Background: an optimization exercise with open tools, aiming at small area. Do not read the settings as production practice. Where RTL was checked, it was by simulation tests only, not by an equivalence proof against the original. Some runs may be left out. An edit can pass the tests and still lose a function that they never use. The RTL of runs 1, 2 and 4 was laid out without a check of its function.

### Cell placement, run 1

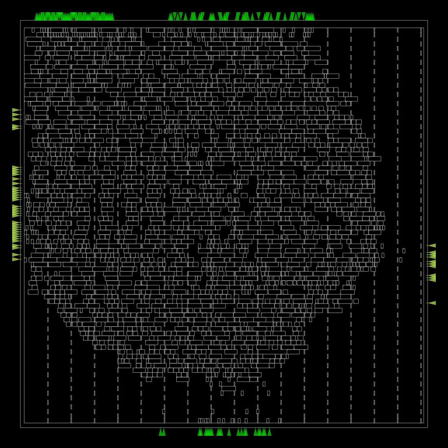
### Metal 2, run 1

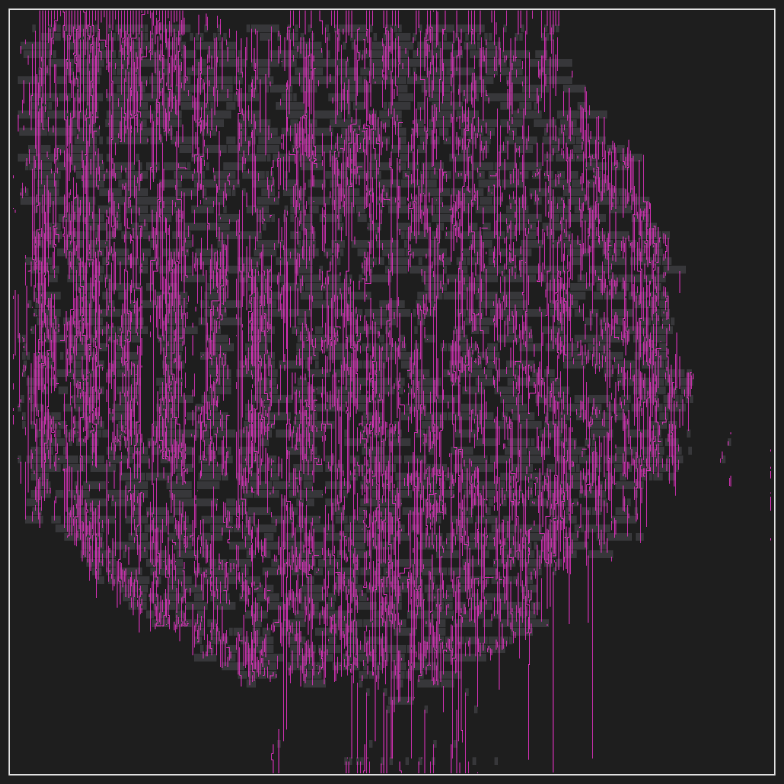
### Wires at chosen ports, followed through buffers, run 1

Bar = 50 um.
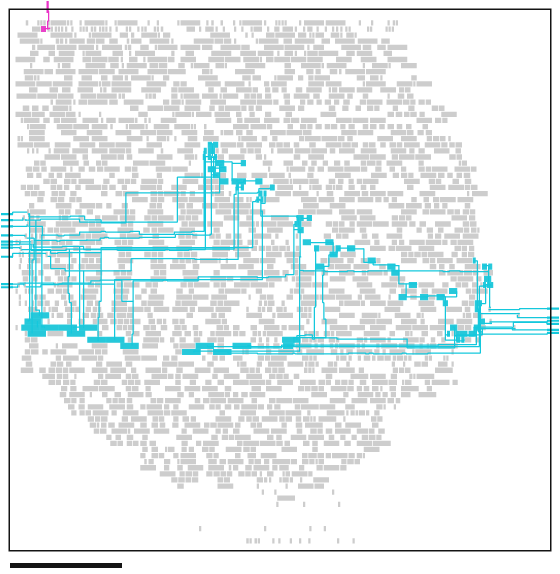
### Clock nets, run 1

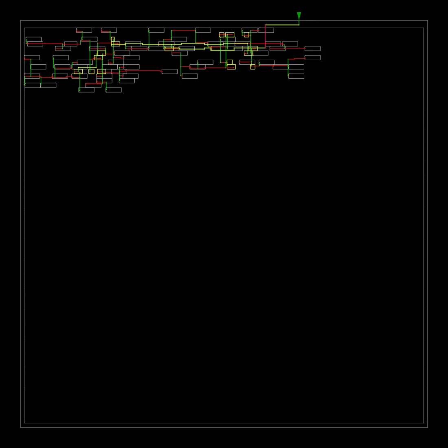
File: config.mk
export PLATFORM = sky130hd
export DESIGN_NAME = butterfly_unit
export DESIGN_NICKNAME = butterfly_unit
export VERILOG_FILES = /design/flow/design.v
export SDC_FILE = /design/flow/constraint.sdc
export NUM_CORES = 4
export LEC_CHECK = 0
export CAP_MARGIN = 20
export CORE_MARGIN = 2
export CORE_UTILIZATION = 40
export CTS_BUF_LIST = sky130_fd_sc_hd__clkbuf_8
export PLACE_DENSITY = 0.6
export SLEW_MARGIN = 20
export SYNTH_HIERARCHICAL = 1
File: constraint.sdc
create_clock -name core_clock -period 20.0 [get_ports {clk}]
set_input_delay 4.0000 -clock core_clock [delete_from_list [all_inputs] [get_ports {clk}]]
set_output_delay 4.0000 -clock core_clock [all_outputs]
set_load 0.01 [all_outputs]
File: design.v
module butterfly_unit #(
    parameter Q_IN    = 15,
    parameter Q_DATA = 15,
    parameter Q_OUT   = 15
)(
    input  wire clk,
    input  wire reset,
    input  wire valid_in,
    input  wire signed [Q_IN:0]    a_real, a_imag,
    input  wire signed [Q_IN:0]    b_real, b_imag,
    input  wire signed [Q_DATA:0] W_real, W_imag,
    output reg valid_out,
    output reg signed [Q_OUT:0]   y0_real, y0_imag,
    output reg signed [Q_OUT:0]   y1_real, y1_imag
);
  wire p1 = b_real[0] ^ b_imag[0];
  wire p2 = b_real[0] & b_imag[0];
  wire s3, c3;
  bu_fa u3 (.a(b_real[1]), .b(b_imag[1]), .ci(p2), .s(s3), .co(c3));
  wire s4, c4;
  bu_fa u4 (.a(b_real[2]), .b(b_imag[2]), .ci(c3), .s(s4), .co(c4));
  wire s5, c5;
  bu_fa u5 (.a(b_real[3]), .b(b_imag[3]), .ci(c4), .s(s5), .co(c5));
  wire s6, c6;
  bu_fa u6 (.a(b_real[4]), .b(b_imag[4]), .ci(c5), .s(s6), .co(c6));
  wire s7, c7;
  bu_fa u7 (.a(b_real[5]), .b(b_imag[5]), .ci(c6), .s(s7), .co(c7));
  wire s8, c8;
  bu_fa u8 (.a(b_real[6]), .b(b_imag[6]), .ci(c7), .s(s8), .co(c8));
  wire s9, c9;
  bu_fa u9 (.a(b_real[7]), .b(b_imag[7]), .ci(c8), .s(s9), .co(c9));
  wire s10, c10;
  bu_fa u10 (.a(b_real[8]), .b(b_imag[8]), .ci(c9), .s(s10), .co(c10));
  wire s11, c11;
  bu_fa u11 (.a(b_real[9]), .b(b_imag[9]), .ci(c10), .s(s11), .co(c11));
  wire s12, c12;
  bu_fa u12 (.a(b_real[10]), .b(b_imag[10]), .ci(c11), .s(s12), .co(c12));
  wire s13, c13;
  bu_fa u13 (.a(b_real[11]), .b(b_imag[11]), .ci(c12), .s(s13), .co(c13));
  wire s14, c14;
  bu_fa u14 (.a(b_real[12]), .b(b_imag[12]), .ci(c13), .s(s14), .co(c14));
  wire s15, c15;
  bu_fa u15 (.a(b_real[13]), .b(b_imag[13]), .ci(c14), .s(s15), .co(c15));
  wire s16, c16;
  bu_fa u16 (.a(b_real[14]), .b(b_imag[14]), .ci(c15), .s(s16), .co(c16));
  wire s17, c17;
  bu_fa u17 (.a(b_real[15]), .b(b_imag[15]), .ci(c16), .s(s17), .co(c17));
  wire p18 = b_real[15] ^ b_imag[15] ^ c17;
  wire iv19 = ~W_real[0];
  wire iv20 = ~W_real[1];
  wire iv21 = ~W_real[2];
  wire iv22 = ~W_real[3];
  wire iv23 = ~W_real[4];
  wire iv24 = ~W_real[5];
  wire iv25 = ~W_real[6];
  wire iv26 = ~W_real[7];
  wire iv27 = ~W_real[8];
  wire iv28 = ~W_real[9];
  wire iv29 = ~W_real[10];
  wire iv30 = ~W_real[11];
  wire iv31 = ~W_real[12];
  wire iv32 = ~W_real[13];
  wire iv33 = ~W_real[14];
  wire iv34 = ~W_real[15];
  wire p35 = ~(W_imag[0] ^ iv19);
  wire p36 = W_imag[0] | iv19;
  wire s37, c37;
  bu_fa u37 (.a(W_imag[1]), .b(iv20), .ci(p36), .s(s37), .co(c37));
  wire s38, c38;
  bu_fa u38 (.a(W_imag[2]), .b(iv21), .ci(c37), .s(s38), .co(c38));
  wire s39, c39;
  bu_fa u39 (.a(W_imag[3]), .b(iv22), .ci(c38), .s(s39), .co(c39));
  wire s40, c40;
  bu_fa u40 (.a(W_imag[4]), .b(iv23), .ci(c39), .s(s40), .co(c40));
  wire s41, c41;
  bu_fa u41 (.a(W_imag[5]), .b(iv24), .ci(c40), .s(s41), .co(c41));
  wire s42, c42;
  bu_fa u42 (.a(W_imag[6]), .b(iv25), .ci(c41), .s(s42), .co(c42));
  wire s43, c43;
  bu_fa u43 (.a(W_imag[7]), .b(iv26), .ci(c42), .s(s43), .co(c43));
  wire s44, c44;
  bu_fa u44 (.a(W_imag[8]), .b(iv27), .ci(c43), .s(s44), .co(c44));
  wire s45, c45;
  bu_fa u45 (.a(W_imag[9]), .b(iv28), .ci(c44), .s(s45), .co(c45));
  wire s46, c46;
  bu_fa u46 (.a(W_imag[10]), .b(iv29), .ci(c45), .s(s46), .co(c46));
  wire s47, c47;
  bu_fa u47 (.a(W_imag[11]), .b(iv30), .ci(c46), .s(s47), .co(c47));
  wire s48, c48;
  bu_fa u48 (.a(W_imag[12]), .b(iv31), .ci(c47), .s(s48), .co(c48));
  wire s49, c49;
  bu_fa u49 (.a(W_imag[13]), .b(iv32), .ci(c48), .s(s49), .co(c49));
  wire s50, c50;
  bu_fa u50 (.a(W_imag[14]), .b(iv33), .ci(c49), .s(s50), .co(c50));
  wire s51, c51;
  bu_fa u51 (.a(W_imag[15]), .b(iv34), .ci(c50), .s(s51), .co(c51));
  wire p52 = W_imag[15] ^ iv34 ^ c51;
  wire p53 = W_real[0] ^ W_imag[0];
  wire p54 = W_real[0] & W_imag[0];
  wire s55, c55;
  bu_fa u55 (.a(W_real[1]), .b(W_imag[1]), .ci(p54), .s(s55), .co(c55));
  wire s56, c56;
  bu_fa u56 (.a(W_real[2]), .b(W_imag[2]), .ci(c55), .s(s56), .co(c56));
  wire s57, c57;
  bu_fa u57 (.a(W_real[3]), .b(W_imag[3]), .ci(c56), .s(s57), .co(c57));
  wire s58, c58;
  bu_fa u58 (.a(W_real[4]), .b(W_imag[4]), .ci(c57), .s(s58), .co(c58));
  wire s59, c59;
  bu_fa u59 (.a(W_real[5]), .b(W_imag[5]), .ci(c58), .s(s59), .co(c59));
  wire s60, c60;
  bu_fa u60 (.a(W_real[6]), .b(W_imag[6]), .ci(c59), .s(s60), .co(c60));
  wire s61, c61;
  bu_fa u61 (.a(W_real[7]), .b(W_imag[7]), .ci(c60), .s(s61), .co(c61));
  wire s62, c62;
  bu_fa u62 (.a(W_real[8]), .b(W_imag[8]), .ci(c61), .s(s62), .co(c62));
  wire s63, c63;
  bu_fa u63 (.a(W_real[9]), .b(W_imag[9]), .ci(c62), .s(s63), .co(c63));
  wire s64, c64;
  bu_fa u64 (.a(W_real[10]), .b(W_imag[10]), .ci(c63), .s(s64), .co(c64));
  wire s65, c65;
  bu_fa u65 (.a(W_real[11]), .b(W_imag[11]), .ci(c64), .s(s65), .co(c65));
  wire s66, c66;
  bu_fa u66 (.a(W_real[12]), .b(W_imag[12]), .ci(c65), .s(s66), .co(c66));
  wire s67, c67;
  bu_fa u67 (.a(W_real[13]), .b(W_imag[13]), .ci(c66), .s(s67), .co(c67));
  wire s68, c68;
  bu_fa u68 (.a(W_real[14]), .b(W_imag[14]), .ci(c67), .s(s68), .co(c68));
  wire s69, c69;
  bu_fa u69 (.a(W_real[15]), .b(W_imag[15]), .ci(c68), .s(s69), .co(c69));
  wire p70 = W_real[15] ^ W_imag[15] ^ c69;
  wire one71 = W_real[0] ^ 1'b0;
  wire two72 = (W_real[1] & ~W_real[0] & ~1'b0) | (~W_real[1] & W_real[0] & 1'b0);
  wire ng73 = W_real[1] & ~(W_real[0] & 1'b0);
  wire nm74 = ~W_real[1] & (W_real[0] | 1'b0);
  wire t75 = p1 ^ ng73;
  wire t76 = s3 ^ ng73;
  wire t77 = s4 ^ ng73;
  wire t78 = s5 ^ ng73;
  wire t79 = s6 ^ ng73;
  wire t80 = s7 ^ ng73;
  wire t81 = s8 ^ ng73;
  wire t82 = s9 ^ ng73;
  wire t83 = s10 ^ ng73;
  wire t84 = s11 ^ ng73;
  wire t85 = s12 ^ ng73;
  wire t86 = s13 ^ ng73;
  wire t87 = s14 ^ ng73;
  wire t88 = s15 ^ ng73;
  wire t89 = s16 ^ ng73;
  wire t90 = s17 ^ ng73;
  wire t91 = p18 ^ ng73;
  wire n92 = ~((one71 & t75) | (two72 & ng73));
  wire n93 = ~((one71 & t76) | (two72 & t75));
  wire n94 = ~((one71 & t77) | (two72 & t76));
  wire n95 = ~((one71 & t78) | (two72 & t77));
  wire n96 = ~((one71 & t79) | (two72 & t78));
  wire n97 = ~((one71 & t80) | (two72 & t79));
  wire n98 = ~((one71 & t81) | (two72 & t80));
  wire n99 = ~((one71 & t82) | (two72 & t81));
  wire n100 = ~((one71 & t83) | (two72 & t82));
  wire n101 = ~((one71 & t84) | (two72 & t83));
  wire n102 = ~((one71 & t85) | (two72 & t84));
  wire n103 = ~((one71 & t86) | (two72 & t85));
  wire n104 = ~((one71 & t87) | (two72 & t86));
  wire n105 = ~((one71 & t88) | (two72 & t87));
  wire n106 = ~((one71 & t89) | (two72 & t88));
  wire n107 = ~((one71 & t90) | (two72 & t89));
  wire n108 = ~((one71 & t91) | (two72 & t90));
  wire n109 = (one71 | two72) & t91;
  wire n110 = ~(ng73);
  wire one111 = W_real[2] ^ W_real[1];
  wire two112 = (W_real[3] & ~W_real[2] & ~W_real[1]) | (~W_real[3] & W_real[2] & W_real[1]);
  wire ng113 = W_real[3] & ~(W_real[2] & W_real[1]);
  wire nm114 = ~W_real[3] & (W_real[2] | W_real[1]);
  wire t115 = p1 ^ ng113;
  wire t116 = s3 ^ ng113;
  wire t117 = s4 ^ ng113;
  wire t118 = s5 ^ ng113;
  wire t119 = s6 ^ ng113;
  wire t120 = s7 ^ ng113;
  wire t121 = s8 ^ ng113;
  wire t122 = s9 ^ ng113;
  wire t123 = s10 ^ ng113;
  wire t124 = s11 ^ ng113;
  wire t125 = s12 ^ ng113;
  wire t126 = s13 ^ ng113;
  wire t127 = s14 ^ ng113;
  wire t128 = s15 ^ ng113;
  wire t129 = s16 ^ ng113;
  wire t130 = s17 ^ ng113;
  wire t131 = p18 ^ ng113;
  wire n132 = ~((one111 & t115) | (two112 & ng113));
  wire n133 = ~((one111 & t116) | (two112 & t115));
  wire n134 = ~((one111 & t117) | (two112 & t116));
  wire n135 = ~((one111 & t118) | (two112 & t117));
  wire n136 = ~((one111 & t119) | (two112 & t118));
  wire n137 = ~((one111 & t120) | (two112 & t119));
  wire n138 = ~((one111 & t121) | (two112 & t120));
  wire n139 = ~((one111 & t122) | (two112 & t121));
  wire n140 = ~((one111 & t123) | (two112 & t122));
  wire n141 = ~((one111 & t124) | (two112 & t123));
  wire n142 = ~((one111 & t125) | (two112 & t124));
  wire n143 = ~((one111 & t126) | (two112 & t125));
  wire n144 = ~((one111 & t127) | (two112 & t126));
  wire n145 = ~((one111 & t128) | (two112 & t127));
  wire n146 = ~((one111 & t129) | (two112 & t128));
  wire n147 = ~((one111 & t130) | (two112 & t129));
  wire n148 = ~((one111 & t131) | (two112 & t130));
  wire n149 = (one111 | two112) & t131;
  wire n150 = ~(ng113);
  wire one151 = W_real[4] ^ W_real[3];
  wire two152 = (W_real[5] & ~W_real[4] & ~W_real[3]) | (~W_real[5] & W_real[4] & W_real[3]);
  wire ng153 = W_real[5] & ~(W_real[4] & W_real[3]);
  wire nm154 = ~W_real[5] & (W_real[4] | W_real[3]);
  wire t155 = p1 ^ ng153;
  wire t156 = s3 ^ ng153;
  wire t157 = s4 ^ ng153;
  wire t158 = s5 ^ ng153;
  wire t159 = s6 ^ ng153;
  wire t160 = s7 ^ ng153;
  wire t161 = s8 ^ ng153;
  wire t162 = s9 ^ ng153;
  wire t163 = s10 ^ ng153;
  wire t164 = s11 ^ ng153;
  wire t165 = s12 ^ ng153;
  wire t166 = s13 ^ ng153;
  wire t167 = s14 ^ ng153;
  wire t168 = s15 ^ ng153;
  wire t169 = s16 ^ ng153;
  wire t170 = s17 ^ ng153;
  wire t171 = p18 ^ ng153;
  wire n172 = ~((one151 & t155) | (two152 & ng153));
  wire n173 = ~((one151 & t156) | (two152 & t155));
  wire n174 = ~((one151 & t157) | (two152 & t156));
  wire n175 = ~((one151 & t158) | (two152 & t157));
  wire n176 = ~((one151 & t159) | (two152 & t158));
  wire n177 = ~((one151 & t160) | (two152 & t159));
  wire n178 = ~((one151 & t161) | (two152 & t160));
  wire n179 = ~((one151 & t162) | (two152 & t161));
  wire n180 = ~((one151 & t163) | (two152 & t162));
  wire n181 = ~((one151 & t164) | (two152 & t163));
  wire n182 = ~((one151 & t165) | (two152 & t164));
  wire n183 = ~((one151 & t166) | (two152 & t165));
  wire n184 = ~((one151 & t167) | (two152 & t166));
  wire n185 = ~((one151 & t168) | (two152 & t167));
  wire n186 = ~((one151 & t169) | (two152 & t168));
  wire n187 = ~((one151 & t170) | (two152 & t169));
  wire n188 = ~((one151 & t171) | (two152 & t170));
  wire n189 = (one151 | two152) & t171;
  wire n190 = ~(ng153);
  wire one191 = W_real[6] ^ W_real[5];
  wire two192 = (W_real[7] & ~W_real[6] & ~W_real[5]) | (~W_real[7] & W_real[6] & W_real[5]);
  wire ng193 = W_real[7] & ~(W_real[6] & W_real[5]);
  wire nm194 = ~W_real[7] & (W_real[6] | W_real[5]);
  wire t195 = p1 ^ ng193;
  wire t196 = s3 ^ ng193;
  wire t197 = s4 ^ ng193;
  wire t198 = s5 ^ ng193;
  wire t199 = s6 ^ ng193;
  wire t200 = s7 ^ ng193;
  wire t201 = s8 ^ ng193;
  wire t202 = s9 ^ ng193;
  wire t203 = s10 ^ ng193;
  wire t204 = s11 ^ ng193;
  wire t205 = s12 ^ ng193;
  wire t206 = s13 ^ ng193;
  wire t207 = s14 ^ ng193;
  wire t208 = s15 ^ ng193;
  wire t209 = s16 ^ ng193;
  wire t210 = s17 ^ ng193;
  wire t211 = p18 ^ ng193;
  wire n212 = ~((one191 & t195) | (two192 & ng193));
  wire n213 = ~((one191 & t196) | (two192 & t195));
  wire n214 = ~((one191 & t197) | (two192 & t196));
  wire n215 = ~((one191 & t198) | (two192 & t197));
  wire n216 = ~((one191 & t199) | (two192 & t198));
  wire n217 = ~((one191 & t200) | (two192 & t199));
  wire n218 = ~((one191 & t201) | (two192 & t200));
  wire n219 = ~((one191 & t202) | (two192 & t201));
  wire n220 = ~((one191 & t203) | (two192 & t202));
  wire n221 = ~((one191 & t204) | (two192 & t203));
  wire n222 = ~((one191 & t205) | (two192 & t204));
  wire n223 = ~((one191 & t206) | (two192 & t205));
  wire n224 = ~((one191 & t207) | (two192 & t206));
  wire n225 = ~((one191 & t208) | (two192 & t207));
  wire n226 = ~((one191 & t209) | (two192 & t208));
  wire n227 = ~((one191 & t210) | (two192 & t209));
  wire n228 = ~((one191 & t211) | (two192 & t210));
  wire n229 = (one191 | two192) & t211;
  wire n230 = ~(ng193);
  wire one231 = W_real[8] ^ W_real[7];
  wire two232 = (W_real[9] & ~W_real[8] & ~W_real[7]) | (~W_real[9] & W_real[8] & W_real[7]);
  wire ng233 = W_real[9] & ~(W_real[8] & W_real[7]);
  wire nm234 = ~W_real[9] & (W_real[8] | W_real[7]);
  wire t235 = p1 ^ ng233;
  wire t236 = s3 ^ ng233;
  wire t237 = s4 ^ ng233;
  wire t238 = s5 ^ ng233;
  wire t239 = s6 ^ ng233;
  wire t240 = s7 ^ ng233;
  wire t241 = s8 ^ ng233;
  wire t242 = s9 ^ ng233;
  wire t243 = s10 ^ ng233;
  wire t244 = s11 ^ ng233;
  wire t245 = s12 ^ ng233;
  wire t246 = s13 ^ ng233;
  wire t247 = s14 ^ ng233;
  wire t248 = s15 ^ ng233;
  wire t249 = s16 ^ ng233;
  wire t250 = s17 ^ ng233;
  wire t251 = p18 ^ ng233;
  wire n252 = ~((one231 & t235) | (two232 & ng233));
  wire n253 = ~((one231 & t236) | (two232 & t235));
  wire n254 = ~((one231 & t237) | (two232 & t236));
  wire n255 = ~((one231 & t238) | (two232 & t237));
  wire n256 = ~((one231 & t239) | (two232 & t238));
  wire n257 = ~((one231 & t240) | (two232 & t239));
  wire n258 = ~((one231 & t241) | (two232 & t240));
  wire n259 = ~((one231 & t242) | (two232 & t241));
  wire n260 = ~((one231 & t243) | (two232 & t242));
  wire n261 = ~((one231 & t244) | (two232 & t243));
  wire n262 = ~((one231 & t245) | (two232 & t244));
  wire n263 = ~((one231 & t246) | (two232 & t245));
  wire n264 = ~((one231 & t247) | (two232 & t246));
  wire n265 = ~((one231 & t248) | (two232 & t247));
  wire n266 = ~((one231 & t249) | (two232 & t248));
  wire n267 = ~((one231 & t250) | (two232 & t249));
  wire n268 = ~((one231 & t251) | (two232 & t250));
  wire n269 = (one231 | two232) & t251;
  wire n270 = ~(ng233);
  wire one271 = W_real[10] ^ W_real[9];
  wire two272 = (W_real[11] & ~W_real[10] & ~W_real[9]) | (~W_real[11] & W_real[10] & W_real[9]);
  wire ng273 = W_real[11] & ~(W_real[10] & W_real[9]);
  wire nm274 = ~W_real[11] & (W_real[10] | W_real[9]);
  wire t275 = p1 ^ ng273;
  wire t276 = s3 ^ ng273;
  wire t277 = s4 ^ ng273;
  wire t278 = s5 ^ ng273;
  wire t279 = s6 ^ ng273;
  wire t280 = s7 ^ ng273;
  wire t281 = s8 ^ ng273;
  wire t282 = s9 ^ ng273;
  wire t283 = s10 ^ ng273;
  wire t284 = s11 ^ ng273;
  wire t285 = s12 ^ ng273;
  wire t286 = s13 ^ ng273;
  wire t287 = s14 ^ ng273;
  wire t288 = s15 ^ ng273;
  wire t289 = s16 ^ ng273;
  wire t290 = s17 ^ ng273;
  wire t291 = p18 ^ ng273;
  wire n292 = ~((one271 & t275) | (two272 & ng273));
  wire n293 = ~((one271 & t276) | (two272 & t275));
  wire n294 = ~((one271 & t277) | (two272 & t276));
  wire n295 = ~((one271 & t278) | (two272 & t277));
  wire n296 = ~((one271 & t279) | (two272 & t278));
  wire n297 = ~((one271 & t280) | (two272 & t279));
  wire n298 = ~((one271 & t281) | (two272 & t280));
  wire n299 = ~((one271 & t282) | (two272 & t281));
  wire n300 = ~((one271 & t283) | (two272 & t282));
  wire n301 = ~((one271 & t284) | (two272 & t283));
  wire n302 = ~((one271 & t285) | (two272 & t284));
  wire n303 = ~((one271 & t286) | (two272 & t285));
  wire n304 = ~((one271 & t287) | (two272 & t286));
  wire n305 = ~((one271 & t288) | (two272 & t287));
  wire n306 = ~((one271 & t289) | (two272 & t288));
  wire n307 = ~((one271 & t290) | (two272 & t289));
  wire n308 = ~((one271 & t291) | (two272 & t290));
  wire n309 = (one271 | two272) & t291;
  wire n310 = ~(ng273);
  wire one311 = W_real[12] ^ W_real[11];
  wire two312 = (W_real[13] & ~W_real[12] & ~W_real[11]) | (~W_real[13] & W_real[12] & W_real[11]);
  wire ng313 = W_real[13] & ~(W_real[12] & W_real[11]);
  wire nm314 = ~W_real[13] & (W_real[12] | W_real[11]);
  wire t315 = p1 ^ ng313;
  wire t316 = s3 ^ ng313;
  wire t317 = s4 ^ ng313;
  wire t318 = s5 ^ ng313;
  wire t319 = s6 ^ ng313;
  wire t320 = s7 ^ ng313;
  wire t321 = s8 ^ ng313;
  wire t322 = s9 ^ ng313;
  wire t323 = s10 ^ ng313;
  wire t324 = s11 ^ ng313;
  wire t325 = s12 ^ ng313;
  wire t326 = s13 ^ ng313;
  wire t327 = s14 ^ ng313;
  wire t328 = s15 ^ ng313;
  wire t329 = s16 ^ ng313;
  wire t330 = s17 ^ ng313;
  wire t331 = p18 ^ ng313;
  wire n332 = ~((one311 & t315) | (two312 & ng313));
  wire n333 = ~((one311 & t316) | (two312 & t315));
  wire n334 = ~((one311 & t317) | (two312 & t316));
  wire n335 = ~((one311 & t318) | (two312 & t317));
  wire n336 = ~((one311 & t319) | (two312 & t318));
  wire n337 = ~((one311 & t320) | (two312 & t319));
  wire n338 = ~((one311 & t321) | (two312 & t320));
  wire n339 = ~((one311 & t322) | (two312 & t321));
  wire n340 = ~((one311 & t323) | (two312 & t322));
  wire n341 = ~((one311 & t324) | (two312 & t323));
  wire n342 = ~((one311 & t325) | (two312 & t324));
  wire n343 = ~((one311 & t326) | (two312 & t325));
  wire n344 = ~((one311 & t327) | (two312 & t326));
  wire n345 = ~((one311 & t328) | (two312 & t327));
  wire n346 = ~((one311 & t329) | (two312 & t328));
  wire n347 = ~((one311 & t330) | (two312 & t329));
  wire n348 = ~((one311 & t331) | (two312 & t330));
  wire n349 = (one311 | two312) & t331;
  wire n350 = ~(ng313);
  wire one351 = W_real[14] ^ W_real[13];
  wire two352 = (W_real[15] & ~W_real[14] & ~W_real[13]) | (~W_real[15] & W_real[14] & W_real[13]);
  wire ng353 = W_real[15] & ~(W_real[14] & W_real[13]);
  wire nm354 = ~W_real[15] & (W_real[14] | W_real[13]);
  wire t355 = p1 ^ ng353;
  wire t356 = s3 ^ ng353;
  wire t357 = s4 ^ ng353;
  wire t358 = s5 ^ ng353;
  wire t359 = s6 ^ ng353;
  wire t360 = s7 ^ ng353;
  wire t361 = s8 ^ ng353;
  wire t362 = s9 ^ ng353;
  wire t363 = s10 ^ ng353;
  wire t364 = s11 ^ ng353;
  wire t365 = s12 ^ ng353;
  wire t366 = s13 ^ ng353;
  wire t367 = s14 ^ ng353;
  wire t368 = s15 ^ ng353;
  wire t369 = s16 ^ ng353;
  wire t370 = s17 ^ ng353;
  wire t371 = p18 ^ ng353;
  wire n372 = ~((one351 & t355) | (two352 & ng353));
  wire n373 = ~((one351 & t356) | (two352 & t355));
  wire n374 = ~((one351 & t357) | (two352 & t356));
  wire n375 = ~((one351 & t358) | (two352 & t357));
  wire n376 = ~((one351 & t359) | (two352 & t358));
  wire n377 = ~((one351 & t360) | (two352 & t359));
  wire n378 = ~((one351 & t361) | (two352 & t360));
  wire n379 = ~((one351 & t362) | (two352 & t361));
  wire n380 = ~((one351 & t363) | (two352 & t362));
  wire n381 = ~((one351 & t364) | (two352 & t363));
  wire n382 = ~((one351 & t365) | (two352 & t364));
  wire n383 = ~((one351 & t366) | (two352 & t365));
  wire n384 = ~((one351 & t367) | (two352 & t366));
  wire n385 = ~((one351 & t368) | (two352 & t367));
  wire n386 = ~((one351 & t369) | (two352 & t368));
  wire n387 = ~((one351 & t370) | (two352 & t369));
  wire n388 = ~((one351 & t371) | (two352 & t370));
  wire n389 = ~(ng353);
  wire s390, c390;
  bu_fa u390 (.a(n150), .b(n132), .ci(n94), .s(s390), .co(c390));
  wire s391, c391;
  bu_fa u391 (.a(n133), .b(c390), .ci(n95), .s(s391), .co(c391));
  wire s392, c392;
  bu_fa u392 (.a(n190), .b(n172), .ci(n134), .s(s392), .co(c392));
  wire s393, c393;
  bu_fa u393 (.a(s392), .b(n96), .ci(c391), .s(s393), .co(c393));
  wire s394, c394;
  bu_fa u394 (.a(n173), .b(c392), .ci(n135), .s(s394), .co(c394));
  wire s395, c395;
  bu_fa u395 (.a(s394), .b(n97), .ci(c393), .s(s395), .co(c395));
  wire s396, c396;
  bu_fa u396 (.a(n230), .b(n212), .ci(n174), .s(s396), .co(c396));
  wire s397, c397;
  bu_fa u397 (.a(s396), .b(n136), .ci(c394), .s(s397), .co(c397));
  wire s398, c398;
  bu_fa u398 (.a(s397), .b(n98), .ci(c395), .s(s398), .co(c398));
  wire s399, c399;
  bu_fa u399 (.a(n213), .b(c396), .ci(n175), .s(s399), .co(c399));
  wire s400, c400;
  bu_fa u400 (.a(s399), .b(n137), .ci(c397), .s(s400), .co(c400));
  wire s401, c401;
  bu_fa u401 (.a(s400), .b(n99), .ci(c398), .s(s401), .co(c401));
  wire s402, c402;
  bu_fa u402 (.a(n270), .b(n252), .ci(n214), .s(s402), .co(c402));
  wire s403, c403;
  bu_fa u403 (.a(s402), .b(n176), .ci(c399), .s(s403), .co(c403));
  wire s404, c404;
  bu_fa u404 (.a(s403), .b(n138), .ci(c400), .s(s404), .co(c404));
  wire s405, c405;
  bu_fa u405 (.a(s404), .b(n100), .ci(c401), .s(s405), .co(c405));
  wire s406, c406;
  bu_fa u406 (.a(n253), .b(c402), .ci(n215), .s(s406), .co(c406));
  wire s407, c407;
  bu_fa u407 (.a(s406), .b(n177), .ci(c403), .s(s407), .co(c407));
  wire s408, c408;
  bu_fa u408 (.a(s407), .b(n139), .ci(c404), .s(s408), .co(c408));
  wire s409, c409;
  bu_fa u409 (.a(s408), .b(n101), .ci(c405), .s(s409), .co(c409));
  wire s410, c410;
  bu_fa u410 (.a(n310), .b(n292), .ci(n254), .s(s410), .co(c410));
  wire s411, c411;
  bu_fa u411 (.a(s410), .b(n216), .ci(c406), .s(s411), .co(c411));
  wire s412, c412;
  bu_fa u412 (.a(s411), .b(n178), .ci(c407), .s(s412), .co(c412));
  wire s413, c413;
  bu_fa u413 (.a(s412), .b(n140), .ci(c408), .s(s413), .co(c413));
  wire s414, c414;
  bu_fa u414 (.a(s413), .b(n102), .ci(c409), .s(s414), .co(c414));
  wire s415, c415;
  bu_fa u415 (.a(n293), .b(c410), .ci(n255), .s(s415), .co(c415));
  wire s416, c416;
  bu_fa u416 (.a(s415), .b(n217), .ci(c411), .s(s416), .co(c416));
  wire s417, c417;
  bu_fa u417 (.a(s416), .b(n179), .ci(c412), .s(s417), .co(c417));
  wire s418, c418;
  bu_fa u418 (.a(s417), .b(n141), .ci(c413), .s(s418), .co(c418));
  wire s419, c419;
  bu_fa u419 (.a(s418), .b(n103), .ci(c414), .s(s419), .co(c419));
  wire s420, c420;
  bu_fa u420 (.a(n350), .b(n332), .ci(n294), .s(s420), .co(c420));
  wire s421, c421;
  bu_fa u421 (.a(s420), .b(n256), .ci(c415), .s(s421), .co(c421));
  wire s422, c422;
  bu_fa u422 (.a(s421), .b(n218), .ci(c416), .s(s422), .co(c422));
  wire s423, c423;
  bu_fa u423 (.a(s422), .b(n180), .ci(c417), .s(s423), .co(c423));
  wire s424, c424;
  bu_fa u424 (.a(s423), .b(n142), .ci(c418), .s(s424), .co(c424));
  wire s425, c425;
  bu_fa u425 (.a(s424), .b(n104), .ci(c419), .s(s425), .co(c425));
  wire s426, c426;
  bu_fa u426 (.a(n333), .b(c420), .ci(n295), .s(s426), .co(c426));
  wire s427, c427;
  bu_fa u427 (.a(s426), .b(n257), .ci(c421), .s(s427), .co(c427));
  wire s428, c428;
  bu_fa u428 (.a(s427), .b(n219), .ci(c422), .s(s428), .co(c428));
  wire s429, c429;
  bu_fa u429 (.a(s428), .b(n181), .ci(c423), .s(s429), .co(c429));
  wire s430, c430;
  bu_fa u430 (.a(s429), .b(n143), .ci(c424), .s(s430), .co(c430));
  wire s431, c431;
  bu_fa u431 (.a(s430), .b(n105), .ci(c425), .s(s431), .co(c431));
  wire s432, c432;
  bu_fa u432 (.a(n389), .b(n372), .ci(n334), .s(s432), .co(c432));
  wire s433, c433;
  bu_fa u433 (.a(s432), .b(n296), .ci(c426), .s(s433), .co(c433));
  wire s434, c434;
  bu_fa u434 (.a(s433), .b(n258), .ci(c427), .s(s434), .co(c434));
  wire s435, c435;
  bu_fa u435 (.a(s434), .b(n220), .ci(c428), .s(s435), .co(c435));
  wire s436, c436;
  bu_fa u436 (.a(s435), .b(n182), .ci(c429), .s(s436), .co(c436));
  wire s437, c437;
  bu_fa u437 (.a(s436), .b(n144), .ci(c430), .s(s437), .co(c437));
  wire s438, c438;
  bu_fa u438 (.a(s437), .b(n106), .ci(c431), .s(s438), .co(c438));
  wire s439, c439;
  bu_fa u439 (.a(n373), .b(c432), .ci(n335), .s(s439), .co(c439));
  wire s440, c440;
  bu_fa u440 (.a(s439), .b(n297), .ci(c433), .s(s440), .co(c440));
  wire s441, c441;
  bu_fa u441 (.a(s440), .b(n259), .ci(c434), .s(s441), .co(c441));
  wire s442, c442;
  bu_fa u442 (.a(s441), .b(n221), .ci(c435), .s(s442), .co(c442));
  wire s443, c443;
  bu_fa u443 (.a(s442), .b(n183), .ci(c436), .s(s443), .co(c443));
  wire s444, c444;
  bu_fa u444 (.a(s443), .b(n145), .ci(c437), .s(s444), .co(c444));
  wire s445, c445;
  bu_fa u445 (.a(s444), .b(n107), .ci(c438), .s(s445), .co(c445));
  wire s446, c446;
  bu_fa u446 (.a(n374), .b(n336), .ci(c439), .s(s446), .co(c446));
  wire s447, c447;
  bu_fa u447 (.a(s446), .b(n298), .ci(c440), .s(s447), .co(c447));
  wire s448, c448;
  bu_fa u448 (.a(s447), .b(n260), .ci(c441), .s(s448), .co(c448));
  wire s449, c449;
  bu_fa u449 (.a(s448), .b(n222), .ci(c442), .s(s449), .co(c449));
  wire s450, c450;
  bu_fa u450 (.a(s449), .b(n184), .ci(c443), .s(s450), .co(c450));
  wire s451, c451;
  bu_fa u451 (.a(s450), .b(n146), .ci(c444), .s(s451), .co(c451));
  wire s452, c452;
  bu_fa u452 (.a(s451), .b(n108), .ci(c445), .s(s452), .co(c452));
  wire s453, c453;
  bu_fa u453 (.a(1'b0), .b(n375), .ci(n337), .s(s453), .co(c453));
  wire s454, c454;
  bu_fa u454 (.a(c446), .b(s453), .ci(n299), .s(s454), .co(c454));
  wire s455, c455;
  bu_fa u455 (.a(c447), .b(s454), .ci(n261), .s(s455), .co(c455));
  wire s456, c456;
  bu_fa u456 (.a(c448), .b(s455), .ci(n223), .s(s456), .co(c456));
  wire s457, c457;
  bu_fa u457 (.a(c449), .b(s456), .ci(n185), .s(s457), .co(c457));
  wire s458, c458;
  bu_fa u458 (.a(c450), .b(s457), .ci(n147), .s(s458), .co(c458));
  wire s459, c459;
  bu_fa u459 (.a(c451), .b(n109), .ci(s458), .s(s459), .co(c459));
  wire s460, c460;
  bu_fa u460 (.a(1'b0), .b(n376), .ci(n338), .s(s460), .co(c460));
  wire s461, c461;
  bu_fa u461 (.a(c453), .b(s460), .ci(n300), .s(s461), .co(c461));
  wire s462, c462;
  bu_fa u462 (.a(c454), .b(s461), .ci(n262), .s(s462), .co(c462));
  wire s463, c463;
  bu_fa u463 (.a(c455), .b(s462), .ci(n224), .s(s463), .co(c463));
  wire s464, c464;
  bu_fa u464 (.a(c456), .b(s463), .ci(n186), .s(s464), .co(c464));
  wire s465, c465;
  bu_fa u465 (.a(c457), .b(s464), .ci(n148), .s(s465), .co(c465));
  wire s466, c466;
  bu_fa u466 (.a(c458), .b(c459), .ci(s465), .s(s466), .co(c466));
  wire s467, c467;
  bu_fa u467 (.a(n377), .b(n339), .ci(c460), .s(s467), .co(c467));
  wire s468, c468;
  bu_fa u468 (.a(s467), .b(n301), .ci(c461), .s(s468), .co(c468));
  wire s469, c469;
  bu_fa u469 (.a(s468), .b(n263), .ci(c462), .s(s469), .co(c469));
  wire s470, c470;
  bu_fa u470 (.a(s469), .b(n225), .ci(c463), .s(s470), .co(c470));
  wire s471, c471;
  bu_fa u471 (.a(s470), .b(n187), .ci(c464), .s(s471), .co(c471));
  wire s472, c472;
  bu_fa u472 (.a(n149), .b(s471), .ci(c465), .s(s472), .co(c472));
  wire s473, c473;
  bu_fa u473 (.a(1'b0), .b(n378), .ci(n340), .s(s473), .co(c473));
  wire s474, c474;
  bu_fa u474 (.a(c467), .b(s473), .ci(n302), .s(s474), .co(c474));
  wire s475, c475;
  bu_fa u475 (.a(c468), .b(s474), .ci(n264), .s(s475), .co(c475));
  wire s476, c476;
  bu_fa u476 (.a(c469), .b(s475), .ci(n226), .s(s476), .co(c476));
  wire s477, c477;
  bu_fa u477 (.a(c470), .b(s476), .ci(n188), .s(s477), .co(c477));
  wire s478, c478;
  bu_fa u478 (.a(c471), .b(s477), .ci(c472), .s(s478), .co(c478));
  wire s479, c479;
  bu_fa u479 (.a(n379), .b(n341), .ci(c473), .s(s479), .co(c479));
  wire s480, c480;
  bu_fa u480 (.a(s479), .b(n303), .ci(c474), .s(s480), .co(c480));
  wire s481, c481;
  bu_fa u481 (.a(s480), .b(n265), .ci(c475), .s(s481), .co(c481));
  wire s482, c482;
  bu_fa u482 (.a(s481), .b(n227), .ci(c476), .s(s482), .co(c482));
  wire s483, c483;
  bu_fa u483 (.a(n189), .b(s482), .ci(c477), .s(s483), .co(c483));
  wire s484, c484;
  bu_fa u484 (.a(1'b0), .b(n380), .ci(n342), .s(s484), .co(c484));
  wire s485, c485;
  bu_fa u485 (.a(c479), .b(s484), .ci(n304), .s(s485), .co(c485));
  wire s486, c486;
  bu_fa u486 (.a(c480), .b(s485), .ci(n266), .s(s486), .co(c486));
  wire s487, c487;
  bu_fa u487 (.a(c481), .b(s486), .ci(n228), .s(s487), .co(c487));
  wire s488, c488;
  bu_fa u488 (.a(c482), .b(s487), .ci(c483), .s(s488), .co(c488));
  wire s489, c489;
  bu_fa u489 (.a(n381), .b(n343), .ci(c484), .s(s489), .co(c489));
  wire s490, c490;
  bu_fa u490 (.a(s489), .b(n305), .ci(c485), .s(s490), .co(c490));
  wire s491, c491;
  bu_fa u491 (.a(s490), .b(n267), .ci(c486), .s(s491), .co(c491));
  wire s492, c492;
  bu_fa u492 (.a(n229), .b(s491), .ci(c487), .s(s492), .co(c492));
  wire s493, c493;
  bu_fa u493 (.a(1'b0), .b(n382), .ci(n344), .s(s493), .co(c493));
  wire s494, c494;
  bu_fa u494 (.a(c489), .b(s493), .ci(n306), .s(s494), .co(c494));
  wire s495, c495;
  bu_fa u495 (.a(c490), .b(s494), .ci(n268), .s(s495), .co(c495));
  wire s496, c496;
  bu_fa u496 (.a(c491), .b(s495), .ci(c492), .s(s496), .co(c496));
  wire s497, c497;
  bu_fa u497 (.a(n383), .b(n345), .ci(c493), .s(s497), .co(c497));
  wire s498, c498;
  bu_fa u498 (.a(s497), .b(n307), .ci(c494), .s(s498), .co(c498));
  wire s499, c499;
  bu_fa u499 (.a(n269), .b(s498), .ci(c495), .s(s499), .co(c499));
  wire s500, c500;
  bu_fa u500 (.a(1'b0), .b(n384), .ci(n346), .s(s500), .co(c500));
  wire s501, c501;
  bu_fa u501 (.a(c497), .b(s500), .ci(n308), .s(s501), .co(c501));
  wire s502, c502;
  bu_fa u502 (.a(c498), .b(s501), .ci(c499), .s(s502), .co(c502));
  wire s503, c503;
  bu_fa u503 (.a(n385), .b(n347), .ci(c500), .s(s503), .co(c503));
  wire s504, c504;
  bu_fa u504 (.a(n309), .b(s503), .ci(c501), .s(s504), .co(c504));
  wire s505, c505;
  bu_fa u505 (.a(1'b0), .b(n386), .ci(n348), .s(s505), .co(c505));
  wire s506, c506;
  bu_fa u506 (.a(c503), .b(s505), .ci(c504), .s(s506), .co(c506));
  wire s507, c507;
  bu_fa u507 (.a(n387), .b(n349), .ci(c505), .s(s507), .co(c507));
  wire n508 = 1'b0 ^ n388 ^ c507;
  wire one509 = b_imag[0] ^ 1'b0;
  wire two510 = (b_imag[1] & ~b_imag[0] & ~1'b0) | (~b_imag[1] & b_imag[0] & 1'b0);
  wire ng511 = b_imag[1] & ~(b_imag[0] & 1'b0);
  wire nm512 = ~b_imag[1] & (b_imag[0] | 1'b0);
  wire t513 = p53 ^ nm512;
  wire t514 = s55 ^ nm512;
  wire t515 = s56 ^ nm512;
  wire t516 = s57 ^ nm512;
  wire t517 = s58 ^ nm512;
  wire t518 = s59 ^ nm512;
  wire t519 = s60 ^ nm512;
  wire t520 = s61 ^ nm512;
  wire t521 = s62 ^ nm512;
  wire t522 = s63 ^ nm512;
  wire t523 = s64 ^ nm512;
  wire t524 = s65 ^ nm512;
  wire t525 = s66 ^ nm512;
  wire t526 = s67 ^ nm512;
  wire t527 = s68 ^ nm512;
  wire t528 = s69 ^ nm512;
  wire t529 = p70 ^ nm512;
  wire n530 = ~((one509 & t513) | (two510 & nm512));
  wire n531 = ~((one509 & t514) | (two510 & t513));
  wire n532 = ~((one509 & t515) | (two510 & t514));
  wire n533 = ~((one509 & t516) | (two510 & t515));
  wire n534 = ~((one509 & t517) | (two510 & t516));
  wire n535 = ~((one509 & t518) | (two510 & t517));
  wire n536 = ~((one509 & t519) | (two510 & t518));
  wire n537 = ~((one509 & t520) | (two510 & t519));
  wire n538 = ~((one509 & t521) | (two510 & t520));
  wire n539 = ~((one509 & t522) | (two510 & t521));
  wire n540 = ~((one509 & t523) | (two510 & t522));
  wire n541 = ~((one509 & t524) | (two510 & t523));
  wire n542 = ~((one509 & t525) | (two510 & t524));
  wire n543 = ~((one509 & t526) | (two510 & t525));
  wire n544 = ~((one509 & t527) | (two510 & t526));
  wire n545 = ~((one509 & t528) | (two510 & t527));
  wire n546 = ~((one509 & t529) | (two510 & t528));
  wire n547 = (one509 | two510) & t529;
  wire n548 = ~(nm512);
  wire one549 = b_imag[2] ^ b_imag[1];
  wire two550 = (b_imag[3] & ~b_imag[2] & ~b_imag[1]) | (~b_imag[3] & b_imag[2] & b_imag[1]);
  wire ng551 = b_imag[3] & ~(b_imag[2] & b_imag[1]);
  wire nm552 = ~b_imag[3] & (b_imag[2] | b_imag[1]);
  wire t553 = p53 ^ nm552;
  wire t554 = s55 ^ nm552;
  wire t555 = s56 ^ nm552;
  wire t556 = s57 ^ nm552;
  wire t557 = s58 ^ nm552;
  wire t558 = s59 ^ nm552;
  wire t559 = s60 ^ nm552;
  wire t560 = s61 ^ nm552;
  wire t561 = s62 ^ nm552;
  wire t562 = s63 ^ nm552;
  wire t563 = s64 ^ nm552;
  wire t564 = s65 ^ nm552;
  wire t565 = s66 ^ nm552;
  wire t566 = s67 ^ nm552;
  wire t567 = s68 ^ nm552;
  wire t568 = s69 ^ nm552;
  wire t569 = p70 ^ nm552;
  wire n570 = ~((one549 & t553) | (two550 & nm552));
  wire n571 = ~((one549 & t554) | (two550 & t553));
  wire n572 = ~((one549 & t555) | (two550 & t554));
  wire n573 = ~((one549 & t556) | (two550 & t555));
  wire n574 = ~((one549 & t557) | (two550 & t556));
  wire n575 = ~((one549 & t558) | (two550 & t557));
  wire n576 = ~((one549 & t559) | (two550 & t558));
  wire n577 = ~((one549 & t560) | (two550 & t559));
  wire n578 = ~((one549 & t561) | (two550 & t560));
  wire n579 = ~((one549 & t562) | (two550 & t561));
  wire n580 = ~((one549 & t563) | (two550 & t562));
  wire n581 = ~((one549 & t564) | (two550 & t563));
  wire n582 = ~((one549 & t565) | (two550 & t564));
  wire n583 = ~((one549 & t566) | (two550 & t565));
  wire n584 = ~((one549 & t567) | (two550 & t566));
  wire n585 = ~((one549 & t568) | (two550 & t567));
  wire n586 = ~((one549 & t569) | (two550 & t568));
  wire n587 = (one549 | two550) & t569;
  wire n588 = ~(nm552);
  wire one589 = b_imag[4] ^ b_imag[3];
  wire two590 = (b_imag[5] & ~b_imag[4] & ~b_imag[3]) | (~b_imag[5] & b_imag[4] & b_imag[3]);
  wire ng591 = b_imag[5] & ~(b_imag[4] & b_imag[3]);
  wire nm592 = ~b_imag[5] & (b_imag[4] | b_imag[3]);
  wire t593 = p53 ^ nm592;
  wire t594 = s55 ^ nm592;
  wire t595 = s56 ^ nm592;
  wire t596 = s57 ^ nm592;
  wire t597 = s58 ^ nm592;
  wire t598 = s59 ^ nm592;
  wire t599 = s60 ^ nm592;
  wire t600 = s61 ^ nm592;
  wire t601 = s62 ^ nm592;
  wire t602 = s63 ^ nm592;
  wire t603 = s64 ^ nm592;
  wire t604 = s65 ^ nm592;
  wire t605 = s66 ^ nm592;
  wire t606 = s67 ^ nm592;
  wire t607 = s68 ^ nm592;
  wire t608 = s69 ^ nm592;
  wire t609 = p70 ^ nm592;
  wire n610 = ~((one589 & t593) | (two590 & nm592));
  wire n611 = ~((one589 & t594) | (two590 & t593));
  wire n612 = ~((one589 & t595) | (two590 & t594));
  wire n613 = ~((one589 & t596) | (two590 & t595));
  wire n614 = ~((one589 & t597) | (two590 & t596));
  wire n615 = ~((one589 & t598) | (two590 & t597));
  wire n616 = ~((one589 & t599) | (two590 & t598));
  wire n617 = ~((one589 & t600) | (two590 & t599));
  wire n618 = ~((one589 & t601) | (two590 & t600));
  wire n619 = ~((one589 & t602) | (two590 & t601));
  wire n620 = ~((one589 & t603) | (two590 & t602));
  wire n621 = ~((one589 & t604) | (two590 & t603));
  wire n622 = ~((one589 & t605) | (two590 & t604));
  wire n623 = ~((one589 & t606) | (two590 & t605));
  wire n624 = ~((one589 & t607) | (two590 & t606));
  wire n625 = ~((one589 & t608) | (two590 & t607));
  wire n626 = ~((one589 & t609) | (two590 & t608));
  wire n627 = (one589 | two590) & t609;
  wire n628 = ~(nm592);
  wire one629 = b_imag[6] ^ b_imag[5];
  wire two630 = (b_imag[7] & ~b_imag[6] & ~b_imag[5]) | (~b_imag[7] & b_imag[6] & b_imag[5]);
  wire ng631 = b_imag[7] & ~(b_imag[6] & b_imag[5]);
  wire nm632 = ~b_imag[7] & (b_imag[6] | b_imag[5]);
  wire t633 = p53 ^ nm632;
  wire t634 = s55 ^ nm632;
  wire t635 = s56 ^ nm632;
  wire t636 = s57 ^ nm632;
  wire t637 = s58 ^ nm632;
  wire t638 = s59 ^ nm632;
  wire t639 = s60 ^ nm632;
  wire t640 = s61 ^ nm632;
  wire t641 = s62 ^ nm632;
  wire t642 = s63 ^ nm632;
  wire t643 = s64 ^ nm632;
  wire t644 = s65 ^ nm632;
  wire t645 = s66 ^ nm632;
  wire t646 = s67 ^ nm632;
  wire t647 = s68 ^ nm632;
  wire t648 = s69 ^ nm632;
  wire t649 = p70 ^ nm632;
  wire n650 = ~((one629 & t633) | (two630 & nm632));
  wire n651 = ~((one629 & t634) | (two630 & t633));
  wire n652 = ~((one629 & t635) | (two630 & t634));
  wire n653 = ~((one629 & t636) | (two630 & t635));
  wire n654 = ~((one629 & t637) | (two630 & t636));
  wire n655 = ~((one629 & t638) | (two630 & t637));
  wire n656 = ~((one629 & t639) | (two630 & t638));
  wire n657 = ~((one629 & t640) | (two630 & t639));
  wire n658 = ~((one629 & t641) | (two630 & t640));
  wire n659 = ~((one629 & t642) | (two630 & t641));
  wire n660 = ~((one629 & t643) | (two630 & t642));
  wire n661 = ~((one629 & t644) | (two630 & t643));
  wire n662 = ~((one629 & t645) | (two630 & t644));
  wire n663 = ~((one629 & t646) | (two630 & t645));
  wire n664 = ~((one629 & t647) | (two630 & t646));
  wire n665 = ~((one629 & t648) | (two630 & t647));
  wire n666 = ~((one629 & t649) | (two630 & t648));
  wire n667 = (one629 | two630) & t649;
  wire n668 = ~(nm632);
  wire one669 = b_imag[8] ^ b_imag[7];
  wire two670 = (b_imag[9] & ~b_imag[8] & ~b_imag[7]) | (~b_imag[9] & b_imag[8] & b_imag[7]);
  wire ng671 = b_imag[9] & ~(b_imag[8] & b_imag[7]);
  wire nm672 = ~b_imag[9] & (b_imag[8] | b_imag[7]);
  wire t673 = p53 ^ nm672;
  wire t674 = s55 ^ nm672;
  wire t675 = s56 ^ nm672;
  wire t676 = s57 ^ nm672;
  wire t677 = s58 ^ nm672;
  wire t678 = s59 ^ nm672;
  wire t679 = s60 ^ nm672;
  wire t680 = s61 ^ nm672;
  wire t681 = s62 ^ nm672;
  wire t682 = s63 ^ nm672;
  wire t683 = s64 ^ nm672;
  wire t684 = s65 ^ nm672;
  wire t685 = s66 ^ nm672;
  wire t686 = s67 ^ nm672;
  wire t687 = s68 ^ nm672;
  wire t688 = s69 ^ nm672;
  wire t689 = p70 ^ nm672;
  wire n690 = ~((one669 & t673) | (two670 & nm672));
  wire n691 = ~((one669 & t674) | (two670 & t673));
  wire n692 = ~((one669 & t675) | (two670 & t674));
  wire n693 = ~((one669 & t676) | (two670 & t675));
  wire n694 = ~((one669 & t677) | (two670 & t676));
  wire n695 = ~((one669 & t678) | (two670 & t677));
  wire n696 = ~((one669 & t679) | (two670 & t678));
  wire n697 = ~((one669 & t680) | (two670 & t679));
  wire n698 = ~((one669 & t681) | (two670 & t680));
  wire n699 = ~((one669 & t682) | (two670 & t681));
  wire n700 = ~((one669 & t683) | (two670 & t682));
  wire n701 = ~((one669 & t684) | (two670 & t683));
  wire n702 = ~((one669 & t685) | (two670 & t684));
  wire n703 = ~((one669 & t686) | (two670 & t685));
  wire n704 = ~((one669 & t687) | (two670 & t686));
  wire n705 = ~((one669 & t688) | (two670 & t687));
  wire n706 = ~((one669 & t689) | (two670 & t688));
  wire n707 = (one669 | two670) & t689;
  wire n708 = ~(nm672);
  wire one709 = b_imag[10] ^ b_imag[9];
  wire two710 = (b_imag[11] & ~b_imag[10] & ~b_imag[9]) | (~b_imag[11] & b_imag[10] & b_imag[9]);
  wire ng711 = b_imag[11] & ~(b_imag[10] & b_imag[9]);
  wire nm712 = ~b_imag[11] & (b_imag[10] | b_imag[9]);
  wire t713 = p53 ^ nm712;
  wire t714 = s55 ^ nm712;
  wire t715 = s56 ^ nm712;
  wire t716 = s57 ^ nm712;
  wire t717 = s58 ^ nm712;
  wire t718 = s59 ^ nm712;
  wire t719 = s60 ^ nm712;
  wire t720 = s61 ^ nm712;
  wire t721 = s62 ^ nm712;
  wire t722 = s63 ^ nm712;
  wire t723 = s64 ^ nm712;
  wire t724 = s65 ^ nm712;
  wire t725 = s66 ^ nm712;
  wire t726 = s67 ^ nm712;
  wire t727 = s68 ^ nm712;
  wire t728 = s69 ^ nm712;
  wire t729 = p70 ^ nm712;
  wire n730 = ~((one709 & t713) | (two710 & nm712));
  wire n731 = ~((one709 & t714) | (two710 & t713));
  wire n732 = ~((one709 & t715) | (two710 & t714));
  wire n733 = ~((one709 & t716) | (two710 & t715));
  wire n734 = ~((one709 & t717) | (two710 & t716));
  wire n735 = ~((one709 & t718) | (two710 & t717));
  wire n736 = ~((one709 & t719) | (two710 & t718));
  wire n737 = ~((one709 & t720) | (two710 & t719));
  wire n738 = ~((one709 & t721) | (two710 & t720));
  wire n739 = ~((one709 & t722) | (two710 & t721));
  wire n740 = ~((one709 & t723) | (two710 & t722));
  wire n741 = ~((one709 & t724) | (two710 & t723));
  wire n742 = ~((one709 & t725) | (two710 & t724));
  wire n743 = ~((one709 & t726) | (two710 & t725));
  wire n744 = ~((one709 & t727) | (two710 & t726));
  wire n745 = ~((one709 & t728) | (two710 & t727));
  wire n746 = ~((one709 & t729) | (two710 & t728));
  wire n747 = (one709 | two710) & t729;
  wire n748 = ~(nm712);
  wire one749 = b_imag[12] ^ b_imag[11];
  wire two750 = (b_imag[13] & ~b_imag[12] & ~b_imag[11]) | (~b_imag[13] & b_imag[12] & b_imag[11]);
  wire ng751 = b_imag[13] & ~(b_imag[12] & b_imag[11]);
  wire nm752 = ~b_imag[13] & (b_imag[12] | b_imag[11]);
  wire t753 = p53 ^ nm752;
  wire t754 = s55 ^ nm752;
  wire t755 = s56 ^ nm752;
  wire t756 = s57 ^ nm752;
  wire t757 = s58 ^ nm752;
  wire t758 = s59 ^ nm752;
  wire t759 = s60 ^ nm752;
  wire t760 = s61 ^ nm752;
  wire t761 = s62 ^ nm752;
  wire t762 = s63 ^ nm752;
  wire t763 = s64 ^ nm752;
  wire t764 = s65 ^ nm752;
  wire t765 = s66 ^ nm752;
  wire t766 = s67 ^ nm752;
  wire t767 = s68 ^ nm752;
  wire t768 = s69 ^ nm752;
  wire t769 = p70 ^ nm752;
  wire n770 = ~((one749 & t753) | (two750 & nm752));
  wire n771 = ~((one749 & t754) | (two750 & t753));
  wire n772 = ~((one749 & t755) | (two750 & t754));
  wire n773 = ~((one749 & t756) | (two750 & t755));
  wire n774 = ~((one749 & t757) | (two750 & t756));
  wire n775 = ~((one749 & t758) | (two750 & t757));
  wire n776 = ~((one749 & t759) | (two750 & t758));
  wire n777 = ~((one749 & t760) | (two750 & t759));
  wire n778 = ~((one749 & t761) | (two750 & t760));
  wire n779 = ~((one749 & t762) | (two750 & t761));
  wire n780 = ~((one749 & t763) | (two750 & t762));
  wire n781 = ~((one749 & t764) | (two750 & t763));
  wire n782 = ~((one749 & t765) | (two750 & t764));
  wire n783 = ~((one749 & t766) | (two750 & t765));
  wire n784 = ~((one749 & t767) | (two750 & t766));
  wire n785 = ~((one749 & t768) | (two750 & t767));
  wire n786 = ~((one749 & t769) | (two750 & t768));
  wire n787 = (one749 | two750) & t769;
  wire n788 = ~(nm752);
  wire one789 = b_imag[14] ^ b_imag[13];
  wire two790 = (b_imag[15] & ~b_imag[14] & ~b_imag[13]) | (~b_imag[15] & b_imag[14] & b_imag[13]);
  wire ng791 = b_imag[15] & ~(b_imag[14] & b_imag[13]);
  wire nm792 = ~b_imag[15] & (b_imag[14] | b_imag[13]);
  wire t793 = p53 ^ nm792;
  wire t794 = s55 ^ nm792;
  wire t795 = s56 ^ nm792;
  wire t796 = s57 ^ nm792;
  wire t797 = s58 ^ nm792;
  wire t798 = s59 ^ nm792;
  wire t799 = s60 ^ nm792;
  wire t800 = s61 ^ nm792;
  wire t801 = s62 ^ nm792;
  wire t802 = s63 ^ nm792;
  wire t803 = s64 ^ nm792;
  wire t804 = s65 ^ nm792;
  wire t805 = s66 ^ nm792;
  wire t806 = s67 ^ nm792;
  wire t807 = s68 ^ nm792;
  wire t808 = s69 ^ nm792;
  wire t809 = p70 ^ nm792;
  wire n810 = ~((one789 & t793) | (two790 & nm792));
  wire n811 = ~((one789 & t794) | (two790 & t793));
  wire n812 = ~((one789 & t795) | (two790 & t794));
  wire n813 = ~((one789 & t796) | (two790 & t795));
  wire n814 = ~((one789 & t797) | (two790 & t796));
  wire n815 = ~((one789 & t798) | (two790 & t797));
  wire n816 = ~((one789 & t799) | (two790 & t798));
  wire n817 = ~((one789 & t800) | (two790 & t799));
  wire n818 = ~((one789 & t801) | (two790 & t800));
  wire n819 = ~((one789 & t802) | (two790 & t801));
  wire n820 = ~((one789 & t803) | (two790 & t802));
  wire n821 = ~((one789 & t804) | (two790 & t803));
  wire n822 = ~((one789 & t805) | (two790 & t804));
  wire n823 = ~((one789 & t806) | (two790 & t805));
  wire n824 = ~((one789 & t807) | (two790 & t806));
  wire n825 = ~((one789 & t808) | (two790 & t807));
  wire n826 = ~((one789 & t809) | (two790 & t808));
  wire n827 = ~(nm792);
  wire s828, c828;
  bu_fa u828 (.a(n548), .b(n110), .ci(n530), .s(s828), .co(c828));
  wire n829 = n92 | s828;
  wire s830, c830;
  bu_fa u830 (.a(n531), .b(n93), .ci(c828), .s(s830), .co(c830));
  wire n831 = n829 | s830;
  wire s832, c832;
  bu_fa u832 (.a(n588), .b(n570), .ci(n532), .s(s832), .co(c832));
  wire s833, c833;
  bu_fa u833 (.a(c830), .b(s390), .ci(n831), .s(s833), .co(c833));
  wire n834 = s832 | s833;
  wire s835, c835;
  bu_fa u835 (.a(n571), .b(c832), .ci(n533), .s(s835), .co(c835));
  wire s836, c836;
  bu_fa u836 (.a(c833), .b(s391), .ci(s835), .s(s836), .co(c836));
  wire n837 = n834 | s836;
  wire s838, c838;
  bu_fa u838 (.a(n628), .b(n610), .ci(n572), .s(s838), .co(c838));
  wire s839, c839;
  bu_fa u839 (.a(s838), .b(n534), .ci(c835), .s(s839), .co(c839));
  wire s840, c840;
  bu_fa u840 (.a(s393), .b(c836), .ci(s839), .s(s840), .co(c840));
  wire n841 = s840 | n837;
  wire s842, c842;
  bu_fa u842 (.a(n611), .b(c838), .ci(n573), .s(s842), .co(c842));
  wire s843, c843;
  bu_fa u843 (.a(s842), .b(n535), .ci(c839), .s(s843), .co(c843));
  wire s844, c844;
  bu_fa u844 (.a(s395), .b(c840), .ci(s843), .s(s844), .co(c844));
  wire n845 = s844 | n841;
  wire s846, c846;
  bu_fa u846 (.a(n668), .b(n650), .ci(n612), .s(s846), .co(c846));
  wire s847, c847;
  bu_fa u847 (.a(s846), .b(n574), .ci(c842), .s(s847), .co(c847));
  wire s848, c848;
  bu_fa u848 (.a(s847), .b(n536), .ci(c843), .s(s848), .co(c848));
  wire s849, c849;
  bu_fa u849 (.a(s398), .b(c844), .ci(s848), .s(s849), .co(c849));
  wire n850 = s849 | n845;
  wire s851, c851;
  bu_fa u851 (.a(n651), .b(c846), .ci(n613), .s(s851), .co(c851));
  wire s852, c852;
  bu_fa u852 (.a(s851), .b(n575), .ci(c847), .s(s852), .co(c852));
  wire s853, c853;
  bu_fa u853 (.a(s852), .b(n537), .ci(c848), .s(s853), .co(c853));
  wire s854, c854;
  bu_fa u854 (.a(s401), .b(s853), .ci(c849), .s(s854), .co(c854));
  wire n855 = s854 | n850;
  wire s856, c856;
  bu_fa u856 (.a(n708), .b(n690), .ci(n652), .s(s856), .co(c856));
  wire s857, c857;
  bu_fa u857 (.a(s856), .b(n614), .ci(c851), .s(s857), .co(c857));
  wire s858, c858;
  bu_fa u858 (.a(s857), .b(n576), .ci(c852), .s(s858), .co(c858));
  wire s859, c859;
  bu_fa u859 (.a(s858), .b(n538), .ci(c853), .s(s859), .co(c859));
  wire s860, c860;
  bu_fa u860 (.a(s405), .b(s859), .ci(c854), .s(s860), .co(c860));
  wire n861 = s860 | n855;
  wire s862, c862;
  bu_fa u862 (.a(n691), .b(c856), .ci(n653), .s(s862), .co(c862));
  wire s863, c863;
  bu_fa u863 (.a(s862), .b(n615), .ci(c857), .s(s863), .co(c863));
  wire s864, c864;
  bu_fa u864 (.a(s863), .b(n577), .ci(c858), .s(s864), .co(c864));
  wire s865, c865;
  bu_fa u865 (.a(s864), .b(n539), .ci(c859), .s(s865), .co(c865));
  wire s866, c866;
  bu_fa u866 (.a(s409), .b(s865), .ci(c860), .s(s866), .co(c866));
  wire n867 = s866 | n861;
  wire s868, c868;
  bu_fa u868 (.a(n748), .b(n730), .ci(n692), .s(s868), .co(c868));
  wire s869, c869;
  bu_fa u869 (.a(s868), .b(n654), .ci(c862), .s(s869), .co(c869));
  wire s870, c870;
  bu_fa u870 (.a(s869), .b(n616), .ci(c863), .s(s870), .co(c870));
  wire s871, c871;
  bu_fa u871 (.a(s870), .b(n578), .ci(c864), .s(s871), .co(c871));
  wire s872, c872;
  bu_fa u872 (.a(s871), .b(n540), .ci(c865), .s(s872), .co(c872));
  wire s873, c873;
  bu_fa u873 (.a(s414), .b(s872), .ci(c866), .s(s873), .co(c873));
  wire n874 = s873 | n867;
  wire s875, c875;
  bu_fa u875 (.a(n731), .b(c868), .ci(n693), .s(s875), .co(c875));
  wire s876, c876;
  bu_fa u876 (.a(s875), .b(n655), .ci(c869), .s(s876), .co(c876));
  wire s877, c877;
  bu_fa u877 (.a(s876), .b(n617), .ci(c870), .s(s877), .co(c877));
  wire s878, c878;
  bu_fa u878 (.a(s877), .b(n579), .ci(c871), .s(s878), .co(c878));
  wire s879, c879;
  bu_fa u879 (.a(s878), .b(n541), .ci(c872), .s(s879), .co(c879));
  wire s880, c880;
  bu_fa u880 (.a(s419), .b(s879), .ci(c873), .s(s880), .co(c880));
  wire n881 = s880 | n874;
  wire s882, c882;
  bu_fa u882 (.a(n788), .b(n770), .ci(n732), .s(s882), .co(c882));
  wire s883, c883;
  bu_fa u883 (.a(s882), .b(n694), .ci(c875), .s(s883), .co(c883));
  wire s884, c884;
  bu_fa u884 (.a(s883), .b(n656), .ci(c876), .s(s884), .co(c884));
  wire s885, c885;
  bu_fa u885 (.a(s884), .b(n618), .ci(c877), .s(s885), .co(c885));
  wire s886, c886;
  bu_fa u886 (.a(s885), .b(n580), .ci(c878), .s(s886), .co(c886));
  wire s887, c887;
  bu_fa u887 (.a(s886), .b(n542), .ci(c879), .s(s887), .co(c887));
  wire s888, c888;
  bu_fa u888 (.a(s425), .b(s887), .ci(c880), .s(s888), .co(c888));
  wire n889 = s888 | n881;
  wire s890, c890;
  bu_fa u890 (.a(n771), .b(c882), .ci(n733), .s(s890), .co(c890));
  wire s891, c891;
  bu_fa u891 (.a(s890), .b(n695), .ci(c883), .s(s891), .co(c891));
  wire s892, c892;
  bu_fa u892 (.a(s891), .b(n657), .ci(c884), .s(s892), .co(c892));
  wire s893, c893;
  bu_fa u893 (.a(s892), .b(n619), .ci(c885), .s(s893), .co(c893));
  wire s894, c894;
  bu_fa u894 (.a(s893), .b(n581), .ci(c886), .s(s894), .co(c894));
  wire s895, c895;
  bu_fa u895 (.a(s894), .b(n543), .ci(c887), .s(s895), .co(c895));
  wire s896, c896;
  bu_fa u896 (.a(s431), .b(s895), .ci(c888), .s(s896), .co(c896));
  wire n897 = s896 | n889;
  wire s898, c898;
  bu_fa u898 (.a(n827), .b(n810), .ci(n772), .s(s898), .co(c898));
  wire s899, c899;
  bu_fa u899 (.a(s898), .b(n734), .ci(c890), .s(s899), .co(c899));
  wire s900, c900;
  bu_fa u900 (.a(s899), .b(n696), .ci(c891), .s(s900), .co(c900));
  wire s901, c901;
  bu_fa u901 (.a(s900), .b(n658), .ci(c892), .s(s901), .co(c901));
  wire s902, c902;
  bu_fa u902 (.a(s901), .b(n620), .ci(c893), .s(s902), .co(c902));
  wire s903, c903;
  bu_fa u903 (.a(s902), .b(n582), .ci(c894), .s(s903), .co(c903));
  wire s904, c904;
  bu_fa u904 (.a(s903), .b(n544), .ci(c895), .s(s904), .co(c904));
  wire s905, c905;
  bu_fa u905 (.a(s438), .b(s904), .ci(c896), .s(s905), .co(c905));
  wire n906 = n897 | s905;
  wire s907, c907;
  bu_fa u907 (.a(a_real[0]), .b(n811), .ci(c898), .s(s907), .co(c907));
  wire s908, c908;
  bu_fa u908 (.a(n773), .b(s907), .ci(n735), .s(s908), .co(c908));
  wire s909, c909;
  bu_fa u909 (.a(c899), .b(s908), .ci(n697), .s(s909), .co(c909));
  wire s910, c910;
  bu_fa u910 (.a(c900), .b(s909), .ci(n659), .s(s910), .co(c910));
  wire s911, c911;
  bu_fa u911 (.a(c901), .b(s910), .ci(n621), .s(s911), .co(c911));
  wire s912, c912;
  bu_fa u912 (.a(c902), .b(s911), .ci(n583), .s(s912), .co(c912));
  wire s913, c913;
  bu_fa u913 (.a(c903), .b(s912), .ci(n545), .s(s913), .co(c913));
  wire s914, c914;
  bu_fa u914 (.a(c904), .b(s913), .ci(s445), .s(s914), .co(c914));
  wire s915, c915;
  bu_fa u915 (.a(c905), .b(n906), .ci(s914), .s(s915), .co(c915));
  wire s916, c916;
  bu_fa u916 (.a(a_real[1]), .b(n812), .ci(c907), .s(s916), .co(c916));
  wire s917, c917;
  bu_fa u917 (.a(n774), .b(s916), .ci(n736), .s(s917), .co(c917));
  wire s918, c918;
  bu_fa u918 (.a(c908), .b(s917), .ci(n698), .s(s918), .co(c918));
  wire s919, c919;
  bu_fa u919 (.a(c909), .b(s918), .ci(n660), .s(s919), .co(c919));
  wire s920, c920;
  bu_fa u920 (.a(c910), .b(s919), .ci(n622), .s(s920), .co(c920));
  wire s921, c921;
  bu_fa u921 (.a(c911), .b(s920), .ci(n584), .s(s921), .co(c921));
  wire s922, c922;
  bu_fa u922 (.a(c912), .b(s921), .ci(n546), .s(s922), .co(c922));
  wire s923, c923;
  bu_fa u923 (.a(c913), .b(s452), .ci(s922), .s(s923), .co(c923));
  wire s924, c924;
  bu_fa u924 (.a(c914), .b(s923), .ci(c915), .s(s924), .co(c924));
  wire s925, c925;
  bu_fa u925 (.a(1'b0), .b(a_real[2]), .ci(n813), .s(s925), .co(c925));
  wire s926, c926;
  bu_fa u926 (.a(s925), .b(c916), .ci(n775), .s(s926), .co(c926));
  wire s927, c927;
  bu_fa u927 (.a(s926), .b(n737), .ci(c917), .s(s927), .co(c927));
  wire s928, c928;
  bu_fa u928 (.a(s927), .b(n699), .ci(c918), .s(s928), .co(c928));
  wire s929, c929;
  bu_fa u929 (.a(s928), .b(n661), .ci(c919), .s(s929), .co(c929));
  wire s930, c930;
  bu_fa u930 (.a(s929), .b(n623), .ci(c920), .s(s930), .co(c930));
  wire s931, c931;
  bu_fa u931 (.a(s930), .b(n585), .ci(c921), .s(s931), .co(c931));
  wire s932, c932;
  bu_fa u932 (.a(n547), .b(s931), .ci(c922), .s(s932), .co(c932));
  wire s933, c933;
  bu_fa u933 (.a(c452), .b(s459), .ci(s932), .s(s933), .co(c933));
  wire s934, c934;
  bu_fa u934 (.a(c923), .b(s933), .ci(c924), .s(s934), .co(c934));
  wire s935, c935;
  bu_fa u935 (.a(1'b0), .b(a_real[3]), .ci(n814), .s(s935), .co(c935));
  wire s936, c936;
  bu_fa u936 (.a(c925), .b(s935), .ci(n776), .s(s936), .co(c936));
  wire s937, c937;
  bu_fa u937 (.a(c926), .b(s936), .ci(n738), .s(s937), .co(c937));
  wire s938, c938;
  bu_fa u938 (.a(c927), .b(s937), .ci(n700), .s(s938), .co(c938));
  wire s939, c939;
  bu_fa u939 (.a(c928), .b(s938), .ci(n662), .s(s939), .co(c939));
  wire s940, c940;
  bu_fa u940 (.a(c929), .b(s939), .ci(n624), .s(s940), .co(c940));
  wire s941, c941;
  bu_fa u941 (.a(c930), .b(s940), .ci(n586), .s(s941), .co(c941));
  wire s942, c942;
  bu_fa u942 (.a(c931), .b(s941), .ci(c932), .s(s942), .co(c942));
  wire s943, c943;
  bu_fa u943 (.a(s466), .b(c933), .ci(s942), .s(s943), .co(c943));
  wire n944 = ~(s943 ^ c934);
  wire n945 = s943 | c934;
  wire s946, c946;
  bu_fa u946 (.a(a_real[4]), .b(n815), .ci(c935), .s(s946), .co(c946));
  wire s947, c947;
  bu_fa u947 (.a(s946), .b(n777), .ci(c936), .s(s947), .co(c947));
  wire s948, c948;
  bu_fa u948 (.a(s947), .b(n739), .ci(c937), .s(s948), .co(c948));
  wire s949, c949;
  bu_fa u949 (.a(s948), .b(n701), .ci(c938), .s(s949), .co(c949));
  wire s950, c950;
  bu_fa u950 (.a(s949), .b(n663), .ci(c939), .s(s950), .co(c950));
  wire s951, c951;
  bu_fa u951 (.a(s950), .b(n625), .ci(c940), .s(s951), .co(c951));
  wire s952, c952;
  bu_fa u952 (.a(n587), .b(s951), .ci(c941), .s(s952), .co(c952));
  wire s953, c953;
  bu_fa u953 (.a(s472), .b(s952), .ci(c466), .s(s953), .co(c953));
  wire s954, c954;
  bu_fa u954 (.a(c942), .b(s953), .ci(c943), .s(s954), .co(c954));
  wire n955 = ~(s954 ^ n945);
  wire n956 = s954 | n945;
  wire s957, c957;
  bu_fa u957 (.a(1'b0), .b(a_real[5]), .ci(n816), .s(s957), .co(c957));
  wire s958, c958;
  bu_fa u958 (.a(c946), .b(s957), .ci(n778), .s(s958), .co(c958));
  wire s959, c959;
  bu_fa u959 (.a(c947), .b(s958), .ci(n740), .s(s959), .co(c959));
  wire s960, c960;
  bu_fa u960 (.a(c948), .b(s959), .ci(n702), .s(s960), .co(c960));
  wire s961, c961;
  bu_fa u961 (.a(c949), .b(s960), .ci(n664), .s(s961), .co(c961));
  wire s962, c962;
  bu_fa u962 (.a(c950), .b(s961), .ci(n626), .s(s962), .co(c962));
  wire s963, c963;
  bu_fa u963 (.a(c951), .b(s962), .ci(c952), .s(s963), .co(c963));
  wire s964, c964;
  bu_fa u964 (.a(s478), .b(s963), .ci(c953), .s(s964), .co(c964));
  wire s965, c965;
  bu_fa u965 (.a(s964), .b(c954), .ci(n956), .s(s965), .co(c965));
  wire s966, c966;
  bu_fa u966 (.a(a_real[6]), .b(n817), .ci(c957), .s(s966), .co(c966));
  wire s967, c967;
  bu_fa u967 (.a(s966), .b(n779), .ci(c958), .s(s967), .co(c967));
  wire s968, c968;
  bu_fa u968 (.a(s967), .b(n741), .ci(c959), .s(s968), .co(c968));
  wire s969, c969;
  bu_fa u969 (.a(s968), .b(n703), .ci(c960), .s(s969), .co(c969));
  wire s970, c970;
  bu_fa u970 (.a(s969), .b(n665), .ci(c961), .s(s970), .co(c970));
  wire s971, c971;
  bu_fa u971 (.a(n627), .b(s970), .ci(c962), .s(s971), .co(c971));
  wire s972, c972;
  bu_fa u972 (.a(s483), .b(s971), .ci(c478), .s(s972), .co(c972));
  wire s973, c973;
  bu_fa u973 (.a(c963), .b(s972), .ci(c964), .s(s973), .co(c973));
  wire n974 = ~(s973 ^ c965);
  wire n975 = s973 | c965;
  wire s976, c976;
  bu_fa u976 (.a(1'b0), .b(a_real[7]), .ci(n818), .s(s976), .co(c976));
  wire s977, c977;
  bu_fa u977 (.a(c966), .b(s976), .ci(n780), .s(s977), .co(c977));
  wire s978, c978;
  bu_fa u978 (.a(c967), .b(s977), .ci(n742), .s(s978), .co(c978));
  wire s979, c979;
  bu_fa u979 (.a(c968), .b(s978), .ci(n704), .s(s979), .co(c979));
  wire s980, c980;
  bu_fa u980 (.a(c969), .b(s979), .ci(n666), .s(s980), .co(c980));
  wire s981, c981;
  bu_fa u981 (.a(c970), .b(s980), .ci(c971), .s(s981), .co(c981));
  wire s982, c982;
  bu_fa u982 (.a(s488), .b(s981), .ci(c972), .s(s982), .co(c982));
  wire s983, c983;
  bu_fa u983 (.a(s982), .b(c973), .ci(n975), .s(s983), .co(c983));
  wire s984, c984;
  bu_fa u984 (.a(a_real[8]), .b(n819), .ci(c976), .s(s984), .co(c984));
  wire s985, c985;
  bu_fa u985 (.a(s984), .b(n781), .ci(c977), .s(s985), .co(c985));
  wire s986, c986;
  bu_fa u986 (.a(s985), .b(n743), .ci(c978), .s(s986), .co(c986));
  wire s987, c987;
  bu_fa u987 (.a(s986), .b(n705), .ci(c979), .s(s987), .co(c987));
  wire s988, c988;
  bu_fa u988 (.a(n667), .b(s987), .ci(c980), .s(s988), .co(c988));
  wire s989, c989;
  bu_fa u989 (.a(s492), .b(s988), .ci(c488), .s(s989), .co(c989));
  wire s990, c990;
  bu_fa u990 (.a(c981), .b(s989), .ci(c982), .s(s990), .co(c990));
  wire n991 = ~(s990 ^ c983);
  wire n992 = s990 | c983;
  wire s993, c993;
  bu_fa u993 (.a(1'b0), .b(a_real[9]), .ci(n820), .s(s993), .co(c993));
  wire s994, c994;
  bu_fa u994 (.a(c984), .b(s993), .ci(n782), .s(s994), .co(c994));
  wire s995, c995;
  bu_fa u995 (.a(c985), .b(s994), .ci(n744), .s(s995), .co(c995));
  wire s996, c996;
  bu_fa u996 (.a(c986), .b(s995), .ci(n706), .s(s996), .co(c996));
  wire s997, c997;
  bu_fa u997 (.a(c987), .b(s996), .ci(c988), .s(s997), .co(c997));
  wire s998, c998;
  bu_fa u998 (.a(s496), .b(s997), .ci(c989), .s(s998), .co(c998));
  wire s999, c999;
  bu_fa u999 (.a(s998), .b(c990), .ci(n992), .s(s999), .co(c999));
  wire s1000, c1000;
  bu_fa u1000 (.a(a_real[10]), .b(n821), .ci(c993), .s(s1000), .co(c1000));
  wire s1001, c1001;
  bu_fa u1001 (.a(s1000), .b(n783), .ci(c994), .s(s1001), .co(c1001));
  wire s1002, c1002;
  bu_fa u1002 (.a(s1001), .b(n745), .ci(c995), .s(s1002), .co(c1002));
  wire s1003, c1003;
  bu_fa u1003 (.a(n707), .b(s1002), .ci(c996), .s(s1003), .co(c1003));
  wire s1004, c1004;
  bu_fa u1004 (.a(s499), .b(s1003), .ci(c496), .s(s1004), .co(c1004));
  wire s1005, c1005;
  bu_fa u1005 (.a(c997), .b(s1004), .ci(c998), .s(s1005), .co(c1005));
  wire n1006 = ~(s1005 ^ c999);
  wire n1007 = s1005 | c999;
  wire s1008, c1008;
  bu_fa u1008 (.a(1'b0), .b(a_real[11]), .ci(n822), .s(s1008), .co(c1008));
  wire s1009, c1009;
  bu_fa u1009 (.a(c1000), .b(s1008), .ci(n784), .s(s1009), .co(c1009));
  wire s1010, c1010;
  bu_fa u1010 (.a(c1001), .b(s1009), .ci(n746), .s(s1010), .co(c1010));
  wire s1011, c1011;
  bu_fa u1011 (.a(c1002), .b(s1010), .ci(c1003), .s(s1011), .co(c1011));
  wire s1012, c1012;
  bu_fa u1012 (.a(s502), .b(s1011), .ci(c1004), .s(s1012), .co(c1012));
  wire s1013, c1013;
  bu_fa u1013 (.a(s1012), .b(c1005), .ci(n1007), .s(s1013), .co(c1013));
  wire s1014, c1014;
  bu_fa u1014 (.a(a_real[12]), .b(n823), .ci(c1008), .s(s1014), .co(c1014));
  wire s1015, c1015;
  bu_fa u1015 (.a(s1014), .b(n785), .ci(c1009), .s(s1015), .co(c1015));
  wire s1016, c1016;
  bu_fa u1016 (.a(n747), .b(s1015), .ci(c1010), .s(s1016), .co(c1016));
  wire s1017, c1017;
  bu_fa u1017 (.a(s504), .b(s1016), .ci(c502), .s(s1017), .co(c1017));
  wire s1018, c1018;
  bu_fa u1018 (.a(c1011), .b(s1017), .ci(c1012), .s(s1018), .co(c1018));
  wire n1019 = ~(s1018 ^ c1013);
  wire n1020 = s1018 | c1013;
  wire s1021, c1021;
  bu_fa u1021 (.a(1'b0), .b(a_real[13]), .ci(n824), .s(s1021), .co(c1021));
  wire s1022, c1022;
  bu_fa u1022 (.a(c1014), .b(s1021), .ci(n786), .s(s1022), .co(c1022));
  wire s1023, c1023;
  bu_fa u1023 (.a(c1015), .b(s1022), .ci(c1016), .s(s1023), .co(c1023));
  wire s1024, c1024;
  bu_fa u1024 (.a(s506), .b(s1023), .ci(c1017), .s(s1024), .co(c1024));
  wire s1025, c1025;
  bu_fa u1025 (.a(s1024), .b(c1018), .ci(n1020), .s(s1025), .co(c1025));
  wire s1026, c1026;
  bu_fa u1026 (.a(a_real[14]), .b(n825), .ci(c1021), .s(s1026), .co(c1026));
  wire s1027, c1027;
  bu_fa u1027 (.a(n787), .b(s1026), .ci(c1022), .s(s1027), .co(c1027));
  wire s1028, c1028;
  bu_fa u1028 (.a(s507), .b(s1027), .ci(c506), .s(s1028), .co(c1028));
  wire s1029, c1029;
  bu_fa u1029 (.a(c1023), .b(s1028), .ci(c1024), .s(s1029), .co(c1029));
  wire n1030 = ~(s1029 ^ c1025);
  wire n1031 = s1029 | c1025;
  wire n1032 = 1'b0 ^ a_real[15] ^ n826;
  wire n1033 = c1026 ^ n1032 ^ c1027;
  wire n1034 = n508 ^ n1033 ^ c1028;
  wire n1035 = n1034 ^ c1029 ^ n1031;
  wire one1036 = b_real[0] ^ 1'b0;
  wire two1037 = (b_real[1] & ~b_real[0] & ~1'b0) | (~b_real[1] & b_real[0] & 1'b0);
  wire ng1038 = b_real[1] & ~(b_real[0] & 1'b0);
  wire nm1039 = ~b_real[1] & (b_real[0] | 1'b0);
  wire t1040 = p35 ^ ng1038;
  wire t1041 = s37 ^ ng1038;
  wire t1042 = s38 ^ ng1038;
  wire t1043 = s39 ^ ng1038;
  wire t1044 = s40 ^ ng1038;
  wire t1045 = s41 ^ ng1038;
  wire t1046 = s42 ^ ng1038;
  wire t1047 = s43 ^ ng1038;
  wire t1048 = s44 ^ ng1038;
  wire t1049 = s45 ^ ng1038;
  wire t1050 = s46 ^ ng1038;
  wire t1051 = s47 ^ ng1038;
  wire t1052 = s48 ^ ng1038;
  wire t1053 = s49 ^ ng1038;
  wire t1054 = s50 ^ ng1038;
  wire t1055 = s51 ^ ng1038;
  wire t1056 = p52 ^ ng1038;
  wire n1057 = ~((one1036 & t1040) | (two1037 & ng1038));
  wire n1058 = ~((one1036 & t1041) | (two1037 & t1040));
  wire n1059 = ~((one1036 & t1042) | (two1037 & t1041));
  wire n1060 = ~((one1036 & t1043) | (two1037 & t1042));
  wire n1061 = ~((one1036 & t1044) | (two1037 & t1043));
  wire n1062 = ~((one1036 & t1045) | (two1037 & t1044));
  wire n1063 = ~((one1036 & t1046) | (two1037 & t1045));
  wire n1064 = ~((one1036 & t1047) | (two1037 & t1046));
  wire n1065 = ~((one1036 & t1048) | (two1037 & t1047));
  wire n1066 = ~((one1036 & t1049) | (two1037 & t1048));
  wire n1067 = ~((one1036 & t1050) | (two1037 & t1049));
  wire n1068 = ~((one1036 & t1051) | (two1037 & t1050));
  wire n1069 = ~((one1036 & t1052) | (two1037 & t1051));
  wire n1070 = ~((one1036 & t1053) | (two1037 & t1052));
  wire n1071 = ~((one1036 & t1054) | (two1037 & t1053));
  wire n1072 = ~((one1036 & t1055) | (two1037 & t1054));
  wire n1073 = ~((one1036 & t1056) | (two1037 & t1055));
  wire n1074 = (one1036 | two1037) & t1056;
  wire n1075 = ~(ng1038);
  wire one1076 = b_real[2] ^ b_real[1];
  wire two1077 = (b_real[3] & ~b_real[2] & ~b_real[1]) | (~b_real[3] & b_real[2] & b_real[1]);
  wire ng1078 = b_real[3] & ~(b_real[2] & b_real[1]);
  wire nm1079 = ~b_real[3] & (b_real[2] | b_real[1]);
  wire t1080 = p35 ^ ng1078;
  wire t1081 = s37 ^ ng1078;
  wire t1082 = s38 ^ ng1078;
  wire t1083 = s39 ^ ng1078;
  wire t1084 = s40 ^ ng1078;
  wire t1085 = s41 ^ ng1078;
  wire t1086 = s42 ^ ng1078;
  wire t1087 = s43 ^ ng1078;
  wire t1088 = s44 ^ ng1078;
  wire t1089 = s45 ^ ng1078;
  wire t1090 = s46 ^ ng1078;
  wire t1091 = s47 ^ ng1078;
  wire t1092 = s48 ^ ng1078;
  wire t1093 = s49 ^ ng1078;
  wire t1094 = s50 ^ ng1078;
  wire t1095 = s51 ^ ng1078;
  wire t1096 = p52 ^ ng1078;
  wire n1097 = ~((one1076 & t1080) | (two1077 & ng1078));
  wire n1098 = ~((one1076 & t1081) | (two1077 & t1080));
  wire n1099 = ~((one1076 & t1082) | (two1077 & t1081));
  wire n1100 = ~((one1076 & t1083) | (two1077 & t1082));
  wire n1101 = ~((one1076 & t1084) | (two1077 & t1083));
  wire n1102 = ~((one1076 & t1085) | (two1077 & t1084));
  wire n1103 = ~((one1076 & t1086) | (two1077 & t1085));
  wire n1104 = ~((one1076 & t1087) | (two1077 & t1086));
  wire n1105 = ~((one1076 & t1088) | (two1077 & t1087));
  wire n1106 = ~((one1076 & t1089) | (two1077 & t1088));
  wire n1107 = ~((one1076 & t1090) | (two1077 & t1089));
  wire n1108 = ~((one1076 & t1091) | (two1077 & t1090));
  wire n1109 = ~((one1076 & t1092) | (two1077 & t1091));
  wire n1110 = ~((one1076 & t1093) | (two1077 & t1092));
  wire n1111 = ~((one1076 & t1094) | (two1077 & t1093));
  wire n1112 = ~((one1076 & t1095) | (two1077 & t1094));
  wire n1113 = ~((one1076 & t1096) | (two1077 & t1095));
  wire n1114 = (one1076 | two1077) & t1096;
  wire n1115 = ~(ng1078);
  wire one1116 = b_real[4] ^ b_real[3];
  wire two1117 = (b_real[5] & ~b_real[4] & ~b_real[3]) | (~b_real[5] & b_real[4] & b_real[3]);
  wire ng1118 = b_real[5] & ~(b_real[4] & b_real[3]);
  wire nm1119 = ~b_real[5] & (b_real[4] | b_real[3]);
  wire t1120 = p35 ^ ng1118;
  wire t1121 = s37 ^ ng1118;
  wire t1122 = s38 ^ ng1118;
  wire t1123 = s39 ^ ng1118;
  wire t1124 = s40 ^ ng1118;
  wire t1125 = s41 ^ ng1118;
  wire t1126 = s42 ^ ng1118;
  wire t1127 = s43 ^ ng1118;
  wire t1128 = s44 ^ ng1118;
  wire t1129 = s45 ^ ng1118;
  wire t1130 = s46 ^ ng1118;
  wire t1131 = s47 ^ ng1118;
  wire t1132 = s48 ^ ng1118;
  wire t1133 = s49 ^ ng1118;
  wire t1134 = s50 ^ ng1118;
  wire t1135 = s51 ^ ng1118;
  wire t1136 = p52 ^ ng1118;
  wire n1137 = ~((one1116 & t1120) | (two1117 & ng1118));
  wire n1138 = ~((one1116 & t1121) | (two1117 & t1120));
  wire n1139 = ~((one1116 & t1122) | (two1117 & t1121));
  wire n1140 = ~((one1116 & t1123) | (two1117 & t1122));
  wire n1141 = ~((one1116 & t1124) | (two1117 & t1123));
  wire n1142 = ~((one1116 & t1125) | (two1117 & t1124));
  wire n1143 = ~((one1116 & t1126) | (two1117 & t1125));
  wire n1144 = ~((one1116 & t1127) | (two1117 & t1126));
  wire n1145 = ~((one1116 & t1128) | (two1117 & t1127));
  wire n1146 = ~((one1116 & t1129) | (two1117 & t1128));
  wire n1147 = ~((one1116 & t1130) | (two1117 & t1129));
  wire n1148 = ~((one1116 & t1131) | (two1117 & t1130));
  wire n1149 = ~((one1116 & t1132) | (two1117 & t1131));
  wire n1150 = ~((one1116 & t1133) | (two1117 & t1132));
  wire n1151 = ~((one1116 & t1134) | (two1117 & t1133));
  wire n1152 = ~((one1116 & t1135) | (two1117 & t1134));
  wire n1153 = ~((one1116 & t1136) | (two1117 & t1135));
  wire n1154 = (one1116 | two1117) & t1136;
  wire n1155 = ~(ng1118);
  wire one1156 = b_real[6] ^ b_real[5];
  wire two1157 = (b_real[7] & ~b_real[6] & ~b_real[5]) | (~b_real[7] & b_real[6] & b_real[5]);
  wire ng1158 = b_real[7] & ~(b_real[6] & b_real[5]);
  wire nm1159 = ~b_real[7] & (b_real[6] | b_real[5]);
  wire t1160 = p35 ^ ng1158;
  wire t1161 = s37 ^ ng1158;
  wire t1162 = s38 ^ ng1158;
  wire t1163 = s39 ^ ng1158;
  wire t1164 = s40 ^ ng1158;
  wire t1165 = s41 ^ ng1158;
  wire t1166 = s42 ^ ng1158;
  wire t1167 = s43 ^ ng1158;
  wire t1168 = s44 ^ ng1158;
  wire t1169 = s45 ^ ng1158;
  wire t1170 = s46 ^ ng1158;
  wire t1171 = s47 ^ ng1158;
  wire t1172 = s48 ^ ng1158;
  wire t1173 = s49 ^ ng1158;
  wire t1174 = s50 ^ ng1158;
  wire t1175 = s51 ^ ng1158;
  wire t1176 = p52 ^ ng1158;
  wire n1177 = ~((one1156 & t1160) | (two1157 & ng1158));
  wire n1178 = ~((one1156 & t1161) | (two1157 & t1160));
  wire n1179 = ~((one1156 & t1162) | (two1157 & t1161));
  wire n1180 = ~((one1156 & t1163) | (two1157 & t1162));
  wire n1181 = ~((one1156 & t1164) | (two1157 & t1163));
  wire n1182 = ~((one1156 & t1165) | (two1157 & t1164));
  wire n1183 = ~((one1156 & t1166) | (two1157 & t1165));
  wire n1184 = ~((one1156 & t1167) | (two1157 & t1166));
  wire n1185 = ~((one1156 & t1168) | (two1157 & t1167));
  wire n1186 = ~((one1156 & t1169) | (two1157 & t1168));
  wire n1187 = ~((one1156 & t1170) | (two1157 & t1169));
  wire n1188 = ~((one1156 & t1171) | (two1157 & t1170));
  wire n1189 = ~((one1156 & t1172) | (two1157 & t1171));
  wire n1190 = ~((one1156 & t1173) | (two1157 & t1172));
  wire n1191 = ~((one1156 & t1174) | (two1157 & t1173));
  wire n1192 = ~((one1156 & t1175) | (two1157 & t1174));
  wire n1193 = ~((one1156 & t1176) | (two1157 & t1175));
  wire n1194 = (one1156 | two1157) & t1176;
  wire n1195 = ~(ng1158);
  wire one1196 = b_real[8] ^ b_real[7];
  wire two1197 = (b_real[9] & ~b_real[8] & ~b_real[7]) | (~b_real[9] & b_real[8] & b_real[7]);
  wire ng1198 = b_real[9] & ~(b_real[8] & b_real[7]);
  wire nm1199 = ~b_real[9] & (b_real[8] | b_real[7]);
  wire t1200 = p35 ^ ng1198;
  wire t1201 = s37 ^ ng1198;
  wire t1202 = s38 ^ ng1198;
  wire t1203 = s39 ^ ng1198;
  wire t1204 = s40 ^ ng1198;
  wire t1205 = s41 ^ ng1198;
  wire t1206 = s42 ^ ng1198;
  wire t1207 = s43 ^ ng1198;
  wire t1208 = s44 ^ ng1198;
  wire t1209 = s45 ^ ng1198;
  wire t1210 = s46 ^ ng1198;
  wire t1211 = s47 ^ ng1198;
  wire t1212 = s48 ^ ng1198;
  wire t1213 = s49 ^ ng1198;
  wire t1214 = s50 ^ ng1198;
  wire t1215 = s51 ^ ng1198;
  wire t1216 = p52 ^ ng1198;
  wire n1217 = ~((one1196 & t1200) | (two1197 & ng1198));
  wire n1218 = ~((one1196 & t1201) | (two1197 & t1200));
  wire n1219 = ~((one1196 & t1202) | (two1197 & t1201));
  wire n1220 = ~((one1196 & t1203) | (two1197 & t1202));
  wire n1221 = ~((one1196 & t1204) | (two1197 & t1203));
  wire n1222 = ~((one1196 & t1205) | (two1197 & t1204));
  wire n1223 = ~((one1196 & t1206) | (two1197 & t1205));
  wire n1224 = ~((one1196 & t1207) | (two1197 & t1206));
  wire n1225 = ~((one1196 & t1208) | (two1197 & t1207));
  wire n1226 = ~((one1196 & t1209) | (two1197 & t1208));
  wire n1227 = ~((one1196 & t1210) | (two1197 & t1209));
  wire n1228 = ~((one1196 & t1211) | (two1197 & t1210));
  wire n1229 = ~((one1196 & t1212) | (two1197 & t1211));
  wire n1230 = ~((one1196 & t1213) | (two1197 & t1212));
  wire n1231 = ~((one1196 & t1214) | (two1197 & t1213));
  wire n1232 = ~((one1196 & t1215) | (two1197 & t1214));
  wire n1233 = ~((one1196 & t1216) | (two1197 & t1215));
  wire n1234 = (one1196 | two1197) & t1216;
  wire n1235 = ~(ng1198);
  wire one1236 = b_real[10] ^ b_real[9];
  wire two1237 = (b_real[11] & ~b_real[10] & ~b_real[9]) | (~b_real[11] & b_real[10] & b_real[9]);
  wire ng1238 = b_real[11] & ~(b_real[10] & b_real[9]);
  wire nm1239 = ~b_real[11] & (b_real[10] | b_real[9]);
  wire t1240 = p35 ^ ng1238;
  wire t1241 = s37 ^ ng1238;
  wire t1242 = s38 ^ ng1238;
  wire t1243 = s39 ^ ng1238;
  wire t1244 = s40 ^ ng1238;
  wire t1245 = s41 ^ ng1238;
  wire t1246 = s42 ^ ng1238;
  wire t1247 = s43 ^ ng1238;
  wire t1248 = s44 ^ ng1238;
  wire t1249 = s45 ^ ng1238;
  wire t1250 = s46 ^ ng1238;
  wire t1251 = s47 ^ ng1238;
  wire t1252 = s48 ^ ng1238;
  wire t1253 = s49 ^ ng1238;
  wire t1254 = s50 ^ ng1238;
  wire t1255 = s51 ^ ng1238;
  wire t1256 = p52 ^ ng1238;
  wire n1257 = ~((one1236 & t1240) | (two1237 & ng1238));
  wire n1258 = ~((one1236 & t1241) | (two1237 & t1240));
  wire n1259 = ~((one1236 & t1242) | (two1237 & t1241));
  wire n1260 = ~((one1236 & t1243) | (two1237 & t1242));
  wire n1261 = ~((one1236 & t1244) | (two1237 & t1243));
  wire n1262 = ~((one1236 & t1245) | (two1237 & t1244));
  wire n1263 = ~((one1236 & t1246) | (two1237 & t1245));
  wire n1264 = ~((one1236 & t1247) | (two1237 & t1246));
  wire n1265 = ~((one1236 & t1248) | (two1237 & t1247));
  wire n1266 = ~((one1236 & t1249) | (two1237 & t1248));
  wire n1267 = ~((one1236 & t1250) | (two1237 & t1249));
  wire n1268 = ~((one1236 & t1251) | (two1237 & t1250));
  wire n1269 = ~((one1236 & t1252) | (two1237 & t1251));
  wire n1270 = ~((one1236 & t1253) | (two1237 & t1252));
  wire n1271 = ~((one1236 & t1254) | (two1237 & t1253));
  wire n1272 = ~((one1236 & t1255) | (two1237 & t1254));
  wire n1273 = ~((one1236 & t1256) | (two1237 & t1255));
  wire n1274 = (one1236 | two1237) & t1256;
  wire n1275 = ~(ng1238);
  wire one1276 = b_real[12] ^ b_real[11];
  wire two1277 = (b_real[13] & ~b_real[12] & ~b_real[11]) | (~b_real[13] & b_real[12] & b_real[11]);
  wire ng1278 = b_real[13] & ~(b_real[12] & b_real[11]);
  wire nm1279 = ~b_real[13] & (b_real[12] | b_real[11]);
  wire t1280 = p35 ^ ng1278;
  wire t1281 = s37 ^ ng1278;
  wire t1282 = s38 ^ ng1278;
  wire t1283 = s39 ^ ng1278;
  wire t1284 = s40 ^ ng1278;
  wire t1285 = s41 ^ ng1278;
  wire t1286 = s42 ^ ng1278;
  wire t1287 = s43 ^ ng1278;
  wire t1288 = s44 ^ ng1278;
  wire t1289 = s45 ^ ng1278;
  wire t1290 = s46 ^ ng1278;
  wire t1291 = s47 ^ ng1278;
  wire t1292 = s48 ^ ng1278;
  wire t1293 = s49 ^ ng1278;
  wire t1294 = s50 ^ ng1278;
  wire t1295 = s51 ^ ng1278;
  wire t1296 = p52 ^ ng1278;
  wire n1297 = ~((one1276 & t1280) | (two1277 & ng1278));
  wire n1298 = ~((one1276 & t1281) | (two1277 & t1280));
  wire n1299 = ~((one1276 & t1282) | (two1277 & t1281));
  wire n1300 = ~((one1276 & t1283) | (two1277 & t1282));
  wire n1301 = ~((one1276 & t1284) | (two1277 & t1283));
  wire n1302 = ~((one1276 & t1285) | (two1277 & t1284));
  wire n1303 = ~((one1276 & t1286) | (two1277 & t1285));
  wire n1304 = ~((one1276 & t1287) | (two1277 & t1286));
  wire n1305 = ~((one1276 & t1288) | (two1277 & t1287));
  wire n1306 = ~((one1276 & t1289) | (two1277 & t1288));
  wire n1307 = ~((one1276 & t1290) | (two1277 & t1289));
  wire n1308 = ~((one1276 & t1291) | (two1277 & t1290));
  wire n1309 = ~((one1276 & t1292) | (two1277 & t1291));
  wire n1310 = ~((one1276 & t1293) | (two1277 & t1292));
  wire n1311 = ~((one1276 & t1294) | (two1277 & t1293));
  wire n1312 = ~((one1276 & t1295) | (two1277 & t1294));
  wire n1313 = ~((one1276 & t1296) | (two1277 & t1295));
  wire n1314 = (one1276 | two1277) & t1296;
  wire n1315 = ~(ng1278);
  wire one1316 = b_real[14] ^ b_real[13];
  wire two1317 = (b_real[15] & ~b_real[14] & ~b_real[13]) | (~b_real[15] & b_real[14] & b_real[13]);
  wire ng1318 = b_real[15] & ~(b_real[14] & b_real[13]);
  wire nm1319 = ~b_real[15] & (b_real[14] | b_real[13]);
  wire t1320 = p35 ^ ng1318;
  wire t1321 = s37 ^ ng1318;
  wire t1322 = s38 ^ ng1318;
  wire t1323 = s39 ^ ng1318;
  wire t1324 = s40 ^ ng1318;
  wire t1325 = s41 ^ ng1318;
  wire t1326 = s42 ^ ng1318;
  wire t1327 = s43 ^ ng1318;
  wire t1328 = s44 ^ ng1318;
  wire t1329 = s45 ^ ng1318;
  wire t1330 = s46 ^ ng1318;
  wire t1331 = s47 ^ ng1318;
  wire t1332 = s48 ^ ng1318;
  wire t1333 = s49 ^ ng1318;
  wire t1334 = s50 ^ ng1318;
  wire t1335 = s51 ^ ng1318;
  wire t1336 = p52 ^ ng1318;
  wire n1337 = ~((one1316 & t1320) | (two1317 & ng1318));
  wire n1338 = ~((one1316 & t1321) | (two1317 & t1320));
  wire n1339 = ~((one1316 & t1322) | (two1317 & t1321));
  wire n1340 = ~((one1316 & t1323) | (two1317 & t1322));
  wire n1341 = ~((one1316 & t1324) | (two1317 & t1323));
  wire n1342 = ~((one1316 & t1325) | (two1317 & t1324));
  wire n1343 = ~((one1316 & t1326) | (two1317 & t1325));
  wire n1344 = ~((one1316 & t1327) | (two1317 & t1326));
  wire n1345 = ~((one1316 & t1328) | (two1317 & t1327));
  wire n1346 = ~((one1316 & t1329) | (two1317 & t1328));
  wire n1347 = ~((one1316 & t1330) | (two1317 & t1329));
  wire n1348 = ~((one1316 & t1331) | (two1317 & t1330));
  wire n1349 = ~((one1316 & t1332) | (two1317 & t1331));
  wire n1350 = ~((one1316 & t1333) | (two1317 & t1332));
  wire n1351 = ~((one1316 & t1334) | (two1317 & t1333));
  wire n1352 = ~((one1316 & t1335) | (two1317 & t1334));
  wire n1353 = ~((one1316 & t1336) | (two1317 & t1335));
  wire n1354 = ~(ng1318);
  wire s1355, c1355;
  bu_fa u1355 (.a(n1075), .b(n110), .ci(n1057), .s(s1355), .co(c1355));
  wire n1356 = n92 | s1355;
  wire s1357, c1357;
  bu_fa u1357 (.a(n1058), .b(n93), .ci(c1355), .s(s1357), .co(c1357));
  wire n1358 = n1356 | s1357;
  wire s1359, c1359;
  bu_fa u1359 (.a(n1115), .b(n1097), .ci(n1059), .s(s1359), .co(c1359));
  wire s1360, c1360;
  bu_fa u1360 (.a(c1357), .b(s390), .ci(n1358), .s(s1360), .co(c1360));
  wire n1361 = s1359 | s1360;
  wire s1362, c1362;
  bu_fa u1362 (.a(n1098), .b(c1359), .ci(n1060), .s(s1362), .co(c1362));
  wire s1363, c1363;
  bu_fa u1363 (.a(c1360), .b(s391), .ci(s1362), .s(s1363), .co(c1363));
  wire n1364 = n1361 | s1363;
  wire s1365, c1365;
  bu_fa u1365 (.a(n1155), .b(n1137), .ci(n1099), .s(s1365), .co(c1365));
  wire s1366, c1366;
  bu_fa u1366 (.a(s1365), .b(n1061), .ci(c1362), .s(s1366), .co(c1366));
  wire s1367, c1367;
  bu_fa u1367 (.a(s393), .b(c1363), .ci(s1366), .s(s1367), .co(c1367));
  wire n1368 = s1367 | n1364;
  wire s1369, c1369;
  bu_fa u1369 (.a(n1138), .b(c1365), .ci(n1100), .s(s1369), .co(c1369));
  wire s1370, c1370;
  bu_fa u1370 (.a(s1369), .b(n1062), .ci(c1366), .s(s1370), .co(c1370));
  wire s1371, c1371;
  bu_fa u1371 (.a(s395), .b(c1367), .ci(s1370), .s(s1371), .co(c1371));
  wire n1372 = s1371 | n1368;
  wire s1373, c1373;
  bu_fa u1373 (.a(n1195), .b(n1177), .ci(n1139), .s(s1373), .co(c1373));
  wire s1374, c1374;
  bu_fa u1374 (.a(s1373), .b(n1101), .ci(c1369), .s(s1374), .co(c1374));
  wire s1375, c1375;
  bu_fa u1375 (.a(s1374), .b(n1063), .ci(c1370), .s(s1375), .co(c1375));
  wire s1376, c1376;
  bu_fa u1376 (.a(s398), .b(c1371), .ci(s1375), .s(s1376), .co(c1376));
  wire n1377 = s1376 | n1372;
  wire s1378, c1378;
  bu_fa u1378 (.a(n1178), .b(c1373), .ci(n1140), .s(s1378), .co(c1378));
  wire s1379, c1379;
  bu_fa u1379 (.a(s1378), .b(n1102), .ci(c1374), .s(s1379), .co(c1379));
  wire s1380, c1380;
  bu_fa u1380 (.a(s1379), .b(n1064), .ci(c1375), .s(s1380), .co(c1380));
  wire s1381, c1381;
  bu_fa u1381 (.a(s401), .b(s1380), .ci(c1376), .s(s1381), .co(c1381));
  wire n1382 = s1381 | n1377;
  wire s1383, c1383;
  bu_fa u1383 (.a(n1235), .b(n1217), .ci(n1179), .s(s1383), .co(c1383));
  wire s1384, c1384;
  bu_fa u1384 (.a(s1383), .b(n1141), .ci(c1378), .s(s1384), .co(c1384));
  wire s1385, c1385;
  bu_fa u1385 (.a(s1384), .b(n1103), .ci(c1379), .s(s1385), .co(c1385));
  wire s1386, c1386;
  bu_fa u1386 (.a(s1385), .b(n1065), .ci(c1380), .s(s1386), .co(c1386));
  wire s1387, c1387;
  bu_fa u1387 (.a(s405), .b(s1386), .ci(c1381), .s(s1387), .co(c1387));
  wire n1388 = s1387 | n1382;
  wire s1389, c1389;
  bu_fa u1389 (.a(n1218), .b(c1383), .ci(n1180), .s(s1389), .co(c1389));
  wire s1390, c1390;
  bu_fa u1390 (.a(s1389), .b(n1142), .ci(c1384), .s(s1390), .co(c1390));
  wire s1391, c1391;
  bu_fa u1391 (.a(s1390), .b(n1104), .ci(c1385), .s(s1391), .co(c1391));
  wire s1392, c1392;
  bu_fa u1392 (.a(s1391), .b(n1066), .ci(c1386), .s(s1392), .co(c1392));
  wire s1393, c1393;
  bu_fa u1393 (.a(s409), .b(s1392), .ci(c1387), .s(s1393), .co(c1393));
  wire n1394 = s1393 | n1388;
  wire s1395, c1395;
  bu_fa u1395 (.a(n1275), .b(n1257), .ci(n1219), .s(s1395), .co(c1395));
  wire s1396, c1396;
  bu_fa u1396 (.a(s1395), .b(n1181), .ci(c1389), .s(s1396), .co(c1396));
  wire s1397, c1397;
  bu_fa u1397 (.a(s1396), .b(n1143), .ci(c1390), .s(s1397), .co(c1397));
  wire s1398, c1398;
  bu_fa u1398 (.a(s1397), .b(n1105), .ci(c1391), .s(s1398), .co(c1398));
  wire s1399, c1399;
  bu_fa u1399 (.a(s1398), .b(n1067), .ci(c1392), .s(s1399), .co(c1399));
  wire s1400, c1400;
  bu_fa u1400 (.a(s414), .b(s1399), .ci(c1393), .s(s1400), .co(c1400));
  wire n1401 = s1400 | n1394;
  wire s1402, c1402;
  bu_fa u1402 (.a(n1258), .b(c1395), .ci(n1220), .s(s1402), .co(c1402));
  wire s1403, c1403;
  bu_fa u1403 (.a(s1402), .b(n1182), .ci(c1396), .s(s1403), .co(c1403));
  wire s1404, c1404;
  bu_fa u1404 (.a(s1403), .b(n1144), .ci(c1397), .s(s1404), .co(c1404));
  wire s1405, c1405;
  bu_fa u1405 (.a(s1404), .b(n1106), .ci(c1398), .s(s1405), .co(c1405));
  wire s1406, c1406;
  bu_fa u1406 (.a(s1405), .b(n1068), .ci(c1399), .s(s1406), .co(c1406));
  wire s1407, c1407;
  bu_fa u1407 (.a(s419), .b(s1406), .ci(c1400), .s(s1407), .co(c1407));
  wire n1408 = s1407 | n1401;
  wire s1409, c1409;
  bu_fa u1409 (.a(n1315), .b(n1297), .ci(n1259), .s(s1409), .co(c1409));
  wire s1410, c1410;
  bu_fa u1410 (.a(s1409), .b(n1221), .ci(c1402), .s(s1410), .co(c1410));
  wire s1411, c1411;
  bu_fa u1411 (.a(s1410), .b(n1183), .ci(c1403), .s(s1411), .co(c1411));
  wire s1412, c1412;
  bu_fa u1412 (.a(s1411), .b(n1145), .ci(c1404), .s(s1412), .co(c1412));
  wire s1413, c1413;
  bu_fa u1413 (.a(s1412), .b(n1107), .ci(c1405), .s(s1413), .co(c1413));
  wire s1414, c1414;
  bu_fa u1414 (.a(s1413), .b(n1069), .ci(c1406), .s(s1414), .co(c1414));
  wire s1415, c1415;
  bu_fa u1415 (.a(s425), .b(s1414), .ci(c1407), .s(s1415), .co(c1415));
  wire n1416 = s1415 | n1408;
  wire s1417, c1417;
  bu_fa u1417 (.a(n1298), .b(c1409), .ci(n1260), .s(s1417), .co(c1417));
  wire s1418, c1418;
  bu_fa u1418 (.a(s1417), .b(n1222), .ci(c1410), .s(s1418), .co(c1418));
  wire s1419, c1419;
  bu_fa u1419 (.a(s1418), .b(n1184), .ci(c1411), .s(s1419), .co(c1419));
  wire s1420, c1420;
  bu_fa u1420 (.a(s1419), .b(n1146), .ci(c1412), .s(s1420), .co(c1420));
  wire s1421, c1421;
  bu_fa u1421 (.a(s1420), .b(n1108), .ci(c1413), .s(s1421), .co(c1421));
  wire s1422, c1422;
  bu_fa u1422 (.a(s1421), .b(n1070), .ci(c1414), .s(s1422), .co(c1422));
  wire s1423, c1423;
  bu_fa u1423 (.a(s431), .b(s1422), .ci(c1415), .s(s1423), .co(c1423));
  wire n1424 = s1423 | n1416;
  wire s1425, c1425;
  bu_fa u1425 (.a(n1354), .b(n1337), .ci(n1299), .s(s1425), .co(c1425));
  wire s1426, c1426;
  bu_fa u1426 (.a(s1425), .b(n1261), .ci(c1417), .s(s1426), .co(c1426));
  wire s1427, c1427;
  bu_fa u1427 (.a(s1426), .b(n1223), .ci(c1418), .s(s1427), .co(c1427));
  wire s1428, c1428;
  bu_fa u1428 (.a(s1427), .b(n1185), .ci(c1419), .s(s1428), .co(c1428));
  wire s1429, c1429;
  bu_fa u1429 (.a(s1428), .b(n1147), .ci(c1420), .s(s1429), .co(c1429));
  wire s1430, c1430;
  bu_fa u1430 (.a(s1429), .b(n1109), .ci(c1421), .s(s1430), .co(c1430));
  wire s1431, c1431;
  bu_fa u1431 (.a(s1430), .b(n1071), .ci(c1422), .s(s1431), .co(c1431));
  wire s1432, c1432;
  bu_fa u1432 (.a(s438), .b(s1431), .ci(c1423), .s(s1432), .co(c1432));
  wire n1433 = n1424 | s1432;
  wire s1434, c1434;
  bu_fa u1434 (.a(a_imag[0]), .b(n1338), .ci(c1425), .s(s1434), .co(c1434));
  wire s1435, c1435;
  bu_fa u1435 (.a(n1300), .b(s1434), .ci(n1262), .s(s1435), .co(c1435));
  wire s1436, c1436;
  bu_fa u1436 (.a(c1426), .b(s1435), .ci(n1224), .s(s1436), .co(c1436));
  wire s1437, c1437;
  bu_fa u1437 (.a(c1427), .b(s1436), .ci(n1186), .s(s1437), .co(c1437));
  wire s1438, c1438;
  bu_fa u1438 (.a(c1428), .b(s1437), .ci(n1148), .s(s1438), .co(c1438));
  wire s1439, c1439;
  bu_fa u1439 (.a(c1429), .b(s1438), .ci(n1110), .s(s1439), .co(c1439));
  wire s1440, c1440;
  bu_fa u1440 (.a(c1430), .b(s1439), .ci(n1072), .s(s1440), .co(c1440));
  wire s1441, c1441;
  bu_fa u1441 (.a(c1431), .b(s1440), .ci(s445), .s(s1441), .co(c1441));
  wire s1442, c1442;
  bu_fa u1442 (.a(c1432), .b(n1433), .ci(s1441), .s(s1442), .co(c1442));
  wire s1443, c1443;
  bu_fa u1443 (.a(a_imag[1]), .b(n1339), .ci(c1434), .s(s1443), .co(c1443));
  wire s1444, c1444;
  bu_fa u1444 (.a(n1301), .b(s1443), .ci(n1263), .s(s1444), .co(c1444));
  wire s1445, c1445;
  bu_fa u1445 (.a(c1435), .b(s1444), .ci(n1225), .s(s1445), .co(c1445));
  wire s1446, c1446;
  bu_fa u1446 (.a(c1436), .b(s1445), .ci(n1187), .s(s1446), .co(c1446));
  wire s1447, c1447;
  bu_fa u1447 (.a(c1437), .b(s1446), .ci(n1149), .s(s1447), .co(c1447));
  wire s1448, c1448;
  bu_fa u1448 (.a(c1438), .b(s1447), .ci(n1111), .s(s1448), .co(c1448));
  wire s1449, c1449;
  bu_fa u1449 (.a(c1439), .b(s1448), .ci(n1073), .s(s1449), .co(c1449));
  wire s1450, c1450;
  bu_fa u1450 (.a(c1440), .b(s452), .ci(s1449), .s(s1450), .co(c1450));
  wire s1451, c1451;
  bu_fa u1451 (.a(c1441), .b(s1450), .ci(c1442), .s(s1451), .co(c1451));
  wire s1452, c1452;
  bu_fa u1452 (.a(1'b0), .b(a_imag[2]), .ci(n1340), .s(s1452), .co(c1452));
  wire s1453, c1453;
  bu_fa u1453 (.a(s1452), .b(c1443), .ci(n1302), .s(s1453), .co(c1453));
  wire s1454, c1454;
  bu_fa u1454 (.a(s1453), .b(n1264), .ci(c1444), .s(s1454), .co(c1454));
  wire s1455, c1455;
  bu_fa u1455 (.a(s1454), .b(n1226), .ci(c1445), .s(s1455), .co(c1455));
  wire s1456, c1456;
  bu_fa u1456 (.a(s1455), .b(n1188), .ci(c1446), .s(s1456), .co(c1456));
  wire s1457, c1457;
  bu_fa u1457 (.a(s1456), .b(n1150), .ci(c1447), .s(s1457), .co(c1457));
  wire s1458, c1458;
  bu_fa u1458 (.a(s1457), .b(n1112), .ci(c1448), .s(s1458), .co(c1458));
  wire s1459, c1459;
  bu_fa u1459 (.a(n1074), .b(s1458), .ci(c1449), .s(s1459), .co(c1459));
  wire s1460, c1460;
  bu_fa u1460 (.a(c452), .b(s459), .ci(s1459), .s(s1460), .co(c1460));
  wire s1461, c1461;
  bu_fa u1461 (.a(c1450), .b(s1460), .ci(c1451), .s(s1461), .co(c1461));
  wire s1462, c1462;
  bu_fa u1462 (.a(1'b0), .b(a_imag[3]), .ci(n1341), .s(s1462), .co(c1462));
  wire s1463, c1463;
  bu_fa u1463 (.a(c1452), .b(s1462), .ci(n1303), .s(s1463), .co(c1463));
  wire s1464, c1464;
  bu_fa u1464 (.a(c1453), .b(s1463), .ci(n1265), .s(s1464), .co(c1464));
  wire s1465, c1465;
  bu_fa u1465 (.a(c1454), .b(s1464), .ci(n1227), .s(s1465), .co(c1465));
  wire s1466, c1466;
  bu_fa u1466 (.a(c1455), .b(s1465), .ci(n1189), .s(s1466), .co(c1466));
  wire s1467, c1467;
  bu_fa u1467 (.a(c1456), .b(s1466), .ci(n1151), .s(s1467), .co(c1467));
  wire s1468, c1468;
  bu_fa u1468 (.a(c1457), .b(s1467), .ci(n1113), .s(s1468), .co(c1468));
  wire s1469, c1469;
  bu_fa u1469 (.a(c1458), .b(s1468), .ci(c1459), .s(s1469), .co(c1469));
  wire s1470, c1470;
  bu_fa u1470 (.a(s466), .b(c1460), .ci(s1469), .s(s1470), .co(c1470));
  wire n1471 = ~(s1470 ^ c1461);
  wire n1472 = s1470 | c1461;
  wire s1473, c1473;
  bu_fa u1473 (.a(a_imag[4]), .b(n1342), .ci(c1462), .s(s1473), .co(c1473));
  wire s1474, c1474;
  bu_fa u1474 (.a(s1473), .b(n1304), .ci(c1463), .s(s1474), .co(c1474));
  wire s1475, c1475;
  bu_fa u1475 (.a(s1474), .b(n1266), .ci(c1464), .s(s1475), .co(c1475));
  wire s1476, c1476;
  bu_fa u1476 (.a(s1475), .b(n1228), .ci(c1465), .s(s1476), .co(c1476));
  wire s1477, c1477;
  bu_fa u1477 (.a(s1476), .b(n1190), .ci(c1466), .s(s1477), .co(c1477));
  wire s1478, c1478;
  bu_fa u1478 (.a(s1477), .b(n1152), .ci(c1467), .s(s1478), .co(c1478));
  wire s1479, c1479;
  bu_fa u1479 (.a(n1114), .b(s1478), .ci(c1468), .s(s1479), .co(c1479));
  wire s1480, c1480;
  bu_fa u1480 (.a(s472), .b(s1479), .ci(c466), .s(s1480), .co(c1480));
  wire s1481, c1481;
  bu_fa u1481 (.a(c1469), .b(s1480), .ci(c1470), .s(s1481), .co(c1481));
  wire n1482 = ~(s1481 ^ n1472);
  wire n1483 = s1481 | n1472;
  wire s1484, c1484;
  bu_fa u1484 (.a(1'b0), .b(a_imag[5]), .ci(n1343), .s(s1484), .co(c1484));
  wire s1485, c1485;
  bu_fa u1485 (.a(c1473), .b(s1484), .ci(n1305), .s(s1485), .co(c1485));
  wire s1486, c1486;
  bu_fa u1486 (.a(c1474), .b(s1485), .ci(n1267), .s(s1486), .co(c1486));
  wire s1487, c1487;
  bu_fa u1487 (.a(c1475), .b(s1486), .ci(n1229), .s(s1487), .co(c1487));
  wire s1488, c1488;
  bu_fa u1488 (.a(c1476), .b(s1487), .ci(n1191), .s(s1488), .co(c1488));
  wire s1489, c1489;
  bu_fa u1489 (.a(c1477), .b(s1488), .ci(n1153), .s(s1489), .co(c1489));
  wire s1490, c1490;
  bu_fa u1490 (.a(c1478), .b(s1489), .ci(c1479), .s(s1490), .co(c1490));
  wire s1491, c1491;
  bu_fa u1491 (.a(s478), .b(s1490), .ci(c1480), .s(s1491), .co(c1491));
  wire s1492, c1492;
  bu_fa u1492 (.a(s1491), .b(c1481), .ci(n1483), .s(s1492), .co(c1492));
  wire s1493, c1493;
  bu_fa u1493 (.a(a_imag[6]), .b(n1344), .ci(c1484), .s(s1493), .co(c1493));
  wire s1494, c1494;
  bu_fa u1494 (.a(s1493), .b(n1306), .ci(c1485), .s(s1494), .co(c1494));
  wire s1495, c1495;
  bu_fa u1495 (.a(s1494), .b(n1268), .ci(c1486), .s(s1495), .co(c1495));
  wire s1496, c1496;
  bu_fa u1496 (.a(s1495), .b(n1230), .ci(c1487), .s(s1496), .co(c1496));
  wire s1497, c1497;
  bu_fa u1497 (.a(s1496), .b(n1192), .ci(c1488), .s(s1497), .co(c1497));
  wire s1498, c1498;
  bu_fa u1498 (.a(n1154), .b(s1497), .ci(c1489), .s(s1498), .co(c1498));
  wire s1499, c1499;
  bu_fa u1499 (.a(s483), .b(s1498), .ci(c478), .s(s1499), .co(c1499));
  wire s1500, c1500;
  bu_fa u1500 (.a(c1490), .b(s1499), .ci(c1491), .s(s1500), .co(c1500));
  wire n1501 = ~(s1500 ^ c1492);
  wire n1502 = s1500 | c1492;
  wire s1503, c1503;
  bu_fa u1503 (.a(1'b0), .b(a_imag[7]), .ci(n1345), .s(s1503), .co(c1503));
  wire s1504, c1504;
  bu_fa u1504 (.a(c1493), .b(s1503), .ci(n1307), .s(s1504), .co(c1504));
  wire s1505, c1505;
  bu_fa u1505 (.a(c1494), .b(s1504), .ci(n1269), .s(s1505), .co(c1505));
  wire s1506, c1506;
  bu_fa u1506 (.a(c1495), .b(s1505), .ci(n1231), .s(s1506), .co(c1506));
  wire s1507, c1507;
  bu_fa u1507 (.a(c1496), .b(s1506), .ci(n1193), .s(s1507), .co(c1507));
  wire s1508, c1508;
  bu_fa u1508 (.a(c1497), .b(s1507), .ci(c1498), .s(s1508), .co(c1508));
  wire s1509, c1509;
  bu_fa u1509 (.a(s488), .b(s1508), .ci(c1499), .s(s1509), .co(c1509));
  wire s1510, c1510;
  bu_fa u1510 (.a(s1509), .b(c1500), .ci(n1502), .s(s1510), .co(c1510));
  wire s1511, c1511;
  bu_fa u1511 (.a(a_imag[8]), .b(n1346), .ci(c1503), .s(s1511), .co(c1511));
  wire s1512, c1512;
  bu_fa u1512 (.a(s1511), .b(n1308), .ci(c1504), .s(s1512), .co(c1512));
  wire s1513, c1513;
  bu_fa u1513 (.a(s1512), .b(n1270), .ci(c1505), .s(s1513), .co(c1513));
  wire s1514, c1514;
  bu_fa u1514 (.a(s1513), .b(n1232), .ci(c1506), .s(s1514), .co(c1514));
  wire s1515, c1515;
  bu_fa u1515 (.a(n1194), .b(s1514), .ci(c1507), .s(s1515), .co(c1515));
  wire s1516, c1516;
  bu_fa u1516 (.a(s492), .b(s1515), .ci(c488), .s(s1516), .co(c1516));
  wire s1517, c1517;
  bu_fa u1517 (.a(c1508), .b(s1516), .ci(c1509), .s(s1517), .co(c1517));
  wire n1518 = ~(s1517 ^ c1510);
  wire n1519 = s1517 | c1510;
  wire s1520, c1520;
  bu_fa u1520 (.a(1'b0), .b(a_imag[9]), .ci(n1347), .s(s1520), .co(c1520));
  wire s1521, c1521;
  bu_fa u1521 (.a(c1511), .b(s1520), .ci(n1309), .s(s1521), .co(c1521));
  wire s1522, c1522;
  bu_fa u1522 (.a(c1512), .b(s1521), .ci(n1271), .s(s1522), .co(c1522));
  wire s1523, c1523;
  bu_fa u1523 (.a(c1513), .b(s1522), .ci(n1233), .s(s1523), .co(c1523));
  wire s1524, c1524;
  bu_fa u1524 (.a(c1514), .b(s1523), .ci(c1515), .s(s1524), .co(c1524));
  wire s1525, c1525;
  bu_fa u1525 (.a(s496), .b(s1524), .ci(c1516), .s(s1525), .co(c1525));
  wire s1526, c1526;
  bu_fa u1526 (.a(s1525), .b(c1517), .ci(n1519), .s(s1526), .co(c1526));
  wire s1527, c1527;
  bu_fa u1527 (.a(a_imag[10]), .b(n1348), .ci(c1520), .s(s1527), .co(c1527));
  wire s1528, c1528;
  bu_fa u1528 (.a(s1527), .b(n1310), .ci(c1521), .s(s1528), .co(c1528));
  wire s1529, c1529;
  bu_fa u1529 (.a(s1528), .b(n1272), .ci(c1522), .s(s1529), .co(c1529));
  wire s1530, c1530;
  bu_fa u1530 (.a(n1234), .b(s1529), .ci(c1523), .s(s1530), .co(c1530));
  wire s1531, c1531;
  bu_fa u1531 (.a(s499), .b(s1530), .ci(c496), .s(s1531), .co(c1531));
  wire s1532, c1532;
  bu_fa u1532 (.a(c1524), .b(s1531), .ci(c1525), .s(s1532), .co(c1532));
  wire n1533 = ~(s1532 ^ c1526);
  wire n1534 = s1532 | c1526;
  wire s1535, c1535;
  bu_fa u1535 (.a(1'b0), .b(a_imag[11]), .ci(n1349), .s(s1535), .co(c1535));
  wire s1536, c1536;
  bu_fa u1536 (.a(c1527), .b(s1535), .ci(n1311), .s(s1536), .co(c1536));
  wire s1537, c1537;
  bu_fa u1537 (.a(c1528), .b(s1536), .ci(n1273), .s(s1537), .co(c1537));
  wire s1538, c1538;
  bu_fa u1538 (.a(c1529), .b(s1537), .ci(c1530), .s(s1538), .co(c1538));
  wire s1539, c1539;
  bu_fa u1539 (.a(s502), .b(s1538), .ci(c1531), .s(s1539), .co(c1539));
  wire s1540, c1540;
  bu_fa u1540 (.a(s1539), .b(c1532), .ci(n1534), .s(s1540), .co(c1540));
  wire s1541, c1541;
  bu_fa u1541 (.a(a_imag[12]), .b(n1350), .ci(c1535), .s(s1541), .co(c1541));
  wire s1542, c1542;
  bu_fa u1542 (.a(s1541), .b(n1312), .ci(c1536), .s(s1542), .co(c1542));
  wire s1543, c1543;
  bu_fa u1543 (.a(n1274), .b(s1542), .ci(c1537), .s(s1543), .co(c1543));
  wire s1544, c1544;
  bu_fa u1544 (.a(s504), .b(s1543), .ci(c502), .s(s1544), .co(c1544));
  wire s1545, c1545;
  bu_fa u1545 (.a(c1538), .b(s1544), .ci(c1539), .s(s1545), .co(c1545));
  wire n1546 = ~(s1545 ^ c1540);
  wire n1547 = s1545 | c1540;
  wire s1548, c1548;
  bu_fa u1548 (.a(1'b0), .b(a_imag[13]), .ci(n1351), .s(s1548), .co(c1548));
  wire s1549, c1549;
  bu_fa u1549 (.a(c1541), .b(s1548), .ci(n1313), .s(s1549), .co(c1549));
  wire s1550, c1550;
  bu_fa u1550 (.a(c1542), .b(s1549), .ci(c1543), .s(s1550), .co(c1550));
  wire s1551, c1551;
  bu_fa u1551 (.a(s506), .b(s1550), .ci(c1544), .s(s1551), .co(c1551));
  wire s1552, c1552;
  bu_fa u1552 (.a(s1551), .b(c1545), .ci(n1547), .s(s1552), .co(c1552));
  wire s1553, c1553;
  bu_fa u1553 (.a(a_imag[14]), .b(n1352), .ci(c1548), .s(s1553), .co(c1553));
  wire s1554, c1554;
  bu_fa u1554 (.a(n1314), .b(s1553), .ci(c1549), .s(s1554), .co(c1554));
  wire s1555, c1555;
  bu_fa u1555 (.a(s507), .b(s1554), .ci(c506), .s(s1555), .co(c1555));
  wire s1556, c1556;
  bu_fa u1556 (.a(c1550), .b(s1555), .ci(c1551), .s(s1556), .co(c1556));
  wire n1557 = ~(s1556 ^ c1552);
  wire n1558 = s1556 | c1552;
  wire n1559 = 1'b0 ^ a_imag[15] ^ n1353;
  wire n1560 = c1553 ^ n1559 ^ c1554;
  wire n1561 = n508 ^ n1560 ^ c1555;
  wire n1562 = n1561 ^ c1556 ^ n1558;
  wire s1563, c1563;
  bu_fa u1563 (.a(a_real[0]), .b(~s924), .ci(~s915), .s(s1563), .co(c1563));
  wire s1564, c1564;
  bu_fa u1564 (.a(a_real[1]), .b(~s934), .ci(c1563), .s(s1564), .co(c1564));
  wire s1565, c1565;
  bu_fa u1565 (.a(a_real[2]), .b(~n944), .ci(c1564), .s(s1565), .co(c1565));
  wire s1566, c1566;
  bu_fa u1566 (.a(a_real[3]), .b(~n955), .ci(c1565), .s(s1566), .co(c1566));
  wire s1567, c1567;
  bu_fa u1567 (.a(a_real[4]), .b(~s965), .ci(c1566), .s(s1567), .co(c1567));
  wire s1568, c1568;
  bu_fa u1568 (.a(a_real[5]), .b(~n974), .ci(c1567), .s(s1568), .co(c1568));
  wire s1569, c1569;
  bu_fa u1569 (.a(a_real[6]), .b(~s983), .ci(c1568), .s(s1569), .co(c1569));
  wire s1570, c1570;
  bu_fa u1570 (.a(a_real[7]), .b(~n991), .ci(c1569), .s(s1570), .co(c1570));
  wire s1571, c1571;
  bu_fa u1571 (.a(a_real[8]), .b(~s999), .ci(c1570), .s(s1571), .co(c1571));
  wire s1572, c1572;
  bu_fa u1572 (.a(a_real[9]), .b(~n1006), .ci(c1571), .s(s1572), .co(c1572));
  wire s1573, c1573;
  bu_fa u1573 (.a(a_real[10]), .b(~s1013), .ci(c1572), .s(s1573), .co(c1573));
  wire s1574, c1574;
  bu_fa u1574 (.a(a_real[11]), .b(~n1019), .ci(c1573), .s(s1574), .co(c1574));
  wire s1575, c1575;
  bu_fa u1575 (.a(a_real[12]), .b(~s1025), .ci(c1574), .s(s1575), .co(c1575));
  wire s1576, c1576;
  bu_fa u1576 (.a(a_real[13]), .b(~n1030), .ci(c1575), .s(s1576), .co(c1576));
  wire zr1577 = a_real[14] ^ ~n1035 ^ c1576;
  wire s1578, c1578;
  bu_fa u1578 (.a(a_imag[0]), .b(~s1451), .ci(~s1442), .s(s1578), .co(c1578));
  wire s1579, c1579;
  bu_fa u1579 (.a(a_imag[1]), .b(~s1461), .ci(c1578), .s(s1579), .co(c1579));
  wire s1580, c1580;
  bu_fa u1580 (.a(a_imag[2]), .b(~n1471), .ci(c1579), .s(s1580), .co(c1580));
  wire s1581, c1581;
  bu_fa u1581 (.a(a_imag[3]), .b(~n1482), .ci(c1580), .s(s1581), .co(c1581));
  wire s1582, c1582;
  bu_fa u1582 (.a(a_imag[4]), .b(~s1492), .ci(c1581), .s(s1582), .co(c1582));
  wire s1583, c1583;
  bu_fa u1583 (.a(a_imag[5]), .b(~n1501), .ci(c1582), .s(s1583), .co(c1583));
  wire s1584, c1584;
  bu_fa u1584 (.a(a_imag[6]), .b(~s1510), .ci(c1583), .s(s1584), .co(c1584));
  wire s1585, c1585;
  bu_fa u1585 (.a(a_imag[7]), .b(~n1518), .ci(c1584), .s(s1585), .co(c1585));
  wire s1586, c1586;
  bu_fa u1586 (.a(a_imag[8]), .b(~s1526), .ci(c1585), .s(s1586), .co(c1586));
  wire s1587, c1587;
  bu_fa u1587 (.a(a_imag[9]), .b(~n1533), .ci(c1586), .s(s1587), .co(c1587));
  wire s1588, c1588;
  bu_fa u1588 (.a(a_imag[10]), .b(~s1540), .ci(c1587), .s(s1588), .co(c1588));
  wire s1589, c1589;
  bu_fa u1589 (.a(a_imag[11]), .b(~n1546), .ci(c1588), .s(s1589), .co(c1589));
  wire s1590, c1590;
  bu_fa u1590 (.a(a_imag[12]), .b(~s1552), .ci(c1589), .s(s1590), .co(c1590));
  wire s1591, c1591;
  bu_fa u1591 (.a(a_imag[13]), .b(~n1557), .ci(c1590), .s(s1591), .co(c1591));
  wire zi1592 = a_imag[14] ^ ~n1562 ^ c1591;
  wire [15:0] y0r_n = {zr1577, s1576, s1575, s1574, s1573, s1572, s1571, s1570, s1569, s1568, s1567, s1566, s1565, s1564, s1563, s915};
  wire [15:0] y0i_n = {zi1592, s1591, s1590, s1589, s1588, s1587, s1586, s1585, s1584, s1583, s1582, s1581, s1580, s1579, s1578, s1442};
  wire [15:0] y1r_n = {n1035, n1030, s1025, n1019, s1013, n1006, s999, n991, s983, n974, s965, n955, n944, s934, s924, s915};
  wire [15:0] y1i_n = {n1562, n1557, s1552, n1546, s1540, n1533, s1526, n1518, s1510, n1501, s1492, n1482, n1471, s1461, s1451, s1442};
    always @(posedge clk or posedge reset) begin
        if (reset) begin
            y0_real <= 0;
            y0_imag <= 0;
            y1_real <= 0;
            y1_imag <= 0;
        end else if (valid_in) begin
            y0_real <= y0r_n;
            y0_imag <= y0i_n;
            y1_real <= y1r_n;
            y1_imag <= y1i_n;
        end
    end
    always @(posedge clk) begin
        valid_out <= valid_in;
    end
endmodule
module bu_fa (input wire a, input wire b, input wire ci, output wire s, output wire co);
  assign s = a ^ b ^ ci;
  assign co = (a & b) | (a & ci) | (b & ci);
endmodule
File: flow/run.sh
#!/bin/bash
set -o pipefail
export BUFFER_PORTS_ARGS="-buffer_cell sky130_fd_sc_hd__buf_1"
export GPL_KEEP_OVERFLOW=0
bash standard.sh > standard.log 2>&1
File: standard.sh
#!/bin/bash
# synth_recipe.tcl (not shown) runs the flow's synth.tcl, then flattens the netlist and writes it again
# the make line also repeats each setting of config.mk as NAME=value (left out here)
make -C /OpenROAD-flow-scripts/flow DESIGN_CONFIG=/design/flow/config.mk WORK_HOME=/design/flow/orfs CLKGATE_MAP_FILE= SYNTH_SCRIPT=/design/flow/synth_recipe.tcl "${@:-finish}"
==> impl_metrics.py, run 1 <==
metrics = {
    "cts": {
        "hold_buffers": 0,
        "clockBufferDepth": 2,
        "root_buffer": "clkbuf_8",
        "cts_inserted_buffers": 9,
        "cts_resized": 11,
        "post_cts.repair.setup_buffers": 1,
    },
    "place": {
        "post-place-ws_ns": -0.815,
        "hpwl_um": 54600,
        "gp_congestion": 0.872,
        "dp.cells": 2774,
        "place_area_um2": 23700,
    },
    "grt": {
        "antenna_found_initial": 0,
        "grt_start_max_net_pins": 56,
        "overflow": 0,
        "grt_pass1_vias": 16797,
    },
    "timing": {
        "setup-tns-final_ns": 0,
        "fmax_mhz": 51.4,
        "period_needed_ns": 19.46,
        "relSlewSlack": 0.273,
        "slew_violations": 0,
        "holdWs_ns": 0.508,
        "grt_setup_unrepaired": "false",
        "timing.final.crit_share": 0.973,
        "final_hold_viol_count": 0,
        "setup_viol_count_final": 0,
    },
    "critical_path": {
        "cpMaxStageDelayCell": "fa_2",
        "endpoint": "y0_imag[15]$_DFFE_PP0P_",
        "worstPathArrival_ns": 19.69,
        "r2r_slack_ns": 19.20,
        "rr_worst_depth": 1,
        "crit_required_ns": 20.23,
        "cp_top_family": "adder cells",
        "r2r-end": "y0_imag[2]$_DFFE_PP0P_",
        "cp_max_fo": 35,
        "cp_slowest_stage_delay_ns": 0.78,
        "worst_setup_path_end_kind": "flop",
        "crit_path_start": "b_real[0]",
    },
    "synthesis": {
        "synth_cells": 2007,
        "ys_async_sr_fraction": 0.984,
        "synthMuxAreaShare": 0.0333,
        "synth_top_family_by_area": "adder cells",
        "synth_cell_type_count": 48,
        "synth_top_cell_area_share": 0.482,
        "synth_simple_gate_area_frac": 0.0306,
        "synth_area_leader_cell": "fa_1",
        "yosys_warnings": 7,
        "synth_compound_area_frac": 0.147,
        "synth_ff_type": "dfrtp_1",
        "synth_area_leaders": "fa_1 48%, a22oi_1 12%, xor2_1 9.4%",
        "synth_edf_count": 0,
        "synth_area_um2": 22500,
    },
    "layout": {
        "layout_commonest_cell": "fa_1",
        "final_cell_mix": "507 x fa_1, 348 x a22oi_1, 240 x xor2_1",
        "nonClkBufAreaFrac": 0.0449,
        "syn_to_final_growth_pct": 7.99,
        "regArea_um2": 1570,
        "inv_count": 109,
        "fill_cells": 5347,
        "fin_cells": 2823,
        "multi_input_area_um2": 20100,
        "nNonClkBuffers": 209,
        "design_area_um2": 24300,
        "multi_input_gates": 1678,
        "fin_nets": 2748,
        "sh_seq_area": 0.0647,
        "clockNetworkAreaShare": 0.00753,
    },
    "route": {
        "wirelength_um": 61600,
        "top_layer": "met4",
        "wl_met1_um": 26800,
        "first_pass_iters": 5,
        "drc": 0,
        "ant_nets": 0,
        "wl_met3_um": 2680,
    },
    "floorplan": {
        "initial_core_util": 0.406,
        "fp.dieH_um": 241,
        "die_x_um": 241,
    },
    "status": {
        "status": "timing/DRC/antenna clean",
    },
    "worst_hold_path": {
        "hold_depth": 1,
        "holdCritStartpoint": "y0_real[10]$_DFFE_PP0P_",
        "holdPathEnd": "y0_real[10]$_DFFE_PP0P_",
    },
}
## Picture notes: 'Cell placement'
sequential cells: 63
core area: 55300 um^2
Tapcell Cnt: 748
Finished Core Util: 0.439
site row count: 86

## Picture notes: 'Metal 2'
longest straight run: 103 um
share of all routed wire: 49%
nets with wire on the layer: 2502

## Picture notes: 'Wires at chosen ports, followed through buffers'
legend:
  magenta:
    port: reset
    bits: 1
    direction: input
    edge: north
    end_cells: 1
    wire: 12.3 um
  cyan:
    port: b_imag
    bits: 16
    direction: input
    edge: 10 west, 6 east
    end_cells: 83
    wire: 3090 um

## Picture notes: 'Clock nets'
# clk buffers: 10
worst skew pair latency: 0.33 ns

### Close-up of the layout, run 1

Bar = 5 um. Window x 111 to 131, y 159 to 179 um. Cells in gray, sequential cells in the stronger gray; small squares are vias.
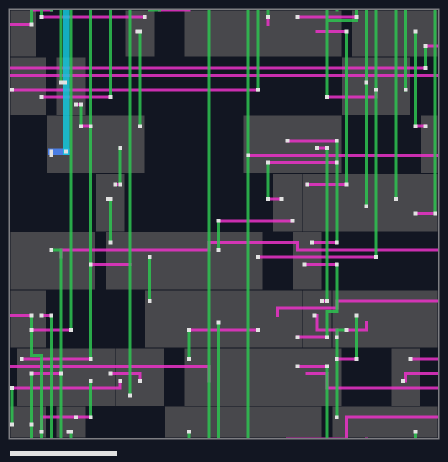

--- run 2 (diff from run 1) ---
==> config.mk (replaced) <==
export PLATFORM = sky130hd
export DESIGN_NAME = butterfly_unit
export DESIGN_NICKNAME = butterfly_unit
export VERILOG_FILES = /design/flow/design.v
export SDC_FILE = /design/flow/constraint.sdc
export NUM_CORES = 4
export LEC_CHECK = 0
export CAP_MARGIN = 0
export CORE_MARGIN = 2
export CORE_UTILIZATION = 40
export PLACE_DENSITY = 0.6
export SLEW_MARGIN = 0
export SYNTH_HIERARCHICAL = 1
### Close-up of the layout, run 2

Bar = 5 um. Window x 111 to 131, y 159 to 179 um. Cells in gray, sequential cells in the stronger gray; small squares are vias.
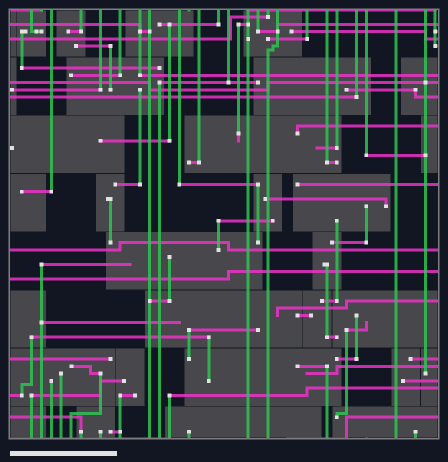
legend:
  magenta:
    layer: met1
  green:
    layer: met2
cells with their middle in the window: 24
most frequent: inv_1 (8), fa_1 (8)
sequential cells in the window: 0

### Metal 2, run 2

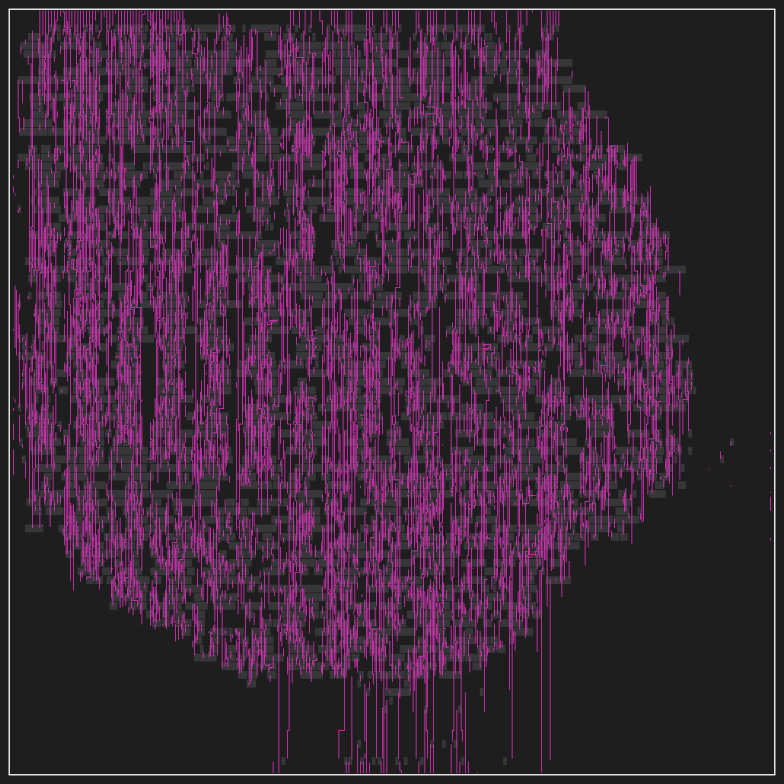
main direction: vertical
share of all routed wire: 50%

==> run 2 against run 1 <==
Still clean. Area after synthesis is the same. Sequential cell count unchanged. Routed wire length increased by 0.74%. Fmax is 0.13% lower. Sequential share of layout area fell by 0.11 points. Worst setup slack worse by 0.025 ns. Via count grew 1.0%.
==> impl_metrics.py, run 2 <==
metrics = {
    "layout": {
        "nNonClkBuffers": 237,
        "design_area_um2": 24700,
        "fill_cells": 5331,
        "multi_input_gates": 1678,
        "regArea_um2": 1570,
        "fin_nets": 2776,
        "layout_commonest_cell": "fa_1",
        "largestClassByArea": "multi-input gates",
        "clkbuf_count": 11,
        "syn_to_final_growth_pct": 9.87,
        "inv_count": 109,
        "sh_seq_area": 0.0636,
        "multi_input_area_um2": 20000,
        "post-route-util": 0.447,
        "final_cell_mix": "502 x fa_1, 348 x a22oi_1, 239 x xor2_1",
    },
    "synthesis": {
        "ys_async_sr_fraction": 0.984,
        "synth_area_leader_cell": "fa_1",
        "synth_top_cell_area_share": 0.482,
        "yosys_warnings": 7,
        "ys_seq_elements": 63,
        "synth_edf_count": 0,
        "synth_top_family_by_area": "adder cells",
        "synth_compound_area_frac": 0.147,
        "synth_ff_type": "dfrtp_1",
        "synthMuxAreaShare": 0.0333,
        "synth_cells": 2007,
        "synth_simple_gate_area_frac": 0.0306,
        "synth_cell_type_count": 48,
    },
    "route": {
        "first_pass_iters": 5,
        "wl_met3_um": 2430,
        "wirelength_um": 62100,
        "ant_nets": 0,
    },
    "timing": {
        "setup_viol_count_final": 0,
        "slew_violations": 0,
        "setup-tns-final_ns": 0,
        "period_needed_ns": 19.48,
        "relSlewSlack": 0.115,
        "grt_setup_unrepaired": "false",
        "timing.final.crit_share": 0.974,
    },
    "place": {
        "post-place-ws_ns": -1.58,
        "place_area_um2": 23600,
        "dp.cells": 2774,
        "gp_congestion": 0.872,
    },
    "critical_path": {
        "worst_setup_path_end_kind": "flop",
        "crit_path_start": "b_imag[0]",
        "cp_max_fo": 21,
        "crit_required_ns": 20.21,
        "r2r_slack_ns": 19.19,
        "endpoint": "y0_imag[15]$_DFFE_PP0P_",
        "rr_worst_depth": 1,
    },
    "worst_hold_path": {
        "holdCritStartpoint": "y0_real[10]$_DFFE_PP0P_",
        "hold_depth": 1,
    },
    "cts": {
        "post_cts.repair.setup_buffers": 1,
        "cts_inserted_buffers": 9,
        "cts_resized": 26,
        "hold_buffers": 0,
        "clockBufferDepth": 2,
    },
    "grt": {
        "overflow": 0,
        "antenna_found_initial": 0,
        "grt_start_max_net_pins": 44,
    },
    "floorplan": {
        "tap_cells": 748,
        "initial_core_util": 0.406,
        "die_x_um": 241,
        "fp.coreArea_um2": 55300,
        "fp.dieH_um": 241,
    },
    "status": {
        "status": "timing/DRC/antenna clean",
    },
}
### Wires at chosen ports, followed through buffers, run 2

Bar = 50 um.
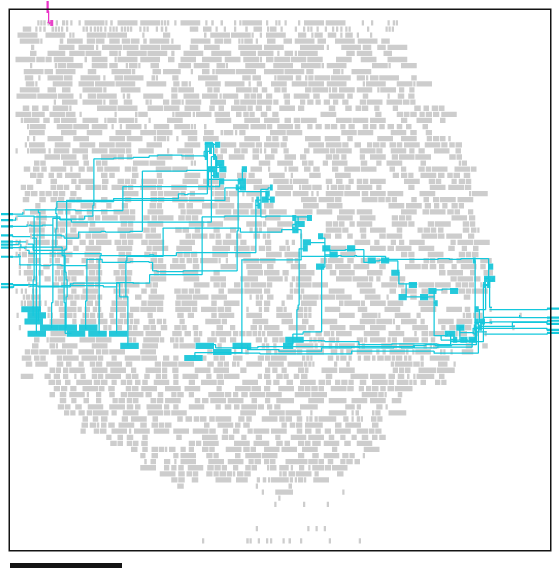
legend:
  cyan:
    port: b_imag
    bits: 16
    direction: input
    edge: 10 west, 6 east
    end_cells: 83
    wire: 3100 um
  magenta:
    port: reset
    bits: 1
    direction: input
    edge: north
    end_cells: 1
    wire: 7.40 um

### Cell placement, run 2

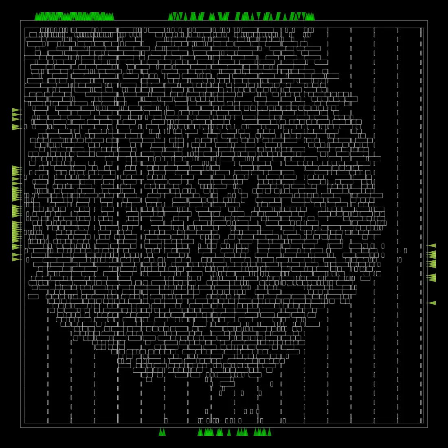

==> run 3: too many edits to list; what changed since run 2 <==
design.v: 2173 -> 2237 lines; modules unchanged: 1
  butterfly_unit: edited, 2169 -> 2233 lines
==> run.sh (new file) <==
#!/bin/bash
# synth_recipe.tcl (not shown) runs the flow's synth.tcl, then flattens the netlist and writes it again
# the make line also repeats each setting of config.mk as NAME=value (left out here)
make -C /OpenROAD-flow-scripts/flow DESIGN_CONFIG=/design/flow/config.mk WORK_HOME=/design/flow/orfs CLKGATE_MAP_FILE= SYNTH_SCRIPT=/design/flow/synth_recipe.tcl finish
--- a/config.mk
+++ b/config.mk
@@ -6,8 +6,8 @@
 export NUM_CORES = 4
 export LEC_CHECK = 0
-export CAP_MARGIN = 0
+export CAP_MARGIN = 20
 export CORE_MARGIN = 2
 export CORE_UTILIZATION = 40
 export PLACE_DENSITY = 0.6
-export SLEW_MARGIN = 0
+export SLEW_MARGIN = 20
 export SYNTH_HIERARCHICAL = 1
removed: flow/run.sh
removed: standard.sh
### Cell placement, run 3

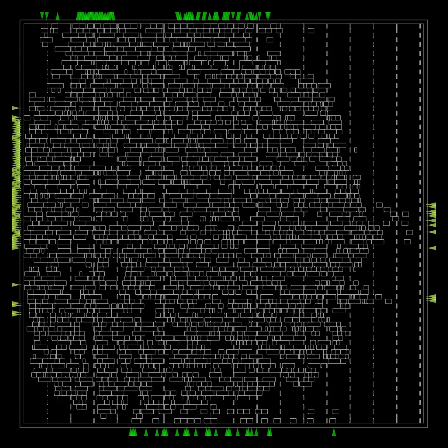
Fillers: 5298
core area: 56100 um^2
count of non-filler cells in the finished layout: 2920

### Metal 2, run 3

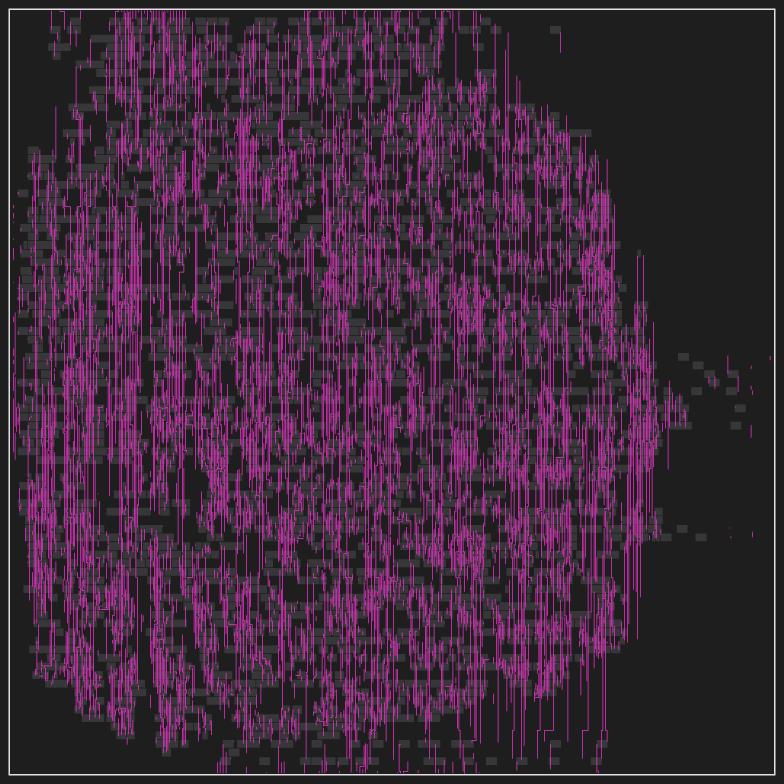
share of all routed wire: 48%
nets with wire on the layer: 2572
wire length on this layer: 31.6 mm

==> run 3 against run 2 <==
Still clean on timing, DRC and antenna. Worst setup slack improved by 0.059 ns. Clock skew unchanged. Sequential cell count unchanged. Clock-buffer cell count increased by 1. Sequential share of layout area decreased by 0.23 points. Non-clock buffer count increased by 32. Register-to-register slack got worse by 0.08 ns. Routed wire length increased by 5.8%. Utilization increased by 1.1 points. Critical endpoint is now y1_imag[15]$_DFFE_PP0P_. Largest cell class unchanged.
==> impl_metrics.py, run 3 <==
metrics = {
    "status": {
        "status": "timing/DRC/antenna clean",
    },
    "critical_path": {
        "cp_max_fo": 8,
        "cp_top_family": "adder cells",
        "worst_setup_path_end_kind": "flop",
        "worstPathArrival_ns": 19.65,
        "cp_slowest_stage_delay_ns": 0.63,
    },
    "place": {
        "place_area_um2": 25300,
        "gp_congestion": 0.963,
    },
    "floorplan": {
        "die_x_um": 242,
        "fp.dieH_um": 242,
        "initial_core_util": 0.403,
    },
    "grt": {
        "antenna_found_initial": 2,
    },
    "route": {
        "wirelength_um": 65700,
        "top_layer": "met5",
        "wl_met1_um": 27400,
        "first_pass_iters": 5,
    },
    "synthesis": {
        "synthMuxAreaShare": 0.0326,
        "synth_compound_area_frac": 0.146,
        "synth_top_cell_area_share": 0.480,
        "synth_cells": 2037,
        "synth_area_leaders": "fa_1 48%, a22oi_1 12%, xor2_1 9.3%",
    },
    "timing": {
        "fmax_mhz": 51.5,
        "holdWs_ns": 0.508,
        "final_hold_viol_count": 0,
        "relSlewSlack": 0.382,
        "setup_viol_count_final": 0,
        "period_needed_ns": 19.42,
    },
    "layout": {
        "post-route-util": 0.457,
        "nonClkBufAreaFrac": 0.0945,
        "design_area_um2": 25600,
        "seq_cells": 63,
        "final_cell_mix": "536 x fa_1, 348 x a22oi_1, 240 x xor2_1",
        "multi_input_area_um2": 19900,
        "fin_nets": 2837,
    },
    "cts": {
        "hold_buffers": 0,
        "clockBufferDepth": 2,
    },
}
### Clock nets, run 3

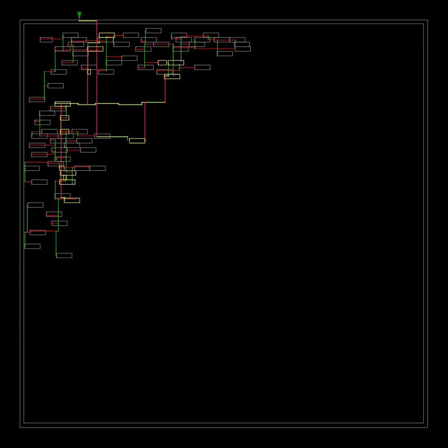
worst skew pair latency: 0.34 ns
CTS Sinks: 63
total CTS buffers: 9

### Routed metal, one color a layer, run 3

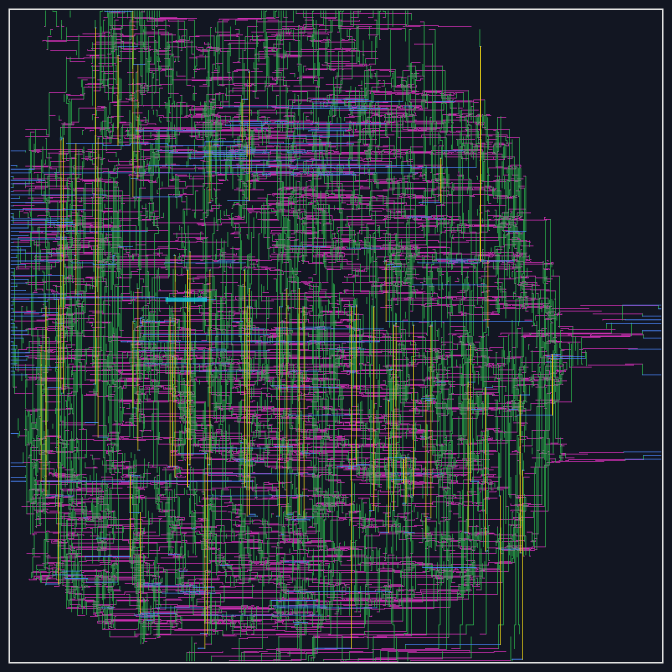

==> run 4: too many edits to list; what changed since run 3 <==
design.v: 2237 -> 2173 lines; modules unchanged: 1
  butterfly_unit: edited, 2233 -> 2169 lines
==> flow/run.sh (new file) <==
#!/bin/bash
set -o pipefail
export BUFFER_PORTS_ARGS="-buffer_cell sky130_fd_sc_hd__buf_1"
export GPL_KEEP_OVERFLOW=0
bash standard.sh > standard.log 2>&1
==> standard.sh (new file) <==
#!/bin/bash
# synth_recipe.tcl (not shown) runs the flow's synth.tcl, then flattens the netlist and writes it again
# the make line also repeats each setting of config.mk as NAME=value (left out here)
make -C /OpenROAD-flow-scripts/flow DESIGN_CONFIG=/design/flow/config.mk WORK_HOME=/design/flow/orfs CLKGATE_MAP_FILE= SYNTH_SCRIPT=/design/flow/synth_recipe.tcl "${@:-finish}"
--- a/config.mk
+++ b/config.mk
@@ -9,4 +9,5 @@
 export CORE_MARGIN = 2
 export CORE_UTILIZATION = 40
+export CTS_BUF_LIST = sky130_fd_sc_hd__clkbuf_8
 export PLACE_DENSITY = 0.6
 export SLEW_MARGIN = 20
removed: run.sh
### Routed metal, one color a layer, run 4

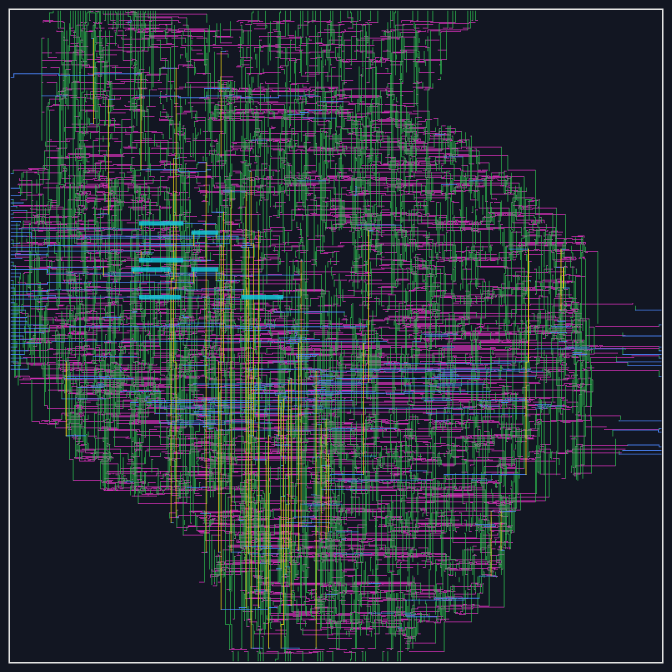
legend:
  cyan:
    layer: met5
    wire_length: 86.5 um
  blue:
    layer: met3
    wire_length: 3750 um
  magenta:
    layer: met1
    wire_length: 26.1 mm
  green:
    layer: met2
    wire_length: 31.4 mm
  yellow:
    layer: met4
    wire_length: 2740 um

### Close-up of the layout, run 4

Bar = 5 um. Window x 110 to 130, y 158 to 178 um. Cells in gray, sequential cells in the stronger gray; small squares are vias.
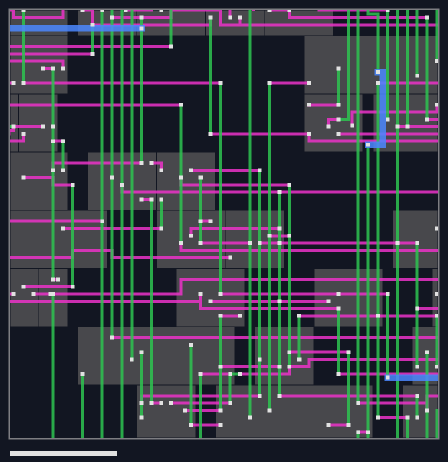
legend:
  green:
    layer: met2
  magenta:
    layer: met1
  blue:
    layer: met3
sequential cells in the window: 0
cells with their middle in the window: 20
most frequent: xor2_1 (4), a22oi_1 (4), fa_1 (4)

==> run 4 against run 3 <==
Sequential cell count did not move. Critical path depth rose by 2. Final area fell by 6.5%. Register-to-register slack improved by 0.05 ns. Routed wire length fell by 2.5%. Largest cell class unchanged. Worst setup slack improved by 0.0042 ns. Non-clock buffer count fell by 67. Global-route usage fell by 0.53 points. Critical endpoint is now y0_real[15]$_DFFE_PP0P_. Area after synthesis fell by 1.3%. Fmax barely moved.
==> impl_metrics.py, run 4 <==
metrics = {
    "floorplan": {
        "fp.dieH_um": 240,
        "die_x_um": 240,
        "fp-row-count": 86,
    },
    "synthesis": {
        "synth_area_leader_cell": "fa_1",
        "synthMuxAreaShare": 0.0332,
        "synth_edf_count": 0,
        "synth_top_cell_area_share": 0.467,
        "synth_ff_type": "dfrtp_1",
        "yosys_warnings": 7,
        "synth_cell_type_count": 41,
        "synth_area_leaders": "fa_1 47%, a22oi_1 12%, xor2_1 9.0%",
        "synth_top_family_by_area": "adder cells",
        "synth_cells": 2006,
    },
    "critical_path": {
        "worst_setup_path_end_kind": "flop",
        "r2r_slack_ns": 19.16,
        "r2r-end": "y1_imag[2]$_DFFE_PP0P_",
        "cp_slowest_stage_delay_ns": 1.01,
        "endpoint": "y0_real[15]$_DFFE_PP0P_",
        "crit_path_start": "W_real[0]",
        "cp_max_fo": 36,
        "crit_required_ns": 20.25,
    },
    "layout": {
        "nonClkBufAreaFrac": 0.0428,
        "multi_input_gates": 1657,
        "fill_cells": 5300,
        "final_cell_mix": "493 x fa_1, 350 x a22oi_1, 230 x xor2_1",
        "syn_to_final_growth_pct": 7.61,
        "fin_nets": 2721,
        "clkbuf_count": 9,
        "largestClassByArea": "multi-input gates",
        "nNonClkBuffers": 202,
        "seq_cells": 63,
        "post-route-util": 0.435,
        "multi_input_area_um2": 19800,
    },
    "place": {
        "hpwl_um": 55500,
        "place_area_um2": 23400,
        "gp_congestion": 1.03,
    },
    "timing": {
        "holdWs_ns": 0.509,
        "timing.final.crit_share": 0.971,
        "setup-tns-final_ns": 0,
        "relSlewSlack": 0.294,
        "period_needed_ns": 19.42,
    },
    "status": {
        "status": "timing/DRC/antenna clean",
    },
    "grt": {
        "antenna_found_initial": 9,
        "overflow": 0,
    },
    "cts": {
        "cts_sinks": 63,
        "post_cts.repair.setup_buffers": 1,
        "cts_inserted_buffers": 9,
        "root_buffer": "clkbuf_8",
    },
    "worst_hold_path": {
        "hold_depth": 1,
        "holdCritStartpoint": "y0_real[10]$_DFFE_PP0P_",
    },
    "route": {
        "ant_nets": 0,
        "wl_met3_um": 3750,
        "drc": 0,
    },
}
### Cell placement, run 4

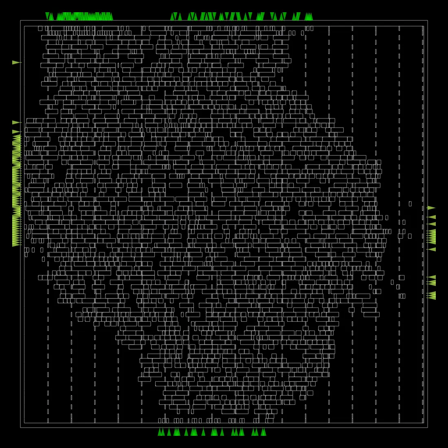
core area: 55100 um^2
count of non-filler cells in the finished layout: 2798

[static timing again, ports no longer ideal]
How much do the figures lean on ideal ports? The routed layouts below were timed once more, with nothing changed but the port constraints.
Step 1 (the two cells are an assumption about what drives the block):
set clk [get_ports {clk}]
set_driving_cell -lib_cell sky130_fd_sc_hd__clkbuf_16 $clk
set_driving_cell -lib_cell sky130_fd_sc_hd__buf_2 [delete_from_list [all_inputs] $clk]
Step 2 times the ports against the registers' clock, not the clock port: input delays grow and output delays shrink by t, the midpoint of the rising clock arrivals with the driver on.
Three values: no drivers, after step 1, after step 2; two values: the first two.
run	t (ns)	slack for setup (ns)	worst setup path after step 2	worst register clock-pin slew, ns
run 1	0.367	0.542 / 0.525 / 0.158	input to register	0.08 / 0.08
run 2	0.359	0.517 / 0.515 / 0.156	input to register	0.05 / 0.05
run 3	0.378	0.576 / 0.587 / 0.209	input to register	0.06 / 0.06
run 4	0.394	0.580 / 0.583 / 0.190	input to register	0.09 / 0.09
After both steps setup and hold are still met in every run listed. For run 4, which loses most, drivers alone change the setup slack by +0.003 ns; drivers and shift together by -0.390 ns.
